Context: an optimization exercise on an open-source flow, tuned for small area, a short achievable clock period and few clock cycles. The choices shown serve that exercise and are no tape-out recipe. At most, simulation tests tie the RTL to the original design; equivalence was not proved. Not every run is shown, and edits may drop behaviour that the tests do not exercise. No functional check of the RTL was part of runs 2 to 11, 13, 19 and 20.

$ cat design/flow/design.v
localparam logic [3:0] FMOVA = 4'b0000;
localparam logic [3:0] FINC  = 4'b0001;
localparam logic [3:0] FADD  = 4'b0010;
localparam logic [3:0] FMUL  = 4'b0011;
localparam logic [3:0] FSRA  = 4'b0100;
localparam logic [3:0] FSUB  = 4'b0101;
localparam logic [3:0] FDEC  = 4'b0110;
localparam logic [3:0] FSLA  = 4'b0111;
localparam logic [3:0] FAND  = 4'b1000;
localparam logic [3:0] FOR   = 4'b1001;
localparam logic [3:0] FXOR  = 4'b1010;
localparam logic [3:0] FNOT  = 4'b1011;
localparam logic [3:0] FMOVB = 4'b1100;
localparam logic [3:0] FSHR  = 4'b1101;
localparam logic [3:0] FSHL  = 4'b1110;
localparam logic [3:0] FUSR  = 4'b1111;
localparam logic [6:0] MOVA = 7'b0000000;
localparam logic [6:0] INC  = 7'b0000001;
localparam logic [6:0] ADD  = 7'b0000010;
localparam logic [6:0] MUL  = 7'b0000011;
localparam logic [6:0] SRA  = 7'b0000100;
localparam logic [6:0] SUB  = 7'b0000101;
localparam logic [6:0] DEC  = 7'b0000110;
localparam logic [6:0] SLA  = 7'b0000111;
localparam logic [6:0] AND  = 7'b0001000;
localparam logic [6:0] OR   = 7'b0001001;
localparam logic [6:0] XOR  = 7'b0001010;
localparam logic [6:0] NOT  = 7'b0001011;
localparam logic [6:0] MOVB = 7'b0001100;
localparam logic [6:0] SHR  = 7'b0001101;
localparam logic [6:0] SHL  = 7'b0001110;
localparam logic [6:0] USR  = 7'b0001111;
localparam logic [6:0] LDI  = 7'b1001100;
localparam logic [6:0] ADI  = 7'b1000010;
localparam logic [6:0] LD   = 7'b0010000;
localparam logic [6:0] ST   = 7'b0100000;
localparam logic [6:0] BRZ  = 7'b1100000;
localparam logic [6:0] BRN  = 7'b1100001;
localparam logic [6:0] JMP  = 7'b1110000;
localparam logic [6:0] IOR  = 7'b0010001;
localparam logic [6:0] IOW  = 7'b0100001;
localparam logic [6:0] HAL  = 7'b1111111;
localparam logic [5:0] RST = 6'b000000;
localparam logic [5:0] INF = 6'b000001;
localparam logic [5:0] EX0 = 6'b000010;
localparam logic [5:0] HLT = 6'b000100;
module cu
  (
   input logic 	       clk,
   input logic 	       rst_n,
   input logic [15:0]  ins_in,
   input logic [1:0]   nz_in,
   output logic        il_out,
   output logic [1:0]  ps_out,
   output logic        rw_out,
   output logic [11:0] rs_out,
   output logic [3:0]  mx_out,
   output logic [3:0] fs_out, 
   output logic        wen_out,
   output logic        iom_out   
   );
localparam logic [3:0] FMOVA = 4'b0000;
localparam logic [3:0] FINC  = 4'b0001;
localparam logic [3:0] FADD  = 4'b0010;
localparam logic [3:0] FMUL  = 4'b0011;
localparam logic [3:0] FSRA  = 4'b0100;
localparam logic [3:0] FSUB  = 4'b0101;
localparam logic [3:0] FDEC  = 4'b0110;
localparam logic [3:0] FSLA  = 4'b0111;
localparam logic [3:0] FAND  = 4'b1000;
localparam logic [3:0] FOR   = 4'b1001;
localparam logic [3:0] FXOR  = 4'b1010;
localparam logic [3:0] FNOT  = 4'b1011;
localparam logic [3:0] FMOVB = 4'b1100;
localparam logic [3:0] FSHR  = 4'b1101;
localparam logic [3:0] FSHL  = 4'b1110;
localparam logic [3:0] FUSR  = 4'b1111;
localparam logic [6:0] MOVA = 7'b0000000;
localparam logic [6:0] INC  = 7'b0000001;
localparam logic [6:0] ADD  = 7'b0000010;
localparam logic [6:0] MUL  = 7'b0000011;
localparam logic [6:0] SRA  = 7'b0000100;
localparam logic [6:0] SUB  = 7'b0000101;
localparam logic [6:0] DEC  = 7'b0000110;
localparam logic [6:0] SLA  = 7'b0000111;
localparam logic [6:0] AND  = 7'b0001000;
localparam logic [6:0] OR   = 7'b0001001;
localparam logic [6:0] XOR  = 7'b0001010;
localparam logic [6:0] NOT  = 7'b0001011;
localparam logic [6:0] MOVB = 7'b0001100;
localparam logic [6:0] SHR  = 7'b0001101;
localparam logic [6:0] SHL  = 7'b0001110;
localparam logic [6:0] USR  = 7'b0001111;
localparam logic [6:0] LDI  = 7'b1001100;
localparam logic [6:0] ADI  = 7'b1000010;
localparam logic [6:0] LD   = 7'b0010000;
localparam logic [6:0] ST   = 7'b0100000;
localparam logic [6:0] BRZ  = 7'b1100000;
localparam logic [6:0] BRN  = 7'b1100001;
localparam logic [6:0] JMP  = 7'b1110000;
localparam logic [6:0] IOR  = 7'b0010001;
localparam logic [6:0] IOW  = 7'b0100001;
localparam logic [6:0] HAL  = 7'b1111111;
localparam logic [5:0] RST = 6'b000000;
localparam logic [5:0] INF = 6'b000001;
localparam logic [5:0] EX0 = 6'b000010;
localparam logic [5:0] HLT = 6'b000100;
   logic [5:0]         st_r;		 
   logic [5:0]         ns;   	
   logic [6:0]         opcode;		 
   always_ff @(posedge clk or negedge rst_n)  
    begin : st_regs
    if(rst_n == '0)
     st_r <= RST;
    else 
     st_r <= ns;			 
    end : st_regs 
   always_comb
   begin : idecoder
   case(st_r)
    RST: 	     begin : rst_state	 
     ns = INF;
     ps_out  = '0;
     il_out  = '0;
     rw_out  = '0;
     wen_out = '1;
     rs_out  = '0;                       
     mx_out  = '0;  
     fs_out  = FMOVA; 			 
     iom_out = '0;   end   : rst_state
    INF:	     begin : fetch_state
     ns = EX0;
     ps_out  = '0;
     il_out  = '1;
     rw_out  = '0;
     mx_out  =  1;			 
     rs_out  = '0; 			 
     fs_out  = FMOVA;			 
     wen_out = '1;   
     iom_out = '0;   end   : fetch_state
    EX0: 	     begin : EX0_state
     rs_out  = {'0, ins_in[8:6], '0, ins_in[5:3], '0, ins_in[2:0]};
     if(opcode == MOVA) begin
      ns = INF;
      ps_out  =  1;
      il_out  = '0;
      rw_out  = '1;
      mx_out  = 4'b0100;		 
      fs_out  = FMOVA;
      wen_out = '1;     
      iom_out = '0;     end
     else if(opcode == INC) begin 
      ns = INF;
      ps_out  =  1;
      il_out  = '0;
      rw_out  = '1;
      mx_out  = 4'b0100;		 
      fs_out  =  FINC;
      wen_out = '1;     
      iom_out = '0;         end
     else if(opcode == ADD) begin 
      ns = INF;
      ps_out  =  1;
      il_out  = '0;
      rw_out  = '1;
      mx_out  = 4'b0100;		 
      fs_out  = FADD;	
      wen_out = '1;     
      iom_out = '0;         end  
     else if(opcode == MUL) begin 
      ns = INF;
      ps_out  =  1;
      il_out  = '0;
      rw_out  = '1;
      mx_out  = 4'b0100;		 
      fs_out  = FMUL;
      wen_out = '1;     
      iom_out = '0;         end 
     else if(opcode == SRA) begin 
      ns = INF;
      ps_out  =  1;
      il_out  = '0;
      rw_out  = '1;
      mx_out  = 4'b1100;		 
      fs_out  = FSRA;
      wen_out = '1;     
      iom_out = '0;         end
     else if(opcode == SUB) begin 
      ns = INF;
      ps_out  =  1;
      il_out  = '0;
      rw_out  = '1;
      mx_out  = 4'b0100;		 
      fs_out  = FSUB;
      wen_out = '1;     
      iom_out = '0;         end  
     else if(opcode == DEC) begin 
      ns = INF;
      ps_out  =  1;
      il_out  = '0;
      rw_out  = '1;
      mx_out  = 4'b0100;		 
      fs_out  = FDEC;
      wen_out = '1;     
      iom_out = '0;         end    
     else if(opcode == SLA) begin 
      ns = INF;
      ps_out  =  1;
      il_out  = '0;
      rw_out  = '1;
      mx_out  = 4'b1100;		 
      fs_out  = FSLA;
      wen_out = '1;     
      iom_out = '0;         end 
     else if(opcode == AND) begin 
      ns = INF;
      ps_out  =  1;
      il_out  = '0;
      rw_out  = '1;
      mx_out  = 4'b0100;		 
      fs_out  = FAND;
      wen_out = '1;     
      iom_out = '0;         end    
     else if(opcode == OR) begin 
      ns = INF;
      ps_out  =  1;
      il_out  = '0;
      rw_out  = '1;
      mx_out  = 4'b0100;		 
      fs_out  = FOR;
      wen_out = '1;     
      iom_out = '0;         end   
     else if(opcode == XOR) begin 
      ns = INF;
      ps_out  =  1;
      il_out  = '0;
      rw_out  = '1;
      mx_out  = 4'b0100;		 
      fs_out  = FXOR;
      wen_out = '1;     
      iom_out = '0;         end  
     else if(opcode == NOT) begin 
      ns = INF;
      ps_out  =  1;
      il_out  = '0;
      rw_out  = '1;
      mx_out  = 4'b0100;		 
      fs_out  = FNOT;
      wen_out = '1;     
      iom_out = '0;         end    
     else if(opcode == MOVB) begin 
      ns = INF;
      ps_out  =  1;
      il_out  = '0;
      rw_out  = '1;
      mx_out  = 4'b0100;		 
      fs_out  = FMOVB;
      wen_out = '1;     
      iom_out = '0;         end   
     else if(opcode == SHR) begin 
      ns = INF;
      ps_out  =  1;
      il_out  = '0;
      rw_out  = '1;
      mx_out  = 4'b0100;		 
      fs_out  = FSHR;
      wen_out = '1;     
      iom_out = '0;         end      
     else if(opcode == SHL) begin 
      ns = INF;
      ps_out  =  1;
      il_out  = '0;
      rw_out  = '1;
      mx_out  = 4'b0100;		 
      fs_out  = FSHL;
      wen_out = '1;     
      iom_out = '0;         end  
     else if(opcode == USR) begin 	 
       ns = INF;
       ps_out =  1;
       il_out = '0;
       rw_out =  1;
       mx_out = 4'b0100; 		 
       fs_out = FUSR;
       wen_out =  1;
       iom_out = '0;
     end   
     else if(opcode == LD) begin 
      ns = INF;
      ps_out  =  1;
      il_out  = '0;
      rw_out  = '1;
      mx_out  = 4'b0010;		 
      fs_out  = FMOVA;			 
      wen_out = '1;     
      iom_out = '0;         end  
     else if(opcode == ST) begin 
      ns = INF;
      ps_out  =  1;
      il_out  = '0;
      rw_out  = '0;
      mx_out  = 4'b0000;		 
      fs_out  = FMOVA;			 
      wen_out = '0;     
      iom_out = '0;         end 
     else if(opcode == LDI) begin 
      ns = INF;
      ps_out  =  1;
      il_out  = '0;
      rw_out  = '1;
      mx_out  = 4'b1100;		 
      fs_out  = FMOVB;
      wen_out = '1;     
      iom_out = '0;         end 
     else if(opcode == ADI) begin 
      ns = INF;
      ps_out  =  1;
      il_out  = '0;
      rw_out  = '1;
      mx_out  = 4'b1100;		 
      fs_out  = FADD;
      wen_out = '1;     
      iom_out = '0;         end    
     else if(opcode == BRZ) begin   
      if(nz_in == 2'b01 || nz_in == 2'b11)    begin   
       ns = INF;
       ps_out  = 2'b10;
       il_out  = '0;
       rw_out  = '0;
       mx_out  = 4'b0000;		 
       fs_out  = FMOVA;
       wen_out = '1;     
       iom_out = '0;         end 
      else 		     begin	 
       ns = INF;
       ps_out  = 2'b01;
       il_out  = '0;
       rw_out  = '0;
       mx_out  = 4'b0000;		 
       fs_out  = FMOVA;
       wen_out = '1;     
       iom_out = '0;         end  end
     else if(opcode == BRN) begin      
      if(nz_in == 2'b10 || nz_in == 2'b11)    begin 
       ns = INF;
       ps_out  = 2'b10;
       il_out  = '0;
       rw_out  = '0;
       mx_out  = 4'b0000;		 
       fs_out  = FMOVA;
       wen_out = '1;     
       iom_out = '0;         end 
     else 		     begin
       ns = INF;
       ps_out  = 2'b01;
       il_out  = '0;
       rw_out  = '0;
       mx_out  = 4'b0000;		 
       fs_out  = FMOVA;
       wen_out = '1;     
       iom_out = '0;         end  end
     else if(opcode == JMP) begin 
      ns = INF;
      ps_out  = '1;
      il_out  = '0;
      rw_out  = '0;
      mx_out  = 4'b0000;		 
      fs_out  = FMOVA;
      wen_out = '1;     
      iom_out = '0;         end
     else if(opcode == IOR) begin 
      ns = INF;
      ps_out  = 2'b01;
      il_out  = '0;
      rw_out  = '1;
      mx_out  = 4'b0000;		 
      fs_out  = FMOVA;			 
      wen_out = '1;     
      iom_out = '1;         end
     else if(opcode == IOW) begin 
      ns = INF;
      ps_out  =  1;
      il_out  = '0;
      rw_out  = '0;
      mx_out  = 4'b0000;		 
      fs_out  = FMOVA;		 	 
      wen_out = '0;     
      iom_out = '1;         end
     else if(opcode == HAL) begin 
      ns = HLT;
      ps_out  = '0;
      il_out  = '0;
      rw_out  = '0;
      mx_out  = 4'b0000;		 
      fs_out  = FMOVA;			 
      wen_out = '1;     
      iom_out = '0;         end
     else begin 			 
      ns = HLT;
      ps_out  = '0;
      il_out  = '0;
      rw_out  = '0;
      mx_out  = 4'b0000;		 
      fs_out  = FMOVA;			 
      wen_out = '1;     
      iom_out = '0;         end
    end : EX0_state
    default: begin : dft_case		 
    ns = HLT;
    ps_out  = '0;
    il_out  = '0;
    rw_out  = '0;
    rs_out  = '0;
    mx_out  = 4'b0000;			 
    fs_out  = FMOVA;			 
    wen_out = '1;     
    iom_out = '0;         
    end : dft_case
    endcase;
   end : idecoder 
   assign opcode = ins_in[15:9];    
endmodule
module fu
  (
   input logic [15:0]  a_in,		 
   input logic [15:0]  b_in, 
   input logic [3:0] fs_in, 
   output logic [15:0] f_out,		 
   output logic [1:0]  nz_out
   );
localparam logic [3:0] FMOVA = 4'b0000;
localparam logic [3:0] FINC  = 4'b0001;
localparam logic [3:0] FADD  = 4'b0010;
localparam logic [3:0] FMUL  = 4'b0011;
localparam logic [3:0] FSRA  = 4'b0100;
localparam logic [3:0] FSUB  = 4'b0101;
localparam logic [3:0] FDEC  = 4'b0110;
localparam logic [3:0] FSLA  = 4'b0111;
localparam logic [3:0] FAND  = 4'b1000;
localparam logic [3:0] FOR   = 4'b1001;
localparam logic [3:0] FXOR  = 4'b1010;
localparam logic [3:0] FNOT  = 4'b1011;
localparam logic [3:0] FMOVB = 4'b1100;
localparam logic [3:0] FSHR  = 4'b1101;
localparam logic [3:0] FSHL  = 4'b1110;
localparam logic [3:0] FUSR  = 4'b1111;
localparam logic [6:0] MOVA = 7'b0000000;
localparam logic [6:0] INC  = 7'b0000001;
localparam logic [6:0] ADD  = 7'b0000010;
localparam logic [6:0] MUL  = 7'b0000011;
localparam logic [6:0] SRA  = 7'b0000100;
localparam logic [6:0] SUB  = 7'b0000101;
localparam logic [6:0] DEC  = 7'b0000110;
localparam logic [6:0] SLA  = 7'b0000111;
localparam logic [6:0] AND  = 7'b0001000;
localparam logic [6:0] OR   = 7'b0001001;
localparam logic [6:0] XOR  = 7'b0001010;
localparam logic [6:0] NOT  = 7'b0001011;
localparam logic [6:0] MOVB = 7'b0001100;
localparam logic [6:0] SHR  = 7'b0001101;
localparam logic [6:0] SHL  = 7'b0001110;
localparam logic [6:0] USR  = 7'b0001111;
localparam logic [6:0] LDI  = 7'b1001100;
localparam logic [6:0] ADI  = 7'b1000010;
localparam logic [6:0] LD   = 7'b0010000;
localparam logic [6:0] ST   = 7'b0100000;
localparam logic [6:0] BRZ  = 7'b1100000;
localparam logic [6:0] BRN  = 7'b1100001;
localparam logic [6:0] JMP  = 7'b1110000;
localparam logic [6:0] IOR  = 7'b0010001;
localparam logic [6:0] IOW  = 7'b0100001;
localparam logic [6:0] HAL  = 7'b1111111;
localparam logic [5:0] RST = 6'b000000;
localparam logic [5:0] INF = 6'b000001;
localparam logic [5:0] EX0 = 6'b000010;
localparam logic [5:0] HLT = 6'b000100;
  logic [15:0] alu;    
  logic [15:0] mul;    
  logic [15:0] usr;    
  logic signed [31:0] mab;    
  logic [15:0] DR;      
  always_comb
    begin: ALU_LGC     	 
     case(fs_in)   
      FMOVA   :          
        alu = a_in; 
      FINC    :          
        alu = a_in + 1;
      FADD    :		 
	alu = a_in + b_in;	
      FSRA    :          
        alu = $signed(a_in)>>>(b_in[2:0]+1);
      FSUB    :		 
        alu = a_in - b_in;
      FDEC    :		 
	alu = a_in - 1;
      FSLA    :          
	alu = $signed(a_in)<<<(b_in[2:0]+1);
      FAND    :		 
	alu = a_in & b_in;
      FOR     :		 
	alu = a_in | b_in;
      FXOR    :		 
	alu = a_in ^ b_in;
      FNOT    :		 
	alu = ~a_in;
      FMOVB   :		 
	alu = b_in;
      FSHR    :		 
	alu = b_in >> 1;
      FSHL    :		 
	alu = b_in << 1;
      default :          
        alu = '0;
      endcase
    end: ALU_LGC
  always_comb 		
   begin : MUL_LGC	 
   mab = $signed(a_in) * $signed(b_in);
    if(fs_in == FMUL)
      begin : sgn_mul
      if(mab > $signed(16'h7fff))	   
       mul = 16'h7FFF;
      else if(mab < $signed(16'h8000))     
       mul = $signed(16'h8000); 
      else
       mul = $unsigned(mab);
      end   : sgn_mul
    else
      mul = '0;
   end   : MUL_LGC
  always_comb                                     
   begin : USR_LGC	
   DR = '0;			
   if(fs_in == FUSR) begin
    if($signed(a_in) >= 0)			 
     DR = a_in;
    else					 
     DR = {1'b1, a_in[14:0]};
   usr = DR;
   end
   else 
    usr = '0;
   end   : USR_LGC 
  always_comb				          
   begin : fout
   f_out = alu | mul | usr;
   if(f_out == '0)      
    nz_out[0] = 1;
   else
    nz_out[0] = 0;
   if(f_out[15] == 1)   
    nz_out[1] = 1;
   else
    nz_out[1] = 0;     
   end   : fout
endmodule
module ir
  (
   input logic 	       clk,
   input logic 	       rst_n,
   input logic 	       il_in,
   input logic [15:0]  ins_in,
   output logic [15:0] ins_out
   );
localparam logic [3:0] FMOVA = 4'b0000;
localparam logic [3:0] FINC  = 4'b0001;
localparam logic [3:0] FADD  = 4'b0010;
localparam logic [3:0] FMUL  = 4'b0011;
localparam logic [3:0] FSRA  = 4'b0100;
localparam logic [3:0] FSUB  = 4'b0101;
localparam logic [3:0] FDEC  = 4'b0110;
localparam logic [3:0] FSLA  = 4'b0111;
localparam logic [3:0] FAND  = 4'b1000;
localparam logic [3:0] FOR   = 4'b1001;
localparam logic [3:0] FXOR  = 4'b1010;
localparam logic [3:0] FNOT  = 4'b1011;
localparam logic [3:0] FMOVB = 4'b1100;
localparam logic [3:0] FSHR  = 4'b1101;
localparam logic [3:0] FSHL  = 4'b1110;
localparam logic [3:0] FUSR  = 4'b1111;
localparam logic [6:0] MOVA = 7'b0000000;
localparam logic [6:0] INC  = 7'b0000001;
localparam logic [6:0] ADD  = 7'b0000010;
localparam logic [6:0] MUL  = 7'b0000011;
localparam logic [6:0] SRA  = 7'b0000100;
localparam logic [6:0] SUB  = 7'b0000101;
localparam logic [6:0] DEC  = 7'b0000110;
localparam logic [6:0] SLA  = 7'b0000111;
localparam logic [6:0] AND  = 7'b0001000;
localparam logic [6:0] OR   = 7'b0001001;
localparam logic [6:0] XOR  = 7'b0001010;
localparam logic [6:0] NOT  = 7'b0001011;
localparam logic [6:0] MOVB = 7'b0001100;
localparam logic [6:0] SHR  = 7'b0001101;
localparam logic [6:0] SHL  = 7'b0001110;
localparam logic [6:0] USR  = 7'b0001111;
localparam logic [6:0] LDI  = 7'b1001100;
localparam logic [6:0] ADI  = 7'b1000010;
localparam logic [6:0] LD   = 7'b0010000;
localparam logic [6:0] ST   = 7'b0100000;
localparam logic [6:0] BRZ  = 7'b1100000;
localparam logic [6:0] BRN  = 7'b1100001;
localparam logic [6:0] JMP  = 7'b1110000;
localparam logic [6:0] IOR  = 7'b0010001;
localparam logic [6:0] IOW  = 7'b0100001;
localparam logic [6:0] HAL  = 7'b1111111;
localparam logic [5:0] RST = 6'b000000;
localparam logic [5:0] INF = 6'b000001;
localparam logic [5:0] EX0 = 6'b000010;
localparam logic [5:0] HLT = 6'b000100;
logic [15:0] ir_r;   
  always_ff @(posedge clk or negedge rst_n)   
   begin : ir_regs
   if(rst_n == '0)
    ir_r <= 0;                                
   else if(il_in == '1)
    ir_r <= ins_in;
   end   : ir_regs
  assign ins_out = ir_r;                      
endmodule
module pc
  (
   input logic 	       clk,
   input logic 	       rst_n,
   input logic [1:0]   ps_in,
   input logic [15:0]  ins_in,
   input logic [15:0]  ra_in, 
   output logic [15:0] pc_out      
   );
localparam logic [3:0] FMOVA = 4'b0000;
localparam logic [3:0] FINC  = 4'b0001;
localparam logic [3:0] FADD  = 4'b0010;
localparam logic [3:0] FMUL  = 4'b0011;
localparam logic [3:0] FSRA  = 4'b0100;
localparam logic [3:0] FSUB  = 4'b0101;
localparam logic [3:0] FDEC  = 4'b0110;
localparam logic [3:0] FSLA  = 4'b0111;
localparam logic [3:0] FAND  = 4'b1000;
localparam logic [3:0] FOR   = 4'b1001;
localparam logic [3:0] FXOR  = 4'b1010;
localparam logic [3:0] FNOT  = 4'b1011;
localparam logic [3:0] FMOVB = 4'b1100;
localparam logic [3:0] FSHR  = 4'b1101;
localparam logic [3:0] FSHL  = 4'b1110;
localparam logic [3:0] FUSR  = 4'b1111;
localparam logic [6:0] MOVA = 7'b0000000;
localparam logic [6:0] INC  = 7'b0000001;
localparam logic [6:0] ADD  = 7'b0000010;
localparam logic [6:0] MUL  = 7'b0000011;
localparam logic [6:0] SRA  = 7'b0000100;
localparam logic [6:0] SUB  = 7'b0000101;
localparam logic [6:0] DEC  = 7'b0000110;
localparam logic [6:0] SLA  = 7'b0000111;
localparam logic [6:0] AND  = 7'b0001000;
localparam logic [6:0] OR   = 7'b0001001;
localparam logic [6:0] XOR  = 7'b0001010;
localparam logic [6:0] NOT  = 7'b0001011;
localparam logic [6:0] MOVB = 7'b0001100;
localparam logic [6:0] SHR  = 7'b0001101;
localparam logic [6:0] SHL  = 7'b0001110;
localparam logic [6:0] USR  = 7'b0001111;
localparam logic [6:0] LDI  = 7'b1001100;
localparam logic [6:0] ADI  = 7'b1000010;
localparam logic [6:0] LD   = 7'b0010000;
localparam logic [6:0] ST   = 7'b0100000;
localparam logic [6:0] BRZ  = 7'b1100000;
localparam logic [6:0] BRN  = 7'b1100001;
localparam logic [6:0] JMP  = 7'b1110000;
localparam logic [6:0] IOR  = 7'b0010001;
localparam logic [6:0] IOW  = 7'b0100001;
localparam logic [6:0] HAL  = 7'b1111111;
localparam logic [5:0] RST = 6'b000000;
localparam logic [5:0] INF = 6'b000001;
localparam logic [5:0] EX0 = 6'b000010;
localparam logic [5:0] HLT = 6'b000100;
logic [15:0] pc_r;	 
logic signed [5:0]  ba;         
  always_ff @(posedge clk or negedge rst_n)
   begin : pc_regs
   if(rst_n == '0)
    pc_r <= '0;
   else
    begin : n_reset     
    if(ps_in == '0)
     pc_r <= pc_r;
    else if(ps_in == 2'b01)
     pc_r <= pc_r + 1;
    else if(ps_in == 2'b10)
     pc_r <= $unsigned($signed(pc_r) + ba);
    else 
     pc_r <= ra_in;
    end   : n_reset 
   end   : pc_regs 
assign ba     = {{ins_in[8:6]}, {ins_in[2:0]}};
assign pc_out = pc_r;
endmodule
module rb
  (
   input logic 	       clk,
   input logic 	       rst_n,
   input logic [15:0]  d_in,
   input logic 	       rw_in,
   input logic [11:0]   rs_in,
   output logic [15:0] a_out,
   output logic [15:0] b_out
   );
localparam logic [3:0] FMOVA = 4'b0000;
localparam logic [3:0] FINC  = 4'b0001;
localparam logic [3:0] FADD  = 4'b0010;
localparam logic [3:0] FMUL  = 4'b0011;
localparam logic [3:0] FSRA  = 4'b0100;
localparam logic [3:0] FSUB  = 4'b0101;
localparam logic [3:0] FDEC  = 4'b0110;
localparam logic [3:0] FSLA  = 4'b0111;
localparam logic [3:0] FAND  = 4'b1000;
localparam logic [3:0] FOR   = 4'b1001;
localparam logic [3:0] FXOR  = 4'b1010;
localparam logic [3:0] FNOT  = 4'b1011;
localparam logic [3:0] FMOVB = 4'b1100;
localparam logic [3:0] FSHR  = 4'b1101;
localparam logic [3:0] FSHL  = 4'b1110;
localparam logic [3:0] FUSR  = 4'b1111;
localparam logic [6:0] MOVA = 7'b0000000;
localparam logic [6:0] INC  = 7'b0000001;
localparam logic [6:0] ADD  = 7'b0000010;
localparam logic [6:0] MUL  = 7'b0000011;
localparam logic [6:0] SRA  = 7'b0000100;
localparam logic [6:0] SUB  = 7'b0000101;
localparam logic [6:0] DEC  = 7'b0000110;
localparam logic [6:0] SLA  = 7'b0000111;
localparam logic [6:0] AND  = 7'b0001000;
localparam logic [6:0] OR   = 7'b0001001;
localparam logic [6:0] XOR  = 7'b0001010;
localparam logic [6:0] NOT  = 7'b0001011;
localparam logic [6:0] MOVB = 7'b0001100;
localparam logic [6:0] SHR  = 7'b0001101;
localparam logic [6:0] SHL  = 7'b0001110;
localparam logic [6:0] USR  = 7'b0001111;
localparam logic [6:0] LDI  = 7'b1001100;
localparam logic [6:0] ADI  = 7'b1000010;
localparam logic [6:0] LD   = 7'b0010000;
localparam logic [6:0] ST   = 7'b0100000;
localparam logic [6:0] BRZ  = 7'b1100000;
localparam logic [6:0] BRN  = 7'b1100001;
localparam logic [6:0] JMP  = 7'b1110000;
localparam logic [6:0] IOR  = 7'b0010001;
localparam logic [6:0] IOW  = 7'b0100001;
localparam logic [6:0] HAL  = 7'b1111111;
localparam logic [5:0] RST = 6'b000000;
localparam logic [5:0] INF = 6'b000001;
localparam logic [5:0] EX0 = 6'b000010;
localparam logic [5:0] HLT = 6'b000100;
logic [7:0][15:0] rb_r; 	 
logic [7:0][15:0] hb_r;          
  always_ff @(posedge clk or negedge rst_n)
   begin : reg_bnk
   if(rst_n == 0)
    begin : rst_state
    rb_r <= '0;
    hb_r <= '0;
    end   : rst_state
   else
    begin : reg_asgn			 
    for(int i = 0; i < 8; i++)
     begin : iteration_rb 		 
     if(rs_in[11:8] == i && rw_in == 1)
      rb_r[i] <= d_in;
     end   : iteration_rb
    for(int i = 8; i < 16; i++)
     begin : iteration_hb		 
     if(rs_in[11:8] == i && rw_in == 1)
      hb_r[i-8] <= d_in;
     end : iteration_hb   
    end : reg_asgn		
   end : reg_bnk
  always_comb
   begin : op_asgn 			 
     a_out = '0;
     b_out = '0;
   for(int i = 0; i < 8; i++)
    begin : a_op			 
    if(rs_in[7:4] == i)
     a_out = rb_r[i];
    else if(rs_in[7:4] == i+8)
     a_out = hb_r[i];
    end : a_op
   for(int i = 0; i < 8; i++)
    begin : b_op			 
    if(rs_in[3:0] == i)
     b_out = rb_r[i];
    else if(rs_in[3:0] == i+8)
     b_out = hb_r[i];
    else;				 
    end : b_op
   end : op_asgn
endmodule
module muxb
  (input logic sel_in,
   input logic [15:0] d0_in,
   input logic [15:0] d1_in,
   output logic [15:0] m_out);
localparam logic [3:0] FMOVA = 4'b0000;
localparam logic [3:0] FINC  = 4'b0001;
localparam logic [3:0] FADD  = 4'b0010;
localparam logic [3:0] FMUL  = 4'b0011;
localparam logic [3:0] FSRA  = 4'b0100;
localparam logic [3:0] FSUB  = 4'b0101;
localparam logic [3:0] FDEC  = 4'b0110;
localparam logic [3:0] FSLA  = 4'b0111;
localparam logic [3:0] FAND  = 4'b1000;
localparam logic [3:0] FOR   = 4'b1001;
localparam logic [3:0] FXOR  = 4'b1010;
localparam logic [3:0] FNOT  = 4'b1011;
localparam logic [3:0] FMOVB = 4'b1100;
localparam logic [3:0] FSHR  = 4'b1101;
localparam logic [3:0] FSHL  = 4'b1110;
localparam logic [3:0] FUSR  = 4'b1111;
localparam logic [6:0] MOVA = 7'b0000000;
localparam logic [6:0] INC  = 7'b0000001;
localparam logic [6:0] ADD  = 7'b0000010;
localparam logic [6:0] MUL  = 7'b0000011;
localparam logic [6:0] SRA  = 7'b0000100;
localparam logic [6:0] SUB  = 7'b0000101;
localparam logic [6:0] DEC  = 7'b0000110;
localparam logic [6:0] SLA  = 7'b0000111;
localparam logic [6:0] AND  = 7'b0001000;
localparam logic [6:0] OR   = 7'b0001001;
localparam logic [6:0] XOR  = 7'b0001010;
localparam logic [6:0] NOT  = 7'b0001011;
localparam logic [6:0] MOVB = 7'b0001100;
localparam logic [6:0] SHR  = 7'b0001101;
localparam logic [6:0] SHL  = 7'b0001110;
localparam logic [6:0] USR  = 7'b0001111;
localparam logic [6:0] LDI  = 7'b1001100;
localparam logic [6:0] ADI  = 7'b1000010;
localparam logic [6:0] LD   = 7'b0010000;
localparam logic [6:0] ST   = 7'b0100000;
localparam logic [6:0] BRZ  = 7'b1100000;
localparam logic [6:0] BRN  = 7'b1100001;
localparam logic [6:0] JMP  = 7'b1110000;
localparam logic [6:0] IOR  = 7'b0010001;
localparam logic [6:0] IOW  = 7'b0100001;
localparam logic [6:0] HAL  = 7'b1111111;
localparam logic [5:0] RST = 6'b000000;
localparam logic [5:0] INF = 6'b000001;
localparam logic [5:0] EX0 = 6'b000010;
localparam logic [5:0] HLT = 6'b000100;
   always_comb
   begin : muxb_logic
   if(sel_in)
   m_out = 16'h0000 | d1_in[2:0];
   else
   m_out = d0_in;   
   end   : muxb_logic
endmodule
module muxd
  #(parameter N = 3)
  (input logic [$clog2(N)-1:0] sel_in,
   input logic [N-1:0][15:0]  d_in,
   output logic [15:0] m_out);
localparam logic [3:0] FMOVA = 4'b0000;
localparam logic [3:0] FINC  = 4'b0001;
localparam logic [3:0] FADD  = 4'b0010;
localparam logic [3:0] FMUL  = 4'b0011;
localparam logic [3:0] FSRA  = 4'b0100;
localparam logic [3:0] FSUB  = 4'b0101;
localparam logic [3:0] FDEC  = 4'b0110;
localparam logic [3:0] FSLA  = 4'b0111;
localparam logic [3:0] FAND  = 4'b1000;
localparam logic [3:0] FOR   = 4'b1001;
localparam logic [3:0] FXOR  = 4'b1010;
localparam logic [3:0] FNOT  = 4'b1011;
localparam logic [3:0] FMOVB = 4'b1100;
localparam logic [3:0] FSHR  = 4'b1101;
localparam logic [3:0] FSHL  = 4'b1110;
localparam logic [3:0] FUSR  = 4'b1111;
localparam logic [6:0] MOVA = 7'b0000000;
localparam logic [6:0] INC  = 7'b0000001;
localparam logic [6:0] ADD  = 7'b0000010;
localparam logic [6:0] MUL  = 7'b0000011;
localparam logic [6:0] SRA  = 7'b0000100;
localparam logic [6:0] SUB  = 7'b0000101;
localparam logic [6:0] DEC  = 7'b0000110;
localparam logic [6:0] SLA  = 7'b0000111;
localparam logic [6:0] AND  = 7'b0001000;
localparam logic [6:0] OR   = 7'b0001001;
localparam logic [6:0] XOR  = 7'b0001010;
localparam logic [6:0] NOT  = 7'b0001011;
localparam logic [6:0] MOVB = 7'b0001100;
localparam logic [6:0] SHR  = 7'b0001101;
localparam logic [6:0] SHL  = 7'b0001110;
localparam logic [6:0] USR  = 7'b0001111;
localparam logic [6:0] LDI  = 7'b1001100;
localparam logic [6:0] ADI  = 7'b1000010;
localparam logic [6:0] LD   = 7'b0010000;
localparam logic [6:0] ST   = 7'b0100000;
localparam logic [6:0] BRZ  = 7'b1100000;
localparam logic [6:0] BRN  = 7'b1100001;
localparam logic [6:0] JMP  = 7'b1110000;
localparam logic [6:0] IOR  = 7'b0010001;
localparam logic [6:0] IOW  = 7'b0100001;
localparam logic [6:0] HAL  = 7'b1111111;
localparam logic [5:0] RST = 6'b000000;
localparam logic [5:0] INF = 6'b000001;
localparam logic [5:0] EX0 = 6'b000010;
localparam logic [5:0] HLT = 6'b000100;
   always_comb
   begin  : muxd_logic
     m_out = '0;
     for(int i = 0; i < N; i++)
     begin : for_loop
     if(sel_in == i)
       m_out = d_in[i];
     end   : for_loop
   end    : muxd_logic
endmodule
module muxm
  (input logic sel_in,
   input logic [15:0] d0_in,
   input logic [15:0] d1_in,
   output logic [15:0] m_out);
localparam logic [3:0] FMOVA = 4'b0000;
localparam logic [3:0] FINC  = 4'b0001;
localparam logic [3:0] FADD  = 4'b0010;
localparam logic [3:0] FMUL  = 4'b0011;
localparam logic [3:0] FSRA  = 4'b0100;
localparam logic [3:0] FSUB  = 4'b0101;
localparam logic [3:0] FDEC  = 4'b0110;
localparam logic [3:0] FSLA  = 4'b0111;
localparam logic [3:0] FAND  = 4'b1000;
localparam logic [3:0] FOR   = 4'b1001;
localparam logic [3:0] FXOR  = 4'b1010;
localparam logic [3:0] FNOT  = 4'b1011;
localparam logic [3:0] FMOVB = 4'b1100;
localparam logic [3:0] FSHR  = 4'b1101;
localparam logic [3:0] FSHL  = 4'b1110;
localparam logic [3:0] FUSR  = 4'b1111;
localparam logic [6:0] MOVA = 7'b0000000;
localparam logic [6:0] INC  = 7'b0000001;
localparam logic [6:0] ADD  = 7'b0000010;
localparam logic [6:0] MUL  = 7'b0000011;
localparam logic [6:0] SRA  = 7'b0000100;
localparam logic [6:0] SUB  = 7'b0000101;
localparam logic [6:0] DEC  = 7'b0000110;
localparam logic [6:0] SLA  = 7'b0000111;
localparam logic [6:0] AND  = 7'b0001000;
localparam logic [6:0] OR   = 7'b0001001;
localparam logic [6:0] XOR  = 7'b0001010;
localparam logic [6:0] NOT  = 7'b0001011;
localparam logic [6:0] MOVB = 7'b0001100;
localparam logic [6:0] SHR  = 7'b0001101;
localparam logic [6:0] SHL  = 7'b0001110;
localparam logic [6:0] USR  = 7'b0001111;
localparam logic [6:0] LDI  = 7'b1001100;
localparam logic [6:0] ADI  = 7'b1000010;
localparam logic [6:0] LD   = 7'b0010000;
localparam logic [6:0] ST   = 7'b0100000;
localparam logic [6:0] BRZ  = 7'b1100000;
localparam logic [6:0] BRN  = 7'b1100001;
localparam logic [6:0] JMP  = 7'b1110000;
localparam logic [6:0] IOR  = 7'b0010001;
localparam logic [6:0] IOW  = 7'b0100001;
localparam logic [6:0] HAL  = 7'b1111111;
localparam logic [5:0] RST = 6'b000000;
localparam logic [5:0] INF = 6'b000001;
localparam logic [5:0] EX0 = 6'b000010;
localparam logic [5:0] HLT = 6'b000100;
   always_comb
   begin : muxm_logic
   if(sel_in)
   m_out = d1_in;
   else
   m_out = d0_in;
   end   : muxm_logic
endmodule
module mycpu
  (
   input logic 	       clk,
   input logic 	       rst_n,
   output logic [15:0] a_out, 
   input logic [15:0]  d_in,
   output logic [15:0] d_out,
   input logic [15:0]  io_in,
   output logic        wen_out,
   output logic        iom_out
   );
localparam logic [3:0] FMOVA = 4'b0000;
localparam logic [3:0] FINC  = 4'b0001;
localparam logic [3:0] FADD  = 4'b0010;
localparam logic [3:0] FMUL  = 4'b0011;
localparam logic [3:0] FSRA  = 4'b0100;
localparam logic [3:0] FSUB  = 4'b0101;
localparam logic [3:0] FDEC  = 4'b0110;
localparam logic [3:0] FSLA  = 4'b0111;
localparam logic [3:0] FAND  = 4'b1000;
localparam logic [3:0] FOR   = 4'b1001;
localparam logic [3:0] FXOR  = 4'b1010;
localparam logic [3:0] FNOT  = 4'b1011;
localparam logic [3:0] FMOVB = 4'b1100;
localparam logic [3:0] FSHR  = 4'b1101;
localparam logic [3:0] FSHL  = 4'b1110;
localparam logic [3:0] FUSR  = 4'b1111;
localparam logic [6:0] MOVA = 7'b0000000;
localparam logic [6:0] INC  = 7'b0000001;
localparam logic [6:0] ADD  = 7'b0000010;
localparam logic [6:0] MUL  = 7'b0000011;
localparam logic [6:0] SRA  = 7'b0000100;
localparam logic [6:0] SUB  = 7'b0000101;
localparam logic [6:0] DEC  = 7'b0000110;
localparam logic [6:0] SLA  = 7'b0000111;
localparam logic [6:0] AND  = 7'b0001000;
localparam logic [6:0] OR   = 7'b0001001;
localparam logic [6:0] XOR  = 7'b0001010;
localparam logic [6:0] NOT  = 7'b0001011;
localparam logic [6:0] MOVB = 7'b0001100;
localparam logic [6:0] SHR  = 7'b0001101;
localparam logic [6:0] SHL  = 7'b0001110;
localparam logic [6:0] USR  = 7'b0001111;
localparam logic [6:0] LDI  = 7'b1001100;
localparam logic [6:0] ADI  = 7'b1000010;
localparam logic [6:0] LD   = 7'b0010000;
localparam logic [6:0] ST   = 7'b0100000;
localparam logic [6:0] BRZ  = 7'b1100000;
localparam logic [6:0] BRN  = 7'b1100001;
localparam logic [6:0] JMP  = 7'b1110000;
localparam logic [6:0] IOR  = 7'b0010001;
localparam logic [6:0] IOW  = 7'b0100001;
localparam logic [6:0] HAL  = 7'b1111111;
localparam logic [5:0] RST = 6'b000000;
localparam logic [5:0] INF = 6'b000001;
localparam logic [5:0] EX0 = 6'b000010;
localparam logic [5:0] HLT = 6'b000100;
logic [1:0] ps;
logic il;
logic [3:0] mx;
logic [2:0][15:0] md;
logic rw;
logic [11:0] rs;
logic [3:0] fs;
logic [15:0] pca;
logic [15:0] ins;
logic [15:0] abus;
logic [15:0] bdat;
logic [15:0] bbus;
logic [15:0] dbus;
logic [15:0] fbus;
logic [1:0] nz;
pc   PC(.clk(clk), .rst_n(rst_n), .ps_in(ps), .ins_in(ins), .ra_in(abus), .pc_out(pca));
ir   IR(.clk(clk), .rst_n(rst_n), .il_in(il), .ins_in(d_in), .ins_out(ins));
cu CU(.clk(clk), .rst_n(rst_n), .ins_in(ins), .nz_in(nz), .il_out(il), .ps_out(ps), .rw_out(rw), .rs_out(rs), .mx_out(mx), .fs_out(fs), .wen_out(wen_out), .iom_out(iom_out));
fu   FU(.a_in(abus), .b_in(bbus), .fs_in(fs), .f_out(fbus), .nz_out(nz));
muxb MUXB(.sel_in(mx[3]), .d0_in(bdat), .d1_in(ins), .m_out(bbus));
rb   RB(.clk(clk), .rst_n(rst_n), .d_in(dbus), .rw_in(rw), .rs_in(rs), .a_out(abus), .b_out(bdat));
muxd MUXD(.sel_in(mx[2:1]), .d_in(md), .m_out(dbus));  
muxm MUXM(.sel_in(mx[0]), .d0_in(abus), .d1_in(pca), .m_out(a_out));
assign d_out = bbus;
assign md[0] = io_in;
assign md[1] = d_in;
assign md[2] = fbus;
endmodule 
$ cat design/flow/run.sh
#!/bin/bash
# synth_recipe.tcl (not shown) runs the flow's synth.tcl, then flattens the netlist and writes it again
# the make line also repeats each setting of config.mk as NAME=value (left out here)
make -C /OpenROAD-flow-scripts/flow DESIGN_CONFIG=/design/flow/config.mk WORK_HOME=/design/flow/orfs CLKGATE_MAP_FILE= SYNTH_SCRIPT=/design/flow/synth_recipe.tcl finish
$ cat design/flow/config.mk
export PLATFORM = sky130hd
export DESIGN_NAME = mycpu
export DESIGN_NICKNAME = mycpu
export VERILOG_FILES = /design/flow/design.v
export SDC_FILE = /design/flow/constraint.sdc
export NUM_CORES = 4
export LEC_CHECK = 0
export CAP_MARGIN = 20
export CORE_MARGIN = 2
export CORE_UTILIZATION = 40
export SLEW_MARGIN = 20
$ cat design/flow/constraint.sdc
create_clock -name core_clock -period 12.0 [get_ports {clk}]
set_input_delay 2.4000 -clock core_clock [delete_from_list [all_inputs] [get_ports {clk}]]
set_output_delay 2.4000 -clock core_clock [all_outputs]
set_load 0.01 [all_outputs]
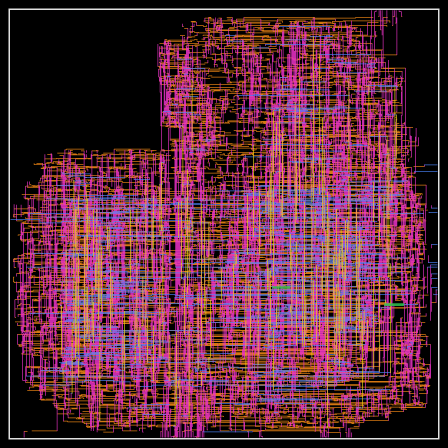
run_1/wires.png
| layer | colour | wire length |
|---|---|---|
| metal 4 | yellow | 6280 µm |
| metal 1 | orange | 44.3 mm |
| metal 2 | magenta | 47.0 mm |
| metal 3 | blue | 11100 µm |
| metal 5 | green | 19.3 µm |

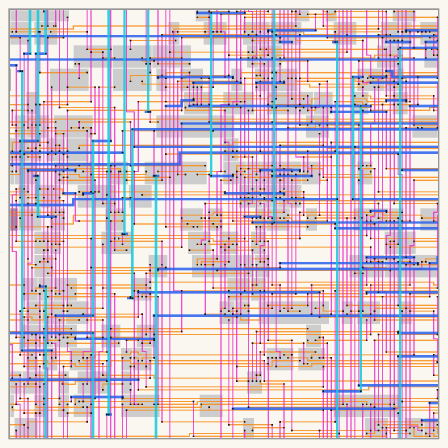
run_1/detail.png
Region (103, 52) to (153, 102) µm. Cells in grey, sequential cells in the stronger grey; small squares are vias.
| layer | colour |
|---|---|
| metal 4 | cyan |
| metal 3 | blue |
| metal 2 | magenta |
| metal 1 | orange |
most frequent: a21oi_1 (13), nand2_1 (12), buf_4 (12)
cells with their middle in the window: 133
sequential cells in the window: 0

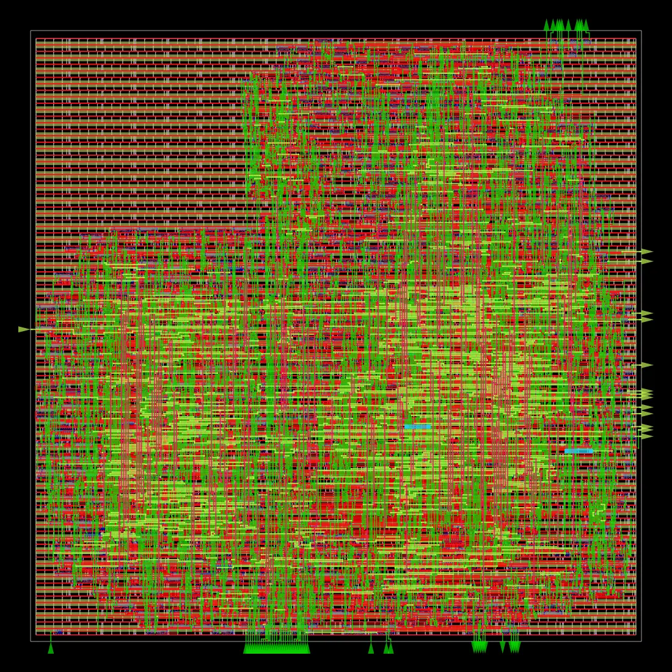
run_1/routing.png
Via Count: 25000
wirelength, routed: 109000 µm
GR Util All Layers: 33.2%
WL per Instance: 26.8 µm
met3 WL: 11100 µm

==> impl_metrics.csv, run 1 <==
group,metric,value,unit
run_status,status,"no timing/DRC/antenna violations",
synthesis,synth_fp_nets,3592,
timing,finalHoldViolCount,0,
worst_setup_path,critPathLaunchType,"flop",
timing,final_max_slew_viol_count,0,
worst_setup_path,worst_path_max_delay_cell,"or3b_4",
grt,antenna_found_initial,3,
synthesis,post-synth-top-count-cell,"nand2_1",
place,place_congestion,1.03,
floorplanning,fp.dieH,256,µm
timing,setup_tns,0,ns
final_layout,final_nets,3646,
clocking,hold_buffers,0,
hold_path,hold_path.class,"flop to flop",
clocking,cts_buffer_depth,2,
hold_path,whs_path_depth,2,
worst_setup_path,arrival,11.88,ns
detailed_routing,first_pass_iters,6,
grt,grt_pass1_wl,163000,µm
clocking,h-tree-depth,4,
floorplanning,ios,68,
detailed_routing,first_iter_violations,3040,
timing,fmax,86.8,MHz
clocking,post_cts_buffers,0,
worst_setup_path,r2r_start,"CU.st_r[1]",
synthesis,ys.flop_type,"dfrtp_1",
detailed_routing,ant_nets,0,
timing,whs,0.492,ns
timing,layout_setup_ws,0.481,ns
worst_setup_path,max_stage_delay,0.73,ns
hold_path,holdCritStartpoint,"RB.rb_r[90]",
timing,slew-limit-headroom,17.9,%
place,dp_hpwl,84700,µm
worst_setup_path,critPathCaptureType,"flop",
timing,setup_viol,0,
place,dp_slack,0.435,ns
floorplanning,row_count,92,
final_layout,drive_gt1_share,9.55,%
Testbench counts for the RTL of run 1, summed over its fixed seeds: cycles 354,144.
run 1: state kept, by name, summed over array words and instances (netlist names):
register,cells
CU.st_r,3
RB.rb_r,128
IR.ir_r,16
PC.pc_r,16
run 1: final timing paths:
kind	end	slack (ns)
max in group asynchronous	RB.rb_r[121]	8.75
max reg2reg	PC.pc_r[8]	0.48
min	RB.rb_r[90]	0.49
min reg2reg	RB.rb_r[90]	0.49
max	PC.pc_r[8]	0.48
min in group asynchronous	RB.rb_r[77]	2.01
run 1: per-layer routing:
layer | track usage (%) | part of all wire [%]
met5 | 0 | 0.017
met4 | 15.5 | 5.8
met1 | 44.5 | 41
met2 | 50.6 | 43
met3 | 7.73 | 10
run 1: cell families (layout without fill, tap and decap cells):
| group | Yosys count | in the layout | share of synthesized area (%) |
|---|---|---|---|
| xor gates and xnor gates | 77 | 77 | 2.85 |
| muxes | 56 | 56 | 2.49 |
| adders and majority gates | 413 | 413 | 28.1 |
| and+or+nand+nor | 1027 | 1027 | 19.0 |
| AOI/OAI and AO/OA | 820 | 820 | 21.9 |
| other | 0 | 1 | 0 |
| buffers and inverters | 590 | 657 | 9.68 |
| DFF | 163 | 163 | 16.0 |
run 1: area by class of cell:
type	instances	area, µm²	area share [%]
inverter	390	1470	5.23
timing repair buffer	235	1940	6.91
clock buffer	18	439	1.56
tap	846	1060	3.77
sequential	163	4080	14.5
multi-input combinational	2393	19000	67.5
antenna	1	2.50	0.00891
clock inverter	14	153	0.543
run 1: cells in the final DEF (no fill, tap or decap), types with 33 or more instances in the layout:
master,netlist,final
o21ai_0,257,256
nand3_1,54,53
nor2_1,258,258
ha_1,148,148
a211oi_1,34,34
mux2i_1,33,33
clkdlybuf4s50_1,0,66
nor3_1,65,63
a21oi_1,115,115
dfrtp_1,163,162
a221oi_1,42,42
buf_4,8,166
fa_1,264,264
xnor2_1,56,56
inv_1,376,376
nand2_1,399,399
run 1: stage by stage:
stage / cells / util, % / area [µm²]
floorplan: 3146 / - / 25500
global placement: 4026 / 43.6 / 27500
detailed placement: 4026 / 43.6 / 27500
CTS: 4058 / 44.6 / 28100
global route: 4059 / 44.6 / 28100
finish: 4060 / 44.6 / 28100
run 1: worst max-delay path: cells and delay by family, from the launching register on:
family / cells / cell delay [ns]
buf+inv: 7 / 1.26
simple gates: 12 / 3.46
flops: 1 / 0.61
mux: 1 / 0.09
compound gates: 8 / 2.40
fa+ha+maj: 7 / 3.54
--- run 2 (changed files replaced; the others as in run 1) ---
==> design/flow/design.v <==
module mycpu
  (
   input  logic        clk,
   input  logic        rst_n,
   output logic [15:0] a_out,
   input  logic [15:0] d_in,
   output logic [15:0] d_out,
   input  logic [15:0] io_in,
   output logic        wen_out,
   output logic        iom_out
   );
   logic [15:0] pc;                  
   logic        started;             
   logic        halted;
   logic        d_valid;
   logic [15:0] d_ir;
   logic        e_valid;
   logic [15:0] e_ir;
   logic        e_bus;               
   logic        e_wr;                
   logic        e_io;                
   logic [15:0] oa, ob;              
   logic [16:0] ms;                  
   logic        mp;                  
   logic [2:0]  mk;                  
   logic [7:0][15:0] rf;
   function automatic logic writes_reg(input logic [6:0] op);
      writes_reg = (op[6:4] == 3'b000) || op == 7'b1001100 || op == 7'b1000010 ||
                   op == 7'b0010000 || op == 7'b0010001;
   endfunction
   function automatic logic legal(input logic [6:0] op);
      legal = writes_reg(op) || op == 7'b0100000 || op == 7'b0100001 ||
              op == 7'b1100000 || op == 7'b1100001 || op == 7'b1110000;
   endfunction
   wire [6:0] d_op = d_ir[15:9];
   wire [2:0] d_sa = d_ir[5:3];
   wire [2:0] d_sb = d_ir[2:0];
   wire d_imm = d_op == 7'b0000100 || d_op == 7'b0000111 ||
                d_op == 7'b1001100 || d_op == 7'b1000010;
   wire d_bus = d_op == 7'b0010000 || d_op == 7'b0100000 ||
                d_op == 7'b0010001 || d_op == 7'b0100001;
   wire d_wr  = d_op == 7'b0100000 || d_op == 7'b0100001;
   wire d_io  = d_op == 7'b0010001 || d_op == 7'b0100001;
   wire [6:0] e_op = e_ir[15:9];
   wire [2:0] e_dr = e_ir[8:6];
   wire e_mul   = e_op == 7'b0000011;
   wire e_ld    = e_op == 7'b0010000;
   wire e_ior   = e_op == 7'b0010001;
   wire e_brz   = e_op == 7'b1100000;
   wire e_brn   = e_op == 7'b1100001;
   wire e_jmp   = e_op == 7'b1110000;
   wire e_legal = legal(e_op);
   wire e_wreg  = writes_reg(e_op);
   wire mul_busy = e_valid && e_mul && mk != 3'd4;
   wire e_taken  = e_valid && ((e_brz && oa == 16'h0) || (e_brn && oa[15]) || e_jmp);
   wire e_halt   = e_valid && !e_legal;
   logic [15:0] alu;
   logic [15:0] bsel;
   logic        cin;
   logic [15:0] sum;
   logic [4:0]  sh;
   always_comb begin
      case (e_op)
        7'b0000001: begin bsel = 16'h0000; cin = 1'b1; end
        7'b0000101: begin bsel = ~ob;      cin = 1'b1; end
        7'b0000110: begin bsel = 16'hffff; cin = 1'b0; end
        default:    begin bsel = ob;       cin = 1'b0; end
      endcase
      sum = oa + bsel + {15'b0, cin};
      sh  = {2'b0, ob[2:0]} + 5'd1;
      case (e_op)
        7'b0000001, 7'b0000010, 7'b0000101, 7'b0000110, 7'b1000010:
          alu = sum;
        7'b0000100: alu = $unsigned($signed(oa) >>> sh);
        7'b0000111: alu = oa << sh;
        7'b0001000: alu = oa & ob;
        7'b0001001: alu = oa | ob;
        7'b0001010: alu = oa ^ ob;
        7'b0001011: alu = ~oa;
        7'b0001100, 7'b1001100: alu = ob;
        7'b0001101: alu = {1'b0, ob[15:1]};
        7'b0001110: alu = {ob[14:0], 1'b0};
        7'b0000011: alu = (ms[15:0] == {16{ob[15]}}) ? ob : (ms[16] ? 16'h8000 : 16'h7fff);
        default:    alu = oa;       
      endcase
   end
   function automatic logic [16:0] brow(input logic [2:0] b, input logic [15:0] a);
      logic [16:0] m;
      case (b)
        3'b001, 3'b010: m = {a[15], a};
        3'b101, 3'b110: m = ~{a[15], a};
        3'b011:         m = {a, 1'b0};
        3'b100:         m = ~{a, 1'b0};
        3'b111:         m = 17'h1ffff;
        default:        m = 17'h0;
      endcase
      brow = m;
   endfunction
   wire [2:0]  bd0 = {ob[1:0], mp && mk != 3'd0};
   wire [2:0]  bd1 = ob[3:1];
   wire [16:0] r0  = brow(bd0, oa);
   wire [16:0] r1  = brow(bd1, oa);
   wire [16:0] sin = (mk == 3'd0) ? 17'h0 : ms;
   wire [20:0] mt  = {{4{sin[16]}}, sin} + {{4{r0[16]}}, r0} + {{2{r1[16]}}, r1, 2'b00}
                     + {20'b0, bd0[2]} + {18'b0, bd1[2], 2'b00};
   wire [15:0] wdata = e_ld ? d_in : e_ior ? io_in : alu;
   wire        we    = e_valid && e_wreg && !mul_busy;
   wire fwd_ok = e_valid && e_wreg && !e_ld && !e_ior && !mul_busy;
   wire [15:0] rd_a = rf[d_sa];
   wire [15:0] rd_b = rf[d_sb];
   wire [15:0] op_a = (fwd_ok && e_dr == d_sa) ? alu : rd_a;
   wire [15:0] op_b = d_imm ? {13'b0, d_sb} : (fwd_ok && e_dr == d_sb) ? alu : rd_b;
   wire e_stop = e_taken || e_halt || halted;
   wire adv    = d_valid && !mul_busy && !(e_valid && e_bus) && !e_stop;
   wire fetch  = !mul_busy && !(e_valid && e_bus) && !e_stop && (adv || !d_valid);
   wire [15:0] target = e_jmp ? oa : pc + {{10{e_ir[8]}}, e_ir[8:6], e_ir[2:0]} - 16'd2;
   assign a_out   = e_bus ? oa : pc;
   assign d_out   = ob;
   assign wen_out = !(e_bus && e_wr);
   assign iom_out = e_bus && e_io;
   always_ff @(posedge clk or negedge rst_n)
     if (!rst_n) begin
        pc      <= 16'h0;
        started <= 1'b0;
        halted  <= 1'b0;
        d_valid <= 1'b0;
        e_valid <= 1'b0;
        e_bus   <= 1'b0;
        e_wr    <= 1'b0;
        e_io    <= 1'b0;
        mk      <= 3'd0;
     end else begin
        started <= 1'b1;
        if (e_halt) halted <= 1'b1;
        if (e_taken) pc <= target;
        else if (fetch) pc <= pc + 16'd1;
        if (e_stop) d_valid <= 1'b0;
        else if (fetch) d_valid <= 1'b1;
        else if (adv) d_valid <= 1'b0;
        if (!mul_busy) e_valid <= adv;
        e_bus <= adv && d_bus;
        e_wr  <= adv && d_wr;
        e_io  <= adv && d_io;
        if (mul_busy) mk <= mk + 3'd1;
        else mk <= 3'd0;
     end
   always_ff @(posedge clk) begin
      if (fetch) d_ir <= d_in;
      if (!mul_busy) begin
         e_ir <= d_ir;
         oa   <= op_a;
         ob   <= op_b;
      end else begin
         ob <= {mt[3:0], ob[15:4]};
         ms <= mt[20:4];
         mp <= ob[3];
      end
      for (int i = 0; i < 8; i++)
        if (!started) rf[i] <= 16'h0;
        else if (we && e_dr == i) rf[i] <= wdata;
   end
endmodule
==> run 2 against run 1 <==
Against the previous run:
- first-iteration DRC count decreased by 36%
- non-clock buffer count shrank 118
- via count decreased by 27%
- cell area shrank 23%
- highest routed layer is now met4
==> impl_metrics.csv, run 2 <==
group,metric,value,unit
hold_path,hold_path.class,"flop to flop",
floorplanning,ios,68,
clocking,cts_buffer_depth,3,
worst_setup_path,r2r_start,"mk[0]",
hold_path,whs_endpoint,"e_ir[6]",
timing,finalHoldViolCount,0,
detailed_routing,ant_nets,0,
worst_setup_path,max_stage_delay,0.89,ns
worst_setup_path,critPathCaptureType,"flop",
final_layout,largest_reg_flops,128,
synthesis,ys_warn_count,1,
worst_setup_path,crit_buf_inv,1,
worst_setup_path,cp_num_cells,21,
final_layout,final_common_cell,"a21oi_1",
place,place_congestion,0.974,
floorplanning,row_count,81,
detailed_routing,drt-total-wl,69900,µm
place,dp_slack,5.42,ns
final_layout,max_flop_register,"rf",
detailed_routing,drc_errors,0,
worst_setup_path,rrSetupSlack,5.33,ns
timing,final_max_slew_viol_count,0,
timing,setup_viol,0,
worst_setup_path,path_delay_family,"simple AND/OR/NAND/NOR gates",
place,dp_hpwl,49900,µm
timing,layout_setup_ws,5.33,ns
grt,grt_pass1_wl,107000,µm
final_layout,drive_gt1_share,11.0,%
grt,antenna_found_initial,1,
detailed_routing,first_iter_violations,1957,
clocking,post_cts_buffers,0,
grt,globalRouteTotalUtil,27.1,%
timing,fmax,150,MHz
final_layout,final_nets,2412,
worst_setup_path,arrival,6.96,ns
detailed_routing,first_pass_iters,5,
hold_path,whs_path_depth,0,
worst_setup_path,worst_path_max_delay_cell,"and2_1",
clocking,h-tree-depth,1,
hold_path,holdCritStartpoint,"d_ir[6]",
timing,slew-limit-headroom,25.6,%
timing,setup_tns,0,ns
final_layout,reg_top3,"rf x128, ms x17",
run_status,status,"no timing/DRC/antenna violations",
final_layout,most-common-layout-cells,"a21oi_1 (194), nand2_1 (189), o21ai_0 (183)",
synthesis,ys.flop_type,"dfxtp_1",
floorplanning,die_area,50900,µm²
## run 2: cell types whose count changed in the layout (fill, tap and decap cells not counted), sizes merged, moves of 119 or more
cell   before  now
inv       397  105
dfxtp       0  144
dfrtp     163   26
buf       169   50
fa        264   23
nand2     401  190
## run 2: layer usage
metal	share of wire, %	up-vias	global-route usage, %
met5	0	-	0
met4	4.5	0	10.8
met3	7.8	182	4.74
met2	46	807	43.7
met1	42	8949	36.1
li1	-	8410	-
## run 2: per-stage QoR
step	cells	hold slack [ns]	utilization, %	cell area, µm²
after floorplan	2292	0.400	-	19700
after global placement	2872	0.402	42.5	20700
after detailed placement	2872	0.407	42.5	20700
after CTS	2924	0.423	44.4	21700
after global routing	2925	0.427	44.5	21700
final	2925	0.426	44.5	21700
## run 2: kinds of logic (layout without fill, tap and decap cells)
family	after synthesis	in the layout	share of synthesized area (%)
muxes	154	154	13.8
AOI/OAI and AO/OA	704	704	23.0
other	1	1	0.0191
xor gates and xnor gates	62	62	2.76
buffers and inverters	307	276	6.34
DFF	233	233	27.6
and+or+nand+nor	692	692	16.7
adders and majority gates	139	139	9.72
## run 2: layout make-up
| class | instances | area, µm² |
|---|---|---|
| repair buffers | 117 | 1070 |
| flip-flops and latches | 233 | 5430 |
| fillers | 4786 | 27100 |
| multi-input cells | 1752 | 13000 |
| inverters | 107 | 402 |
| clock inverters | 10 | 135 |
| well taps | 664 | 831 |
| clock buffers | 42 | 793 |
## run 2: how the worst max path moves through the flow
stage / end / slack (ns)
2_1_floorplan: ms[16] / 6.62
3_3_place_gp: ms[16] / 5.62
3_5_place_dp: ms[16] / 5.42
4_1_cts: ms[16] / 5.40
5_1_grt: ms[16] / 4.80
6_report: ms[16] / 5.33
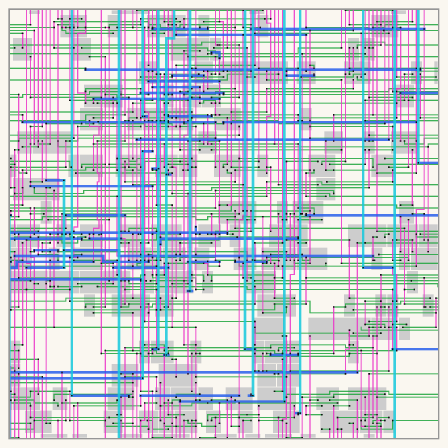
run_2/detail.png
Region (88, 43) to (138, 93) µm. Cells in grey, sequential cells in the stronger grey; small squares are vias.
| layer | colour |
|---|---|
| metal 3 | blue |
| metal 4 | cyan |
| metal 1 | green |
| metal 2 | magenta |
sequential cells in the window: 0
most frequent: ha_1 (16), nand2_1 (14), inv_1 (10)
cells with their middle in the window: 133

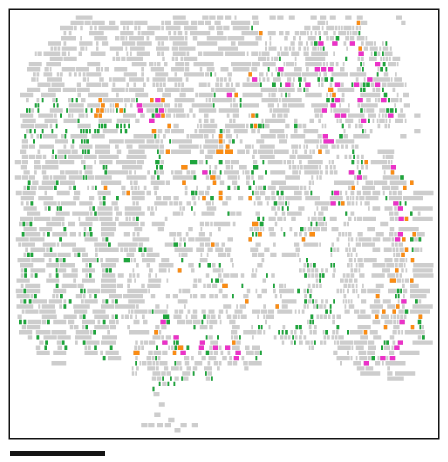
run_2/logic_types.png
Bar = 50 µm.
| family | colour | cells |
|---|---|---|
| XOR/XNOR gates | magenta | 62 |
| NAND gates | green | 351 |
| AND and OR gates | orange | 78 |

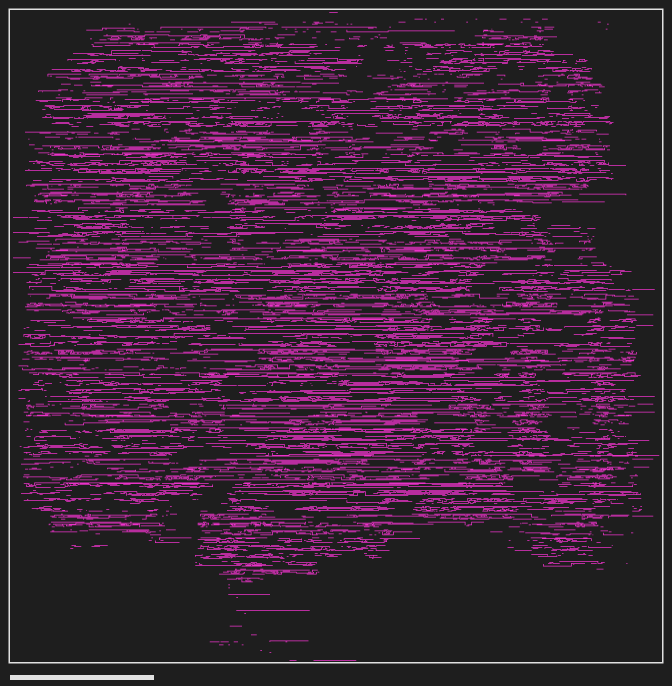
run_2/layer_met1.png
Bar = 50 µm.
wire length on this layer: 29.5 mm
nets with wire on the layer: 2256

## Run 3: files that changed since run 2, shown whole
removed: design/flow/run.sh
==> design/flow/design.v <==
module mycpu
  (
   input  logic        clk,
   input  logic        rst_n,
   output logic [15:0] a_out,
   input  logic [15:0] d_in,
   output logic [15:0] d_out,
   input  logic [15:0] io_in,
   output logic        wen_out,
   output logic        iom_out
   );
   function automatic logic [15:0] add16(input logic [15:0] a, input logic [15:0] b,
                                         input logic ci);
      logic [15:0] g, p, gg, pp, gn, pn;
      g = a & b;
      p = a ^ b;
      gg = g; pp = p;
      for (int d = 1; d < 16; d = d * 2) begin
         gn = gg; pn = pp;
         for (int i = d; i < 16; i++) begin
            gn[i] = gg[i] | (pp[i] & gg[i-d]);
            pn[i] = pp[i] & pp[i-d];
         end
         gg = gn; pp = pn;
      end
      add16[0] = p[0] ^ ci;
      for (int i = 1; i < 16; i++)
        add16[i] = p[i] ^ (gg[i-1] | (pp[i-1] & ci));
   endfunction
   function automatic logic [19:0] add20(input logic [19:0] a, input logic [19:0] b,
                                         input logic ci);
      logic [19:0] g, p, gg, pp, gn, pn;
      g = a & b;
      p = a ^ b;
      gg = g; pp = p;
      for (int d = 1; d < 20; d = d * 2) begin
         gn = gg; pn = pp;
         for (int i = d; i < 20; i++) begin
            gn[i] = gg[i] | (pp[i] & gg[i-d]);
            pn[i] = pp[i] & pp[i-d];
         end
         gg = gn; pp = pn;
      end
      add20[0] = p[0] ^ ci;
      for (int i = 1; i < 20; i++)
        add20[i] = p[i] ^ (gg[i-1] | (pp[i-1] & ci));
   endfunction
   function automatic logic [16:0] brow(input logic [2:0] b, input logic [15:0] a);
      logic one, two, neg;
      one = b[1] ^ b[0];
      two = (b[2] & ~b[1] & ~b[0]) | (~b[2] & b[1] & b[0]);
      neg = b[2];
      brow = ({17{one}} & {a[15], a} | {17{two}} & {a, 1'b0}) ^ {17{neg}};
   endfunction
   logic [15:0] pc;                  
   logic        started;             
   logic        halted;
   logic        d_valid;
   logic [15:0] d_ir;
   logic        e_valid;
   logic        e_bus;               
   logic        e_wr;                
   logic        e_io;                
   logic        e_add, e_log, e_shr, e_shl, e_mul, e_cin, e_binv, e_fill;
   logic [3:0]  e_lt;                
   logic        e_we, e_ld, e_ior, e_brz, e_brn, e_jmp, e_hal;
   logic [2:0]  e_dr;
   logic [6:0]  e_off;               
   logic [15:0] oa, ob;              
   logic [15:0] ms;                  
   logic        mp;                  
   logic [2:0]  mk;                  
   logic [7:0][15:0] rf;
   wire [6:0] op = d_ir[15:9];
   wire [2:0] f_dr = d_ir[8:6];
   wire [2:0] f_sa = d_ir[5:3];
   wire [2:0] f_sb = d_ir[2:0];
   wire o_mova = op == 7'b0000000, o_inc = op == 7'b0000001, o_add = op == 7'b0000010,
        o_mul  = op == 7'b0000011, o_sra = op == 7'b0000100, o_sub = op == 7'b0000101,
        o_dec  = op == 7'b0000110, o_sla = op == 7'b0000111, o_and = op == 7'b0001000,
        o_or   = op == 7'b0001001, o_xor = op == 7'b0001010, o_not = op == 7'b0001011,
        o_movb = op == 7'b0001100, o_shr = op == 7'b0001101, o_shl = op == 7'b0001110,
        o_usr  = op == 7'b0001111, o_ldi = op == 7'b1001100, o_adi = op == 7'b1000010,
        o_ld   = op == 7'b0010000, o_st  = op == 7'b0100000, o_ior = op == 7'b0010001,
        o_iow  = op == 7'b0100001, o_brz = op == 7'b1100000, o_brn = op == 7'b1100001,
        o_jmp  = op == 7'b1110000;
   wire c_add = o_inc | o_add | o_sub | o_dec | o_adi;
   wire c_log = o_mova | o_usr | o_and | o_or | o_xor | o_not | o_movb | o_ldi;
   wire c_shr = o_sra | o_shr;
   wire c_shl = o_sla | o_shl;
   wire c_we  = c_add | c_log | c_shr | c_shl | o_mul | o_ld | o_ior;
   wire c_bus = o_ld | o_st | o_ior | o_iow;
   wire c_hal = !(c_we | o_st | o_iow | o_brz | o_brn | o_jmp);
   wire       swap  = o_movb | o_shr | o_shl;
   wire [2:0] ra    = swap ? f_sb : f_sa;
   wire b_reg  = o_add | o_sub | o_and | o_or | o_xor | o_mul | o_st | o_iow;
   wire b_imm  = o_adi | o_sra | o_sla;
   wire b_ones = o_dec;
   wire [3:0] lt = o_and ? 4'b1000 : o_or ? 4'b1110 : o_xor ? 4'b0110 :
                   o_not ? 4'b0011 : 4'b1100;
   wire mul_busy = e_valid && e_mul && mk != 3'd4;
   wire e_taken  = e_valid && ((e_brz && oa == 16'h0) || (e_brn && oa[15]) || e_jmp);
   wire e_halt   = e_valid && e_hal;
   wire [15:0] sum = add16(oa, ob ^ {16{e_binv}}, e_cin);
   wire [15:0] lgc = ({16{e_lt[3]}} & oa & ob) | ({16{e_lt[2]}} & oa & ~ob) |
                     ({16{e_lt[1]}} & ~oa & ob) | ({16{e_lt[0]}} & ~oa & ~ob);
   wire [15:0] shr1 = {e_fill & oa[15], oa[15:1]};
   wire [15:0] shr2 = ob[0] ? {e_fill & oa[15], shr1[15:1]} : shr1;
   wire [15:0] shr3 = ob[1] ? {{2{e_fill & oa[15]}}, shr2[15:2]} : shr2;
   wire [15:0] shr  = ob[2] ? {{4{e_fill & oa[15]}}, shr3[15:4]} : shr3;
   wire [15:0] shl1 = {oa[14:0], 1'b0};
   wire [15:0] shl2 = ob[0] ? {shl1[14:0], 1'b0} : shl1;
   wire [15:0] shl3 = ob[1] ? {shl2[13:0], 2'b0} : shl2;
   wire [15:0] shl  = ob[2] ? {shl3[11:0], 4'b0} : shl3;
   wire [15:0] mres = (ms == {16{ob[15]}}) ? ob : (ms[15] ? 16'h8000 : 16'h7fff);
   wire [15:0] alu  = ({16{e_add}} & sum) | ({16{e_log}} & lgc) | ({16{e_shr}} & shr) |
                      ({16{e_shl}} & shl) | ({16{e_mul}} & mres);
   wire [2:0]  bd0 = {ob[1:0], mp && mk != 3'd0};
   wire [2:0]  bd1 = ob[3:1];
   wire [16:0] r0  = brow(bd0, oa);
   wire [16:0] r1  = brow(bd1, oa);
   wire [15:0] sin = (mk == 3'd0) ? 16'h0 : ms;
   wire [19:0] x0  = {{4{sin[15]}}, sin};
   wire [19:0] x1  = {{3{r0[16]}}, r0};
   wire [19:0] x2  = {{1{r1[16]}}, r1, {2{bd1[2]}}};
   wire [19:0] cs_s = x0 ^ x1 ^ x2;
   wire [19:0] cs_c = (x0 & x1) | (x0 & x2) | (x1 & x2);
   wire [19:0] mt  = add20(cs_s, {cs_c[18:0], bd1[2]}, bd0[2]);
   wire [15:0] wdata = alu | ({16{e_ld}} & d_in) | ({16{e_ior}} & io_in);
   wire        we    = e_valid && e_we && !mul_busy;
   logic [15:0] rd_a, rd_b;
   always_comb begin
      rd_a = 16'h0;
      rd_b = 16'h0;
      for (int i = 0; i < 8; i++) begin
         rd_a = rd_a | ({16{ra == i}} & rf[i]);
         rd_b = rd_b | ({16{f_sb == i}} & rf[i]);
      end
   end
   wire fwd   = e_valid && e_we && !mul_busy;
   wire [15:0] op_a = o_ldi ? {13'b0, f_sb} : (fwd && e_dr == ra) ? alu : rd_a;
   wire [15:0] op_b = b_reg ? ((fwd && e_dr == f_sb) ? alu : rd_b) :
                      b_imm ? {13'b0, f_sb} : {16{b_ones}};
   wire e_stop = e_taken || e_halt || halted;
   wire adv    = d_valid && !mul_busy && !(e_valid && e_bus) && !e_stop;
   wire fetch  = !mul_busy && !(e_valid && e_bus) && !e_stop && (adv || !d_valid);
   wire [15:0] target = e_jmp ? oa : pc + {{9{e_off[6]}}, e_off};
   assign a_out   = e_bus ? oa : pc;
   assign d_out   = ob;
   assign wen_out = !(e_bus && e_wr);
   assign iom_out = e_bus && e_io;
   always_ff @(posedge clk or negedge rst_n)
     if (!rst_n) begin
        pc      <= 16'h0;
        started <= 1'b0;
        halted  <= 1'b0;
        d_valid <= 1'b0;
        e_valid <= 1'b0;
        e_bus   <= 1'b0;
        e_wr    <= 1'b0;
        e_io    <= 1'b0;
        mk      <= 3'd0;
     end else begin
        started <= 1'b1;
        if (e_halt) halted <= 1'b1;
        if (e_taken) pc <= target;
        else if (fetch) pc <= pc + 16'd1;
        if (e_stop) d_valid <= 1'b0;
        else if (fetch) d_valid <= 1'b1;
        else if (adv) d_valid <= 1'b0;
        if (!mul_busy) e_valid <= adv;
        e_bus <= adv && c_bus;
        e_wr  <= adv && (o_st || o_iow);
        e_io  <= adv && (o_ior || o_iow);
        if (mul_busy) mk <= mk + 3'd1;
        else mk <= 3'd0;
     end
   always_ff @(posedge clk) begin
      if (fetch) d_ir <= d_in;
      if (!mul_busy) begin
         e_add  <= c_add;
         e_log  <= c_log;
         e_shr  <= c_shr;
         e_shl  <= c_shl;
         e_mul  <= o_mul;
         e_cin  <= o_inc | o_sub;
         e_binv <= o_sub;
         e_fill <= o_sra;
         e_lt   <= lt;
         e_we   <= c_we;
         e_ld   <= o_ld;
         e_ior  <= o_ior;
         e_brz  <= o_brz;
         e_brn  <= o_brn;
         e_jmp  <= o_jmp;
         e_hal  <= c_hal;
         e_dr   <= f_dr;
         e_off  <= {f_dr[2], f_dr, f_sb} - 7'd2;
         oa     <= op_a;
         ob     <= op_b;
      end else begin
         ob <= {mt[3:0], ob[15:4]};
         ms <= mt[19:4];
         mp <= ob[3];
      end
      for (int i = 0; i < 8; i++)
        if (!started) rf[i] <= 16'h0;
        else if (we && e_dr == i) rf[i] <= wdata;
   end
endmodule
==> design/flow/flow/run.sh <==
#!/bin/bash
# Standard layout, with repair_timing aiming for extra setup slack.
set -euo pipefail
bash standard.sh SETUP_SLACK_MARGIN=8 finish > standard.log 2>&1
==> design/flow/standard.sh <==
#!/bin/bash
# synth_recipe.tcl (not shown) runs the flow's synth.tcl, then flattens the netlist and writes it again
# the make line also repeats each setting of config.mk as NAME=value (left out here)
make -C /OpenROAD-flow-scripts/flow DESIGN_CONFIG=/design/flow/config.mk WORK_HOME=/design/flow/orfs CLKGATE_MAP_FILE= SYNTH_SCRIPT=/design/flow/synth_recipe.tcl "${@:-finish}"
==> run 3 against run 2 <==
Against the previous run:
- setup slack better by 2.4 ns
- wire length is 7.5% lower
- first-iteration DRC count shrank 2.0%
- critical path depth fell by 16
- area after synthesis fell by 9.5%
- flip-flop and latch count is 15 higher
- cell area down 3.7%
- via count decreased by 8.9%
- non-clock buffer count grew 44
- critical endpoint is now a_out[15]
- highest routed layer unchanged
==> impl_metrics.csv, run 3 <==
group,metric,value,unit
timing,final_max_slew_viol_count,0,
final_layout,regArea,5940,µm²
final_layout,fin_area,20900,µm²
final_layout,max_flop_register,"rf",
final_layout,stdcell_count,2636,
detailed_routing,drc_errors,0,
worst_setup_path,rrSetupSlack,8.13,ns
synthesis,ys.flop_type,"dfxtp_1",
synthesis,ys_warn_count,1,
detailed_routing,first_iter_violations,1918,
timing,slew-limit-headroom,27.5,%
synthesis,post-synth-top-count-cell,"nor2_1",
worst_setup_path,worst_r2r_endpoint,"ms[14]",
timing,setup_viol,0,
final_layout,num_antenna_cells,0,
final_layout,largest_reg_flops,128,
floorplanning,die_area,46200,µm²
place,placed_cell_area,18900,µm²
place,dp_slack,6.97,ns
clocking,cts_buffer_depth,3,
floorplanning,fp.dieH,215,µm
floorplanning,ios,68,
grt,antenna_found_initial,0,
run_status,status,"no timing/DRC/antenna violations",
floorplanning,row_count,77,
worst_setup_path,endpoint,"a_out[15]",
detailed_routing,first_pass_iters,6,
place,placed_cells,2526,
detailed_routing,ant_nets,0,
synthesis,synth_fp_nets,2111,
worst_setup_path,r2r_start,"mk[0]",
hold_path,hold_path.class,"flop to flop",
final_layout,fin_util,47.4,%
run 3: cell count changes after synthesis, moves of 26 or more:
| cell | change |
|---|---|
| o21ai_0 | -65 |
| mux2_2 | +32 |
| a211oi_1 | +59 |
| o22ai_1 | -26 |
| nor2_1 | +60 |
| a22oi_1 | +28 |
| a21oi_1 | -52 |
| nand3_1 | -91 |
| inv_1 | -67 |
| xor2_1 | +38 |
| ha_1 | -62 |
| nand2_1 | -63 |
| buf_2 | -28 |
| mux4_2 | -51 |
run 3: how the worst min path moves through the flow:
stage,startpoint,to,slack (ns),cells after the start
4_1_cts,halted,halted,0.50,2
3_5_place_dp,mk[0],mk[0],0.46,1
3_3_place_gp,mk[0],mk[0],0.46,1
5_1_grt,halted,halted,0.52,2
2_1_floorplan,d_ir[0],e_off[0],0.42,0
6_report,halted,halted,0.50,2
run 3: cells by family after synthesis:
| kind of cell | count (synthesis) | share of synthesized area, % |
|---|---|---|
| AO/OA/AOI/OAI | 622 | 23.4 |
| AND/OR/NAND/NOR | 586 | 15.6 |
| flip-flops | 248 | 33.0 |
| buffers and inverters | 213 | 4.76 |
| multiplexers | 144 | 11.4 |
| XOR/XNOR | 100 | 4.92 |
| adder cells (fa/ha/maj) | 88 | 6.89 |
| other | 1 | 0.0211 |
run 3: worst max-delay path, stage by stage, from the launching register on:
cell     delay [ns]
dfrtp_4        0.50
buf_12         0.14
buf_6          0.11
buf_6          0.11
mux2_4         0.31
buf_6          0.12
run 3: area by class of cell:
cell class                      count  area share [%]
Clock buffer                       39            3.85
Sequential cell                   248            28.4
Inverter                           39           0.743
Multi-Input combinational cell   1542            55.0
Clock inverter                     15           0.815
Tap cell                          592            3.55
Timing Repair Buffer              161            7.61
run 3: what timing repair did:
action                                  4_1_cts  5_1_grt
setup buffers                                32       20
endpoints found under the setup margin      134      106
pin swaps                                     7       23
resized for setup                           144       54
gates cloned                                  1        3
run 3: metal layers:
layer	vias up	wire [µm]	global-route usage [%]
li1	7568	-	-
met1	8171	26800	35.6
met2	805	30100	44.4
met3	164	5220	4.18
met4	0	2520	9.98
met5	-	0	0
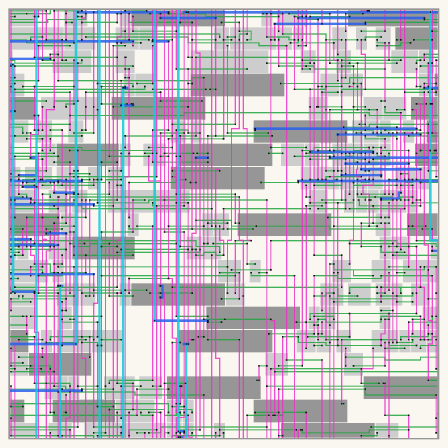
run_3/detail.png
Region (82, 39) to (132, 89) µm. Cells in grey, sequential cells in the stronger grey; small squares are vias.
| layer | colour |
|---|---|
| metal 4 | cyan |
| metal 1 | green |
| metal 2 | magenta |
| metal 3 | blue |
cells with their middle in the window: 154
most frequent: nor2_1 (24), edfxtp_1 (15), nand2_1 (13)
netlist names of flops here include: `oa` (9), `rf` (5), `d_ir` (4)
sequential cells in the window: 20

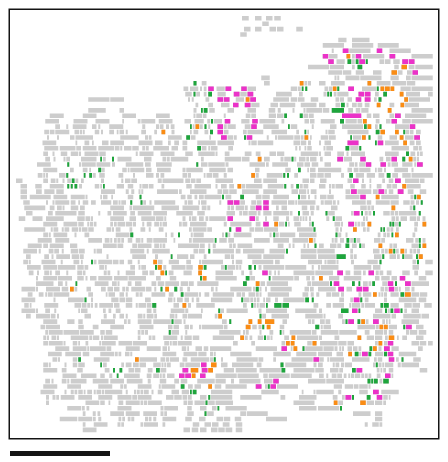
run_3/logic_types.png
Bar = 50 µm.
| family | colour | cells |
|---|---|---|
| XOR/XNOR gates | magenta | 100 |
| NAND gates | green | 194 |
| AND and OR gates | orange | 85 |

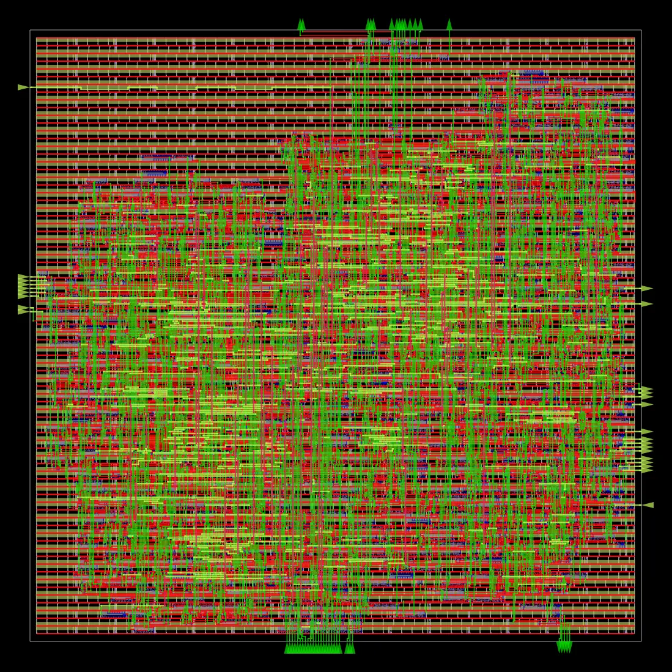
run_3/routing.png
GR Util All Layers: 26.9%
wirelength, routed: 64700 µm
Via Count: 16700
Routed met2 length: 30100 µm
WL per Instance: 24.5 µm

## Run 4: what changed since run 3
==> design/flow/run.sh (new file) <==
#!/bin/bash
# synth_recipe.tcl (not shown) runs the flow's synth.tcl, then flattens the netlist and writes it again
# the make line also repeats each setting of config.mk as NAME=value (left out here)
make -C /OpenROAD-flow-scripts/flow DESIGN_CONFIG=/design/flow/config.mk WORK_HOME=/design/flow/orfs CLKGATE_MAP_FILE= SYNTH_SCRIPT=/design/flow/synth_recipe.tcl finish
removed: design/flow/flow/run.sh
removed: design/flow/standard.sh
==> run 4 against run 3 <==
Against the previous run:
- clock skew increased by 0.0011 ns
- wire length shrank 4.8%
- count of clock-buffer cells in the layout rose by 1
- synthesized cell count did not move
- die area did not move
- critical endpoint is now ms[11]
- fmax down 18%
- utilization fell by 2.2 points
- cell count decreased by 1.7%
- sequential share of layout area is 1.1 points higher
- register-to-register slack lost 1.4 ns
==> impl_metrics.csv, run 4 <==
group,metric,value,unit
clocking,clk_pin_slew,0.06,ns
place,place_congestion,0.956,
grt,antenna_found_initial,0,
synthesis,post-synth-top-count-cell,"nor2_1",
final_layout,max_flop_register,"rf",
floorplanning,ios,68,
worst_setup_path,crit_path_cell_trace,"inv_1 > ha_1 > nand2b_1 > nand3_1 > o21ai_1 > a22oi_1 > xnor2_1 > fa_1 > ha_1 > o21a_1 > a21oi_1 > a211oi_1 > or2_2 > a41o_1 > a21oi_1 > xnor2_1",
floorplanning,fp.dieH,215,µm
floorplanning,row_count,77,
timing,final_max_slew_viol_count,0,
timing,rsz0062_at_grt,"false",
detailed_routing,num_vias,16300,
timing,setup_viol,0,
detailed_routing,drc_errors,0,
timing,fmax,191,MHz
timing,finalHoldViolCount,0,
timing,setup_tns,0,ns
clocking,cts-resized-gates,0,
worst_setup_path,worst_path_max_delay_cell,"o21ai_1",
clocking,hold_buffers,0,
hold_path,hold_path.class,"flop to flop",
final_layout,drive_gt1_share,11.2,%
final_layout,most-common-layout-cells,"nor2_1 (219), a21oi_1 (142), dfxtp_1 (140)",
worst_setup_path,path_delay_family,"compound AO/OA/AOI/OAI gates",
detailed_routing,first_pass_iters,6,
detailed_routing,ant_nets,0,
clocking,post_cts_buffers,0,
final_layout,final_nets,2086,
final_layout,num_antenna_cells,0,
final_layout,largest_reg_flops,128,
run_status,status,"no timing/DRC/antenna violations",
detailed_routing,wl_per_cell,23.8,µm
final_layout,stdcell_count,2592,
worst_setup_path,arrival,5.59,ns
grt,globalRouteTotalUtil,26.0,%
place,dp_hpwl,41900,µm
synthesis,ys_warn_count,1,
final_layout,final_common_cell,"nor2_1",
place,placed_cells,2533,
clocking,h-tree-depth,1,
detailed_routing,drt-total-wl,61600,µm
worst_setup_path,critPathLaunchType,"flop",
timing,slew-limit-headroom,24.9,%
floorplanning,core,44000,µm²
synthesis,synth_fp_nets,2111,
grt,grt_pass1_wl,94600,µm
worst_setup_path,critPathCaptureType,"flop",
-- run 4: cell families (layout without fill, tap and decap cells) --
| kind of cell | Yosys count | count (layout) | synth area share (%) |
|---|---|---|---|
| AO/OA/AOI/OAI | 622 | 622 | 23.4 |
| AND/OR/NAND/NOR | 586 | 586 | 15.6 |
| flip-flops | 248 | 248 | 33.0 |
| buffers and inverters | 213 | 211 | 4.76 |
| multiplexers | 144 | 144 | 11.4 |
| XOR/XNOR | 100 | 100 | 4.92 |
| adder cells (fa/ha/maj) | 88 | 88 | 6.89 |
| other | 1 | 1 | 0.0211 |
-- run 4: final cells by class --
| cell class | count | area, µm² |
|---|---|---|
| tap | 592 | 741 |
| sequential | 248 | 5880 |
| fill | 4365 | 24100 |
| clock inverter | 14 | 135 |
| inverter | 39 | 146 |
| multi-input combinational | 1541 | 11100 |
| clock buffer | 40 | 797 |
| timing repair buffer | 118 | 1040 |
-- run 4: per-stage QoR --
| stage | cell area [µm²] | util [%] | setup slack (ns) | hold WS (ns) |
|---|---|---|---|---|
| after global routing | 19900 | 45.2 | 6.34 | 0.487 |
| after floorplan | 17800 | - | 7.09 | 0.424 |
| after global placement | 18900 | 43.0 | 6.88 | 0.453 |
| final | 19900 | 45.2 | 6.75 | 0.460 |
| after CTS | 19900 | 45.1 | 6.78 | 0.467 |
| after detailed placement | 18900 | 43.0 | 6.80 | 0.453 |
-- run 4: path summary, 6_finish.rpt --
path	end	from	depth (start not counted)	slack, ns
setup reg to reg	ms[11]	mk[0]	16	6.75
max in group asynchronous	pc[15]	rst_n	2	9.53
min in group asynchronous	pc[3]	rst_n	2	2.20
hold / removal	mk[0]	mk[0]	1	0.46
setup / recovery	ms[11]	mk[0]	16	6.75
hold reg to reg	mk[0]	mk[0]	1	0.46
-- run 4: layer usage --
layer  part of all wire (%)  up-vias  GRT usage (%)
li1                       -     7477              -
met1                     41     7912           34.1
met2                     46      748           42.2
met3                    8.1      173           4.46
met4                    4.7        0           11.5
met5                      0        -              0
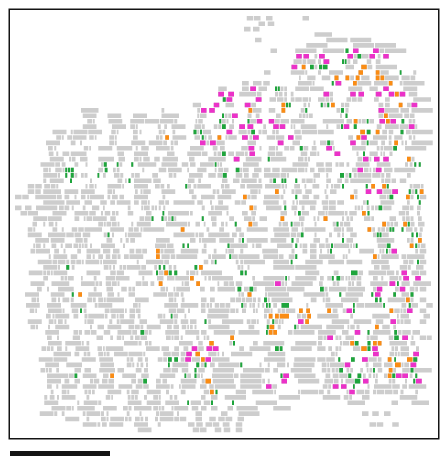
run_4/logic_types.png
Bar = 50 µm.
| family | colour | cells |
|---|---|---|
| NAND gates | green | 194 |
| XOR/XNOR gates | magenta | 100 |
| AND and OR gates | orange | 85 |

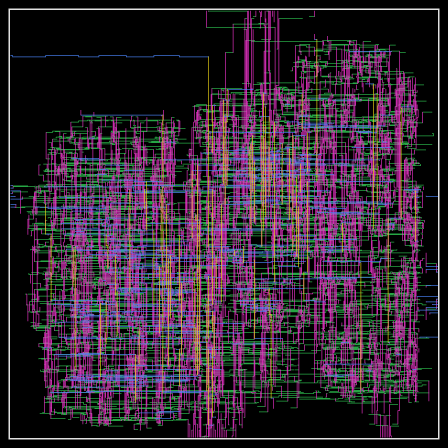
run_4/wires.png
| layer | colour | wire length |
|---|---|---|
| metal 4 | yellow | 2900 µm |
| metal 1 | green | 25.5 mm |
| metal 2 | magenta | 28.3 mm |
| metal 3 | blue | 4990 µm |

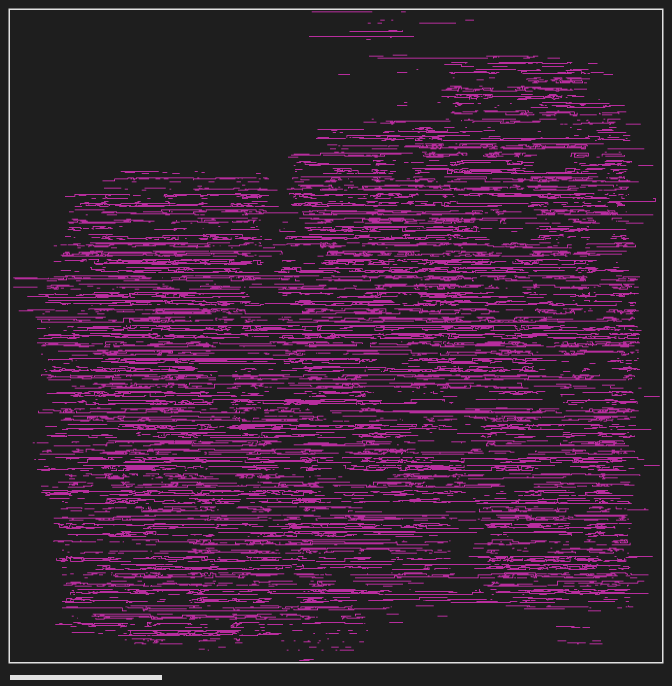
run_4/layer_met1.png
Bar = 50 µm.
wire length on this layer: 25.5 mm
share of all routed wire: 41%

## Run 5: what changed since run 4
--- a/design/flow/design.v
+++ b/design/flow/design.v
@@ -55,2 +55,3 @@
    logic [15:0] pc;                  
+   logic [15:0] ar;                  
    logic        started;             
@@ -117,3 +118,3 @@
                       ({16{e_shl}} & shl) | ({16{e_mul}} & mres);
-   wire [2:0]  bd0 = {ob[1:0], mp && mk != 3'd0};
+   wire [2:0]  bd0 = {ob[1:0], mp};
    wire [2:0]  bd1 = ob[3:1];
@@ -121,4 +122,3 @@
    wire [16:0] r1  = brow(bd1, oa);
-   wire [15:0] sin = (mk == 3'd0) ? 16'h0 : ms;
-   wire [19:0] x0  = {{4{sin[15]}}, sin};
+   wire [19:0] x0  = {{4{ms[15]}}, ms};
    wire [19:0] x1  = {{3{r0[16]}}, r0};
@@ -146,4 +146,5 @@
    wire fetch  = !mul_busy && !(e_valid && e_bus) && !e_stop && (adv || !d_valid);
-   wire [15:0] target = e_jmp ? oa : pc + {{9{e_off[6]}}, e_off};
-   assign a_out   = e_bus ? oa : pc;
+   wire [15:0] target  = e_jmp ? oa : pc + {{9{e_off[6]}}, e_off};
+   wire [15:0] pc_next = e_taken ? target : fetch ? pc + 16'd1 : pc;
+   assign a_out   = ar;
    assign d_out   = ob;
@@ -154,2 +155,3 @@
         pc      <= 16'h0;
+        ar      <= 16'h0;
         started <= 1'b0;
@@ -165,4 +167,4 @@
         if (e_halt) halted <= 1'b1;
-        if (e_taken) pc <= target;
-        else if (fetch) pc <= pc + 16'd1;
+        pc <= pc_next;
+        ar <= (adv && c_bus) ? op_a : pc_next;
         if (e_stop) d_valid <= 1'b0;
@@ -200,2 +202,4 @@
          ob     <= op_b;
+         ms     <= 16'h0;
+         mp     <= 1'b0;
       end else begin
==> design/flow/flow/run.sh (new file) <==
#!/bin/bash
# Standard layout, with repair_timing aiming for extra setup slack.
set -euo pipefail
bash standard.sh SETUP_SLACK_MARGIN=8 finish > standard.log 2>&1
==> design/flow/standard.sh (new file) <==
#!/bin/bash
# synth_recipe.tcl (not shown) runs the flow's synth.tcl, then flattens the netlist and writes it again
# the make line also repeats each setting of config.mk as NAME=value (left out here)
make -C /OpenROAD-flow-scripts/flow DESIGN_CONFIG=/design/flow/config.mk WORK_HOME=/design/flow/orfs CLKGATE_MAP_FILE= SYNTH_SCRIPT=/design/flow/synth_recipe.tcl "${@:-finish}"
removed: design/flow/run.sh
==> run 5 against run 4 <==
Against the previous run:
- hold slack better by 0.018 ns
- area after synthesis grew 5.7%
- global-route usage about the same
- non-clock buffer count rose by 36
- clock skew grew 0.0071 ns
- fmax rose by 32%
- sequential share of layout area decreased by 1.3 points
- flip-flop and latch count increased by 16
- cell area up 9.4%
- utilization is 1.7 points higher
- largest cell class unchanged
==> impl_metrics.csv, run 5 <==
group,metric,value,unit
detailed_routing,drc_errors,0,
worst_setup_path,reg2reg_depth,18,
timing,final_max_slew_viol_count,0,
final_layout,final_nets,2194,
final_layout,final_common_cell,"nor2_1",
synthesis,synth_compound_area_share,25.8,%
timing,setup_viol,0,
final_layout,largest_reg_flops,128,
worst_setup_path,critPathCaptureType,"flop",
clocking,hold_buffers,0,
final_layout,max_flop_register,"rf",
floorplanning,row_count,79,
floorplanning,core,46500,µm²
detailed_routing,first_pass_iters,7,
clocking,cts_buffer_depth,3,
synthesis,post-synth-top-count-cell,"nor2_1",
worst_setup_path,worst_r2r_endpoint,"ms[11]",
clocking,clk_pin_slew,0.06,ns
synthesis,synthSimpleGateAreaFrac,14.4,%
worst_setup_path,endpoint,"ms[11]",
run_status,status,"no timing/DRC/antenna violations",
place,dp_hpwl,43300,µm
synthesis,synth_xor_area_share,3.77,%
detailed_routing,drt-total-wl,66200,µm
timing,slew-limit-headroom,34.4,%
detailed_routing,first_iter_violations,2025,
synthesis,muxShareOfSynthArea,10.9,%
-- run 5: cell types whose count changed in the layout (fill, tap and decap cells not counted), moves of 12 or more --
cell,delta
a22o_1,+16
o311a_1,+12
and2_1,-19
nor3_1,-13
a221oi_4,+12
buf_4,+22
xnor2_1,-18
dfrtp_1,+16
nor2b_1,+30
edfxtp_1,-17
nand2_1,+13
a31oi_1,+12
maj3_1,+15
-- run 5: layout make-up --
cell class | count | area (µm²) | area share, %
Tap cell | 607 | 759 | 3.49
Inverter | 50 | 195 | 0.897
Clock buffer | 43 | 915 | 4.20
Multi-Input combinational cell | 1581 | 11900 | 54.8
Sequential cell | 264 | 6150 | 28.3
Clock inverter | 15 | 203 | 0.931
Timing Repair Buffer | 154 | 1610 | 7.39
-- run 5: layer usage --
| metal | part of all wire, % | wire [µm] | GRT usage [%] | up-vias |
|---|---|---|---|---|
| li1 | - | - | - | 7866 |
| met1 | 41 | 27300 | 34.7 | 8304 |
| met2 | 46 | 30300 | 41.2 | 873 |
| met3 | 8.3 | 5460 | 4.40 | 170 |
| met4 | 4.7 | 3100 | 12.4 | 0 |
| met5 | 0 | 0 | 0 | - |
-- run 5: worst min-delay path by stage --
stage	slack, ns	start	to	cells after the start
after floorplan	0.43	halted	halted	2
after global placement	0.45	halted	halted	2
after detailed placement	0.45	halted	halted	2
after CTS	0.47	halted	halted	2
after global routing	0.50	halted	halted	2
final	0.48	halted	halted	2
-- run 5: what timing repair did --
action | CTS | global route
cloned | 4 | 2
pin swaps | 0 | 16
setup buffers | 14 | 29
resized for setup | 36 | 43
endpoints found under the setup margin | 108 | 88
-- run 5: critical path: stages (launching register included) --
cell        delay [ns]
dfxtp_4           0.39
buf_12            0.13
clkinvlp_4        0.09
buf_8             0.14
clkbuf_2          0.14
buf_4             0.15
o311a_1           0.28
o22a_1            0.21
fa_1              0.39
ha_1              0.36
and4_4            0.22
and3_1            0.17
a22o_1            0.22
o41ai_4           0.35
buf_4             0.18
nor2b_2           0.05
a21oi_2           0.15
xor2_1            0.17
nor2_1            0.05
-- run 5: kinds of logic after synthesis --
family / count (synthesis)
adder cells (fa/ha/maj): 103
buffers and inverters: 248
multiplexers: 139
XOR/XNOR: 81
AND/OR/NAND/NOR: 579
AO/OA/AOI/OAI: 678
flip-flops: 264
other: 1
-- run 5: per-stage QoR --
stage          hold slack [ns]  instances  utilization, %  area (µm²)
6_report                 0.478       2714            46.8       21800
5_1_grt                  0.499       2714            46.8       21800
4_1_cts                  0.469       2683            45.8       21300
3_5_place_dp             0.454       2607            42.7       19800
3_3_place_gp             0.446       2607            42.7       19800
2_1_floorplan            0.426       2093               -       19000
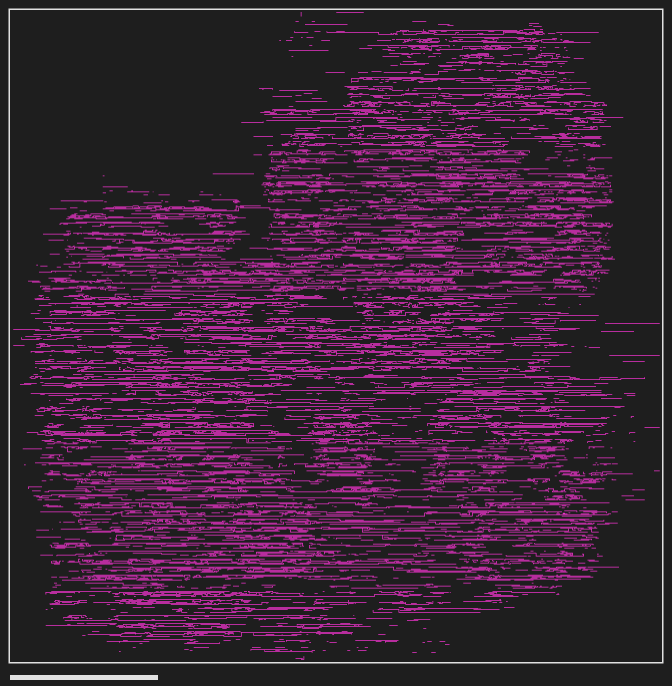
run_5/layer_met1.png
Bar = 50 µm.
main direction: horizontal
nets with wire on the layer: 2082
wire length on this layer: 27.3 mm

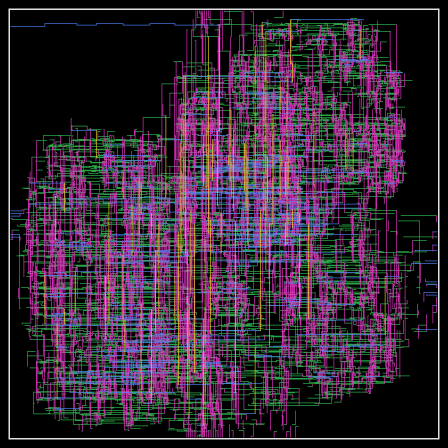
run_5/wires.png
| layer | colour | wire length |
|---|---|---|
| metal 4 | yellow | 3100 µm |
| metal 3 | blue | 5460 µm |
| metal 2 | magenta | 30.3 mm |
| metal 1 | green | 27.3 mm |

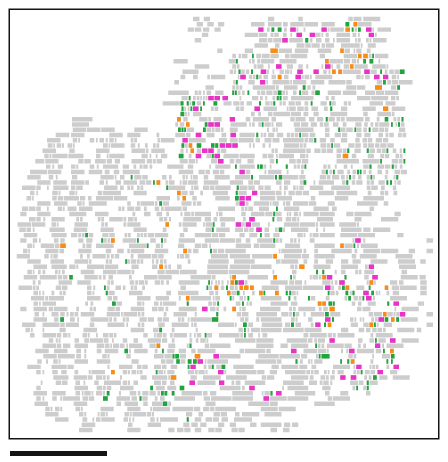
run_5/logic_types.png
Bar = 50 µm.
| family | colour | cells |
|---|---|---|
| XOR/XNOR gates | magenta | 81 |
| AND and OR gates | orange | 58 |
| NAND gates | green | 207 |

## Run 6: what changed since run 5
==> design/flow/flow/run.sh (replaced) <==
#!/bin/bash
# Standard layout, with repair_timing aiming for extra setup slack.
set -euo pipefail
bash standard.sh SETUP_SLACK_MARGIN=9 finish > standard.log 2>&1
==> run 6 against run 5 <==
Against the previous run:
- count of clock-buffer cells in the layout grew 3
- cell count grew 5.6%
- first-iteration DRC count grew 6.6%
- hold slack lost 0.0069 ns
- sequential share of layout area shrank 3.1 points
- synthesized cell count is the same
- global-route usage grew 1.8 points
- fmax grew 2.0%
- utilization grew 5.9 points
- highest routed layer unchanged
==> impl_metrics.csv, run 6 <==
group,metric,value,unit
run_status,status,"no timing/DRC/antenna violations",
floorplanning,fp.dieH,221,µm
timing,whs,0.471,ns
timing,fmax,257,MHz
floorplanning,die_area,48800,µm²
place,place_congestion,0.917,
floorplanning,ios,68,
final_layout,final_common_cell,"nor2_1",
synthesis,yosys.area_share.adder,7.31,%
final_layout,nFillCells,4133,
timing,slew-limit-headroom,26.9,%
synthesis,post-synth-top-count-cell,"nor2_1",
final_layout,num_antenna_cells,0,
detailed_routing,wl_per_cell,25.7,µm
hold_path,hold_path.class,"flop to flop",
grt,globalRouteTotalUtil,27.9,%
timing,setup_tns,0,ns
detailed_routing,num_vias,18500,
timing,final_max_slew_viol_count,0,
timing,finalHoldViolCount,0,
clocking,cts_buffer_depth,3,
timing,rsz0062_at_grt,"true",
final_layout,max_flop_register,"rf",
floorplanning,core,46500,µm²
[run 6: path summary, 6_finish.rpt]
path	to	slack (ns)	depth (start not counted)	start
max	ms[11]	8.11	18	mp
min	mk[0]	0.47	1	mk[0]
max reg2reg	ms[11]	8.11	18	mp
min reg2reg	mk[0]	0.47	1	mk[0]
max in group asynchronous	pc[0]	9.82	1	rst_n
min in group asynchronous	pc[7]	1.77	1	rst_n
[run 6: per-stage QoR]
step | instance area, µm² | setup slack (ns) | utilization, %
2_1_floorplan | 19100 | 8.11 | -
3_3_place_gp | 19900 | 6.83 | 42.9
3_5_place_dp | 19900 | 6.72 | 42.9
4_1_cts | 23600 | 8.22 | 50.8
5_1_grt | 24500 | 8.02 | 52.8
6_report | 24500 | 8.11 | 52.8
[run 6: cells by family (layout without fill, tap and decap cells)]
| family | Yosys count | in the layout |
|---|---|---|
| simple gates | 579 | 585 |
| buf+inv | 248 | 408 |
| fa+ha+maj | 103 | 103 |
| other cells | 1 | 1 |
| flops | 264 | 264 |
| mux | 139 | 140 |
| xor+xnor | 81 | 81 |
| compound gates | 678 | 678 |
[run 6: cell type report]
class	count	area [µm²]	share of cell area, %
multi-input combinational	1588	13100	53.4
clock inverter	11	129	0.525
clock buffer	46	902	3.68
inverter	50	216	0.883
tap	607	759	3.10
sequential	264	6170	25.2
timing repair buffer	301	3250	13.3
[run 6: metal layers]
metal  vias up  wire length, µm
met5         -                0
met2      1122            33100
li1       8157                -
met1      8953            28400
met4         0             5140
met3       310             6900
[run 6: repair_timing]
| item | CTS | global route |
|---|---|---|
| buffers inserted | 140 | 40 |
| pin swaps | 70 | 56 |
| gates cloned | 14 | 8 |
| endpoints found under the setup margin | 236 | 221 |
| gates resized for setup | 416 | 105 |
[run 6: critical path, cell delays in order (launching register included)]
cell and delay (ns):
dfxtp_4 0.36, buf_12 0.13, buf_6 0.11, and2_4 0.17, buf_6 0.13, a221oi_2 0.24, o22ai_2 0.14, fa_1 0.52
inv_2 0.05, ha_4 0.21, and3_4 0.17, a221o_1 0.40, a22o_4 0.27, o41ai_4 0.26, buf_4 0.17, nor2b_2 0.05
a21oi_2 0.14, xor2_1 0.17, nor2_1 0.05
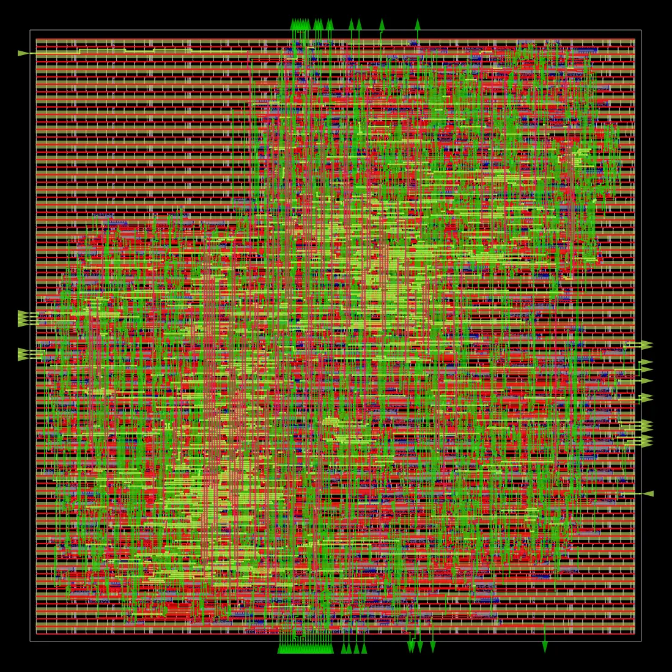
run_6/routing.png
wirelength, routed: 73600 µm
M1 WL: 28400 µm
met3 WL: 6900 µm

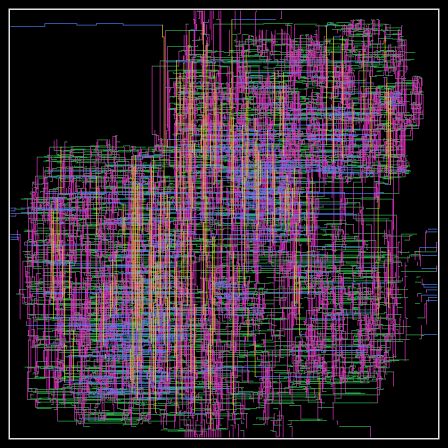
run_6/wires.png
| layer | colour | wire length |
|---|---|---|
| metal 4 | yellow | 5140 µm |
| metal 3 | blue | 6900 µm |
| metal 2 | magenta | 33.1 mm |
| metal 1 | green | 28.4 mm |

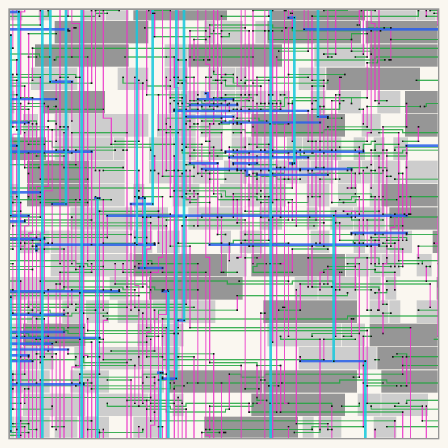
run_6/detail.png
Region (85, 41) to (135, 91) µm. Cells in grey, sequential cells in the stronger grey; small squares are vias.
| layer | colour |
|---|---|
| metal 1 | green |
| metal 4 | cyan |
| metal 3 | blue |
| metal 2 | magenta |
cells with their middle in the window: 162
most frequent: edfxtp_1 (20), buf_4 (20), nor2_1 (14)
netlist names of flops here include: `d_ir` (7), `rf` (5), `oa` (3)
sequential cells in the window: 26

==> run 7: a larger rewrite; changed files in full <==
==> design/flow/design.v <==
module mycpu
  (
   input  logic        clk,
   input  logic        rst_n,
   output logic [15:0] a_out,
   input  logic [15:0] d_in,
   output logic [15:0] d_out,
   input  logic [15:0] io_in,
   output logic        wen_out,
   output logic        iom_out
   );
   function automatic logic [15:0] add16(input logic [15:0] a, input logic [15:0] b,
                                         input logic ci);
      logic [15:0] g, p, gg, pp, gn, pn;
      g = a & b;
      p = a ^ b;
      gg = g; pp = p;
      for (int d = 1; d < 16; d = d * 2) begin
         gn = gg; pn = pp;
         for (int i = d; i < 16; i++) begin
            gn[i] = gg[i] | (pp[i] & gg[i-d]);
            pn[i] = pp[i] & pp[i-d];
         end
         gg = gn; pp = pn;
      end
      add16[0] = p[0] ^ ci;
      for (int i = 1; i < 16; i++)
        add16[i] = p[i] ^ (gg[i-1] | (pp[i-1] & ci));
   endfunction
   function automatic logic [19:0] add20(input logic [19:0] a, input logic [19:0] b,
                                         input logic ci);
      logic [19:0] g, p, gg, pp, gn, pn;
      g = a & b;
      p = a ^ b;
      gg = g; pp = p;
      for (int d = 1; d < 20; d = d * 2) begin
         gn = gg; pn = pp;
         for (int i = d; i < 20; i++) begin
            gn[i] = gg[i] | (pp[i] & gg[i-d]);
            pn[i] = pp[i] & pp[i-d];
         end
         gg = gn; pp = pn;
      end
      add20[0] = p[0] ^ ci;
      for (int i = 1; i < 20; i++)
        add20[i] = p[i] ^ (gg[i-1] | (pp[i-1] & ci));
   endfunction
   function automatic logic [2:0] benc(input logic [2:0] b);
      benc[2] = b[1] ^ b[0];
      benc[1] = (b[2] & ~b[1] & ~b[0]) | (~b[2] & b[1] & b[0]);
      benc[0] = b[2];
   endfunction
   function automatic logic [16:0] brow(input logic [2:0] c, input logic [15:0] a);
      brow = ({17{c[2]}} & {a[15], a} | {17{c[1]}} & {a, 1'b0}) ^ {17{c[0]}};
   endfunction
   logic [15:0] pc;                  
   logic [15:0] ar;                  
   logic        started;             
   logic        halted;
   logic        d_valid;
   logic [15:0] d_ir;
   logic [2:0]  d_ra;                
   logic        d_ldi, d_breg, d_bimm, d_bones;
   logic        e_valid;
   logic        e_bus;               
   logic        e_wr;                
   logic        e_io;                
   logic        e_add, e_log, e_shr, e_shl, e_mul, e_cin, e_binv, e_fill;
   logic [3:0]  e_lt;                
   logic        e_we, e_ld, e_ior, e_brz, e_brn, e_jmp, e_hal;
   logic [2:0]  e_dr;
   logic [2:0]  e_sh;                
   logic [6:0]  e_off;               
   logic [15:0] oa, ob;              
   logic [15:0] dout;                
   logic [15:0] ms;                  
   logic [5:0]  bc;                  
   logic [2:0]  mk;                  
   logic [7:0][15:0] rf;
   wire [6:0] op = d_ir[15:9];
   wire [2:0] f_dr = d_ir[8:6];
   wire [2:0] f_sb = d_ir[2:0];
   wire o_inc = op == 7'b0000001, o_add = op == 7'b0000010,
        o_mul  = op == 7'b0000011, o_sra = op == 7'b0000100, o_sub = op == 7'b0000101,
        o_dec  = op == 7'b0000110, o_sla = op == 7'b0000111, o_and = op == 7'b0001000,
        o_or   = op == 7'b0001001, o_xor = op == 7'b0001010, o_not = op == 7'b0001011,
        o_shr  = op == 7'b0001101, o_shl = op == 7'b0001110,
        o_ldi  = op == 7'b1001100, o_adi = op == 7'b1000010,
        o_ld   = op == 7'b0010000, o_st  = op == 7'b0100000, o_ior = op == 7'b0010001,
        o_iow  = op == 7'b0100001, o_brz = op == 7'b1100000, o_brn = op == 7'b1100001,
        o_jmp  = op == 7'b1110000;
   wire c_log = (op[6:4] == 3'b000 && (op[3] || op[2:0] == 3'b000) &&
                 !o_shr && !o_shl) || o_ldi;
   wire c_add = o_inc | o_add | o_sub | o_dec | o_adi;
   wire c_shr = o_sra | o_shr;
   wire c_shl = o_sla | o_shl;
   wire c_we  = c_add | c_log | c_shr | c_shl | o_mul | o_ld | o_ior;
   wire c_bus = o_ld | o_st | o_ior | o_iow;
   wire c_hal = !(c_we | o_st | o_iow | o_brz | o_brn | o_jmp);
   wire [3:0] lt = o_and ? 4'b1000 : o_or ? 4'b1110 : o_xor ? 4'b0110 :
                   o_not ? 4'b0011 : 4'b1100;
   wire [6:0] n_op   = d_in[15:9];
   wire       n_swap = n_op == 7'b0001100 || n_op == 7'b0001101 || n_op == 7'b0001110;
   wire       n_breg = n_op == 7'b0000010 || n_op == 7'b0000101 || n_op == 7'b0001000 ||
                       n_op == 7'b0001001 || n_op == 7'b0001010 || n_op == 7'b0000011 ||
                       n_op == 7'b0100000 || n_op == 7'b0100001;
   wire       n_bimm = n_op == 7'b1000010 || n_op == 7'b0000100 || n_op == 7'b0000111;
   wire mul_busy = e_valid && e_mul && mk != 3'd4;
   wire e_taken  = e_valid && ((e_brz && oa == 16'h0) || (e_brn && oa[15]) || e_jmp);
   wire e_halt   = e_valid && e_hal;
   wire e_inb    = e_valid && (e_ld || e_ior);    
   wire [15:0] sum = add16(oa, ob ^ {16{e_binv}}, e_cin);
   wire [15:0] lgc = ({16{e_lt[3]}} & oa & ob) | ({16{e_lt[2]}} & oa & ~ob) |
                     ({16{e_lt[1]}} & ~oa & ob) | ({16{e_lt[0]}} & ~oa & ~ob);
   wire        fill = e_fill & oa[15];
   wire [15:0] shr1 = {fill, oa[15:1]};
   wire [15:0] shr2 = e_sh[0] ? {fill, shr1[15:1]} : shr1;
   wire [15:0] shr3 = e_sh[1] ? {{2{fill}}, shr2[15:2]} : shr2;
   wire [15:0] shr  = e_sh[2] ? {{4{fill}}, shr3[15:4]} : shr3;
   wire [15:0] shl1 = {oa[14:0], 1'b0};
   wire [15:0] shl2 = e_sh[0] ? {shl1[14:0], 1'b0} : shl1;
   wire [15:0] shl3 = e_sh[1] ? {shl2[13:0], 2'b0} : shl2;
   wire [15:0] shl  = e_sh[2] ? {shl3[11:0], 4'b0} : shl3;
   wire [15:0] mres = (ms == {16{ob[15]}}) ? ob : (ms[15] ? 16'h8000 : 16'h7fff);
   wire [15:0] alu  = ({16{e_add}} & sum) | ({16{e_log}} & lgc) | ({16{e_shr}} & shr) |
                      ({16{e_shl}} & shl) | ({16{e_mul}} & mres);
   wire [16:0] r0  = brow(bc[2:0], oa);
   wire [16:0] r1  = brow(bc[5:3], oa);
   wire [19:0] x0  = {{4{ms[15]}}, ms};
   wire [19:0] x1  = {{3{r0[16]}}, r0};
   wire [19:0] x2  = {{1{r1[16]}}, r1, {2{bc[3]}}};
   wire [19:0] cs_s = x0 ^ x1 ^ x2;
   wire [19:0] cs_c = (x0 & x1) | (x0 & x2) | (x1 & x2);
   wire [19:0] mt  = add20(cs_s, {cs_c[18:0], bc[3]}, bc[0]);
   wire we = e_valid && e_we && !mul_busy && !e_inb;
   wire [15:0] rd_a = rf[d_ra];
   wire [15:0] rd_b = rf[f_sb];
   wire fwd   = e_valid && e_we && !mul_busy && !e_inb;
   wire fwd_a = fwd && e_dr == d_ra;
   wire fwd_b = fwd && e_dr == f_sb;
   wire [15:0] op_a = d_ldi ? {13'b0, f_sb} : fwd_a ? alu : rd_a;
   wire [15:0] op_b = d_breg ? (fwd_b ? alu : rd_b) :
                      d_bimm ? {13'b0, f_sb} : {16{d_bones}};
   wire mul_wait = o_mul && fwd_b;
   wire e_stop = e_taken || e_halt || halted;
   wire adv    = d_valid && !mul_busy && !(e_valid && e_bus) && !e_stop && !mul_wait;
   wire fetch  = !mul_busy && !(e_valid && e_bus) && !e_stop && (adv || !d_valid);
   wire [15:0] target  = e_jmp ? oa : pc + {{9{e_off[6]}}, e_off};
   wire [15:0] pc_next = e_taken ? target : fetch ? pc + 16'd1 : pc;
   assign a_out   = ar;
   assign d_out   = dout;
   assign wen_out = !(e_bus && e_wr);
   assign iom_out = e_bus && e_io;
   always_ff @(posedge clk or negedge rst_n)
     if (!rst_n) begin
        pc      <= 16'h0;
        ar      <= 16'h0;
        started <= 1'b0;
        halted  <= 1'b0;
        d_valid <= 1'b0;
        e_valid <= 1'b0;
        e_bus   <= 1'b0;
        e_wr    <= 1'b0;
        e_io    <= 1'b0;
        mk      <= 3'd0;
     end else begin
        started <= 1'b1;
        if (e_halt) halted <= 1'b1;
        pc <= pc_next;
        ar <= (adv && c_bus) ? op_a : pc_next;
        if (e_stop) d_valid <= 1'b0;
        else if (fetch) d_valid <= 1'b1;
        else if (adv) d_valid <= 1'b0;
        if (!mul_busy) e_valid <= adv || e_inb;
        e_bus <= adv && c_bus;
        e_wr  <= adv && (o_st || o_iow);
        e_io  <= adv && (o_ior || o_iow);
        if (mul_busy) mk <= mk + 3'd1;
        else mk <= 3'd0;
     end
   always_ff @(posedge clk) begin
      if (fetch) begin
         d_ir    <= d_in;
         d_ra    <= n_swap ? d_in[2:0] : d_in[5:3];
         d_ldi   <= n_op == 7'b1001100;
         d_breg  <= n_breg;
         d_bimm  <= n_bimm;
         d_bones <= n_op == 7'b0000110;
      end
      dout <= op_b;
      if (e_inb) begin
         e_add  <= 1'b0;
         e_log  <= 1'b1;
         e_shr  <= 1'b0;
         e_shl  <= 1'b0;
         e_mul  <= 1'b0;
         e_lt   <= 4'b1100;
         e_ld   <= 1'b0;
         e_ior  <= 1'b0;
         e_brz  <= 1'b0;
         e_brn  <= 1'b0;
         e_jmp  <= 1'b0;
         e_hal  <= 1'b0;
         oa     <= e_ior ? io_in : d_in;
      end else if (!mul_busy) begin
         e_add  <= c_add;
         e_log  <= c_log;
         e_shr  <= c_shr;
         e_shl  <= c_shl;
         e_mul  <= o_mul;
         e_cin  <= o_inc | o_sub;
         e_binv <= o_sub;
         e_fill <= o_sra;
         e_lt   <= lt;
         e_we   <= c_we;
         e_ld   <= o_ld;
         e_ior  <= o_ior;
         e_brz  <= o_brz;
         e_brn  <= o_brn;
         e_jmp  <= o_jmp;
         e_hal  <= c_hal;
         e_dr   <= f_dr;
         e_sh   <= (o_sra || o_sla) ? f_sb : 3'd0;
         e_off  <= {f_dr[2], f_dr, f_sb} - 7'd2;
         oa     <= op_a;
         ob     <= op_b;
         ms     <= 16'h0;
         bc     <= {benc(rd_b[3:1]), benc({rd_b[1:0], 1'b0})};
      end else begin
         ob <= {mt[3:0], ob[15:4]};
         ms <= mt[19:4];
         bc <= {benc(ob[7:5]), benc(ob[5:3])};
      end
      for (int i = 0; i < 8; i++)
        if (!started) rf[i] <= 16'h0;
        else if (we && e_dr == i) rf[i] <= alu;
   end
endmodule
==> design/flow/flow/run.sh <==
#!/bin/bash
# Standard layout, with repair_timing aiming for extra setup slack.
set -euo pipefail
bash standard.sh SETUP_SLACK_MARGIN=8 finish > standard.log 2>&1
==> run 7 against run 6 <==
Against the previous run:
- critical path depth down 17
- utilization down 6.7 points
- hold slack worse by 0.0062 ns
- first-iteration DRC count down 24%
- via count down 10%
- synthesized cell count down 4.6%
- count of clock-buffer cells in the layout up 3
- fmax down 1.3%
- critical path type is now flop to primary output
==> impl_metrics.csv, run 7 <==
group,metric,value,unit
timing,rsz0062_at_grt,"true",
worst_setup_path,r2r_start,"oa[11]",
synthesis,yosys.area_share.adder,5.97,%
worst_setup_path,rrSetupSlack,8.12,ns
floorplanning,ios,68,
detailed_routing,ant_nets,0,
hold_path,hold_path.class,"flop to flop",
detailed_routing,first_iter_violations,1643,
clocking,clk_pin_slew,0.06,ns
grt,grt_pass1_wl,98800,µm
synthesis,synth_compound_area_share,19.6,%
worst_setup_path,arrival,1.54,ns
timing,setup_tns,0,ns
synthesis,synth_fp_nets,2110,
timing,setup_viol,0,
worst_setup_path,worst_path_max_delay_cell,"clkdlybuf4s50_1",
synthesis,muxShareOfSynthArea,14.7,%
run_status,status,"no timing/DRC/antenna violations",
worst_setup_path,max_stage_delay,0.57,ns
clocking,h-tree-depth,2,
synthesis,synthSimpleGateAreaFrac,14.3,%
final_layout,largest_reg_flops,128,
floorplanning,die_area,50300,µm²
place,dp_hpwl,43800,µm
floorplanning,row_count,80,
detailed_routing,drt-total-wl,64800,µm
timing,finalHoldViolCount,0,
final_layout,final_common_cell,"nor2_1",
worst_setup_path,critPathLaunchType,"flop",
timing,final_max_slew_viol_count,0,
worst_setup_path,crit_buf_inv,1,
synthesis,ys_warn_count,1,
==> run 7: changes by cell type in the layout (fill, tap and decap cells not counted), sizes merged, moves of 21 or more <==
cell           previous run  this run
a21oi                   139       108
a211oi                  108       146
a22o                     25         4
maj3                     28         0
a221oi                   51         9
edfxtp                   61        91
xnor2                    31        70
mux4                     47        98
buf                     257        74
clkdlybuf4s50            20        63
==> run 7: repair_timing <==
| item | 4_1_cts | 5_1_grt |
|---|---|---|
| resized for setup | 3 | 4 |
| hold buffers | 0 | 0 |
| pin swaps | 0 | 1 |
| setup buffers | 7 | 28 |
| endpoints found under the setup margin | 16 | 14 |
==> run 7: area by class of cell <==
cell class	instances	area [µm²]	area share, %
multi-input combinational	1484	11700	52.9
sequential	292	6970	31.6
timing repair buffer	141	1260	5.73
clock buffer	49	1010	4.58
tap	615	769	3.49
clock inverter	15	196	0.891
inverter	47	176	0.800
antenna	1	2.50	0.0113
==> run 7: layer usage <==
layer / up-vias / part of all wire (%) / GRT usage, % / wire length [µm]
met5: - / 0 / 0 / 0
met4: 0 / 3.7 / 9.78 / 2390
met3: 131 / 6.5 / 4.19 / 4190
met2: 659 / 46 / 40.2 / 29700
met1: 8295 / 44 / 35.5 / 28500
li1: 7528 / - / - / -
==> run 7: cell families after synthesis <==
| kind of cell | count (synthesis) |
|---|---|
| flip-flops | 292 |
| adder cells (fa/ha/maj) | 80 |
| AO/OA/AOI/OAI | 549 |
| multiplexers | 160 |
| AND/OR/NAND/NOR | 584 |
| other | 1 |
| buffers and inverters | 220 |
| XOR/XNOR | 110 |
==> run 7: per-stage QoR <==
stage	util, %	std cells	area, µm²	hold WS, ns
3_5_place_dp	42.9	2544	20500	0.455
6_report	46.1	2644	22100	0.465
3_3_place_gp	42.9	2543	20500	0.445
2_1_floorplan	-	1996	19400	0.421
4_1_cts	45.6	2615	21800	0.469
5_1_grt	46.1	2643	22100	0.488
==> run 7: worst max-delay path by stage <==
stage,start,endpoint,slack (ns),depth (start not counted)
2_1_floorplan,bc[3],ms[9],8.10,13
3_3_place_gp,d_in[11],d_ra[0],7.94,4
3_5_place_dp,e_binv,oa[12],7.90,10
4_1_cts,oa[4],ms[9],8.01,12
5_1_grt,oa[9],ms[10],7.97,13
6_report,dout[8],d_out[8],8.06,1
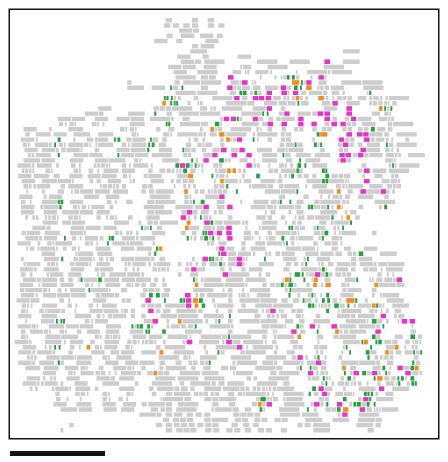
run_7/logic_types.png
Bar = 50 µm.
| family | colour | cells |
|---|---|---|
| NAND gates | green | 217 |
| XOR/XNOR gates | magenta | 110 |
| AND and OR gates | orange | 45 |

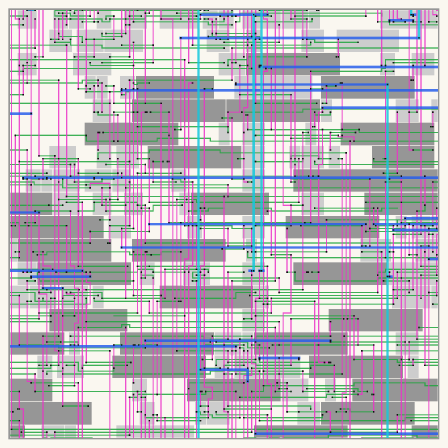
run_7/detail.png
Region (87, 42) to (137, 92) µm. Cells in grey, sequential cells in the stronger grey; small squares are vias.
| layer | colour |
|---|---|
| metal 4 | cyan |
| metal 3 | blue |
| metal 2 | magenta |
| metal 1 | green |
most frequent: edfxtp_1 (26), buf_4 (16)
cells with their middle in the window: 125
netlist names of flops here include: `oa` (10), `e_off` (7), `ar` (3)
sequential cells in the window: 32

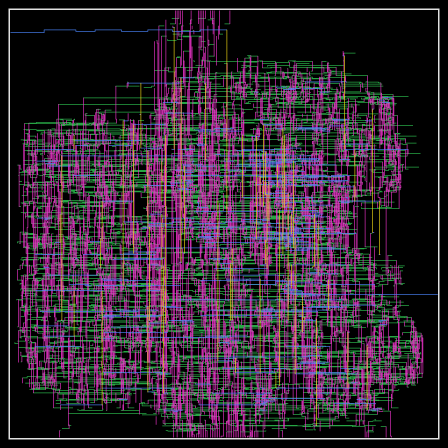
run_7/wires.png
| layer | colour | wire length |
|---|---|---|
| metal 2 | magenta | 29.7 mm |
| metal 4 | yellow | 2390 µm |
| metal 1 | green | 28.5 mm |
| metal 3 | blue | 4190 µm |

## Run 8: what changed since run 7
--- a/design/flow/design.v
+++ b/design/flow/design.v
@@ -75,3 +75,2 @@
    logic [15:0] dout;                
-   logic [15:0] ms;                  
    logic [5:0]  bc;                  
@@ -123,2 +122,3 @@
    wire [15:0] shl  = e_sh[2] ? {shl3[11:0], 4'b0} : shl3;
+   wire [15:0] ms   = dout;
    wire [15:0] mres = (ms == {16{ob[15]}}) ? ob : (ms[15] ? 16'h8000 : 16'h7fff);
@@ -135,2 +135,3 @@
    wire we = e_valid && e_we && !mul_busy && !e_inb;
+   wire [15:0] wd0 = alu & {16{started}};
    wire [15:0] rd_a = rf[d_ra];
@@ -189,3 +190,4 @@
       end
-      dout <= op_b;
+      if (mul_busy) dout <= mt[19:4];
+      else dout <= op_b & {16{!o_mul}};
       if (e_inb) begin
@@ -226,3 +228,2 @@
          ob     <= op_b;
-         ms     <= 16'h0;
          bc     <= {benc(rd_b[3:1]), benc({rd_b[1:0], 1'b0})};
@@ -230,3 +231,2 @@
          ob <= {mt[3:0], ob[15:4]};
-         ms <= mt[19:4];
          bc <= {benc(ob[7:5]), benc(ob[5:3])};
@@ -234,4 +234,3 @@
       for (int i = 0; i < 8; i++)
-        if (!started) rf[i] <= 16'h0;
-        else if (we && e_dr == i) rf[i] <= alu;
+        if (!started || (we && e_dr == i)) rf[i] <= wd0;
    end
==> design/flow/flow/run.sh (replaced) <==
#!/bin/bash
# Standard layout, with repair_timing aiming for extra setup slack.
set -euo pipefail
bash standard.sh SETUP_SLACK_MARGIN=9 finish > standard.log 2>&1
==> run 8 against run 7 <==
Against the previous run:
- area after synthesis fell by 3.7%
- clock skew shrank 0.0044 ns
==> impl_metrics.csv, run 8 <==
group,metric,value,unit
run_status,status,"no timing/DRC/antenna violations",
timing,slew-limit-headroom,14.4,%
worst_setup_path,critPathCaptureType,"flop",
worst_setup_path,worst_path_max_delay_cell,"edfxtp_1",
worst_setup_path,max_stage_delay,0.59,ns
timing,whs,0.456,ns
worst_setup_path,crit_buf_inv,1,
synthesis,ys_warn_count,1,
worst_setup_path,path_delay_family,"compound AO/OA/AOI/OAI gates",
timing,setup_tns,0,ns
clocking,hold_buffers,0,
final_layout,multi_input_area,11500,µm²
clocking,h-tree-depth,2,
grt,antenna_found_initial,0,
final_layout,max_flop_register,"rf",
timing,fin_worst_skew,0.0275,ns
timing,rsz0062_at_grt,"true",
synthesis,post-synth-top-count-cell,"edfxtp_1",
worst_setup_path,crit_path_cell_trace,"a22oi_2 > xnor2_2 > fa_1 > ha_4 > and3_4 > a221o_1 > a311oi_4 > buf_4 > o211ai_1 > a31oi_1 > nor2b_1 > nor3_1 > o22ai_1",
worst_setup_path,reg2reg_depth,13,
detailed_routing,ant_nets,0,
worst_setup_path,arrival,4.11,ns
place,placed_cell_area,20000,µm²
hold_path,whs_path_depth,2,
detailed_routing,wl_per_cell,25.9,µm
final_layout,nFillCells,3899,
hold_path,hold_path.class,"flop to flop",
worst_setup_path,critPathLaunchType,"flop",
final_layout,final_common_cell,"edfxtp_1",
grt,globalRouteTotalUtil,26.0,%
place,place_congestion,0.910,
floorplanning,row_count,79,
detailed_routing,drc_errors,0,
floorplanning,die_area,48500,µm²
synthesis,ys.flop_type,"edfxtp_1",
floorplanning,core,46400,µm²
final_layout,largest_reg_flops,128,
place,dp_hpwl,41200,µm
floorplanning,fp.dieH,220,µm
detailed_routing,first_pass_iters,6,
final_layout,num_antenna_cells,0,
timing,fmax,271,MHz
floorplanning,ios,68,
final_layout,fin_area,24100,µm²
final_layout,regArea,7800,µm²
clocking,cts_tree,"done",
final_layout,most-common-layout-cells,"edfxtp_1 (203), buf_4 (162), nand2_1 (106)",
clocking,clk_pin_slew,0.06,ns
timing,final_max_slew_viol_count,0,
timing,finalHoldViolCount,0,
synthesis,synth_fp_nets,1810,
grt,grt_pass1_wl,94300,µm
final_layout,drive_gt1_share,33.9,%
clocking,cts_buffer_depth,3,
detailed_routing,drt-total-wl,65300,µm
timing,setup_viol,0,
-- run 8: cell count changes after synthesis, sizes merged, moves of 27 or more --
cell / change
dfxtp: -128
edfxtp: +112
a211oi: -106
nor2: -101
clkbuf: -48
a21oi: -34
inv: +33
o21ai: -31
nand2: -27
-- run 8: final cells by class --
| type | count | share of cell area, % |
|---|---|---|
| Timing Repair Buffer | 289 | 11.0 |
| Clock buffer | 45 | 3.83 |
| Clock inverter | 17 | 0.627 |
| Inverter | 82 | 1.39 |
| Tap cell | 607 | 3.15 |
| Sequential cell | 276 | 32.3 |
| Multi-Input combinational cell | 1207 | 47.7 |
-- run 8: worst reg2reg max path, stage by stage (launching register included) --
cell and delay [ns]:
edfxtp_1 0.59, a22oi_2 0.30, xnor2_2 0.15, fa_1 0.48
ha_4 0.24, and3_4 0.16, a221o_1 0.34, a311oi_4 0.32
buf_4 0.18, o211ai_1 0.15, a31oi_1 0.25, nor2b_1 0.08
nor3_1 0.19, o22ai_1 0.13
-- run 8: worst paths after layout --
| kind | from | slack [ns] | end |
|---|---|---|---|
| min in group asynchronous | rst_n | 1.94 | ar[8] |
| worst min-delay path | e_brz | 0.46 | e_brz |
| worst min register to register | e_brz | 0.46 | e_brz |
| worst max register to register | oa[2] | 8.31 | dout[9] |
| worst max-delay path | oa[2] | 8.31 | dout[9] |
| max in group asynchronous | rst_n | 9.57 | e_valid |
-- run 8: kinds of logic (layout without fill, tap and decap cells) --
family / Yosys count / in the layout / synth area share (%)
AND/OR/NAND/NOR: 433 / 433 / 11.5
flip-flops: 276 / 276 / 41.5
buffers and inverters: 213 / 433 / 4.66
multiplexers: 171 / 171 / 15.5
XOR/XNOR: 109 / 109 / 5.11
AO/OA/AOI/OAI: 413 / 413 / 15.5
adder cells (fa/ha/maj): 80 / 80 / 6.20
other: 1 / 1 / 0.0201
-- run 8: what timing repair did --
action                     CTS  global route
resized for setup          410           134
setup buffers              148            43
pin swaps                   94            81
cloned                       0             3
hold endpoints to repair     0             0
setup endpoints to repair  292           201
-- run 8: through the flow --
stage	std cells	util [%]	setup WS (ns)
6_report	2523	52.0	8.31
3_3_place_gp	2266	43.1	7.83
5_1_grt	2523	52.0	8.20
3_5_place_dp	2266	43.1	7.74
2_1_floorplan	1696	-	8.51
4_1_cts	2476	49.8	8.32
-- run 8: layer usage --
| layer | global-route usage (%) | wire [µm] | vias to the layer above |
|---|---|---|---|
| met5 | 0 | 0 | - |
| met4 | 14.7 | 3930 | 0 |
| met3 | 4.71 | 5720 | 211 |
| met2 | 40.3 | 30000 | 835 |
| met1 | 34.5 | 25600 | 7842 |
| li1 | - | - | 6856 |
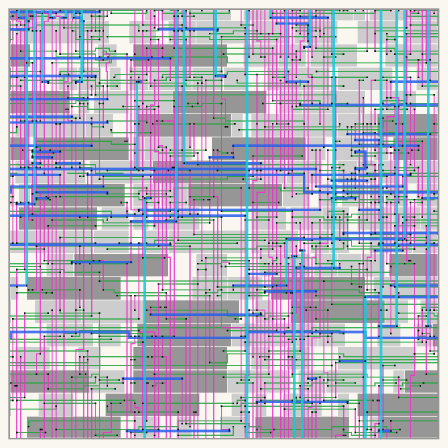
run_8/detail.png
Region (85, 41) to (135, 91) µm. Cells in grey, sequential cells in the stronger grey; small squares are vias.
| layer | colour |
|---|---|
| metal 1 | green |
| metal 2 | magenta |
| metal 3 | blue |
| metal 4 | cyan |
netlist names of flops here include: `oa` (8), `d_ra` (3), `e_dr` (3)
cells with their middle in the window: 145
most frequent: edfxtp_1 (25), buf_4 (17), buf_6 (9)
sequential cells in the window: 26

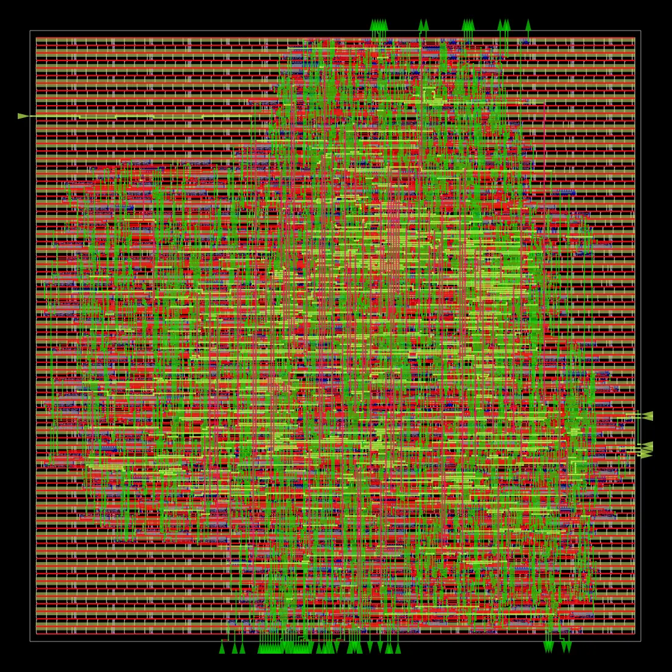
run_8/routing.png
max layer used: met4
Via Count: 15700
M1 WL: 25600 µm
Routed met2 length: 30000 µm

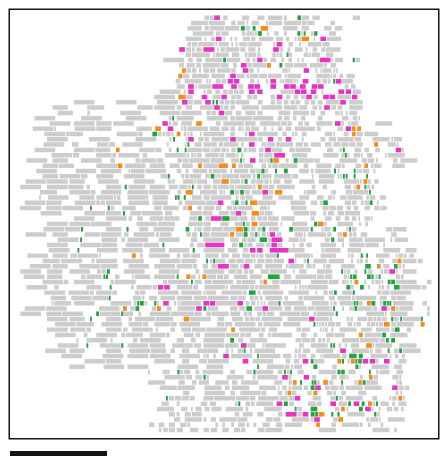
run_8/logic_types.png
Bar = 50 µm.
| family | colour | cells |
|---|---|---|
| XOR/XNOR gates | magenta | 109 |
| NAND gates | green | 183 |
| AND and OR gates | orange | 65 |

## Run 9: what changed since run 8
==> design/flow/flow/run.sh (replaced) <==
#!/bin/bash
# Standard layout, with repair_timing aiming for extra setup slack.
set -euo pipefail
bash standard.sh SETUP_SLACK_MARGIN=8.5 finish > standard.log 2>&1
==> run 9 against run 8 <==
Against the previous run:
- via count is 4.9% lower
- flip-flop and latch count stayed put
- clock skew is 0.0057 ns lower
- non-clock buffer count is 115 lower
- cell area is 8.8% lower
- setup slack worse by 0.013 ns
- sequential share of layout area is 3.1 points higher
- hold slack better by 0.0022 ns
- critical endpoint is now dout[15]
==> impl_metrics.csv, run 9 <==
group,metric,value,unit
timing,rsz0062_at_grt,"true",
final_layout,largest_reg_flops,128,
worst_setup_path,critPathCaptureType,"flop",
timing,finalHoldViolCount,0,
worst_setup_path,endpoint,"dout[15]",
floorplanning,ios,68,
floorplanning,row_count,79,
clocking,cts_buffer_depth,3,
worst_setup_path,rrSetupSlack,8.29,ns
clocking,h-tree-depth,2,
timing,setup_viol,0,
timing,final_max_slew_viol_count,0,
detailed_routing,ant_nets,0,
final_layout,num_antenna_cells,0,
floorplanning,fp.dieH,220,µm
worst_setup_path,worst_r2r_endpoint,"dout[15]",
worst_setup_path,reg2reg_depth,14,
synthesis,ys_warn_count,1,
clocking,clk_pin_slew,0.06,ns
grt,top_usage_layer,"met2",
detailed_routing,first_iter_violations,1539,
final_layout,final_nets,1890,
timing,slew-limit-headroom,27.4,%
timing,whs,0.458,ns
run_status,status,"no timing/DRC/antenna violations",
final_layout,multi_input_area,10600,µm²
detailed_routing,num_vias,15000,
final_layout,nFillCells,4199,
detailed_routing,first_pass_iters,6,
floorplanning,core,46400,µm²
worst_setup_path,arrival,4.14,ns
run 9: cell counts after synthesis:
No cell type changed its count.
run 9: worst min path at each step:
stage,from,slack [ns],endpoint,depth (start not counted)
after floorplan,e_brz,0.42,e_brz,2
after global placement,e_brz,0.44,e_brz,2
after detailed placement,e_brz,0.45,e_brz,2
after CTS,mk[0],0.46,mk[0],1
after global routing,mk[0],0.48,mk[0],1
final,mk[0],0.46,mk[0],1
run 9: cells by family (layout without fill, tap and decap cells):
| kind of cell | count (synthesis) | count (layout) | synth area share [%] |
|---|---|---|---|
| AOI/OAI and AO/OA | 413 | 413 | 15.5 |
| xor gates and xnor gates | 109 | 109 | 5.11 |
| adders and majority gates | 80 | 80 | 6.20 |
| buffers and inverters | 213 | 319 | 4.66 |
| DFF | 276 | 276 | 41.5 |
| muxes | 171 | 171 | 15.5 |
| other | 1 | 1 | 0.0201 |
| and+or+nand+nor | 433 | 433 | 11.5 |
run 9: layer usage:
metal | part of all wire, % | vias to the layer above
met5 | 0 | -
met4 | 5.6 | 0
li1 | - | 6614
met2 | 45 | 717
met1 | 41 | 7471
met3 | 8.3 | 168
run 9: area by class of cell:
type | instances | share of cell area [%]
timing repair buffer | 174 | 6.30
clock inverter | 23 | 1.13
multi-input combinational | 1207 | 48.0
tap | 607 | 3.45
sequential | 276 | 35.5
clock buffer | 40 | 4.16
inverter | 82 | 1.42
run 9: critical path, stage by stage, from the launching register on:
cell,delay (ns)
edfxtp_1,0.41
buf_6,0.16
buf_6,0.11
a22oi_2,0.20
xnor2_2,0.15
fa_1,0.48
ha_4,0.25
and3_4,0.16
a221o_1,0.34
a311oi_4,0.30
o2111a_2,0.32
o21ai_4,0.09
a41oi_4,0.22
o21ai_0,0.12
a211o_1,0.27
run 9: what timing repair did:
item	CTS	global route
setup buffers	58	13
setup endpoints to repair	172	97
pin swaps	19	23
gates resized for setup	204	54
run 9: stage by stage:
stage | util [%] | instance area, µm² | setup slack (ns) | instances
2_1_floorplan | - | 18800 | 8.48 | 1696
3_3_place_gp | 42.9 | 19900 | 7.14 | 2275
3_5_place_dp | 43.0 | 19900 | 7.53 | 2275
4_1_cts | 46.6 | 21600 | 8.30 | 2396
5_1_grt | 47.4 | 22000 | 8.18 | 2409
6_report | 47.4 | 22000 | 8.29 | 2409
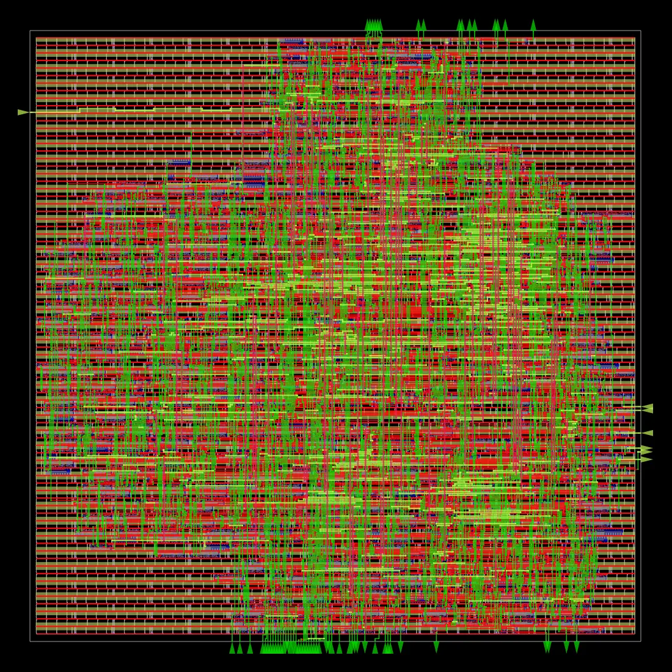
run_9/routing.png
M1 WL: 26300 µm
Routed met2 length: 28600 µm
wirelength, routed: 63700 µm
met3 WL: 5280 µm

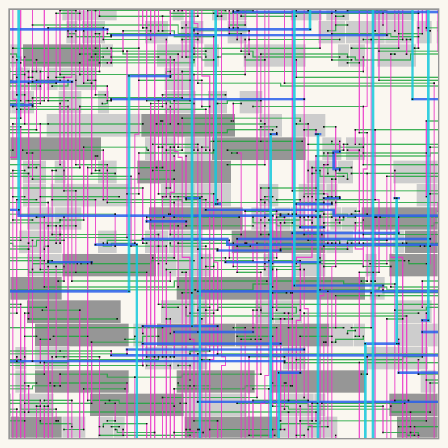
run_9/detail.png
Region (85, 41) to (135, 91) µm. Cells in grey, sequential cells in the stronger grey; small squares are vias.
| layer | colour |
|---|---|
| metal 2 | magenta |
| metal 3 | blue |
| metal 4 | cyan |
| metal 1 | green |
sequential cells in the window: 25
most frequent: edfxtp_1 (21), buf_4 (10)
netlist names of flops here include: `oa` (9), `e_dr` (3), `ar` (2)
cells with their middle in the window: 124

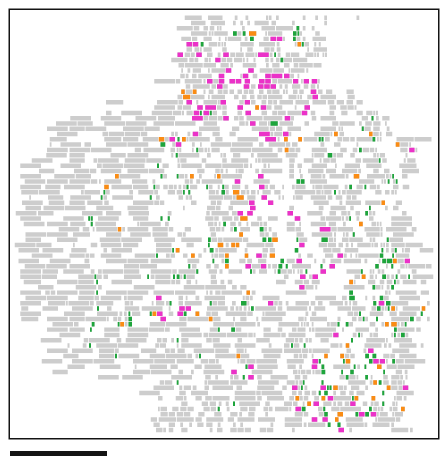
run_9/logic_types.png
Bar = 50 µm.
| family | colour | cells |
|---|---|---|
| XOR/XNOR gates | magenta | 109 |
| NAND gates | green | 183 |
| AND and OR gates | orange | 65 |

## Run 10: what changed since run 9
--- a/design/flow/design.v
+++ b/design/flow/design.v
@@ -152,4 +152,4 @@
    assign d_out   = dout;
-   assign wen_out = !(e_bus && e_wr);
-   assign iom_out = e_bus && e_io;
+   assign wen_out = !e_wr;
+   assign iom_out = e_io;
    always_ff @(posedge clk or negedge rst_n)
@@ -177,3 +177,3 @@
         e_wr  <= adv && (o_st || o_iow);
-        e_io  <= adv && (o_ior || o_iow);
+        e_io  <= adv && (o_ior || o_iow);    
         if (mul_busy) mk <= mk + 3'd1;
==> design/flow/flow/run.sh (replaced) <==
#!/bin/bash
# Standard layout; port buffers are buf_2 cells and repair_timing aims for extra setup slack.
set -euo pipefail
bash standard.sh "BUFFER_PORTS_ARGS=-buffer_cell sky130_fd_sc_hd__buf_2" SETUP_SLACK_MARGIN=8.5 finish > standard.log 2>&1
==> run 10 against run 9 <==
Against the previous run:
- still clean
- utilization grew 0.38 points
- cell area is 1.1% lower
- sequential share of layout area increased by 0.32 points
- wire length is 5.2% lower
- cell count decreased by 0.29%
- area after synthesis fell by 1.2%
- setup slack improved by 0.097 ns
- highest routed layer unchanged
==> impl_metrics.csv, run 10 <==
group,metric,value,unit
worst_setup_path,critPathCaptureType,"flop",
hold_path,hold_path.class,"flop to flop",
timing,fin_worst_skew,0.0272,ns
floorplanning,die_area,47900,µm²
hold_path,whs_endpoint,"e_brz",
grt,antenna_found_initial,1,
floorplanning,start_util,40.6,%
grt,grt_pass1_wl,90400,µm
detailed_routing,wl_per_cell,25.2,µm
final_layout,final_common_cell,"edfxtp_1",
timing,slew-limit-headroom,27.8,%
timing,setup_tns,0,ns
final_layout,max_flop_register,"rf",
detailed_routing,first_pass_iters,6,
floorplanning,fp.dieH,219,µm
synthesis,synth_fp_nets,1797,
detailed_routing,wl_met3,5110,µm
timing,whs,0.463,ns
synthesis,post-synth-top-count-cell,"edfxtp_1",
timing,setup_viol,0,
final_layout,final_nets,1891,
worst_setup_path,worst_r2r_endpoint,"dout[15]",
worst_setup_path,critPathRequiredTime,12.38,ns
place,dp_slack,7.79,ns
floorplanning,ios,68,
timing,finalHoldViolCount,0,
place,place_congestion,0.916,
worst_setup_path,arrival,3.99,ns
run_status,status,"no timing/DRC/antenna violations",
timing,final_max_slew_viol_count,0,
final_layout,fin_util,47.8,%
hold_path,whs_path_depth,2,
hold_path,holdCritStartpoint,"e_brz",
final_layout,drive_gt1_share,26.2,%
timing,layout_setup_ws,8.39,ns
clocking,h-tree-depth,2,
final_layout,most-common-layout-cells,"edfxtp_1 (203), nand2_1 (119), nor2_1 (109)",
timing,fmax,277,MHz
detailed_routing,drc_errors,0,
clocking,cts_buffer_depth,3,
detailed_routing,ant_nets,0,
timing,worst_slew_pin_slew,1.08,ns
detailed_routing,num_vias,14800,
detailed_routing,first_iter_violations,1534,
clocking,clk_pin_slew,0.06,ns
worst_setup_path,rrSetupSlack,8.39,ns
detailed_routing,dr.max_layer_used,"met4",
synthesis,synthCells,1683,
worst_setup_path,startpoint,"bc[2]",
timing,rsz0062_at_grt,"true",
synthesis,ys.flop_type,"edfxtp_1",
floorplanning,row_count,78,
place,dp_hpwl,39900,µm
synthesis,netlist.top_cell.by_area,"edfxtp_1",
floorplanning,core,45500,µm²
clocking,cts_tree,"done",
final_layout,largest_reg_flops,128,
## run 10: cell count changes after synthesis, moves of 8 or more
cell      previous run  this run
a21oi_1             73        97
buf_2               23        14
clkbuf_1            85        93
mux2_2              30        20
nand2_1            112       122
nand3_1             32        23
nor2_1             102       111
o21ai_0             75        45
o21ai_1              2        36
or3_1               16         8
xor2_1              54        64
## run 10: stage by stage
| step | cell area (µm²) | cells |
|---|---|---|
| floorplan | 18500 | 1683 |
| global placement | 19300 | 2259 |
| detailed placement | 19300 | 2259 |
| CTS | 21300 | 2384 |
| global route | 21700 | 2401 |
| finish | 21800 | 2402 |
## run 10: critical path, cell delays in order, from the launching register on
cell and delay (ns):
edfxtp_1 0.47, buf_6 0.18, a22oi_2 0.21, xor2_1 0.20
fa_1 0.46, inv_2 0.08, ha_4 0.21, and3_1 0.19
o2bb2ai_2 0.18, o31a_1 0.30, nand2_2 0.11, a31oi_4 0.10
a41o_1 0.25, o41ai_2 0.25, xnor2_1 0.17, o22ai_1 0.09
## run 10: timing repair
item,CTS,global route
setup endpoints to repair,186,107
pin swaps,40,53
hold buffers,0,0
resized for setup,64,77
cloned,1,1
buffers inserted,64,16
## run 10: final cells by class
cell class,count,area (µm²)
Inverter,82,323
Fill cell,4138,23700
Clock inverter,10,125
Clock buffer,50,972
Antenna cell,1,2.50
Tap cell,600,751
Timing Repair inverter,1,5.00
Timing Repair Buffer,184,1300
Multi-Input combinational cell,1198,10500
Sequential cell,276,7790
## run 10: cells by family (layout without fill, tap and decap cells)
| kind of cell | count (synthesis) | after routing | synth area share [%] |
|---|---|---|---|
| xor gates and xnor gates | 122 | 122 | 5.78 |
| AOI/OAI and AO/OA | 405 | 405 | 14.6 |
| other | 1 | 2 | 0.0203 |
| muxes | 168 | 168 | 15.6 |
| and+or+nand+nor | 422 | 422 | 11.1 |
| adders and majority gates | 80 | 80 | 6.27 |
| DFF | 276 | 276 | 42.0 |
| buffers and inverters | 209 | 327 | 4.62 |
## run 10: worst max path at each step
stage	endpoint	slack, ns	cells past startpoint
2_1_floorplan	dout[7]	8.43	15
3_3_place_gp	ar[15]	7.85	11
3_5_place_dp	ar[15]	7.79	11
4_1_cts	ar[15]	8.36	13
5_1_grt	dout[7]	8.29	15
6_report	dout[15]	8.39	15
## run 10: metal layers
| layer | vias up | global-route usage (%) |
|---|---|---|
| met5 | - | 0 |
| met4 | 0 | 10.7 |
| met1 | 7376 | 34.2 |
| met2 | 745 | 40.0 |
| li1 | 6515 | - |
| met3 | 153 | 4.21 |
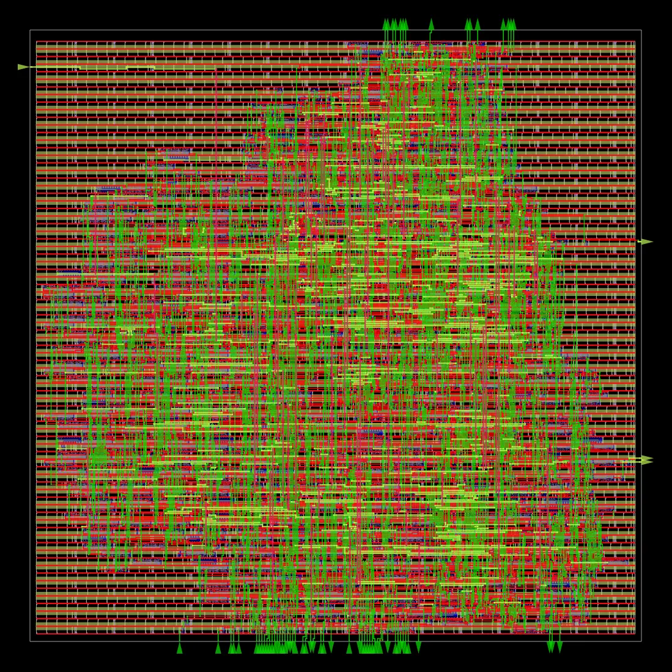
run_10/routing.png
M1 WL: 24500 µm
wirelength, routed: 60500 µm
GR Util All Layers: 25.2%
Routed met2 length: 28100 µm

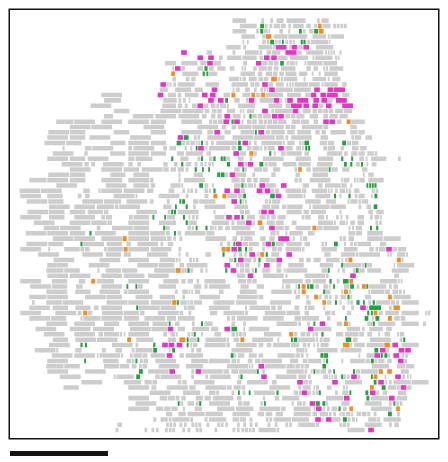
run_10/logic_types.png
Bar = 50 µm.
| family | colour | cells |
|---|---|---|
| XOR/XNOR gates | magenta | 122 |
| NAND gates | green | 177 |
| AND and OR gates | orange | 50 |

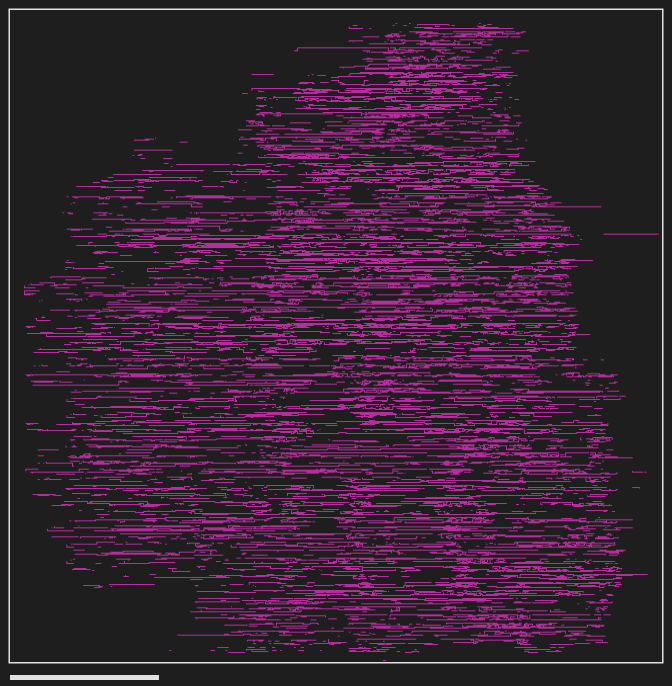
run_10/layer_met1.png
Bar = 50 µm.
nets with wire on the layer: 1765
wire length on this layer: 24.5 mm
longest straight run: 48.3 µm
main direction: horizontal

## Run 11: what changed since run 10
--- a/design/flow/config.mk
+++ b/design/flow/config.mk
@@ -9,3 +9,3 @@
 export CORE_MARGIN = 2
-export CORE_UTILIZATION = 40
+export CORE_UTILIZATION = 60
 export SLEW_MARGIN = 20
==> run 11 against run 10 <==
Against the previous run:
- still clean on timing, DRC and antenna
- count of clock-buffer cells in the layout fell by 14
- register-to-register slack about the same
- area after synthesis stayed put
- critical path type unchanged
==> impl_metrics.csv, run 11 <==
group,metric,value,unit
run_status,status,"no timing/DRC/antenna violations",
grt,antenna_found_initial,1,
worst_setup_path,critPathLaunchType,"flop",
floorplanning,fp.dieH,180,µm
detailed_routing,num_vias,14900,
clocking,h-tree-depth,1,
place,dp_hpwl,39400,µm
final_layout,max_flop_register,"rf",
timing,finalHoldViolCount,0,
timing,final_max_slew_viol_count,0,
floorplanning,start_util,60.7,%
synthesis,post-synth-top-count-cell,"edfxtp_1",
detailed_routing,drc_errors,0,
worst_setup_path,critPathRequiredTime,12.50,ns
grt,globalRouteTotalUtil,35.5,%
synthesis,ys.flop_type,"edfxtp_1",
final_layout,num_antenna_cells,0,
detailed_routing,first_iter_violations,1678,
clocking,cts_buffer_depth,3,
timing,setup_viol,0,
timing,slew-limit-headroom,33.0,%
clocking,hold_buffers,0,
place,dp_slack,7.67,ns
floorplanning,core,30400,µm²
detailed_routing,ant_nets,0,
final_layout,most-common-layout-cells,"edfxtp_1 (203), nand2_1 (121), nor2_1 (110)",
final_layout,final_nets,1885,
timing,layout_setup_ws,8.40,ns
detailed_routing,drt-total-wl,58600,µm
synthesis,netlist.top_cell.by_area,"edfxtp_1",
synthesis,synth_fp_nets,1797,
timing,whs,0.469,ns
final_layout,fin_area,21500,µm²
hold_path,hold_path.class,"flop to flop",
grt,grt_pass1_wl,87600,µm
detailed_routing,first_pass_iters,5,
floorplanning,die_area,32200,µm²
timing,setup_tns,0,ns
final_layout,largest_reg_flops,128,
floorplanning,ios,68,
timing,rsz0062_at_grt,"true",
place,placed_cells,2053,
final_layout,final_common_cell,"edfxtp_1",
final_layout,stdcell_count,2190,
worst_setup_path,arrival,4.10,ns
clocking,cts_tree,"done",
place,placed_cell_area,19100,µm²
run 11: changes by cell type in the layout (fill, tap and decap cells not counted), moves of 4 or more:
cell,change
xor2_2,-5
dfxtp_1,-5
buf_6,-4
xnor2_2,+6
clkbuf_1,-8
xnor2_1,-7
clkinv_2,+5
run 11: final cells by class:
cell class / count / area [µm²]
inverter: 82 / 319
multi-input combinational: 1198 / 10500
sequential: 276 / 7800
clock buffer: 36 / 826
timing repair buffer: 183 / 1300
clock inverter: 19 / 213
fill: 2195 / 8970
tap: 396 / 495
run 11: critical path, cell delays in order, from the launching register on:
cell,delay [ns]
edfxtp_1,0.50
buf_6,0.18
a22oi_2,0.22
xnor2_2,0.12
fa_1,0.48
ha_1,0.33
and3_4,0.19
o2bb2ai_4,0.12
o31a_1,0.34
a21o_1,0.20
a21o_1,0.24
a2111oi_2,0.31
a41o_1,0.13
a21oi_1,0.04
o21ai_1,0.11
run 11: per-stage QoR:
step	util (%)
global route	70.5
detailed placement	62.7
finish	70.5
floorplan	-
CTS	68.5
global placement	62.7
run 11: kinds of logic after synthesis:
kind of cell    after synthesis  synth area share [%]
mux                         168                  15.6
simple gates                422                  11.1
flops                       276                  42.0
buf+inv                     209                  4.62
fa+ha+maj                    80                  6.27
other cells                   1                0.0203
xor+xnor                    122                  5.78
compound gates              405                  14.6
run 11: final timing paths:
check	start	endpoint	slack (ns)	cells after the start
worst max-delay path	bc[2]	dout[7]	8.40	14
worst min-delay path	mk[0]	mk[0]	0.47	1
worst max register to register	bc[2]	dout[7]	8.40	14
worst min register to register	mk[0]	mk[0]	0.47	1
max in group asynchronous	rst_n	e_wr	9.75	1
min in group asynchronous	rst_n	ar[7]	1.81	1
run 11: timing repair:
item                       4_1_cts  5_1_grt
setup endpoints to repair      135       82
gates resized for setup         60       79
buffers inserted                58       24
pin swaps                       25       32
run 11: routing by layer:
layer | vias to the layer above | wire, µm | track usage (%)
met4 | 2 | 2970 | 14.5
met3 | 178 | 5360 | 5.25
met1 | 7435 | 23000 | 50.0
li1 | 6505 | - | -
met2 | 813 | 27300 | 55.7
met5 | - | 9 | 0
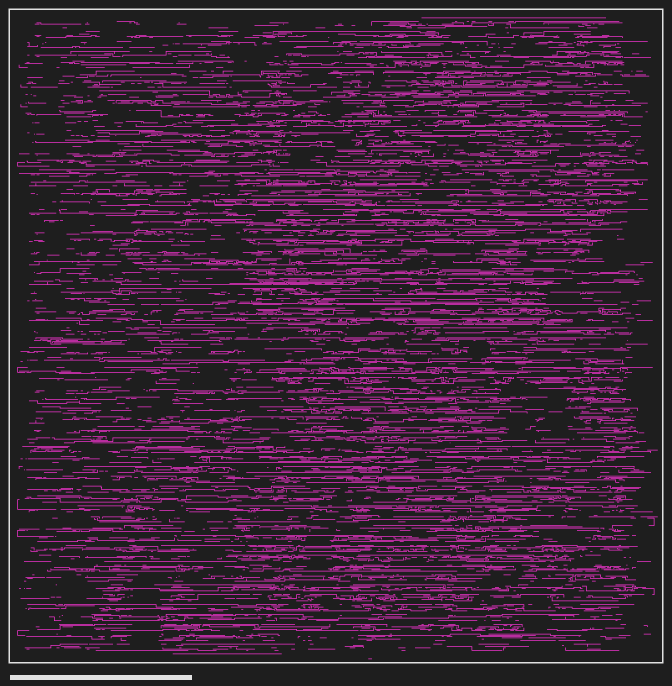
run_11/layer_met1.png
Bar = 50 µm.
longest straight run: 50.6 µm
share of all routed wire: 39%
wire length on this layer: 23.0 mm
nets with wire on the layer: 1788
main direction: horizontal

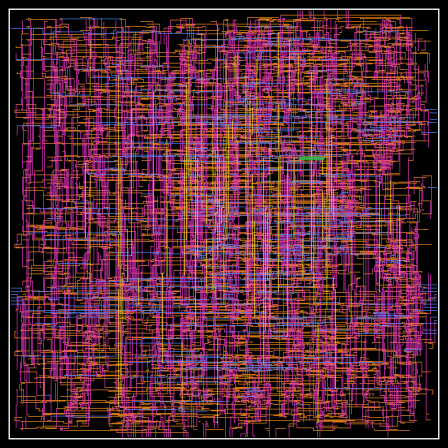
run_11/wires.png
| layer | colour | wire length |
|---|---|---|
| metal 1 | orange | 23.0 mm |
| metal 5 | green | 9.20 µm |
| metal 2 | magenta | 27.3 mm |
| metal 3 | blue | 5360 µm |
| metal 4 | yellow | 2970 µm |

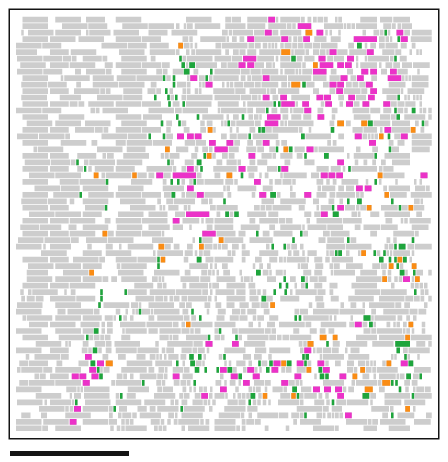
run_11/logic_types.png
Bar = 50 µm.
| family | colour | cells |
|---|---|---|
| AND and OR gates | orange | 50 |
| XOR/XNOR gates | magenta | 122 |
| NAND gates | green | 177 |

## Run 12: what changed since run 11
--- a/design/flow/design.v
+++ b/design/flow/design.v
@@ -63,2 +63,3 @@
    logic        d_ldi, d_breg, d_bimm, d_bones;
+   logic        d_brc;               
    logic        e_valid;
@@ -69,6 +70,5 @@
    logic [3:0]  e_lt;                
-   logic        e_we, e_ld, e_ior, e_brz, e_brn, e_jmp, e_hal;
+   logic        e_we, e_ld, e_ior, e_br, e_cond, e_hal;
    logic [2:0]  e_dr;
    logic [2:0]  e_sh;                
-   logic [6:0]  e_off;               
    logic [15:0] oa, ob;              
@@ -107,3 +107,3 @@
    wire mul_busy = e_valid && e_mul && mk != 3'd4;
-   wire e_taken  = e_valid && ((e_brz && oa == 16'h0) || (e_brn && oa[15]) || e_jmp);
+   wire e_taken  = e_valid && e_br && e_cond;
    wire e_halt   = e_valid && e_hal;
@@ -141,6 +141,9 @@
    wire fwd_b = fwd && e_dr == f_sb;
-   wire [15:0] op_a = d_ldi ? {13'b0, f_sb} : fwd_a ? alu : rd_a;
+   wire [6:0]  offm = {f_dr[2], f_dr, f_sb} - 7'd1;
+   wire [15:0] op_a = d_ldi ? {13'b0, f_sb} : d_brc ? pc : fwd_a ? alu : rd_a;
    wire [15:0] op_b = d_breg ? (fwd_b ? alu : rd_b) :
-                      d_bimm ? {13'b0, f_sb} : {16{d_bones}};
-   wire mul_wait = o_mul && fwd_b;
+                      d_bimm ? {13'b0, f_sb} : d_brc ? {{9{offm[6]}}, offm} : {16{d_bones}};
+   wire ra_zero = rd_a == 16'h0;
+   wire ra_neg  = fwd_a ? alu[15] : rd_a[15];
+   wire mul_wait = (o_mul && fwd_b) || (o_brz && fwd_a);
    wire e_stop = e_taken || e_halt || halted;
@@ -148,4 +151,3 @@
    wire fetch  = !mul_busy && !(e_valid && e_bus) && !e_stop && (adv || !d_valid);
-   wire [15:0] target  = e_jmp ? oa : pc + {{9{e_off[6]}}, e_off};
-   wire [15:0] pc_next = e_taken ? target : fetch ? pc + 16'd1 : pc;
+   wire [15:0] pc_next = e_taken ? sum : fetch ? pc + 16'd1 : pc;
    assign a_out   = ar;
@@ -189,2 +191,3 @@
          d_bones <= n_op == 7'b0000110;
+         d_brc   <= n_op == 7'b1100000 || n_op == 7'b1100001;
       end
@@ -201,5 +204,3 @@
          e_ior  <= 1'b0;
-         e_brz  <= 1'b0;
-         e_brn  <= 1'b0;
-         e_jmp  <= 1'b0;
+         e_br   <= 1'b0;
          e_hal  <= 1'b0;
@@ -207,3 +208,3 @@
       end else if (!mul_busy) begin
-         e_add  <= c_add;
+         e_add  <= c_add || o_brz || o_brn || o_jmp;
          e_log  <= c_log;
@@ -219,5 +220,4 @@
          e_ior  <= o_ior;
-         e_brz  <= o_brz;
-         e_brn  <= o_brn;
-         e_jmp  <= o_jmp;
+         e_br   <= o_brz || o_brn || o_jmp;
+         e_cond <= o_jmp || (o_brz && ra_zero) || (o_brn && ra_neg);
          e_hal  <= c_hal;
@@ -225,3 +225,2 @@
          e_sh   <= (o_sra || o_sla) ? f_sb : 3'd0;
-         e_off  <= {f_dr[2], f_dr, f_sb} - 7'd2;
          oa     <= op_a;
--- a/design/flow/config.mk
+++ b/design/flow/config.mk
@@ -9,3 +9,3 @@
 export CORE_MARGIN = 2
-export CORE_UTILIZATION = 60
+export CORE_UTILIZATION = 40
 export SLEW_MARGIN = 20
==> run 12 against run 11 <==
Against the previous run:
- utilization is 23 points lower
- non-clock buffer count decreased by 18
- critical path type unchanged
- area after synthesis decreased by 3.3%
- count of clock-buffer cells in the layout grew 4
- register-to-register slack worse by 0.096 ns
- synthesized cell count decreased by 4.8%
- flip-flop and latch count down 7
- sequential share of layout area barely moved
- still clean on timing, DRC and antenna
- wire length is 4.3% higher
==> impl_metrics.csv, run 12 <==
group,metric,value,unit
timing,slew-limit-headroom,20.3,%
synthesis,ys_warn_count,1,
clocking,clk_pin_slew,0.07,ns
worst_setup_path,critPathRequiredTime,12.45,ns
detailed_routing,first_pass_iters,5,
detailed_routing,wl_per_cell,26.6,µm
final_layout,largest_reg_flops,128,
timing,worst_slew_pin_slew,1.19,ns
floorplanning,start_util,40.5,%
detailed_routing,drc_errors,0,
final_layout,regArea,7610,µm²
grt,grt_pass1_wl,89200,µm
floorplanning,ios,68,
final_layout,drive_gt1_share,27.0,%
timing,layout_setup_ws,8.30,ns
final_layout,max_flop_register,"rf",
synthesis,synthCells,1603,
final_layout,stdcell_count,2299,
timing,fin_worst_skew,0.0503,ns
timing,finalHoldViolCount,0,
detailed_routing,first_iter_violations,1681,
place,place_congestion,0.958,
synthesis,synthSimpleGateAreaFrac,11.6,%
timing,setup_tns,0,ns
run_status,status,"no timing/DRC/antenna violations",
final_layout,most-common-layout-cells,"edfxtp_1 (198), nand2_1 (125), nor2_1 (98)",
final_layout,multi_input_area,10100,µm²
clocking,hold_buffers,0,
clocking,cts_buffer_depth,3,
clocking,cts_tree,"done",
timing,fmax,270,MHz
worst_setup_path,max_stage_delay,0.56,ns
timing,whs,0.463,ns
timing,final_max_slew_viol_count,0,
synthesis,netlist.top_cell.by_area,"edfxtp_1",
hold_path,hold_path.class,"flop to flop",
floorplanning,fp.dieH,215,µm
Testbench counts for the RTL of run 12, summed over its fixed seeds: cycles 273,451.
[run 12: cell types whose count changed after synthesis, moves of 11 or more]
cell / previous run / this run
o21ai_1: 36 / 3
a211oi_1: 42 / 19
a21oi_1: 97 / 75
ha_1: 59 / 44
xor2_1: 64 / 49
mux2i_1: 51 / 65
nor2_1: 111 / 100
[run 12: layer usage]
layer,up-vias,wire (µm),track usage [%]
met5,-,0,0
met4,0,2760,9.31
met3,133,5530,4.59
met2,725,27800,40.2
met1,7131,25000,36.0
li1,6233,-,-
[run 12: stage by stage]
| step | cell area, µm² | utilization [%] |
|---|---|---|
| 2_1_floorplan | 17900 | - |
| 3_3_place_gp | 18700 | 42.4 |
| 3_5_place_dp | 18700 | 42.4 |
| 4_1_cts | 20400 | 46.2 |
| 5_1_grt | 20900 | 47.5 |
| 6_report | 20900 | 47.5 |
[run 12: cells by family after synthesis]
logic type | after synthesis
compound gates | 360
xor+xnor | 105
fa+ha+maj | 64
buf+inv | 195
flops | 269
mux | 186
other cells | 1
simple gates | 423
[run 12: timing repair]
item | in CTS | in global routing
setup endpoints to repair | 226 | 125
resized for setup | 54 | 90
pin swaps | 10 | 35
setup buffers | 60 | 16
[run 12: worst max-delay path: cells and delay by family, from the launching register on]
kind	cells	cell delay, ns
and+or+nand+nor	2	0.41
adders and majority gates	2	0.78
xor gates and xnor gates	2	0.29
DFF	1	0.45
AOI/OAI and AO/OA	5	1.30
buffers and inverters	3	0.29
[run 12: area by class of cell]
type	instances	area share [%]
multi-input cells	1139	48.4
clock buffers	40	3.95
repair buffers	165	5.70
diodes	1	0.0119
flip-flops and latches	269	36.3
inverters	77	1.41
clock inverters	16	0.633
well taps	592	3.54
[run 12: worst paths after layout]
check	endpoint	slack (ns)	cells after the start
setup / recovery	dout[10]	8.30	14
hold reg to reg	mk[0]	0.46	1
min in group asynchronous	ar[6]	1.81	1
setup reg to reg	dout[10]	8.30	14
hold / removal	mk[0]	0.46	1
max in group asynchronous	e_bus	9.75	1
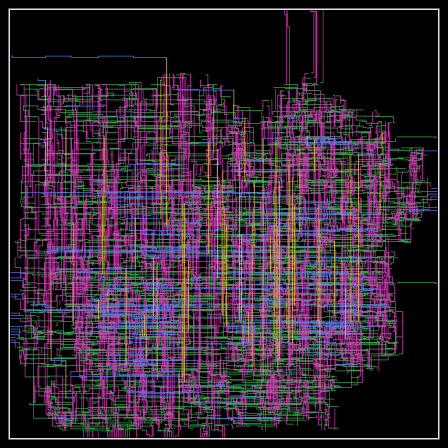
run_12/wires.png
| layer | colour | wire length |
|---|---|---|
| metal 4 | yellow | 2760 µm |
| metal 3 | blue | 5530 µm |
| metal 2 | magenta | 27.8 mm |
| metal 1 | green | 25.0 mm |

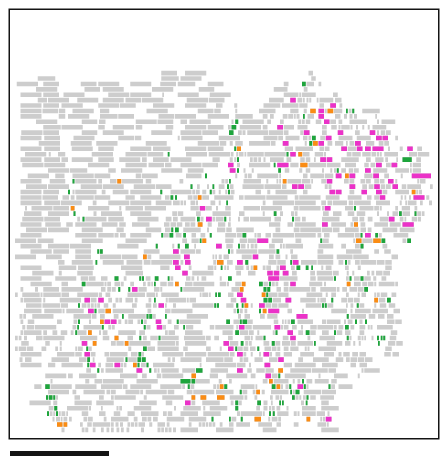
run_12/logic_types.png
Bar = 50 µm.
| family | colour | cells |
|---|---|---|
| AND and OR gates | orange | 48 |
| NAND gates | green | 191 |
| XOR/XNOR gates | magenta | 105 |

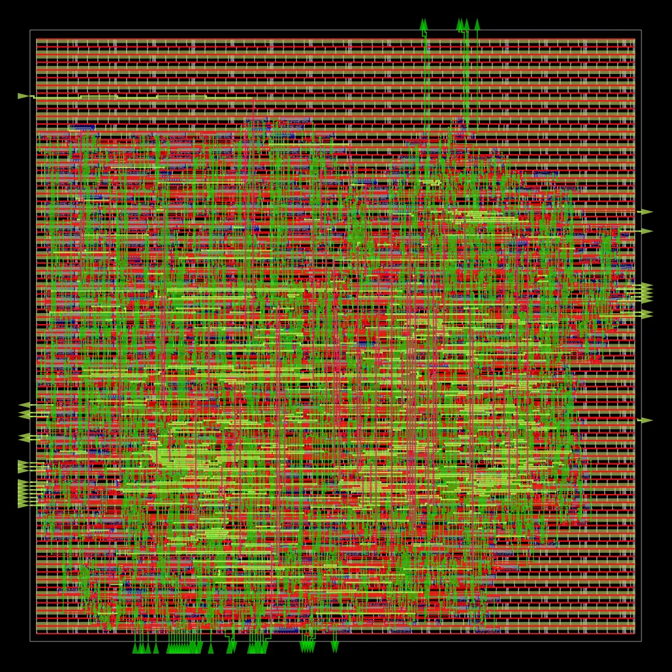
run_12/routing.png
M1 WL: 25000 µm
met3 WL: 5530 µm
Via Count: 14200
GR Util All Layers: 25.7%
Routed met2 length: 27800 µm

## Run 13: what changed since run 12
--- a/design/flow/design.v
+++ b/design/flow/design.v
@@ -75,2 +75,4 @@
    logic [15:0] dout;                
+   logic [15:0] ms;                  
+   logic        mfirst;              
    logic [5:0]  bc;                  
@@ -122,3 +124,2 @@
    wire [15:0] shl  = e_sh[2] ? {shl3[11:0], 4'b0} : shl3;
-   wire [15:0] ms   = dout;
    wire [15:0] mres = (ms == {16{ob[15]}}) ? ob : (ms[15] ? 16'h8000 : 16'h7fff);
@@ -128,3 +129,4 @@
    wire [16:0] r1  = brow(bc[5:3], oa);
-   wire [19:0] x0  = {{4{ms[15]}}, ms};
+   wire [15:0] msv = ms & {16{!mfirst}};
+   wire [19:0] x0  = {{4{msv[15]}}, msv};
    wire [19:0] x1  = {{3{r0[16]}}, r0};
@@ -193,4 +195,5 @@
       end
-      if (mul_busy) dout <= mt[19:4];
-      else dout <= op_b & {16{!o_mul}};
+      dout <= op_b;
+      ms   <= mt[19:4];
+      mfirst <= !mul_busy;
       if (e_inb) begin
@@ -207,2 +210,3 @@
          oa     <= e_ior ? io_in : d_in;
+         bc     <= {benc(rd_b[3:1]), benc({rd_b[1:0], 1'b0})};
       end else if (!mul_busy) begin
==> run 13 against run 12 <==
Against the previous run:
- highest routed layer unchanged
- count of clock-buffer cells in the layout rose by 6
- area after synthesis rose by 1.8%
- largest cell class unchanged
- fmax rose by 2.6%
- first-iteration DRC count fell by 1.6%
- clock skew fell by 0.013 ns
- non-clock buffer count fell by 20
==> impl_metrics.csv, run 13 <==
group,metric,value,unit
worst_setup_path,worst_path_max_delay_cell,"dfrtp_1",
floorplanning,die_area,47200,µm²
final_layout,final_common_cell,"edfxtp_1",
floorplanning,start_util,40.3,%
detailed_routing,first_pass_iters,9,
final_layout,max_flop_register,"rf",
timing,worst_slew_pin_slew,1.04,ns
worst_setup_path,max_stage_delay,0.43,ns
synthesis,synthCells,1636,
detailed_routing,num_vias,14400,
synthesis,synth_fp_nets,1734,
synthesis,ys_warn_count,1,
clocking,hold_buffers,0,
run_status,status,"no timing/DRC/antenna violations",
synthesis,post-synth-top-count-cell,"edfxtp_1",
grt,grt_pass1_wl,90600,µm
synthesis,netlist.top_cell.by_area,"edfxtp_1",
final_layout,num_antenna_cells,0,
timing,setup_tns,0,ns
worst_setup_path,crit_buf_inv,1,
grt,antenna_found_initial,0,
timing,fmax,277,MHz
final_layout,fin_area,21200,µm²
final_layout,final_nets,1781,
## run 13: changes by cell type after synthesis, sizes merged, moves of 14 or more
| cell | delta |
|---|---|
| clkbuf | +15 |
| dfxtp | +23 |
| inv | -39 |
| nand3 | +20 |
| nor2 | -20 |
| o22ai | -14 |
## run 13: timing repair
item / 4_1_cts / 5_1_grt
setup buffers: 29 / 26
pin swaps: 9 / 30
setup endpoints to repair: 210 / 164
cloned: 0 / 0
gates resized for setup: 65 / 80
## run 13: path summary, 6_finish.rpt
check                       start        to  slack, ns  cells past startpoint
setup / recovery            ar[9]  a_out[9]       8.39                      1
hold / removal             halted    halted       0.46                      1
setup reg to reg           e_binv    ob[13]       8.51                     11
hold reg to reg            halted    halted       0.46                      1
max in group asynchronous   rst_n   started       9.72                      1
min in group asynchronous   rst_n    ar[10]       1.79                      1
## run 13: per-stage QoR
step,std cells
after global routing,2308
after global placement,2194
final,2308
after detailed placement,2195
after CTS,2282
after floorplan,1636
## run 13: cells by family (layout without fill, tap and decap cells)
group,count (synthesis),count (layout),synth area share (%)
xor+xnor,104,104,5.00
fa+ha+maj,64,64,5.22
flops,286,286,43.2
other cells,1,1,0.0206
compound gates,385,385,14.4
simple gates,449,449,12.4
mux,177,177,16.1
buf+inv,170,242,3.75
## run 13: final cells by class
class / instances / area [µm²]
fillers: 4138 / 24000
repair buffers: 145 / 1060
multi-input cells: 1180 / 10200
clock buffers: 46 / 988
well taps: 600 / 751
inverters: 39 / 150
clock inverters: 12 / 138
flip-flops and latches: 286 / 7900
## run 13: routing by layer
| metal | global-route usage, % | part of all wire, % |
|---|---|---|
| met5 | 0 | 0 |
| met4 | 11.0 | 5.0 |
| met3 | 4.57 | 8.7 |
| met2 | 40.3 | 46 |
| met1 | 35.0 | 40 |
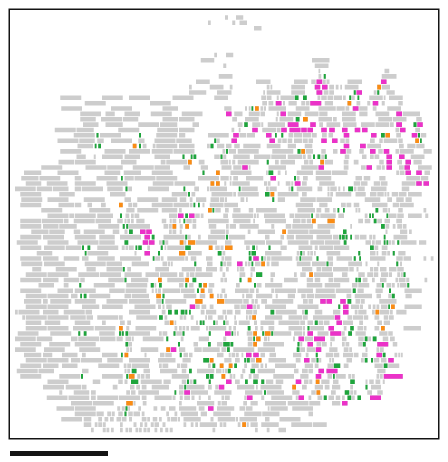
run_13/logic_types.png
Bar = 50 µm.
| family | colour | cells |
|---|---|---|
| NAND gates | green | 216 |
| XOR/XNOR gates | magenta | 104 |
| AND and OR gates | orange | 60 |

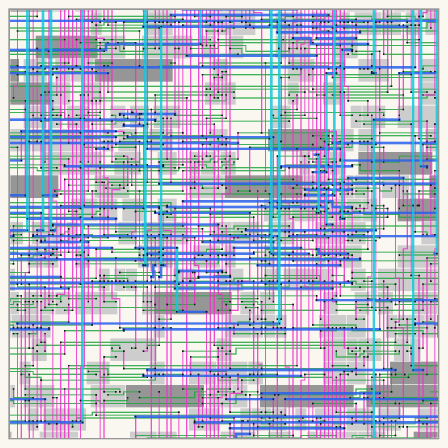
run_13/detail.png
Region (84, 40) to (134, 90) µm. Cells in grey, sequential cells in the stronger grey; small squares are vias.
| layer | colour |
|---|---|
| metal 3 | blue |
| metal 1 | green |
| metal 2 | magenta |
| metal 4 | cyan |
cells with their middle in the window: 178
sequential cells in the window: 12
most frequent: nand2_1 (21), a21oi_1 (16), nor2_1 (13)
netlist names of flops here include: `pc` (4), `oa` (2)

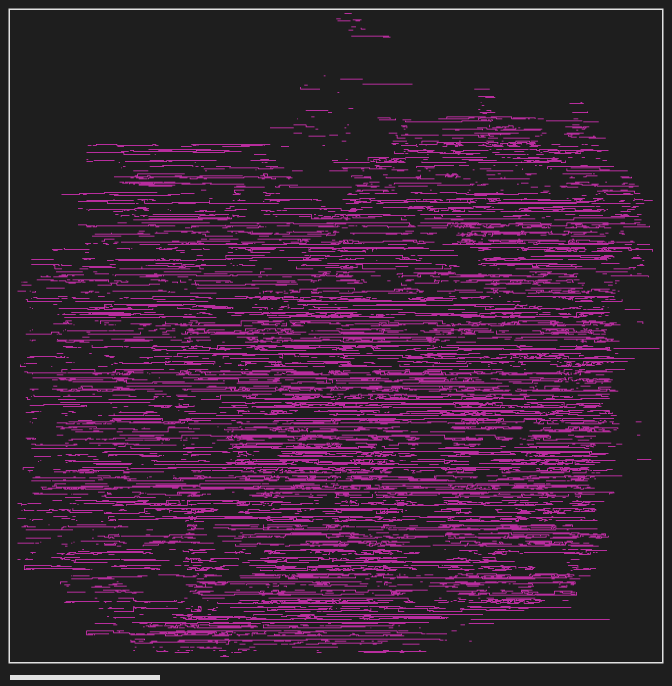
run_13/layer_met1.png
Bar = 50 µm.
main direction: horizontal
wire length on this layer: 24.6 mm
share of all routed wire: 40%
longest straight run: 68.1 µm

## Run 14: what changed since run 13
--- a/design/flow/design.v
+++ b/design/flow/design.v
@@ -79,2 +79,3 @@
    logic [2:0]  mk;                  
+   logic        mshort;              
    logic [7:0][15:0] rf;
@@ -108,3 +109,3 @@
    wire       n_bimm = n_op == 7'b1000010 || n_op == 7'b0000100 || n_op == 7'b0000111;
-   wire mul_busy = e_valid && e_mul && mk != 3'd4;
+   wire mul_busy = e_valid && e_mul && !(mshort ? mk == 3'd1 : mk == 3'd4);
    wire e_taken  = e_valid && e_br && e_cond;
@@ -124,3 +125,5 @@
    wire [15:0] shl  = e_sh[2] ? {shl3[11:0], 4'b0} : shl3;
-   wire [15:0] mres = (ms == {16{ob[15]}}) ? ob : (ms[15] ? 16'h8000 : 16'h7fff);
+   wire        mok  = mshort ? (ms[15:11] == {5{ms[11]}}) : (ms == {16{ob[15]}});
+   wire [15:0] mval = mshort ? {ms[11:0], ob[15:12]} : ob;
+   wire [15:0] mres = mok ? mval : (ms[15] ? 16'h8000 : 16'h7fff);
    wire [15:0] alu  = ({16{e_add}} & sum) | ({16{e_log}} & lgc) | ({16{e_shr}} & shr) |
@@ -232,2 +235,3 @@
          bc     <= {benc(rd_b[3:1]), benc({rd_b[1:0], 1'b0})};
+         mshort <= rd_b[15:3] == {13{rd_b[3]}};
       end else begin
==> run 14 against run 13 <==
Against the previous run:
- still clean on timing, DRC and antenna
- count of clock-buffer cells in the layout fell by 9
- die area fell by 1.1%
- first-iteration DRC count rose by 8.5%
- clock skew rose by 0.00065 ns
- utilization rose by 0.96 points
- global-route usage fell by 0.82 points
- synthesized cell count fell by 2.0%
- critical path type is now flop to flop
- largest cell class unchanged
==> impl_metrics.csv, run 14 <==
group,metric,value,unit
final_layout,largest_reg_flops,128,
worst_setup_path,crit_buf_inv,1,
hold_path,hold_path.class,"flop to flop",
final_layout,fin_util,47.8,%
timing,whs,0.499,ns
timing,finalHoldViolCount,0,
timing,fin_worst_skew,0.0376,ns
floorplanning,fp.dieH,216,µm
grt,globalRouteTotalUtil,24.8,%
detailed_routing,drt-total-wl,58800,µm
timing,rsz0062_at_grt,"true",
worst_setup_path,r2r_start,"oa[7]",
worst_setup_path,crit_path_cell_trace,"buf_6 > a22oi_2 > xnor2_2 > fa_2 > ha_2 > a21o_1 > a21o_1 > a21o_1 > a221oi_4 > o31ai_4 > or3_4 > a31oi_4 > xnor2_1",
final_layout,drive_gt1_share,26.3,%
clocking,hold_buffers,0,
floorplanning,start_util,40.6,%
run_status,status,"no timing/DRC/antenna violations",
timing,worst_slew_pin_slew,0.983,ns
final_layout,final_common_cell,"edfxtp_1",
detailed_routing,ant_nets,0,
worst_setup_path,critPathRequiredTime,12.46,ns
final_layout,final_nets,1775,
timing,setup_viol,0,
place,place_congestion,0.950,
place,placed_cells,2164,
worst_setup_path,critPathCaptureType,"flop",
clocking,clk_pin_slew,0.06,ns
final_layout,most-common-layout-cells,"edfxtp_1 (193), nand2_1 (130), mux4_2 (88)",
synthesis,netlist.top_cell.by_area,"edfxtp_1",
detailed_routing,num_vias,14100,
detailed_routing,drc_errors,0,
hold_path,holdCritStartpoint,"mk[0]",
worst_setup_path,reg2reg_depth,13,
synthesis,ys_warn_count,1,
hold_path,whs_endpoint,"mk[0]",
Testbench counts for the RTL of run 14, summed over its fixed seeds: cycles 261,871.
==> run 14: cell types whose count changed after synthesis, sizes merged, moves of 7 or more <==
cell,previous run,this run
a21oi,83,72
mux2,29,22
clkbuf,102,92
xnor2,60,74
a21o,21,12
a221oi,2,10
mux2i,59,78
nor3,36,20
a2111oi,10,0
a22oi,34,41
nand3,49,41
o21ai,71,79
==> run 14: area by class of cell <==
cell class	instances	area [µm²]	area share, %
clock buffers	37	862	4.07
repair buffers	159	1070	5.06
clock inverters	25	234	1.10
well taps	592	741	3.49
inverters	41	166	0.785
multi-input cells	1155	10200	48.1
flip-flops and latches	287	7910	37.3
==> run 14: what timing repair did <==
item | CTS | global route
gates cloned | 0 | 1
endpoints found under the setup margin | 226 | 117
pin swaps | 31 | 46
gates resized for setup | 73 | 80
buffers inserted | 37 | 32
==> run 14: how the worst max path moves through the flow <==
stage	start	end	cells after the start
6_report	oa[7]	ms[15]	13
5_1_grt	oa[7]	ms[15]	13
4_1_cts	ob[15]	oa[1]	9
3_5_place_dp	e_binv	oa[15]	11
3_3_place_gp	e_binv	oa[13]	11
2_1_floorplan	bc[2]	ms[15]	15
==> run 14: cells by family after synthesis <==
family	share of synthesized area, %
adder cells (fa/ha/maj)	5.21
buffers and inverters	3.61
multiplexers	16.7
flip-flops	43.8
other	0.0208
AO/OA/AOI/OAI	13.2
AND/OR/NAND/NOR	12.0
XOR/XNOR	5.45
==> run 14: metal layers <==
layer / up-vias / wire length, µm / track usage (%)
li1: 6234 / - / -
met1: 7158 / 24400 / 34.3
met2: 616 / 28000 / 40.1
met3: 135 / 4030 / 3.02
met4: 0 / 2360 / 9.77
met5: - / 0 / 0
==> run 14: stage by stage <==
stage	setup slack (ns)	cell area, µm²
after global placement	7.49	18800
after CTS	8.41	20500
after global routing	8.34	21200
after floorplan	8.47	18000
after detailed placement	7.30	18800
final	8.45	21200
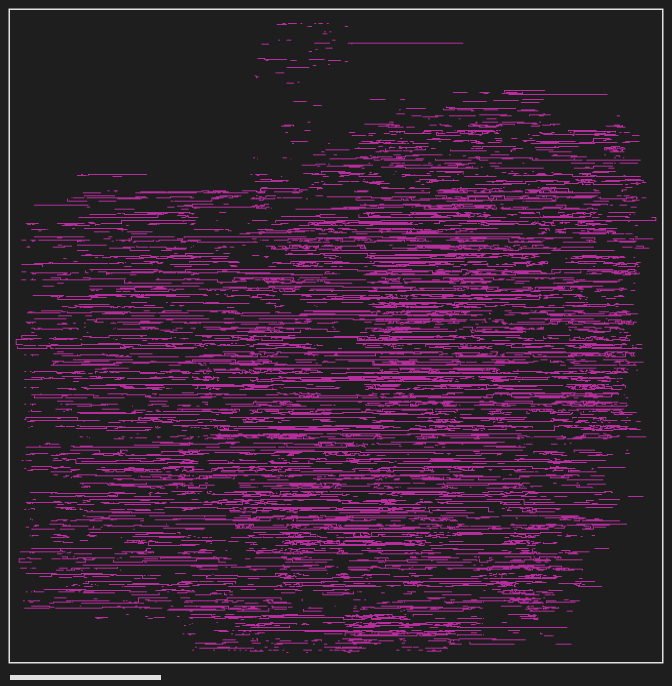
run_14/layer_met1.png
Bar = 50 µm.
share of all routed wire: 42%
wire length on this layer: 24.4 mm
nets with wire on the layer: 1681
longest straight run: 57.0 µm

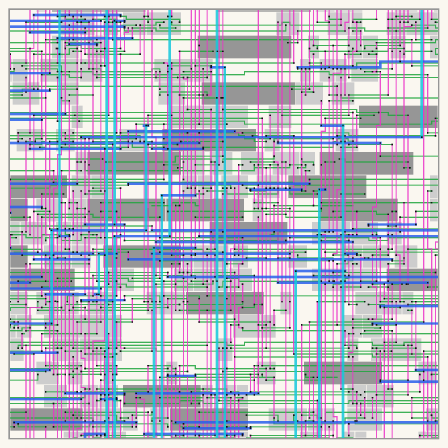
run_14/detail.png
Region (83, 40) to (133, 90) µm. Cells in grey, sequential cells in the stronger grey; small squares are vias.
| layer | colour |
|---|---|
| metal 4 | cyan |
| metal 1 | green |
| metal 2 | magenta |
| metal 3 | blue |
sequential cells in the window: 20
cells with their middle in the window: 148
most frequent: nand2_1 (16), dfrtp_1 (11)
netlist names of flops here include: `pc` (8), `oa` (7), `ar` (3)

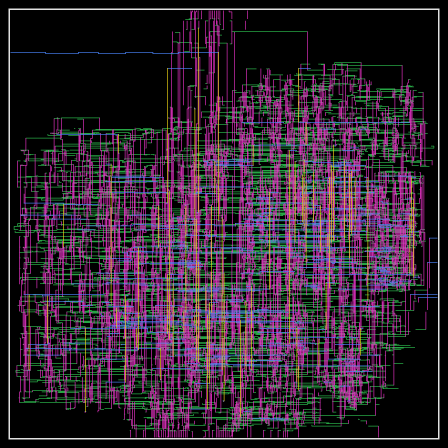
run_14/wires.png
| layer | colour | wire length |
|---|---|---|
| metal 4 | yellow | 2360 µm |
| metal 3 | blue | 4030 µm |
| metal 2 | magenta | 28.0 mm |
| metal 1 | green | 24.4 mm |

## Run 15: what changed since run 14
--- a/design/flow/config.mk
+++ b/design/flow/config.mk
@@ -9,3 +9,5 @@
 export CORE_MARGIN = 2
-export CORE_UTILIZATION = 40
+export CORE_UTILIZATION = 60
+export CTS_CLUSTER_DIAMETER = 60
+export CTS_CLUSTER_SIZE = 30
 export SLEW_MARGIN = 20
==> run 15 against run 14 <==
Against the previous run:
- still clean
- clock skew fell by 0.0011 ns
- hold slack worse by 0.0018 ns
- sequential share of layout area increased by 0.97 points
- area after synthesis unchanged
- flip-flop and latch count did not move
- non-clock buffer count is 2 lower
- die area decreased by 33%
- via count decreased by 0.71%
- cell count decreased by 9.6%
- count of clock-buffer cells in the layout is 11 lower
- largest cell class unchanged
- highest routed layer is now met5
==> impl_metrics.csv, run 15 <==
group,metric,value,unit
hold_path,hold_path.class,"flop to flop",
final_layout,max_flop_register,"rf",
place,placed_cells,1964,
run_status,status,"no timing/DRC/antenna violations",
final_layout,multi_input_area,10100,µm²
final_layout,final_common_cell,"edfxtp_1",
final_layout,final_nets,1764,
floorplanning,die_area,31400,µm²
detailed_routing,first_iter_violations,1514,
final_layout,stdcell_count,2076,
timing,setup_viol,0,
clocking,cts_buffer_depth,3,
detailed_routing,wl_met2,26300,µm
worst_setup_path,arrival,4.06,ns
final_layout,nFillCells,2153,
worst_setup_path,critPathCaptureType,"flop",
timing,finalHoldViolCount,0,
timing,setup_tns,0,ns
timing,fmax,280,MHz
clocking,h-tree-depth,1,
detailed_routing,ant_nets,0,
floorplanning,core,29600,µm²
timing,final_max_slew_viol_count,0,
final_layout,num_antenna_cells,0,
place,place_congestion,0.964,
synthesis,ys_warn_count,1,
timing,slew-limit-headroom,34.4,%
place,dp_hpwl,38100,µm
floorplanning,ios,68,
synthesis,post-synth-top-count-cell,"edfxtp_1",
clocking,clk_pin_slew,0.07,ns
detailed_routing,first_pass_iters,6,
clocking,cts_tree,"done",
final_layout,most-common-layout-cells,"edfxtp_1 (193), nand2_1 (132), mux4_2 (88)",
final_layout,drive_gt1_share,25.7,%
synthesis,ys.flop_type,"edfxtp_1",
floorplanning,fp.dieH,177,µm
synthesis,netlist.top_cell.by_area,"edfxtp_1",
floorplanning,start_util,60.9,%
timing,fin_worst_skew,0.0365,ns
detailed_routing,wl_per_cell,26.5,µm
floorplanning,row_count,63,
timing,worst_slew_pin_slew,0.984,ns
grt,antenna_found_initial,1,
synthesis,synth_fp_nets,1701,
worst_setup_path,critPathRequiredTime,12.48,ns
final_layout,largest_reg_flops,128,
run 15: path summary, 6_finish.rpt:
path	from	endpoint	slack [ns]	cells past startpoint
setup / recovery	oa[6]	ms[15]	8.42	13
hold / removal	e_hal	e_hal	0.50	2
setup reg to reg	oa[6]	ms[15]	8.42	13
hold reg to reg	e_hal	e_hal	0.50	2
max in group asynchronous	rst_n	ar[13]	9.76	1
min in group asynchronous	rst_n	pc[1]	1.81	1
run 15: what timing repair did:
item                                    4_1_cts  5_1_grt
pin swaps                                    15       32
buffers inserted                             39       27
endpoints found under the setup margin      203      125
hold buffers                                  0        0
gates cloned                                  0        0
resized for setup                            54       77
run 15: logic make-up after synthesis:
family,after synthesis,share of synthesized area [%]
adder cells (fa/ha/maj),63,5.21
other,1,0.0208
XOR/XNOR,112,5.45
AO/OA/AOI/OAI,353,13.2
buffers and inverters,162,3.61
multiplexers,188,16.7
AND/OR/NAND/NOR,438,12.0
flip-flops,287,43.8
run 15: per-layer routing:
metal  track usage (%)  vias to the layer above
li1                  -                     6209
met1              47.5                     6964
met2              57.2                      718
met3              4.38                      150
met4              15.1                        2
met5                 0                        -
run 15: cell type report:
cell class | instances | area share [%]
clock inverter | 20 | 1.39
tap | 390 | 2.36
sequential | 287 | 38.3
inverter | 41 | 0.793
timing repair buffer | 157 | 5.22
multi-input combinational | 1155 | 48.8
clock buffer | 26 | 3.15
run 15: through the flow:
| step | util (%) | instance area (µm²) | setup slack [ns] | hold WS [ns] |
|---|---|---|---|---|
| 2_1_floorplan | - | 18000 | 8.47 | 0.426 |
| 3_3_place_gp | 62.8 | 18600 | 7.58 | 0.469 |
| 3_5_place_dp | 62.8 | 18600 | 7.40 | 0.491 |
| 4_1_cts | 67.9 | 20100 | 8.46 | 0.504 |
| 5_1_grt | 69.9 | 20700 | 8.33 | 0.507 |
| 6_report | 69.9 | 20700 | 8.42 | 0.497 |
run 15: critical path, cell delays in order (launching register included):
cell	delay, ns
edfxtp_1	0.55
buf_6	0.19
a22oi_2	0.17
xnor2_1	0.16
fa_1	0.48
ha_4	0.25
a21o_1	0.17
a21o_1	0.19
a21o_1	0.20
a221oi_4	0.35
o31ai_2	0.10
or3_1	0.34
a31oi_1	0.21
xnor2_1	0.14
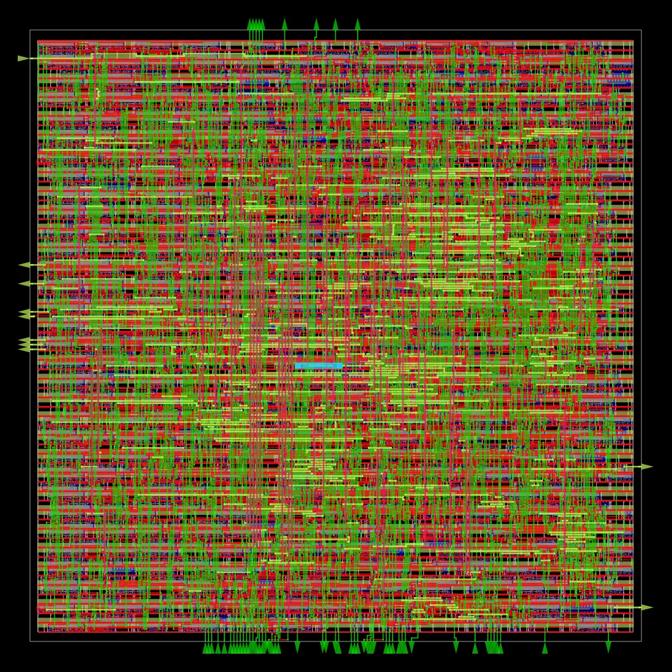
run_15/routing.png
max layer used: met5
met3 WL: 4210 µm
M1 WL: 21800 µm
wirelength, routed: 55000 µm
Via Count: 14000

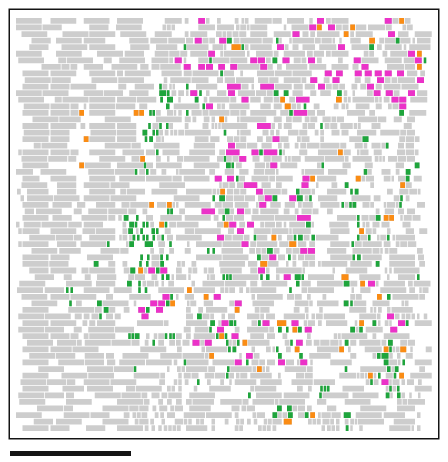
run_15/logic_types.png
Bar = 50 µm.
| family | colour | cells |
|---|---|---|
| AND and OR gates | orange | 56 |
| XOR/XNOR gates | magenta | 112 |
| NAND gates | green | 219 |

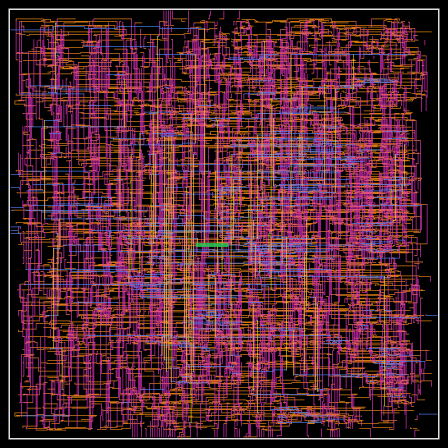
run_15/wires.png
| layer | colour | wire length |
|---|---|---|
| metal 4 | yellow | 2700 µm |
| metal 3 | blue | 4210 µm |
| metal 1 | orange | 21.8 mm |
| metal 5 | green | 12.0 µm |
| metal 2 | magenta | 26.3 mm |

## Run 16: what changed since run 15
--- a/design/flow/config.mk
+++ b/design/flow/config.mk
@@ -9,5 +9,6 @@
 export CORE_MARGIN = 2
-export CORE_UTILIZATION = 60
-export CTS_CLUSTER_DIAMETER = 60
-export CTS_CLUSTER_SIZE = 30
+export CORE_UTILIZATION = 40
+export CTS_CLUSTER_DIAMETER = 100
+export CTS_CLUSTER_SIZE = 25
+export GPL_TIMING_DRIVEN = 1
 export SLEW_MARGIN = 20
==> run 16 against run 15 <==
Against the previous run:
- still clean
- fmax up 0.90%
- wire length up 5.1%
- via count down 1.2%
- area after synthesis unchanged
- hold slack better by 0.0075 ns
- synthesized cell count unchanged
- sequential share of layout area up 0.46 points
- flip-flop and latch count unchanged
- largest cell class unchanged
==> impl_metrics.csv, run 16 <==
group,metric,value,unit
run_status,status,"no timing/DRC/antenna violations",
synthesis,post-synth-top-count-cell,"edfxtp_1",
final_layout,most-common-layout-cells,"edfxtp_1 (193), nand2_1 (132), mux4_2 (88)",
detailed_routing,first_pass_iters,6,
final_layout,fin_area,20400,µm²
timing,finalHoldViolCount,0,
synthesis,ys_warn_count,1,
timing,fmax,282,MHz
floorplanning,core,44300,µm²
timing,final_max_slew_viol_count,0,
worst_setup_path,arrival,3.83,ns
hold_path,hold_path.class,"flop to flop",
timing,fin_worst_skew,0.0313,ns
detailed_routing,first_iter_violations,1562,
worst_setup_path,critPathRequiredTime,12.29,ns
detailed_routing,drt-total-wl,57800,µm
timing,rsz0062_at_grt,"true",
synthesis,netlist.top_cell.by_area,"edfxtp_1",
clocking,cts_buffers,16,
grt,grt_pass1_wl,86700,µm
worst_setup_path,startpoint,"e_binv",
floorplanning,start_util,40.6,%
worst_setup_path,critPathCaptureType,"flop",
timing,whs,0.505,ns
synthesis,ys.flop_type,"edfxtp_1",
final_layout,largest_reg_flops,128,
grt,antenna_found_initial,1,
final_layout,drive_gt1_share,24.2,%
floorplanning,ios,68,
worst_setup_path,endpoint,"ob[8]",
detailed_routing,wl_per_cell,25.6,µm
final_layout,final_nets,1749,
synthesis,synth_fp_nets,1701,
clocking,cts_buffer_depth,3,
clocking,hold_buffers,0,
final_layout,max_flop_register,"rf",
synthesis,synthCells,1604,
clocking,h-tree-depth,1,
worst_setup_path,rrSetupSlack,8.46,ns
final_layout,fin_util,46.1,%
timing,worst_slew_pin_slew,0.980,ns
place,place_congestion,0.950,
detailed_routing,ant_nets,0,
detailed_routing,drc_errors,0,
timing,slew-limit-headroom,34.7,%
clocking,cts_tree,"done",
place,placed_cell_area,18800,µm²
worst_setup_path,reg2reg_depth,12,
floorplanning,die_area,46700,µm²
worst_setup_path,worst_r2r_endpoint,"ob[8]",
grt,globalRouteTotalUtil,24.3,%
## run 16: cell counts after synthesis
No cell type changed its count.
## run 16: logic make-up after synthesis
kind of cell | Yosys count | share of synthesized area, %
simple gates | 438 | 12.0
compound gates | 353 | 13.2
xor+xnor | 112 | 5.45
other cells | 1 | 0.0208
flops | 287 | 43.8
fa+ha+maj | 63 | 5.21
buf+inv | 162 | 3.61
mux | 188 | 16.7
## run 16: per-layer routing
metal	wire length (µm)	GRT usage (%)	share of wire, %
met1	23700	33.6	41
met2	27400	39.7	47
met3	4240	2.84	7.3
met4	2450	8.47	4.2
met5	0	0	0
## run 16: worst min-delay path by stage
stage / depth (start not counted) / slack [ns] / start / to
finish: 1 / 0.50 / mk[0] / mk[0]
global route: 0 / 0.53 / d_ir[8] / e_dr[2]
CTS: 1 / 0.51 / mk[0] / mk[0]
detailed placement: 1 / 0.49 / mk[0] / mk[0]
global placement: 2 / 0.47 / e_hal / e_hal
floorplan: 0 / 0.43 / d_ir[8] / e_dr[2]
## run 16: what timing repair did
action / CTS / global route
pin swaps: 32 / 32
gates cloned: 0 / 0
resized for setup: 75 / 56
endpoints found under the setup margin: 224 / 140
buffers inserted: 37 / 25
## run 16: per-stage QoR
stage | instances | worst slack, ns
after floorplan | 1604 | 8.47
after global placement | 2164 | 7.49
after detailed placement | 2164 | 7.30
after CTS | 2229 | 8.39
after global routing | 2254 | 8.35
final | 2255 | 8.46
## run 16: cell type report
class	count	area, µm²
multi-input cells	1155	10100
repair buffers	151	1010
inverters	41	166
well taps	592	741
clock inverters	6	63.8
clock buffers	22	433
flip-flops and latches	287	7910
fillers	4112	23900
diodes	1	2.50
## run 16: worst max-delay path, cell delays in order (launching register included)
cell and delay, ns:
edfxtp_1 0.46, buf_6 0.18, xor2_2 0.19, ha_1 0.36, a21oi_1 0.11, a2111o_1 0.44, nand3b_1 0.12, a21oi_1 0.10
xnor2_1 0.22, a2111o_1 0.54, buf_4 0.19, o211ai_1 0.28, a31oi_1 0.12
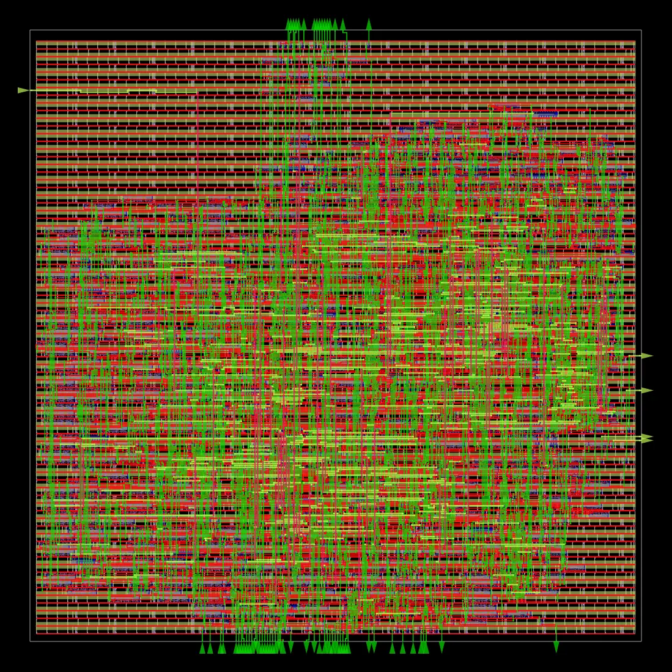
run_16/routing.png
Via Count: 13900
met3 WL: 4240 µm
max layer used: met4
Routed met2 length: 27400 µm

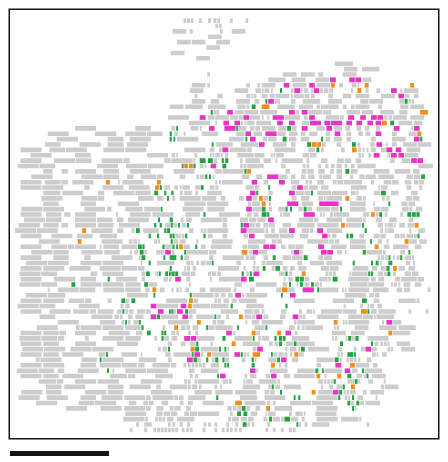
run_16/logic_types.png
Bar = 50 µm.
| family | colour | cells |
|---|---|---|
| AND and OR gates | orange | 56 |
| XOR/XNOR gates | magenta | 112 |
| NAND gates | green | 219 |

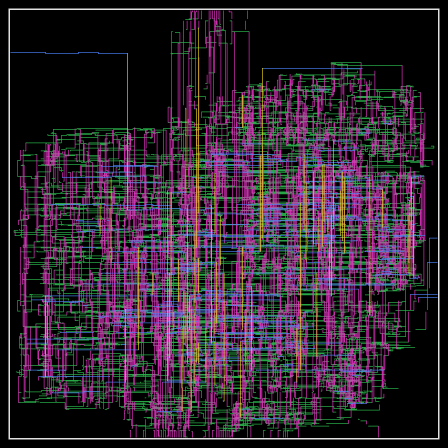
run_16/wires.png
| layer | colour | wire length |
|---|---|---|
| metal 4 | yellow | 2450 µm |
| metal 1 | green | 23.7 mm |
| metal 3 | blue | 4240 µm |
| metal 2 | magenta | 27.4 mm |

## Run 17: what changed since run 16
--- a/design/flow/config.mk
+++ b/design/flow/config.mk
@@ -12,3 +12,2 @@
 export CTS_CLUSTER_SIZE = 25
-export GPL_TIMING_DRIVEN = 1
 export SLEW_MARGIN = 20
==> run 17 against run 16 <==
Against the previous run:
- via count unchanged
- area after synthesis unchanged
- hold slack unchanged
- critical endpoint unchanged
==> impl_metrics.csv, run 17 <==
group,metric,value,unit
run_status,status,"no timing/DRC/antenna violations",
synthesis,synth_fp_nets,1701,
floorplanning,die_area,46700,µm²
worst_setup_path,rrSetupSlack,8.46,ns
clocking,hold_buffers,0,
detailed_routing,drt-total-wl,57800,µm
worst_setup_path,reg2reg_depth,12,
synthesis,ys.flop_type,"edfxtp_1",
grt,grt_pass1_wl,86700,µm
worst_setup_path,critPathCaptureType,"flop",
worst_setup_path,critPathRequiredTime,12.29,ns
hold_path,whs_path_depth,1,
synthesis,post-synth-top-count-cell,"edfxtp_1",
floorplanning,ios,68,
worst_setup_path,r2r_start,"e_binv",
worst_setup_path,critPathLaunchType,"flop",
worst_setup_path,worst_r2r_endpoint,"ob[8]",
worst_setup_path,crit_path_cell_trace,"buf_6 > xor2_2 > ha_1 > a21oi_1 > a2111o_1 > nand3b_1 > a21oi_1 > xnor2_1 > a2111o_1 > buf_4 > o211ai_1 > a31oi_1",
timing,worst_slew_pin_slew,0.980,ns
floorplanning,start_util,40.6,%
timing,fmax,282,MHz
synthesis,ys_warn_count,1,
hold_path,holdCritStartpoint,"mk[0]",
final_layout,largest_reg_flops,128,
clocking,cts_buffers,16,
final_layout,nFillCells,4112,
synthesis,synthCells,1604,
hold_path,whs_endpoint,"mk[0]",
detailed_routing,first_iter_violations,1562,
place,dp_hpwl,40500,µm
timing,setup_viol,0,
clocking,h-tree-depth,1,
timing,rsz0062_at_grt,"true",
final_layout,final_common_cell,"edfxtp_1",
final_layout,drive_gt1_share,24.2,%
detailed_routing,first_pass_iters,6,
worst_setup_path,crit_buf_inv,2,
==> run 17: cell counts after synthesis <==
No cell type changed its count.
==> run 17: cell families after synthesis <==
logic type                 after synthesis  share of synthesized area (%)
other                                    1                         0.0208
DFF                                    287                           43.8
buffers and inverters                  162                           3.61
adders and majority gates               63                           5.21
muxes                                  188                           16.7
and+or+nand+nor                        438                           12.0
xor gates and xnor gates               112                           5.45
AOI/OAI and AO/OA                      353                           13.2
==> run 17: worst max-delay path by stage <==
stage / from / to / slack [ns] / depth (start not counted)
after detailed placement: e_binv / oa[15] / 7.30 / 11
after global routing: oa[10] / ms[15] / 8.35 / 10
final: e_binv / ob[8] / 8.46 / 12
after global placement: e_binv / oa[13] / 7.49 / 11
after CTS: ob[0] / ob[11] / 8.39 / 11
after floorplan: bc[2] / ms[15] / 8.47 / 15
==> run 17: cell type report <==
class | instances | area [µm²] | area share [%]
Antenna cell | 1 | 2.50 | 0.0123
Clock buffer | 22 | 433 | 2.12
Clock inverter | 6 | 63.8 | 0.313
Inverter | 41 | 166 | 0.815
Multi-Input combinational cell | 1155 | 10100 | 49.4
Sequential cell | 287 | 7910 | 38.8
Tap cell | 592 | 741 | 3.63
Timing Repair Buffer | 151 | 1010 | 4.94
==> run 17: worst register-to-register path, stage by stage (launching register included) <==
cell and delay, ns:
edfxtp_1 0.46, buf_6 0.18, xor2_2 0.19, ha_1 0.36
a21oi_1 0.11, a2111o_1 0.44, nand3b_1 0.12, a21oi_1 0.10
xnor2_1 0.22, a2111o_1 0.54, buf_4 0.19, o211ai_1 0.28
a31oi_1 0.13
==> run 17: layer usage <==
metal / up-vias / global-route usage [%] / share of wire, %
met5: - / 0 / 0
met4: 0 / 8.47 / 4.2
met3: 137 / 2.84 / 7.3
met2: 647 / 39.7 / 47
met1: 6934 / 33.6 / 41
li1: 6156 / - / -
==> run 17: timing repair <==
item / CTS / global route
resized for setup: 75 / 56
endpoints found under the setup margin: 224 / 140
pin swaps: 32 / 32
setup buffers: 37 / 25
==> run 17: per-stage QoR <==
stage               setup slack, ns  std cells  utilization (%)  hold WS, ns
floorplan                      8.47       1604                -        0.426
global placement               7.49       2164             42.3        0.474
detailed placement             7.30       2164             42.3        0.486
CTS                            8.39       2229             44.9        0.506
global route                   8.35       2254             46.1        0.531
finish                         8.46       2255             46.1        0.505
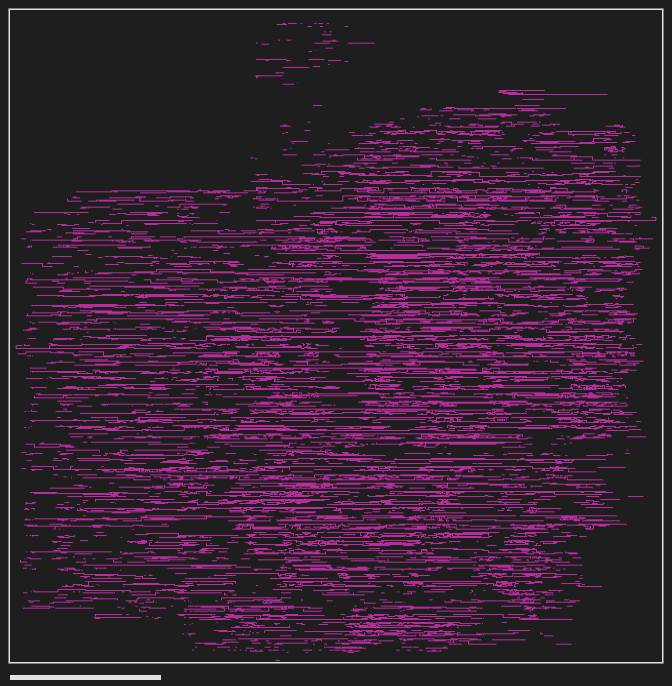
run_17/layer_met1.png
Bar = 50 µm.
main direction: horizontal
share of all routed wire: 41%
nets with wire on the layer: 1659

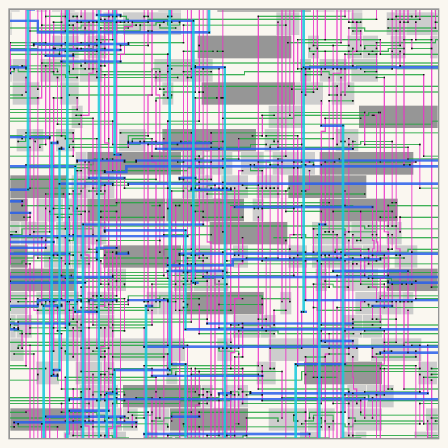
run_17/detail.png
Region (83, 40) to (133, 90) µm. Cells in grey, sequential cells in the stronger grey; small squares are vias.
| layer | colour |
|---|---|
| metal 4 | cyan |
| metal 3 | blue |
| metal 2 | magenta |
| metal 1 | green |
netlist names of flops here include: `pc` (8), `oa` (7), `ar` (3)
sequential cells in the window: 20
most frequent: nand2_1 (16), dfrtp_1 (11)
cells with their middle in the window: 145

## Run 18: what changed since run 17
--- a/design/flow/config.mk
+++ b/design/flow/config.mk
@@ -9,5 +9,6 @@
 export CORE_MARGIN = 2
-export CORE_UTILIZATION = 40
+export CORE_UTILIZATION = 50
 export CTS_CLUSTER_DIAMETER = 100
 export CTS_CLUSTER_SIZE = 25
+export PLACE_DENSITY = 0.75
 export SLEW_MARGIN = 20
==> run 18 against run 17 <==
Against the previous run:
- still clean on timing, DRC and antenna
- clock skew fell by 0.0047 ns
- utilization rose by 11 points
- register-to-register slack got worse by 0.05 ns
- via count rose by 2.3%
- cell count fell by 5.7%
- area after synthesis did not move
- first-iteration DRC count rose by 13%
- global-route usage rose by 4.7 points
- highest routed layer unchanged
==> impl_metrics.csv, run 18 <==
group,metric,value,unit
synthesis,post-synth-top-count-cell,"edfxtp_1",
place,placed_cells,2035,
grt,antenna_found_initial,1,
final_layout,fin_util,57.4,%
detailed_routing,ant_nets,0,
final_layout,most-common-layout-cells,"edfxtp_1 (193), nand2_1 (131), mux4_2 (88)",
final_layout,nFillCells,2875,
floorplanning,core,35500,µm²
synthesis,muxShareOfSynthArea,16.7,%
synthesis,synthCells,1604,
synthesis,synth_xor_area_share,5.45,%
final_layout,stdcell_count,2127,
timing,finalHoldViolCount,0,
timing,rsz0062_at_grt,"true",
grt,grt_pass1_wl,83700,µm
floorplanning,start_util,50.7,%
timing,setup_tns,0,ns
synthesis,ys_warn_count,1,
timing,worst_slew_pin_slew,1.19,ns
final_layout,max_flop_register,"rf",
floorplanning,ios,68,
floorplanning,fp.dieH,194,µm
synthesis,synthSimpleGateAreaFrac,12.0,%
timing,setup_viol,0,
worst_setup_path,critPathLaunchType,"flop",
timing,whs,0.505,ns
worst_setup_path,arrival,4.00,ns
final_layout,final_common_cell,"edfxtp_1",
hold_path,hold_path.class,"flop to flop",
clocking,cts_buffer_depth,3,
timing,fmax,278,MHz
worst_setup_path,startpoint,"oa[3]",
run_status,status,"no timing/DRC/antenna violations",
place,dp_hpwl,38800,µm
clocking,cts_tree,"done",
clocking,cts_buffers,16,
synthesis,ys.flop_type,"edfxtp_1",
synthesis,synth_compound_area_share,13.2,%
detailed_routing,wl_per_cell,26.3,µm
timing,fin_worst_skew,0.0265,ns
detailed_routing,drc_errors,0,
worst_setup_path,worst_r2r_endpoint,"ms[15]",
worst_setup_path,rrSetupSlack,8.40,ns
final_layout,largest_reg_flops,128,
synthesis,netlist.top_cell.by_area,"edfxtp_1",
detailed_routing,first_iter_violations,1771,
synthesis,yosys.area_share.adder,5.21,%
timing,final_max_slew_viol_count,0,
worst_setup_path,critPathRequiredTime,12.40,ns
clocking,hold_buffers,0,
## run 18: routing by layer
metal  vias to the layer above  track usage, %  part of all wire, %
met5                         -               0                    0
met4                         0            11.9                  5.2
li1                       6153               -                    -
met2                       831            47.8                   48
met1                      7044            38.4                   38
met3                       172            4.82                  9.5
## run 18: worst min path at each step
stage                     depth (start not counted)  slack [ns]    start      end
after global routing                              1        0.52    mk[0]    mk[0]
after global placement                            1        0.47    mk[0]    mk[0]
after detailed placement                          1        0.48   halted   halted
after floorplan                                   0        0.43  d_ir[8]  e_dr[2]
after CTS                                         1        0.50    mk[0]    mk[0]
final                                             1        0.51   halted   halted
## run 18: kinds of logic after synthesis
group / Yosys count
fa+ha+maj: 63
flops: 287
buf+inv: 162
mux: 188
xor+xnor: 112
other cells: 1
simple gates: 438
compound gates: 353
## run 18: per-stage QoR
step	area, µm²	setup slack (ns)
after global placement	18600	7.26
after CTS	19600	8.39
final	20400	8.40
after floorplan	18000	8.47
after detailed placement	18600	7.30
after global routing	20400	8.27
## run 18: worst max-delay path, cell delays in order, from the launching register on
cell,delay [ns]
edfxtp_1,0.53
buf_6,0.18
a22oi_2,0.18
xnor2_2,0.10
fa_1,0.54
ha_4,0.31
and3_4,0.20
nand4_1,0.20
a211oi_4,0.41
a221oi_4,0.13
o31ai_4,0.31
or3_4,0.19
a31oi_4,0.08
xnor2_1,0.13
## run 18: repair_timing
action,in CTS,in global routing
pin swaps,11,68
resized for setup,44,108
buffers inserted,37,26
endpoints found under the setup margin,184,138
## run 18: layout make-up
cell class	instances	area, µm²	share of cell area (%)
clock inverter	3	41.3	0.203
antenna	1	2.50	0.0123
inverter	41	166	0.817
tap	461	577	2.83
timing repair buffer	154	1030	5.06
multi-input combinational	1155	10200	49.9
clock buffer	25	475	2.34
sequential	287	7910	38.8
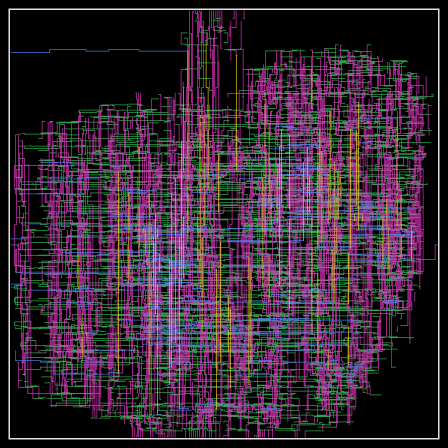
run_18/wires.png
| layer | colour | wire length |
|---|---|---|
| metal 1 | green | 21.0 mm |
| metal 2 | magenta | 26.6 mm |
| metal 4 | yellow | 2900 µm |
| metal 3 | blue | 5330 µm |

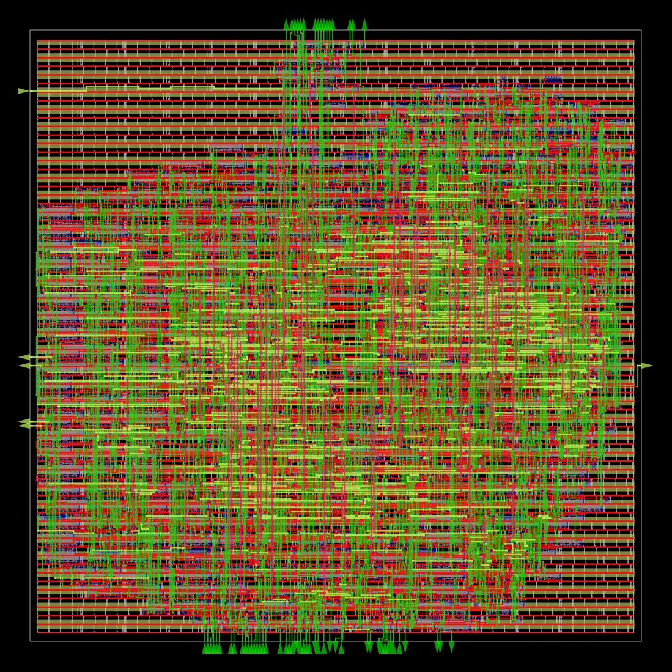
run_18/routing.png
met3 WL: 5330 µm
Routed met2 length: 26600 µm
wirelength, routed: 55900 µm
GR Util All Layers: 29.1%

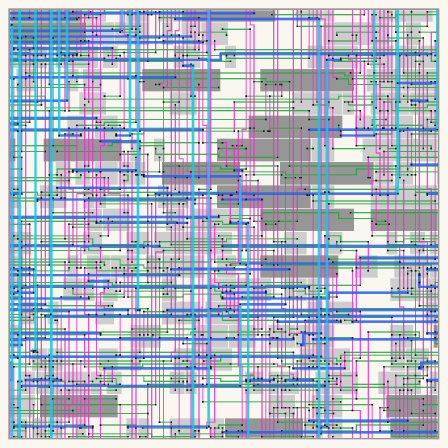
run_18/detail.png
Region (72, 33) to (122, 83) µm. Cells in grey, sequential cells in the stronger grey; small squares are vias.
| layer | colour |
|---|---|
| metal 3 | blue |
| metal 4 | cyan |
| metal 2 | magenta |
| metal 1 | green |
most frequent: nand2_1 (22)
sequential cells in the window: 18
netlist names of flops here include: `oa` (8), `pc` (8)
cells with their middle in the window: 171

## Run 19: what changed since run 18
--- a/design/flow/design.v
+++ b/design/flow/design.v
@@ -75,4 +75,2 @@
    logic [15:0] dout;                
-   logic [15:0] ms;                  
-   logic        mfirst;              
    logic [5:0]  bc;                  
@@ -125,2 +123,3 @@
    wire [15:0] shl  = e_sh[2] ? {shl3[11:0], 4'b0} : shl3;
+   wire [15:0] ms   = dout;
    wire        mok  = mshort ? (ms[15:11] == {5{ms[11]}}) : (ms == {16{ob[15]}});
@@ -132,4 +131,3 @@
    wire [16:0] r1  = brow(bc[5:3], oa);
-   wire [15:0] msv = ms & {16{!mfirst}};
-   wire [19:0] x0  = {{4{msv[15]}}, msv};
+   wire [19:0] x0  = {{4{ms[15]}}, ms};
    wire [19:0] x1  = {{3{r0[16]}}, r0};
@@ -198,5 +196,4 @@
       end
-      dout <= op_b;
-      ms   <= mt[19:4];
-      mfirst <= !mul_busy;
+      if (mul_busy) dout <= mt[19:4];
+      else dout <= op_b & {16{!o_mul}};
       if (e_inb) begin
@@ -213,3 +210,2 @@
          oa     <= e_ior ? io_in : d_in;
-         bc     <= {benc(rd_b[3:1]), benc({rd_b[1:0], 1'b0})};
       end else if (!mul_busy) begin
--- a/design/flow/config.mk
+++ b/design/flow/config.mk
@@ -9,6 +9,3 @@
 export CORE_MARGIN = 2
-export CORE_UTILIZATION = 50
-export CTS_CLUSTER_DIAMETER = 100
-export CTS_CLUSTER_SIZE = 25
-export PLACE_DENSITY = 0.75
+export CORE_UTILIZATION = 40
 export SLEW_MARGIN = 20
==> run 19 against run 18 <==
Against the previous run:
- still clean on timing, DRC and antenna
- count of clock-buffer cells in the layout rose by 21
- fmax is 0.96% lower
- cell area increased by 6.9%
- hold slack lost 0.031 ns
- clock skew down 0.0045 ns
- largest cell class unchanged
==> impl_metrics.csv, run 19 <==
group,metric,value,unit
timing,finalHoldViolCount,0,
synthesis,netlist.top_cell.by_area,"edfxtp_1",
clocking,cts_buffer_depth,3,
grt,globalRouteTotalUtil,27.2,%
detailed_routing,drc_errors,0,
grt,antenna_found_initial,0,
final_layout,final_nets,1858,
clocking,cts_buffers,29,
synthesis,synthCells,1669,
synthesis,ys_warn_count,1,
grt,grt_pass1_vias,14300,
final_layout,drive_gt1_share,27.5,%
grt,grt_pass1_wl,95400,µm
timing,setup_viol,0,
timing,whs,0.474,ns
synthesis,ys.flop_type,"edfxtp_1",
worst_setup_path,r2r_start,"bc[1]",
floorplanning,start_util,40.5,%
final_layout,nFillCells,4122,
synthesis,post-synth-top-count-cell,"edfxtp_1",
run_status,status,"no timing/DRC/antenna violations",
timing,final_max_slew_viol_count,0,
clocking,h-tree-depth,1,
clocking,clk_pin_slew,0.06,ns
final_layout,most-common-layout-cells,"edfxtp_1 (199), nand2_1 (116), mux4_2 (104)",
final_layout,largest_reg_flops,128,
clocking,cts_tree,"done",
timing,setup_tns,0,ns
worst_setup_path,critPathLaunchType,"flop",
worst_setup_path,worst_r2r_endpoint,"dout[12]",
hold_path,hold_path.class,"flop to flop",
detailed_routing,ant_nets,0,
worst_setup_path,arrival,1.23,ns
detailed_routing,first_iter_violations,2016,
worst_setup_path,critPathRequiredTime,9.60,ns
hold_path,whs_path_depth,2,
hold_path,whs_endpoint,"e_hal",
final_layout,final_common_cell,"edfxtp_1",
place,place_congestion,1.02,
final_layout,max_flop_register,"rf",
floorplanning,row_count,78,
place,dp_hpwl,45200,µm
final_layout,num_antenna_cells,0,
timing,min_period,3.63,ns
timing,rsz0062_at_grt,"true",
floorplanning,fp.dieH,218,µm
timing,slew-limit-headroom,30.7,%
timing,worst_slew_pin_slew,1.01,ns
floorplanning,ios,68,
floorplanning,die_area,47500,µm²
==> run 19: changes by cell type after synthesis, sizes merged, moves of 16 or more <==
cell | before | now
mux4 | 88 | 104
inv | 39 | 64
nor2b | 37 | 19
dfxtp | 52 | 29
nor2 | 86 | 102
a21oi | 72 | 93
mux2i | 78 | 49
nand2 | 135 | 119
==> run 19: final cells by class <==
class / count / area [µm²] / area share [%]
Clock buffer: 46 / 851 / 3.91
Clock inverter: 8 / 70.1 / 0.322
Inverter: 66 / 258 / 1.18
Multi-Input combinational cell: 1205 / 10700 / 49.0
Sequential cell: 270 / 7660 / 35.2
Tap cell: 600 / 751 / 3.45
Timing Repair Buffer: 189 / 1510 / 6.96
==> run 19: worst max-delay path, cell delays in order, from the launching register on <==
cell     delay [ns]
dfrtp_1        0.45
inv_1          0.09
buf_2          0.12
==> run 19: layer usage <==
layer | wire (µm) | GRT usage, %
met1 | 26800 | 38.6
met5 | 0 | 0
met3 | 6920 | 5.02
met2 | 29500 | 42.1
met4 | 2540 | 8.73
==> run 19: stage by stage <==
stage               cells  instance area [µm²]  utilization (%)  worst slack [ns]
floorplan            1669                18300                -              8.46
global placement     2230                19100             42.3              7.21
detailed placement   2232                19200             42.4              7.10
CTS                  2370                21200             46.8              8.38
global route         2384                21800             48.1              8.31
finish               2384                21800             48.1              8.37
==> run 19: how the worst max path moves through the flow <==
stage                      start        to  slack [ns]
after floorplan            bc[2]  dout[14]        8.46
after global placement    mshort    ar[13]        7.21
after detailed placement  mshort    ar[13]        7.10
after CTS                   e_wr   wen_out        8.38
after global routing       bc[2]  dout[12]        8.31
final                       e_wr   wen_out        8.37
==> run 19: cells by family after synthesis <==
family | synth area share, %
AND/OR/NAND/NOR | 12.0
adder cells (fa/ha/maj) | 5.12
other | 0.0205
flip-flops | 41.5
buffers and inverters | 4.12
multiplexers | 16.9
XOR/XNOR | 5.07
AO/OA/AOI/OAI | 15.2
==> run 19: what timing repair did <==
action | CTS | global route
resized for setup | 89 | 88
pin swaps | 11 | 32
cloned | 0 | 1
buffers inserted | 84 | 13
endpoints found under the setup margin | 287 | 139
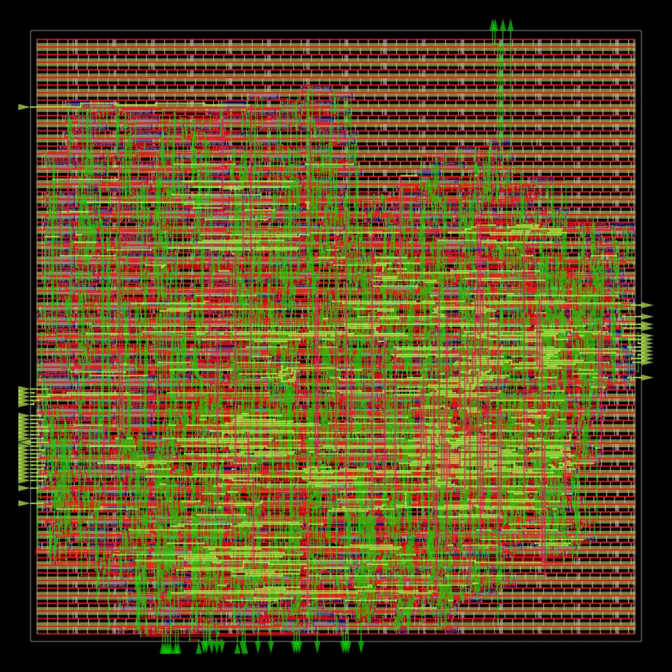
run_19/routing.png
wirelength, routed: 65800 µm
WL per Instance: 27.6 µm
M1 WL: 26800 µm

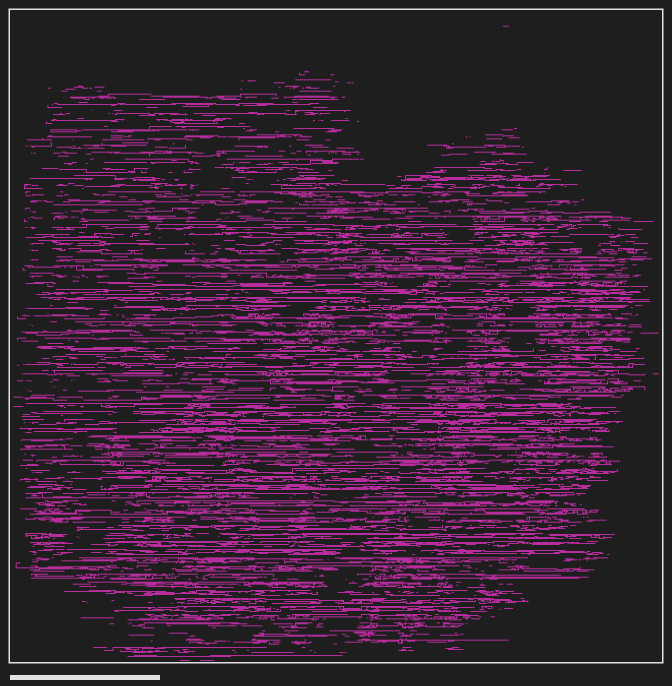
run_19/layer_met1.png
Bar = 50 µm.
main direction: horizontal
longest straight run: 81.9 µm
nets with wire on the layer: 1744
share of all routed wire: 41%

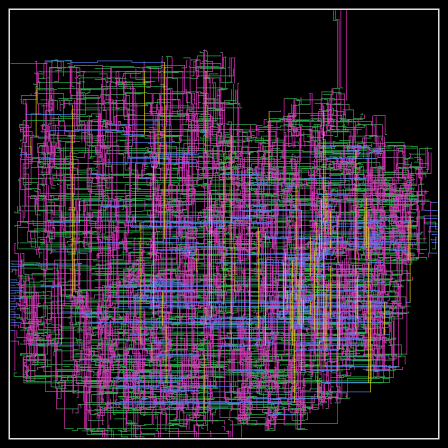
run_19/wires.png
| layer | colour | wire length |
|---|---|---|
| metal 4 | yellow | 2540 µm |
| metal 1 | green | 26.8 mm |
| metal 2 | magenta | 29.5 mm |
| metal 3 | blue | 6920 µm |

## Run 20: what changed since run 19
--- a/design/flow/design.v
+++ b/design/flow/design.v
@@ -64,2 +64,3 @@
    logic        d_brc;               
+   logic        d_mulop;             
    logic        e_valid;
@@ -75,2 +76,4 @@
    logic [15:0] dout;                
+   logic [15:0] ms;                  
+   logic        mfirst;              
    logic [5:0]  bc;                  
@@ -123,3 +126,2 @@
    wire [15:0] shl  = e_sh[2] ? {shl3[11:0], 4'b0} : shl3;
-   wire [15:0] ms   = dout;
    wire        mok  = mshort ? (ms[15:11] == {5{ms[11]}}) : (ms == {16{ob[15]}});
@@ -131,3 +133,4 @@
    wire [16:0] r1  = brow(bc[5:3], oa);
-   wire [19:0] x0  = {{4{ms[15]}}, ms};
+   wire [15:0] msv = ms & {16{!mfirst}};
+   wire [19:0] x0  = {{4{msv[15]}}, msv};
    wire [19:0] x1  = {{3{r0[16]}}, r0};
@@ -138,2 +141,3 @@
    wire we = e_valid && e_we && !mul_busy && !e_inb;
+   wire ld_e = !mul_busy && !e_inb;      
    wire [15:0] wd0 = alu & {16{started}};
@@ -195,42 +199,29 @@
          d_brc   <= n_op == 7'b1100000 || n_op == 7'b1100001;
-      end
-      if (mul_busy) dout <= mt[19:4];
-      else dout <= op_b & {16{!o_mul}};
-      if (e_inb) begin
-         e_add  <= 1'b0;
-         e_log  <= 1'b1;
-         e_shr  <= 1'b0;
-         e_shl  <= 1'b0;
-         e_mul  <= 1'b0;
-         e_lt   <= 4'b1100;
-         e_ld   <= 1'b0;
-         e_ior  <= 1'b0;
-         e_br   <= 1'b0;
-         e_hal  <= 1'b0;
-         oa     <= e_ior ? io_in : d_in;
-      end else if (!mul_busy) begin
-         e_add  <= c_add || o_brz || o_brn || o_jmp;
-         e_log  <= c_log;
-         e_shr  <= c_shr;
-         e_shl  <= c_shl;
-         e_mul  <= o_mul;
-         e_cin  <= o_inc | o_sub;
-         e_binv <= o_sub;
-         e_fill <= o_sra;
-         e_lt   <= lt;
-         e_we   <= c_we;
-         e_ld   <= o_ld;
-         e_ior  <= o_ior;
-         e_br   <= o_brz || o_brn || o_jmp;
-         e_cond <= o_jmp || (o_brz && ra_zero) || (o_brn && ra_neg);
-         e_hal  <= c_hal;
-         e_dr   <= f_dr;
-         e_sh   <= (o_sra || o_sla) ? f_sb : 3'd0;
-         oa     <= op_a;
-         ob     <= op_b;
-         bc     <= {benc(rd_b[3:1]), benc({rd_b[1:0], 1'b0})};
+         d_mulop <= n_op == 7'b0000011;
+      end
+      dout <= mul_busy ? oa : d_mulop ? op_a : op_b;
+      ms   <= mt[19:4];
+      mfirst <= !mul_busy;
+      e_cin  <= o_inc | o_sub;
+      e_binv <= o_sub;
+      e_fill <= o_sra;
+      e_sh   <= (o_sra || o_sla) ? f_sb : 3'd0;
+      e_lt   <= e_inb ? 4'b1100 : lt;
+      e_add  <= ld_e && (c_add || o_brz || o_brn || o_jmp);
+      e_log  <= e_inb || (ld_e && c_log);
+      e_shr  <= ld_e && c_shr;
+      e_shl  <= ld_e && c_shl;
+      e_br   <= ld_e && (o_brz || o_brn || o_jmp);
+      e_cond <= o_jmp || (o_brz && ra_zero) || (o_brn && ra_neg);
+      e_hal  <= ld_e && c_hal;
+      e_ld   <= ld_e && o_ld;
+      e_ior  <= ld_e && o_ior;
+      bc     <= mul_busy ? {benc(ob[7:5]), benc(ob[5:3])} : {benc(rd_b[3:1]), benc({rd_b[1:0], 1'b0})};
+      ob     <= mul_busy ? {mt[3:0], ob[15:4]} : op_b;
+      oa     <= e_inb ? (e_ior ? io_in : d_in) : mul_busy ? dout : op_a;
+      if (!mul_busy) begin
+         e_mul  <= ld_e && o_mul;
+         e_we   <= e_inb || c_we;
+         if (!e_inb) e_dr <= f_dr;
          mshort <= rd_b[15:3] == {13{rd_b[3]}};
-      end else begin
-         ob <= {mt[3:0], ob[15:4]};
-         bc <= {benc(ob[7:5]), benc(ob[5:3])};
       end
--- a/design/flow/config.mk
+++ b/design/flow/config.mk
@@ -10,2 +10,4 @@
 export CORE_UTILIZATION = 40
+export CTS_CLUSTER_DIAMETER = 100
+export CTS_CLUSTER_SIZE = 25
 export SLEW_MARGIN = 20
==> run 20 against run 19 <==
Against the previous run:
- still clean
- via count shrank 3.8%
- cell count shrank 2.8%
- hold slack lost 0.0088 ns
- count of clock-buffer cells in the layout shrank 23
- critical path depth grew 10
- critical path type is now flop to flop
- critical endpoint is now dout[13]
- highest routed layer unchanged
==> impl_metrics.csv, run 20 <==
group,metric,value,unit
place,placed_cell_area,19100,µm²
run_status,status,"no timing/DRC/antenna violations",
final_layout,drive_gt1_share,24.2,%
floorplanning,fp.dieH,218,µm
final_layout,multi_input_area,10700,µm²
grt,antenna_found_initial,1,
detailed_routing,ant_nets,0,
synthesis,synth_fp_nets,1788,
timing,whs,0.465,ns
synthesis,netlist.top_cell.by_area,"edfxtp_1",
timing,final_max_slew_viol_count,0,
floorplanning,die_area,47700,µm²
clocking,h-tree-depth,1,
worst_setup_path,worst_r2r_endpoint,"dout[13]",
worst_setup_path,reg2reg_depth,12,
clocking,cts_buffer_depth,3,
worst_setup_path,startpoint,"ob[0]",
detailed_routing,drc_errors,0,
final_layout,nFillCells,4209,
final_layout,largest_reg_flops,128,
timing,setup_tns,0,ns
detailed_routing,num_vias,14600,
timing,slew-limit-headroom,15.5,%
detailed_routing,drt-total-wl,62100,µm
timing,worst_slew_pin_slew,1.26,ns
timing,rsz0062_at_grt,"true",
run 20: changes by cell type in the layout (fill, tap and decap cells not counted), sizes merged, moves of 9 or more:
cell / previous run / this run
edfxtp: 199 / 156
clkbuf: 46 / 24
xor2: 47 / 36
buf: 189 / 125
nor2b: 19 / 47
dfxtp: 29 / 90
nand2: 119 / 131
a221o: 13 / 0
a21o: 14 / 25
inv: 67 / 36
nor2: 102 / 121
nor4: 21 / 12
mux2i: 49 / 62
run 20: worst max-delay path: cells and delay by family (launching register included):
kind,cells,cell delay [ns]
buffers and inverters,1,0.16
DFF,1,0.41
adders and majority gates,1,0.28
AOI/OAI and AO/OA,8,2.31
xor gates and xnor gates,2,0.33
run 20: logic make-up (layout without fill, tap and decap cells):
logic type      Yosys count  in the layout  synth area share, %
other cells               1              2               0.0204
flops                   288            288                 41.0
xor+xnor                 97             97                 4.62
mux                     192            192                 17.6
simple gates            480            481                 12.7
buf+inv                 166            190                 3.95
fa+ha+maj                63             63                 5.11
compound gates          404            404                 15.0
run 20: how the worst min path moves through the flow:
stage                start      to  slack (ns)  cells after the start
floorplan           halted  halted        0.42                      1
CTS                  e_hal  halted        0.47                      1
global route         e_hal  halted        0.48                      1
global placement     e_hal  halted        0.44                      1
finish               e_hal  halted        0.47                      1
detailed placement  halted  halted        0.45                      1
run 20: cell type report:
type	instances	share of cell area, %
clock buffers	23	2.17
well taps	600	3.63
multi-input cells	1238	51.6
diodes	1	0.0121
flip-flops and latches	288	36.8
clock inverters	7	0.641
inverters	34	0.629
repair buffers	126	4.51
run 20: layer usage:
metal / vias up / GRT usage (%) / part of all wire (%)
met5: - / 0 / 0
met2: 752 / 39.2 / 45
met1: 7291 / 35.7 / 41
met3: 135 / 3.60 / 8.4
li1: 6431 / - / -
met4: 0 / 12.2 / 5.1
run 20: per-stage QoR:
stage / instances / setup slack [ns]
after floorplan: 1691 / 8.52
after global placement: 2251 / 7.28
final: 2317 / 8.44
after global routing: 2316 / 8.36
after detailed placement: 2251 / 7.13
after CTS: 2301 / 8.42
run 20: repair_timing:
item | CTS | global route
resized for setup | 83 | 75
endpoints found under the setup margin | 294 | 134
cloned | 1 | 1
buffers inserted | 19 | 13
pin swaps | 18 | 26
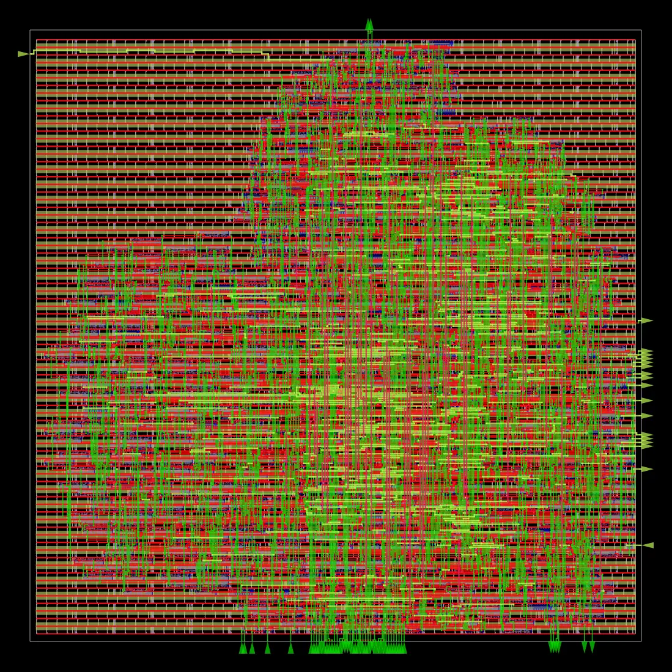
run_20/routing.png
WL per Instance: 26.8 µm
Routed met2 length: 28100 µm
M1 WL: 25600 µm
GR Util All Layers: 25.6%

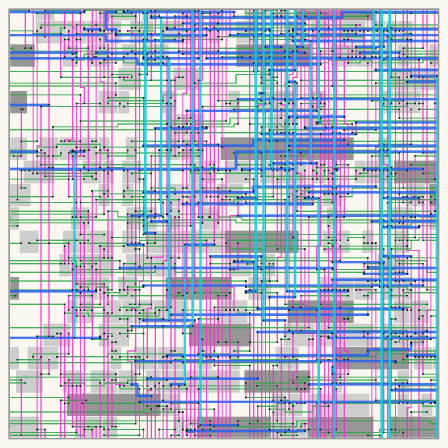
run_20/detail.png
Region (84, 41) to (134, 91) µm. Cells in grey, sequential cells in the stronger grey; small squares are vias.
| layer | colour |
|---|---|
| metal 2 | magenta |
| metal 4 | cyan |
| metal 3 | blue |
| metal 1 | green |
most frequent: nand2_1 (26), a21oi_1 (16), nor2_1 (13)
netlist names of flops here include: `dout` (7), `oa` (6)
sequential cells in the window: 14
cells with their middle in the window: 164

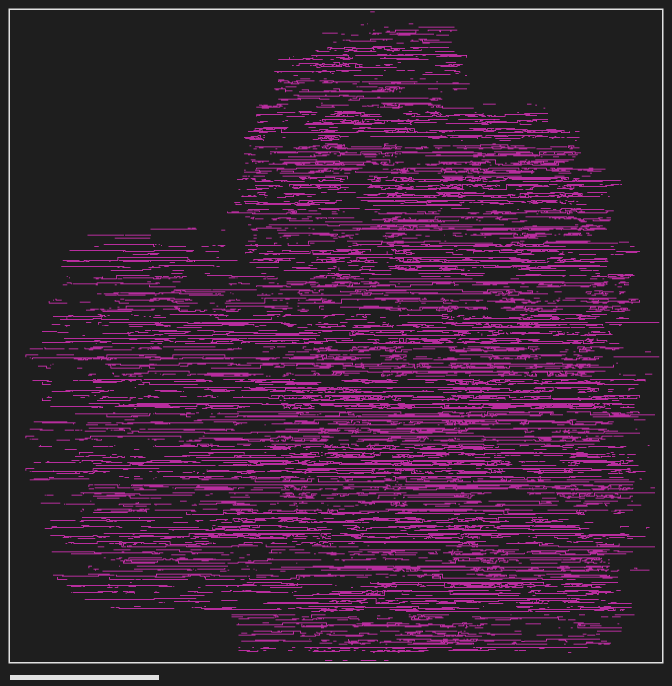
run_20/layer_met1.png
Bar = 50 µm.
share of all routed wire: 41%
longest straight run: 71.3 µm
wire length on this layer: 25.6 mm

## Run 21: what changed since run 20
--- a/design/flow/design.v
+++ b/design/flow/design.v
@@ -64,3 +64,2 @@
    logic        d_brc;               
-   logic        d_mulop;             
    logic        e_valid;
@@ -199,5 +198,4 @@
          d_brc   <= n_op == 7'b1100000 || n_op == 7'b1100001;
-         d_mulop <= n_op == 7'b0000011;
-      end
-      dout <= mul_busy ? oa : d_mulop ? op_a : op_b;
+      end
+      dout <= op_b;
       ms   <= mt[19:4];
@@ -220,3 +218,4 @@
       ob     <= mul_busy ? {mt[3:0], ob[15:4]} : op_b;
-      oa     <= e_inb ? (e_ior ? io_in : d_in) : mul_busy ? dout : op_a;
+      if (e_inb) oa <= e_ior ? io_in : d_in;
+      else if (!mul_busy) oa <= op_a;
       if (!mul_busy) begin
==> run 21 against run 20 <==
Against the previous run:
- still clean
- die area down 0.81%
- global-route usage shrank 1.1 points
- synthesized cell count shrank 5.4%
- area after synthesis is 0.82% lower
- wire length shrank 5.5%
- flip-flop and latch count fell by 1
- count of clock-buffer cells in the layout increased by 2
- first-iteration DRC count fell by 1.7%
- critical path depth shrank 11
- utilization fell by 0.86 points
- critical path type is now flop to primary output
- largest cell class unchanged
- highest routed layer unchanged
==> impl_metrics.csv, run 21 <==
group,metric,value,unit
floorplanning,die_area,47300,µm²
timing,finalHoldViolCount,0,
detailed_routing,ant_nets,0,
grt,use_met2,38.9,%
timing,min_period,3.53,ns
synthesis,ys_warn_count,1,
synthesis,netlist.top_cell.by_area,"edfxtp_1",
detailed_routing,drt-total-wl,58700,µm
floorplanning,row_count,78,
floorplanning,ios,68,
final_layout,stdcell_count,2251,
synthesis,ys.flop_type,"edfxtp_1",
timing,whs,0.497,ns
worst_setup_path,critPathLaunchType,"flop",
worst_setup_path,crit_path_cell_trace,"buf_2",
place,place_congestion,0.923,
worst_setup_path,arrival,1.13,ns
worst_setup_path,worst_path_max_delay_cell,"dfrtp_1",
timing,fmax,283,MHz
synthesis,post-synth-top-count-cell,"edfxtp_1",
final_layout,final_common_cell,"edfxtp_1",
synthesis,synthSimpleGateAreaFrac,11.8,%
timing,setup_viol,0,
run_status,status,"no timing/DRC/antenna violations",
worst_setup_path,critPathCaptureType,"primary output",
final_layout,largest_reg_flops,128,
timing,setup_tns,0,ns
final_layout,drive_gt1_share,22.8,%
timing,final_max_slew_viol_count,0,
timing,slew-limit-headroom,27.6,%
grt,grt_pass1_wl,86700,µm
place,placed_cells,2175,
clocking,cts_tree,"done",
worst_setup_path,max_stage_delay,0.43,ns
timing,worst_slew_pin_slew,1.08,ns
floorplanning,fp.dieH,217,µm
Testbench counts for the RTL of run 21, summed over its fixed seeds: cycles 261,871.
==> run 21: cells by family after synthesis <==
group           after synthesis
buf+inv                     155
other cells                   1
mux                         211
xor+xnor                    114
simple gates                417
flops                       287
compound gates              352
fa+ha+maj                    63
==> run 21: final timing paths <==
path / from / to / slack [ns] / depth (start not counted)
max: ar[12] / a_out[12] / 8.47 / 1
min in group asynchronous: rst_n / pc[7] / 2.00 / 1
min reg2reg: halted / halted / 0.50 / 1
min: halted / halted / 0.50 / 1
max reg2reg: oa[9] / ob[2] / 8.47 / 11
max in group asynchronous: rst_n / d_valid / 9.39 / 1
==> run 21: final cells by class <==
type                       count  area [µm²]
sequential                   287        7700
clock buffer                  25         455
tap                          600         751
timing repair buffer         141         970
multi-input combinational   1158       10100
fill                        4218       25000
inverter                      35         131
clock inverter                 5        86.3
==> run 21: per-stage QoR <==
stage                     utilization, %
final                               44.7
after global routing                44.7
after CTS                           44.1
after detailed placement            42.2
after global placement              42.2
after floorplan                        -
==> run 21: routing by layer <==
metal	vias to the layer above	wire length [µm]
met1	7007	24700
met2	679	27000
met5	-	0
li1	6171	-
met4	0	2260
met3	114	4730
==> run 21: what timing repair did <==
item                       4_1_cts  5_1_grt
pin swaps                        1        5
cloned                           0        0
setup buffers                   29       17
hold buffers                     0        0
setup endpoints to repair      265      102
gates resized for setup         20       32
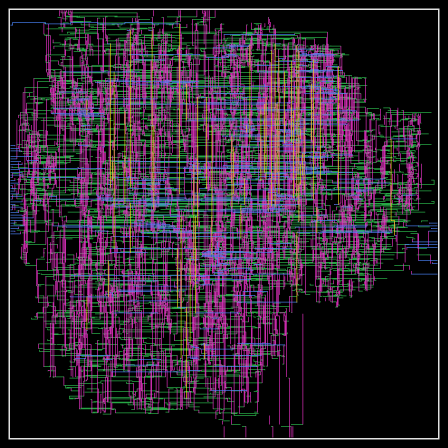
run_21/wires.png
| layer | colour | wire length |
|---|---|---|
| metal 3 | blue | 4730 µm |
| metal 2 | magenta | 27.0 mm |
| metal 1 | green | 24.7 mm |
| metal 4 | yellow | 2260 µm |

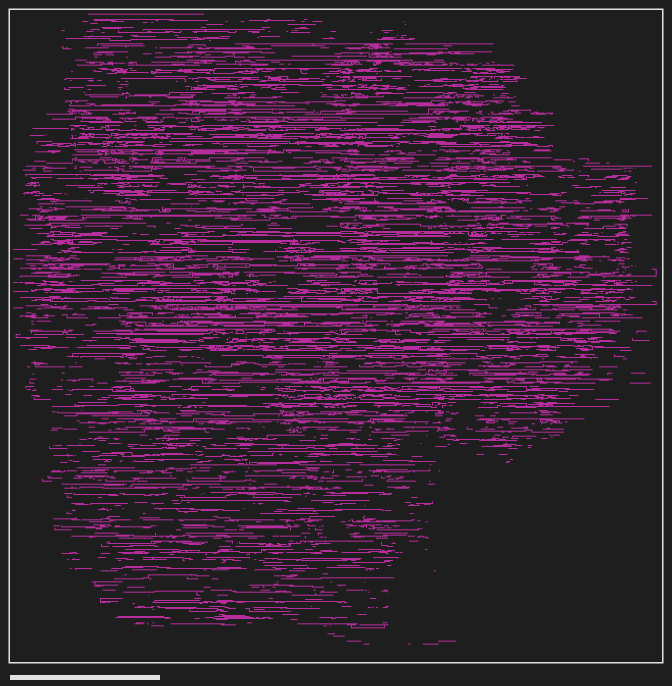
run_21/layer_met1.png
Bar = 50 µm.
nets with wire on the layer: 1621
main direction: horizontal

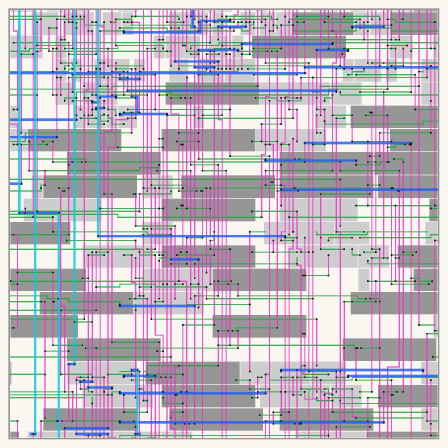
run_21/detail.png
Region (84, 40) to (134, 90) µm. Cells in grey, sequential cells in the stronger grey; small squares are vias.
| layer | colour |
|---|---|
| metal 3 | blue |
| metal 1 | green |
| metal 2 | magenta |
| metal 4 | cyan |
sequential cells in the window: 32
most frequent: edfxtp_1 (30), mux4_2 (11), nand2_1 (11)
cells with their middle in the window: 94
netlist names of flops here include: `rf` (30), `ob` (2)

## Run 22: what changed since run 21
--- a/design/flow/config.mk
+++ b/design/flow/config.mk
@@ -10,4 +10,4 @@
 export CORE_UTILIZATION = 40
-export CTS_CLUSTER_DIAMETER = 100
-export CTS_CLUSTER_SIZE = 25
+export CTS_CLUSTER_DIAMETER = 90
+export CTS_CLUSTER_SIZE = 30
 export SLEW_MARGIN = 20
==> run 22 against run 21 <==
Against the previous run:
- still clean on timing, DRC and antenna
- count of clock-buffer cells in the layout down 4
- utilization rose by 0.32 points
- sequential share of layout area decreased by 0.27 points
- area after synthesis unchanged
- synthesized cell count stayed put
- global-route usage about the same
- clock skew grew 0.036 ns
- critical path depth stayed put
- setup slack got worse by 0.027 ns
- critical path type unchanged
- largest cell class unchanged
- highest routed layer unchanged
==> impl_metrics.csv, run 22 <==
group,metric,value,unit
floorplanning,ios,68,
grt,grt_pass1_vias,13400,
floorplanning,start_util,40.3,%
worst_setup_path,crit_buf_inv,1,
final_layout,final_nets,1738,
worst_setup_path,critPathRequiredTime,9.60,ns
final_layout,drive_gt1_share,23.6,%
detailed_routing,drc_errors,0,
run_status,status,"no timing/DRC/antenna violations",
timing,setup_viol,0,
timing,worst_slew_pin_slew,1.03,ns
worst_setup_path,critPathLaunchType,"flop",
timing,slew-limit-headroom,31.7,%
detailed_routing,first_pass_iters,6,
final_layout,most-common-layout-cells,"edfxtp_1 (171), nand2_1 (110), mux4_2 (92)",
detailed_routing,first_iter_violations,1450,
timing,final_max_slew_viol_count,0,
floorplanning,core,45200,µm²
detailed_routing,ant_nets,0,
synthesis,synthCells,1600,
synthesis,ys.flop_type,"edfxtp_1",
worst_setup_path,crit_path_cell_trace,"buf_6",
synthesis,ys_warn_count,1,
worst_setup_path,path_delay_family,"flip-flops",
synthesis,post-synth-top-count-cell,"edfxtp_1",
floorplanning,die_area,47300,µm²
clocking,clk_pin_slew,0.11,ns
place,dp_hpwl,42200,µm
place,placed_cell_area,19100,µm²
final_layout,stdcell_count,2253,
==> run 22: cell counts after synthesis <==
Identical to the previous run, type by type.
==> run 22: through the flow <==
stage | util (%) | setup slack, ns | hold WS, ns
2_1_floorplan | - | 8.51 | 0.445
3_3_place_gp | 42.2 | 7.85 | 0.477
3_5_place_dp | 42.2 | 7.68 | 0.485
4_1_cts | 44.4 | 8.41 | 0.510
5_1_grt | 45.0 | 8.41 | 0.530
6_report | 45.0 | 8.44 | 0.497
==> run 22: what timing repair did <==
item                                    CTS  global route
pin swaps                                 2             5
hold buffers                              0             0
endpoints found under the setup margin  269           122
hold endpoints to repair                  0             0
setup buffers                            30            16
gates resized for setup                  26            33
==> run 22: cell families (layout without fill, tap and decap cells) <==
logic type | after synthesis | in the layout | share of synthesized area (%)
simple gates | 417 | 417 | 11.8
compound gates | 352 | 352 | 13.6
flops | 287 | 287 | 42.1
mux | 211 | 211 | 18.2
buf+inv | 155 | 208 | 3.60
xor+xnor | 114 | 114 | 5.52
fa+ha+maj | 63 | 63 | 5.15
other cells | 1 | 1 | 0.0206
==> run 22: per-layer routing <==
metal | routed length, µm | global-route usage, % | share of wire, % | vias up
li1 | - | - | - | 6171
met5 | 0 | 0 | 0 | -
met3 | 4860 | 4.03 | 8.3 | 117
met1 | 24600 | 33.9 | 42 | 7027
met2 | 27000 | 38.8 | 46 | 642
met4 | 2440 | 8.65 | 4.1 | 0
==> run 22: area by class of cell <==
type	instances	area (µm²)	area share, %
Multi-Input combinational cell	1158	10200	49.9
Inverter	35	131	0.645
Clock buffer	21	493	2.42
Timing Repair Buffer	141	961	4.72
Sequential cell	287	7700	37.8
Clock inverter	11	166	0.818
Tap cell	600	751	3.69
==> run 22: final timing paths <==
check	from	endpoint	slack, ns	cells after the start
worst max register to register	oa[5]	ms[15]	8.54	11
worst min register to register	halted	halted	0.50	1
worst max-delay path	ar[6]	a_out[6]	8.44	1
worst min-delay path	halted	halted	0.50	1
max in group asynchronous	rst_n	ar[12]	9.42	1
min in group asynchronous	rst_n	ar[7]	1.97	1
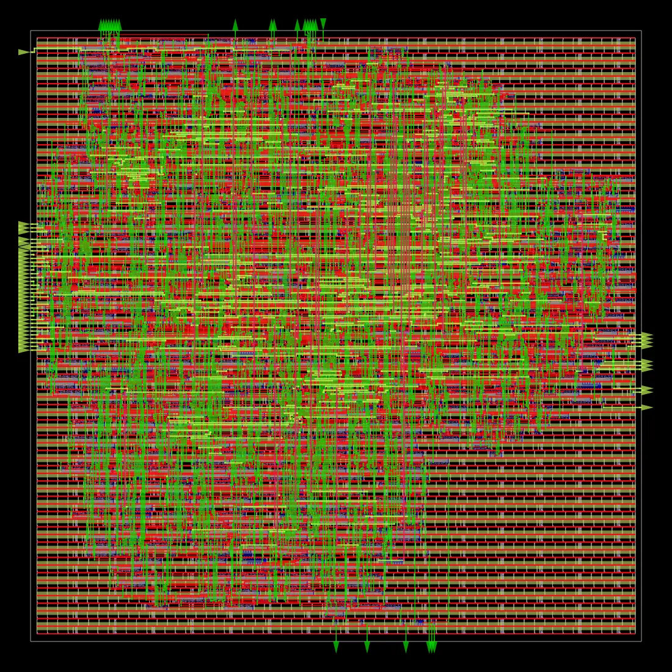
run_22/routing.png
Routed met2 length: 27000 µm
GR Util All Layers: 24.5%
met3 WL: 4860 µm
WL per Instance: 26.1 µm

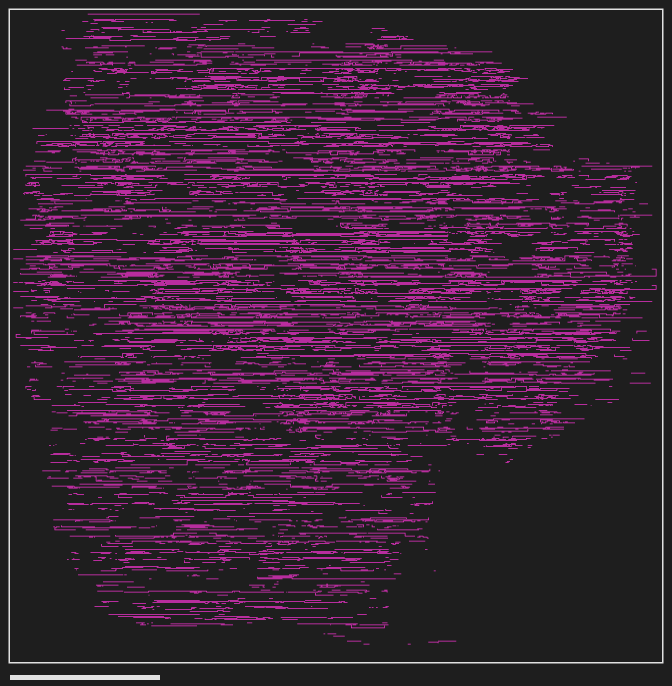
run_22/layer_met1.png
Bar = 50 µm.
longest straight run: 58.4 µm
wire length on this layer: 24.6 mm
share of all routed wire: 42%

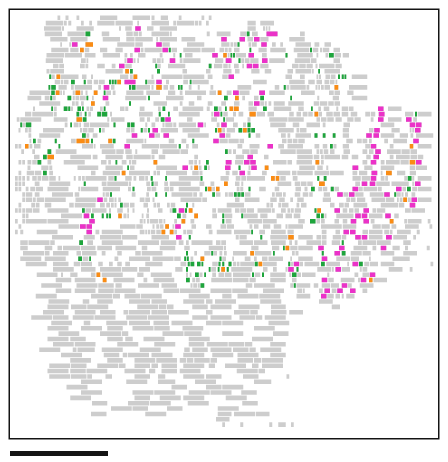
run_22/logic_types.png
Bar = 50 µm.
| family | colour | cells |
|---|---|---|
| AND and OR gates | orange | 60 |
| NAND gates | green | 184 |
| XOR/XNOR gates | magenta | 114 |

## Run 23: what changed since run 22
==> design/flow/flow/run.sh (replaced) <==
#!/bin/bash
# Standard layout; port buffers are buf_2 cells and repair_timing aims for extra setup slack.
set -euo pipefail
bash standard.sh "BUFFER_PORTS_ARGS=-buffer_cell sky130_fd_sc_hd__buf_2" SETUP_SLACK_MARGIN=8.8 finish > standard.log 2>&1
--- a/design/flow/config.mk
+++ b/design/flow/config.mk
@@ -10,4 +10,4 @@
 export CORE_UTILIZATION = 40
-export CTS_CLUSTER_DIAMETER = 90
-export CTS_CLUSTER_SIZE = 30
+export CTS_CLUSTER_DIAMETER = 100
+export CTS_CLUSTER_SIZE = 25
 export SLEW_MARGIN = 20
==> run 23 against run 22 <==
Against the previous run:
- still clean
- first-iteration DRC count increased by 14%
- via count grew 2.5%
- utilization rose by 2.7 points
- count of clock-buffer cells in the layout grew 4
- wire length up 3.5%
- fmax rose by 0.70%
- global-route usage rose by 0.72 points
- cell area grew 5.9%
- sequential share of layout area down 2.0 points
- critical path depth stayed put
==> impl_metrics.csv, run 23 <==
group,metric,value,unit
grt,grt_pass1_wl,89000,µm
place,place_congestion,0.919,
synthesis,synth_fp_nets,1697,
hold_path,whs_endpoint,"halted",
final_layout,drive_gt1_share,31.6,%
floorplanning,fp.dieH,217,µm
synthesis,synthCells,1600,
worst_setup_path,max_stage_delay,0.44,ns
timing,rsz0062_at_grt,"true",
worst_setup_path,worst_r2r_endpoint,"ms[15]",
worst_setup_path,crit_buf_inv,1,
detailed_routing,drc_errors,0,
clocking,cts_buffer_depth,3,
synthesis,synthSimpleGateAreaFrac,11.8,%
final_layout,largest_reg_flops,128,
worst_setup_path,critPathCaptureType,"primary output",
worst_setup_path,reg2reg_depth,12,
clocking,h-tree-depth,1,
final_layout,final_common_cell,"edfxtp_1",
synthesis,muxShareOfSynthArea,18.2,%
clocking,cts_buffers,17,
worst_setup_path,crit_path_cell_trace,"buf_2",
timing,worst_slew_pin_slew,1.03,ns
synthesis,synth_compound_area_share,13.6,%
worst_setup_path,path_delay_family,"flip-flops",
floorplanning,row_count,78,
detailed_routing,ant_nets,0,
final_layout,final_nets,1800,
final_layout,most-common-layout-cells,"edfxtp_1 (171), buf_4 (116), nand2_1 (109)",
detailed_routing,wl_per_cell,26.3,µm
hold_path,whs_path_depth,1,
run_status,status,"no timing/DRC/antenna violations",
synthesis,synth_top_family_by_area,"multiplexers",
timing,fmax,283,MHz
final_layout,multi_input_area,10800,µm²
timing,setup_viol,0,
worst_setup_path,critPathRequiredTime,9.60,ns
timing,final_max_slew_viol_count,0,
timing,min_period,3.54,ns
floorplanning,ios,68,
final_layout,nFillCells,4071,
floorplanning,start_util,40.3,%
final_layout,max_flop_register,"rf",
place,dp_hpwl,42400,µm
synthesis,ys_warn_count,1,
floorplanning,die_area,47300,µm²
worst_setup_path,worst_path_max_delay_cell,"dfrtp_1",
synthesis,yosys.area_share.adder,5.15,%
detailed_routing,first_pass_iters,6,
timing,setup_tns,0,ns
grt,antenna_found_initial,1,
detailed_routing,first_iter_violations,1649,
synthesis,synth_xor_area_share,5.52,%
worst_setup_path,r2r_start,"oa[10]",
synthesis,post-synth-top-count-cell,"edfxtp_1",
[run 23: area by class of cell]
| type | instances | share of cell area, % |
|---|---|---|
| diodes | 2 | 0.0232 |
| clock buffers | 25 | 2.21 |
| clock inverters | 5 | 0.337 |
| inverters | 35 | 0.621 |
| multi-input cells | 1158 | 50.3 |
| flip-flops and latches | 287 | 35.8 |
| well taps | 600 | 3.48 |
| repair buffers | 204 | 7.19 |
[run 23: repair_timing]
item / CTS / global route
pin swaps: 29 / 58
endpoints found under the setup margin: 313 / 181
resized for setup: 139 / 90
buffers inserted: 72 / 38
hold buffers: 0 / 0
[run 23: worst max-delay path by stage]
stage | end | from | slack (ns) | depth (start not counted)
after floorplan | d_ra[0] | d_in[10] | 8.54 | 3
after global placement | oa[15] | e_binv | 7.80 | 10
after detailed placement | oa[15] | e_binv | 7.68 | 9
after CTS | a_out[15] | ar[15] | 8.44 | 1
after global routing | a_out[14] | ar[14] | 8.43 | 1
final | a_out[15] | ar[15] | 8.46 | 1
[run 23: routing by layer]
layer,track usage (%),part of all wire [%]
met2,40.5,46
met5,0,0
met4,7.56,3.7
met1,35.2,42
met3,3.92,8.0
[run 23: cell families (layout without fill, tap and decap cells)]
family	Yosys count	after routing
AO/OA/AOI/OAI	352	352
buffers and inverters	155	269
adder cells (fa/ha/maj)	63	63
flip-flops	287	287
multiplexers	211	211
XOR/XNOR	114	114
other	1	3
AND/OR/NAND/NOR	417	417
[run 23: per-stage QoR]
step	utilization [%]	cells	area (µm²)	hold WS [ns]
floorplan	-	1600	18300	0.445
global placement	42.2	2174	19100	0.466
detailed placement	42.2	2174	19100	0.472
CTS	46.0	2276	20800	0.495
global route	47.7	2314	21600	0.543
finish	47.7	2316	21600	0.512
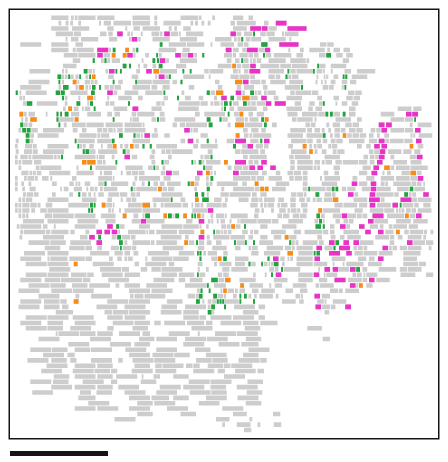
run_23/logic_types.png
Bar = 50 µm.
| family | colour | cells |
|---|---|---|
| NAND gates | green | 184 |
| AND and OR gates | orange | 60 |
| XOR/XNOR gates | magenta | 114 |

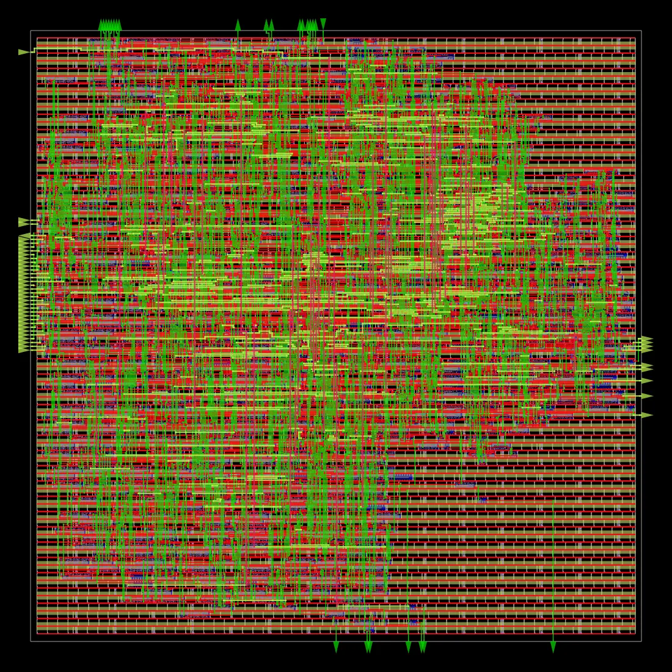
run_23/routing.png
Via Count: 14300
GR Util All Layers: 25.2%

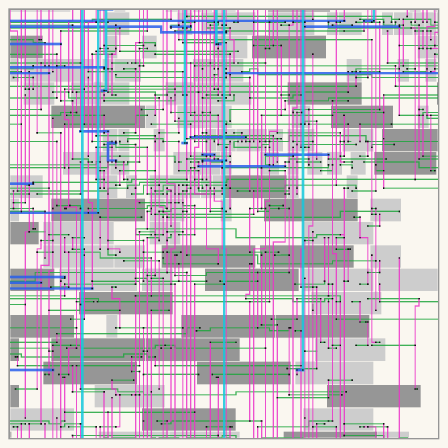
run_23/detail.png
Region (84, 40) to (134, 90) µm. Cells in grey, sequential cells in the stronger grey; small squares are vias.
| layer | colour |
|---|---|
| metal 2 | magenta |
| metal 4 | cyan |
| metal 3 | blue |
| metal 1 | green |
cells with their middle in the window: 104
netlist names of flops here include: `rf` (15), `ob` (4), `dout` (2)
sequential cells in the window: 22
most frequent: edfxtp_1 (16), nand2_1 (14)

==> re-timing with driven ports <==
The results above use ideal ports. As a check the final layouts listed here were re-extracted and re-timed, cells and wires unchanged.
Step 1 assumes that a clkbuf_16 drives the clock port and a buf_2 every other input.
Step 2 times the ports against the registers' clock, not the clock port: input delays grow and output delays shrink by t, the midpoint of the rising clock arrivals with the driver on.
Slacks: no drivers / after step 1 / after step 2; pairs: no drivers / after step 1.
run	t (ns)	setup WS [ns]	worst slew at a driven data input, ns
run 1	0.519	0.481 / 0.481 / 0.481	0.04
run 2	0.639	5.334 / 5.334 / 5.334	0.05
run 3	0.635	7.722 / 7.667 / 7.897	0.05
run 4	0.641	6.754 / 6.754 / 6.754	0.05
run 5	0.609	8.033 / 7.982 / 7.828	0.04
run 6	0.656	8.110 / 8.110 / 8.110	0.05
run 7	0.616	8.059 / 8.003 / 7.793	0.09
run 8	0.589	8.307 / 8.307 / 8.307	0.09
run 9	0.595	8.294 / 8.294 / 7.983	0.07
run 10	0.587	8.391 / 8.391 / 8.318	0.03
run 11	0.629	8.397 / 8.397 / 8.248	0.05
run 12	0.631	8.301 / 8.301 / 8.301	0.05
run 13	0.661	8.395 / 8.340 / 8.236	0.04
run 14	0.603	8.454 / 8.417 / 8.275	0.03
run 15	0.619	8.424 / 8.424 / 8.259	0.03
run 16	0.579	8.455 / 8.421 / 8.257	0.04
run 17	0.579	8.455 / 8.421 / 8.257	0.04
run 18	0.564	8.402 / 8.402 / 8.298	0.03
run 19	0.625	8.367 / 8.315 / 8.303	0.06
run 20	0.586	8.439 / 8.439 / 8.322	0.04
run 21	0.593	8.466 / 8.407 / 8.246	0.04
run 22	0.611	8.438 / 8.381 / 8.333	0.04
run 23	0.591	8.463 / 8.406 / 8.310	0.03
After both steps every run listed still meets setup and hold. For run 9, which loses most, drivers alone change the setup slack by 0.000 ns; drivers and shift together by -0.311 ns.
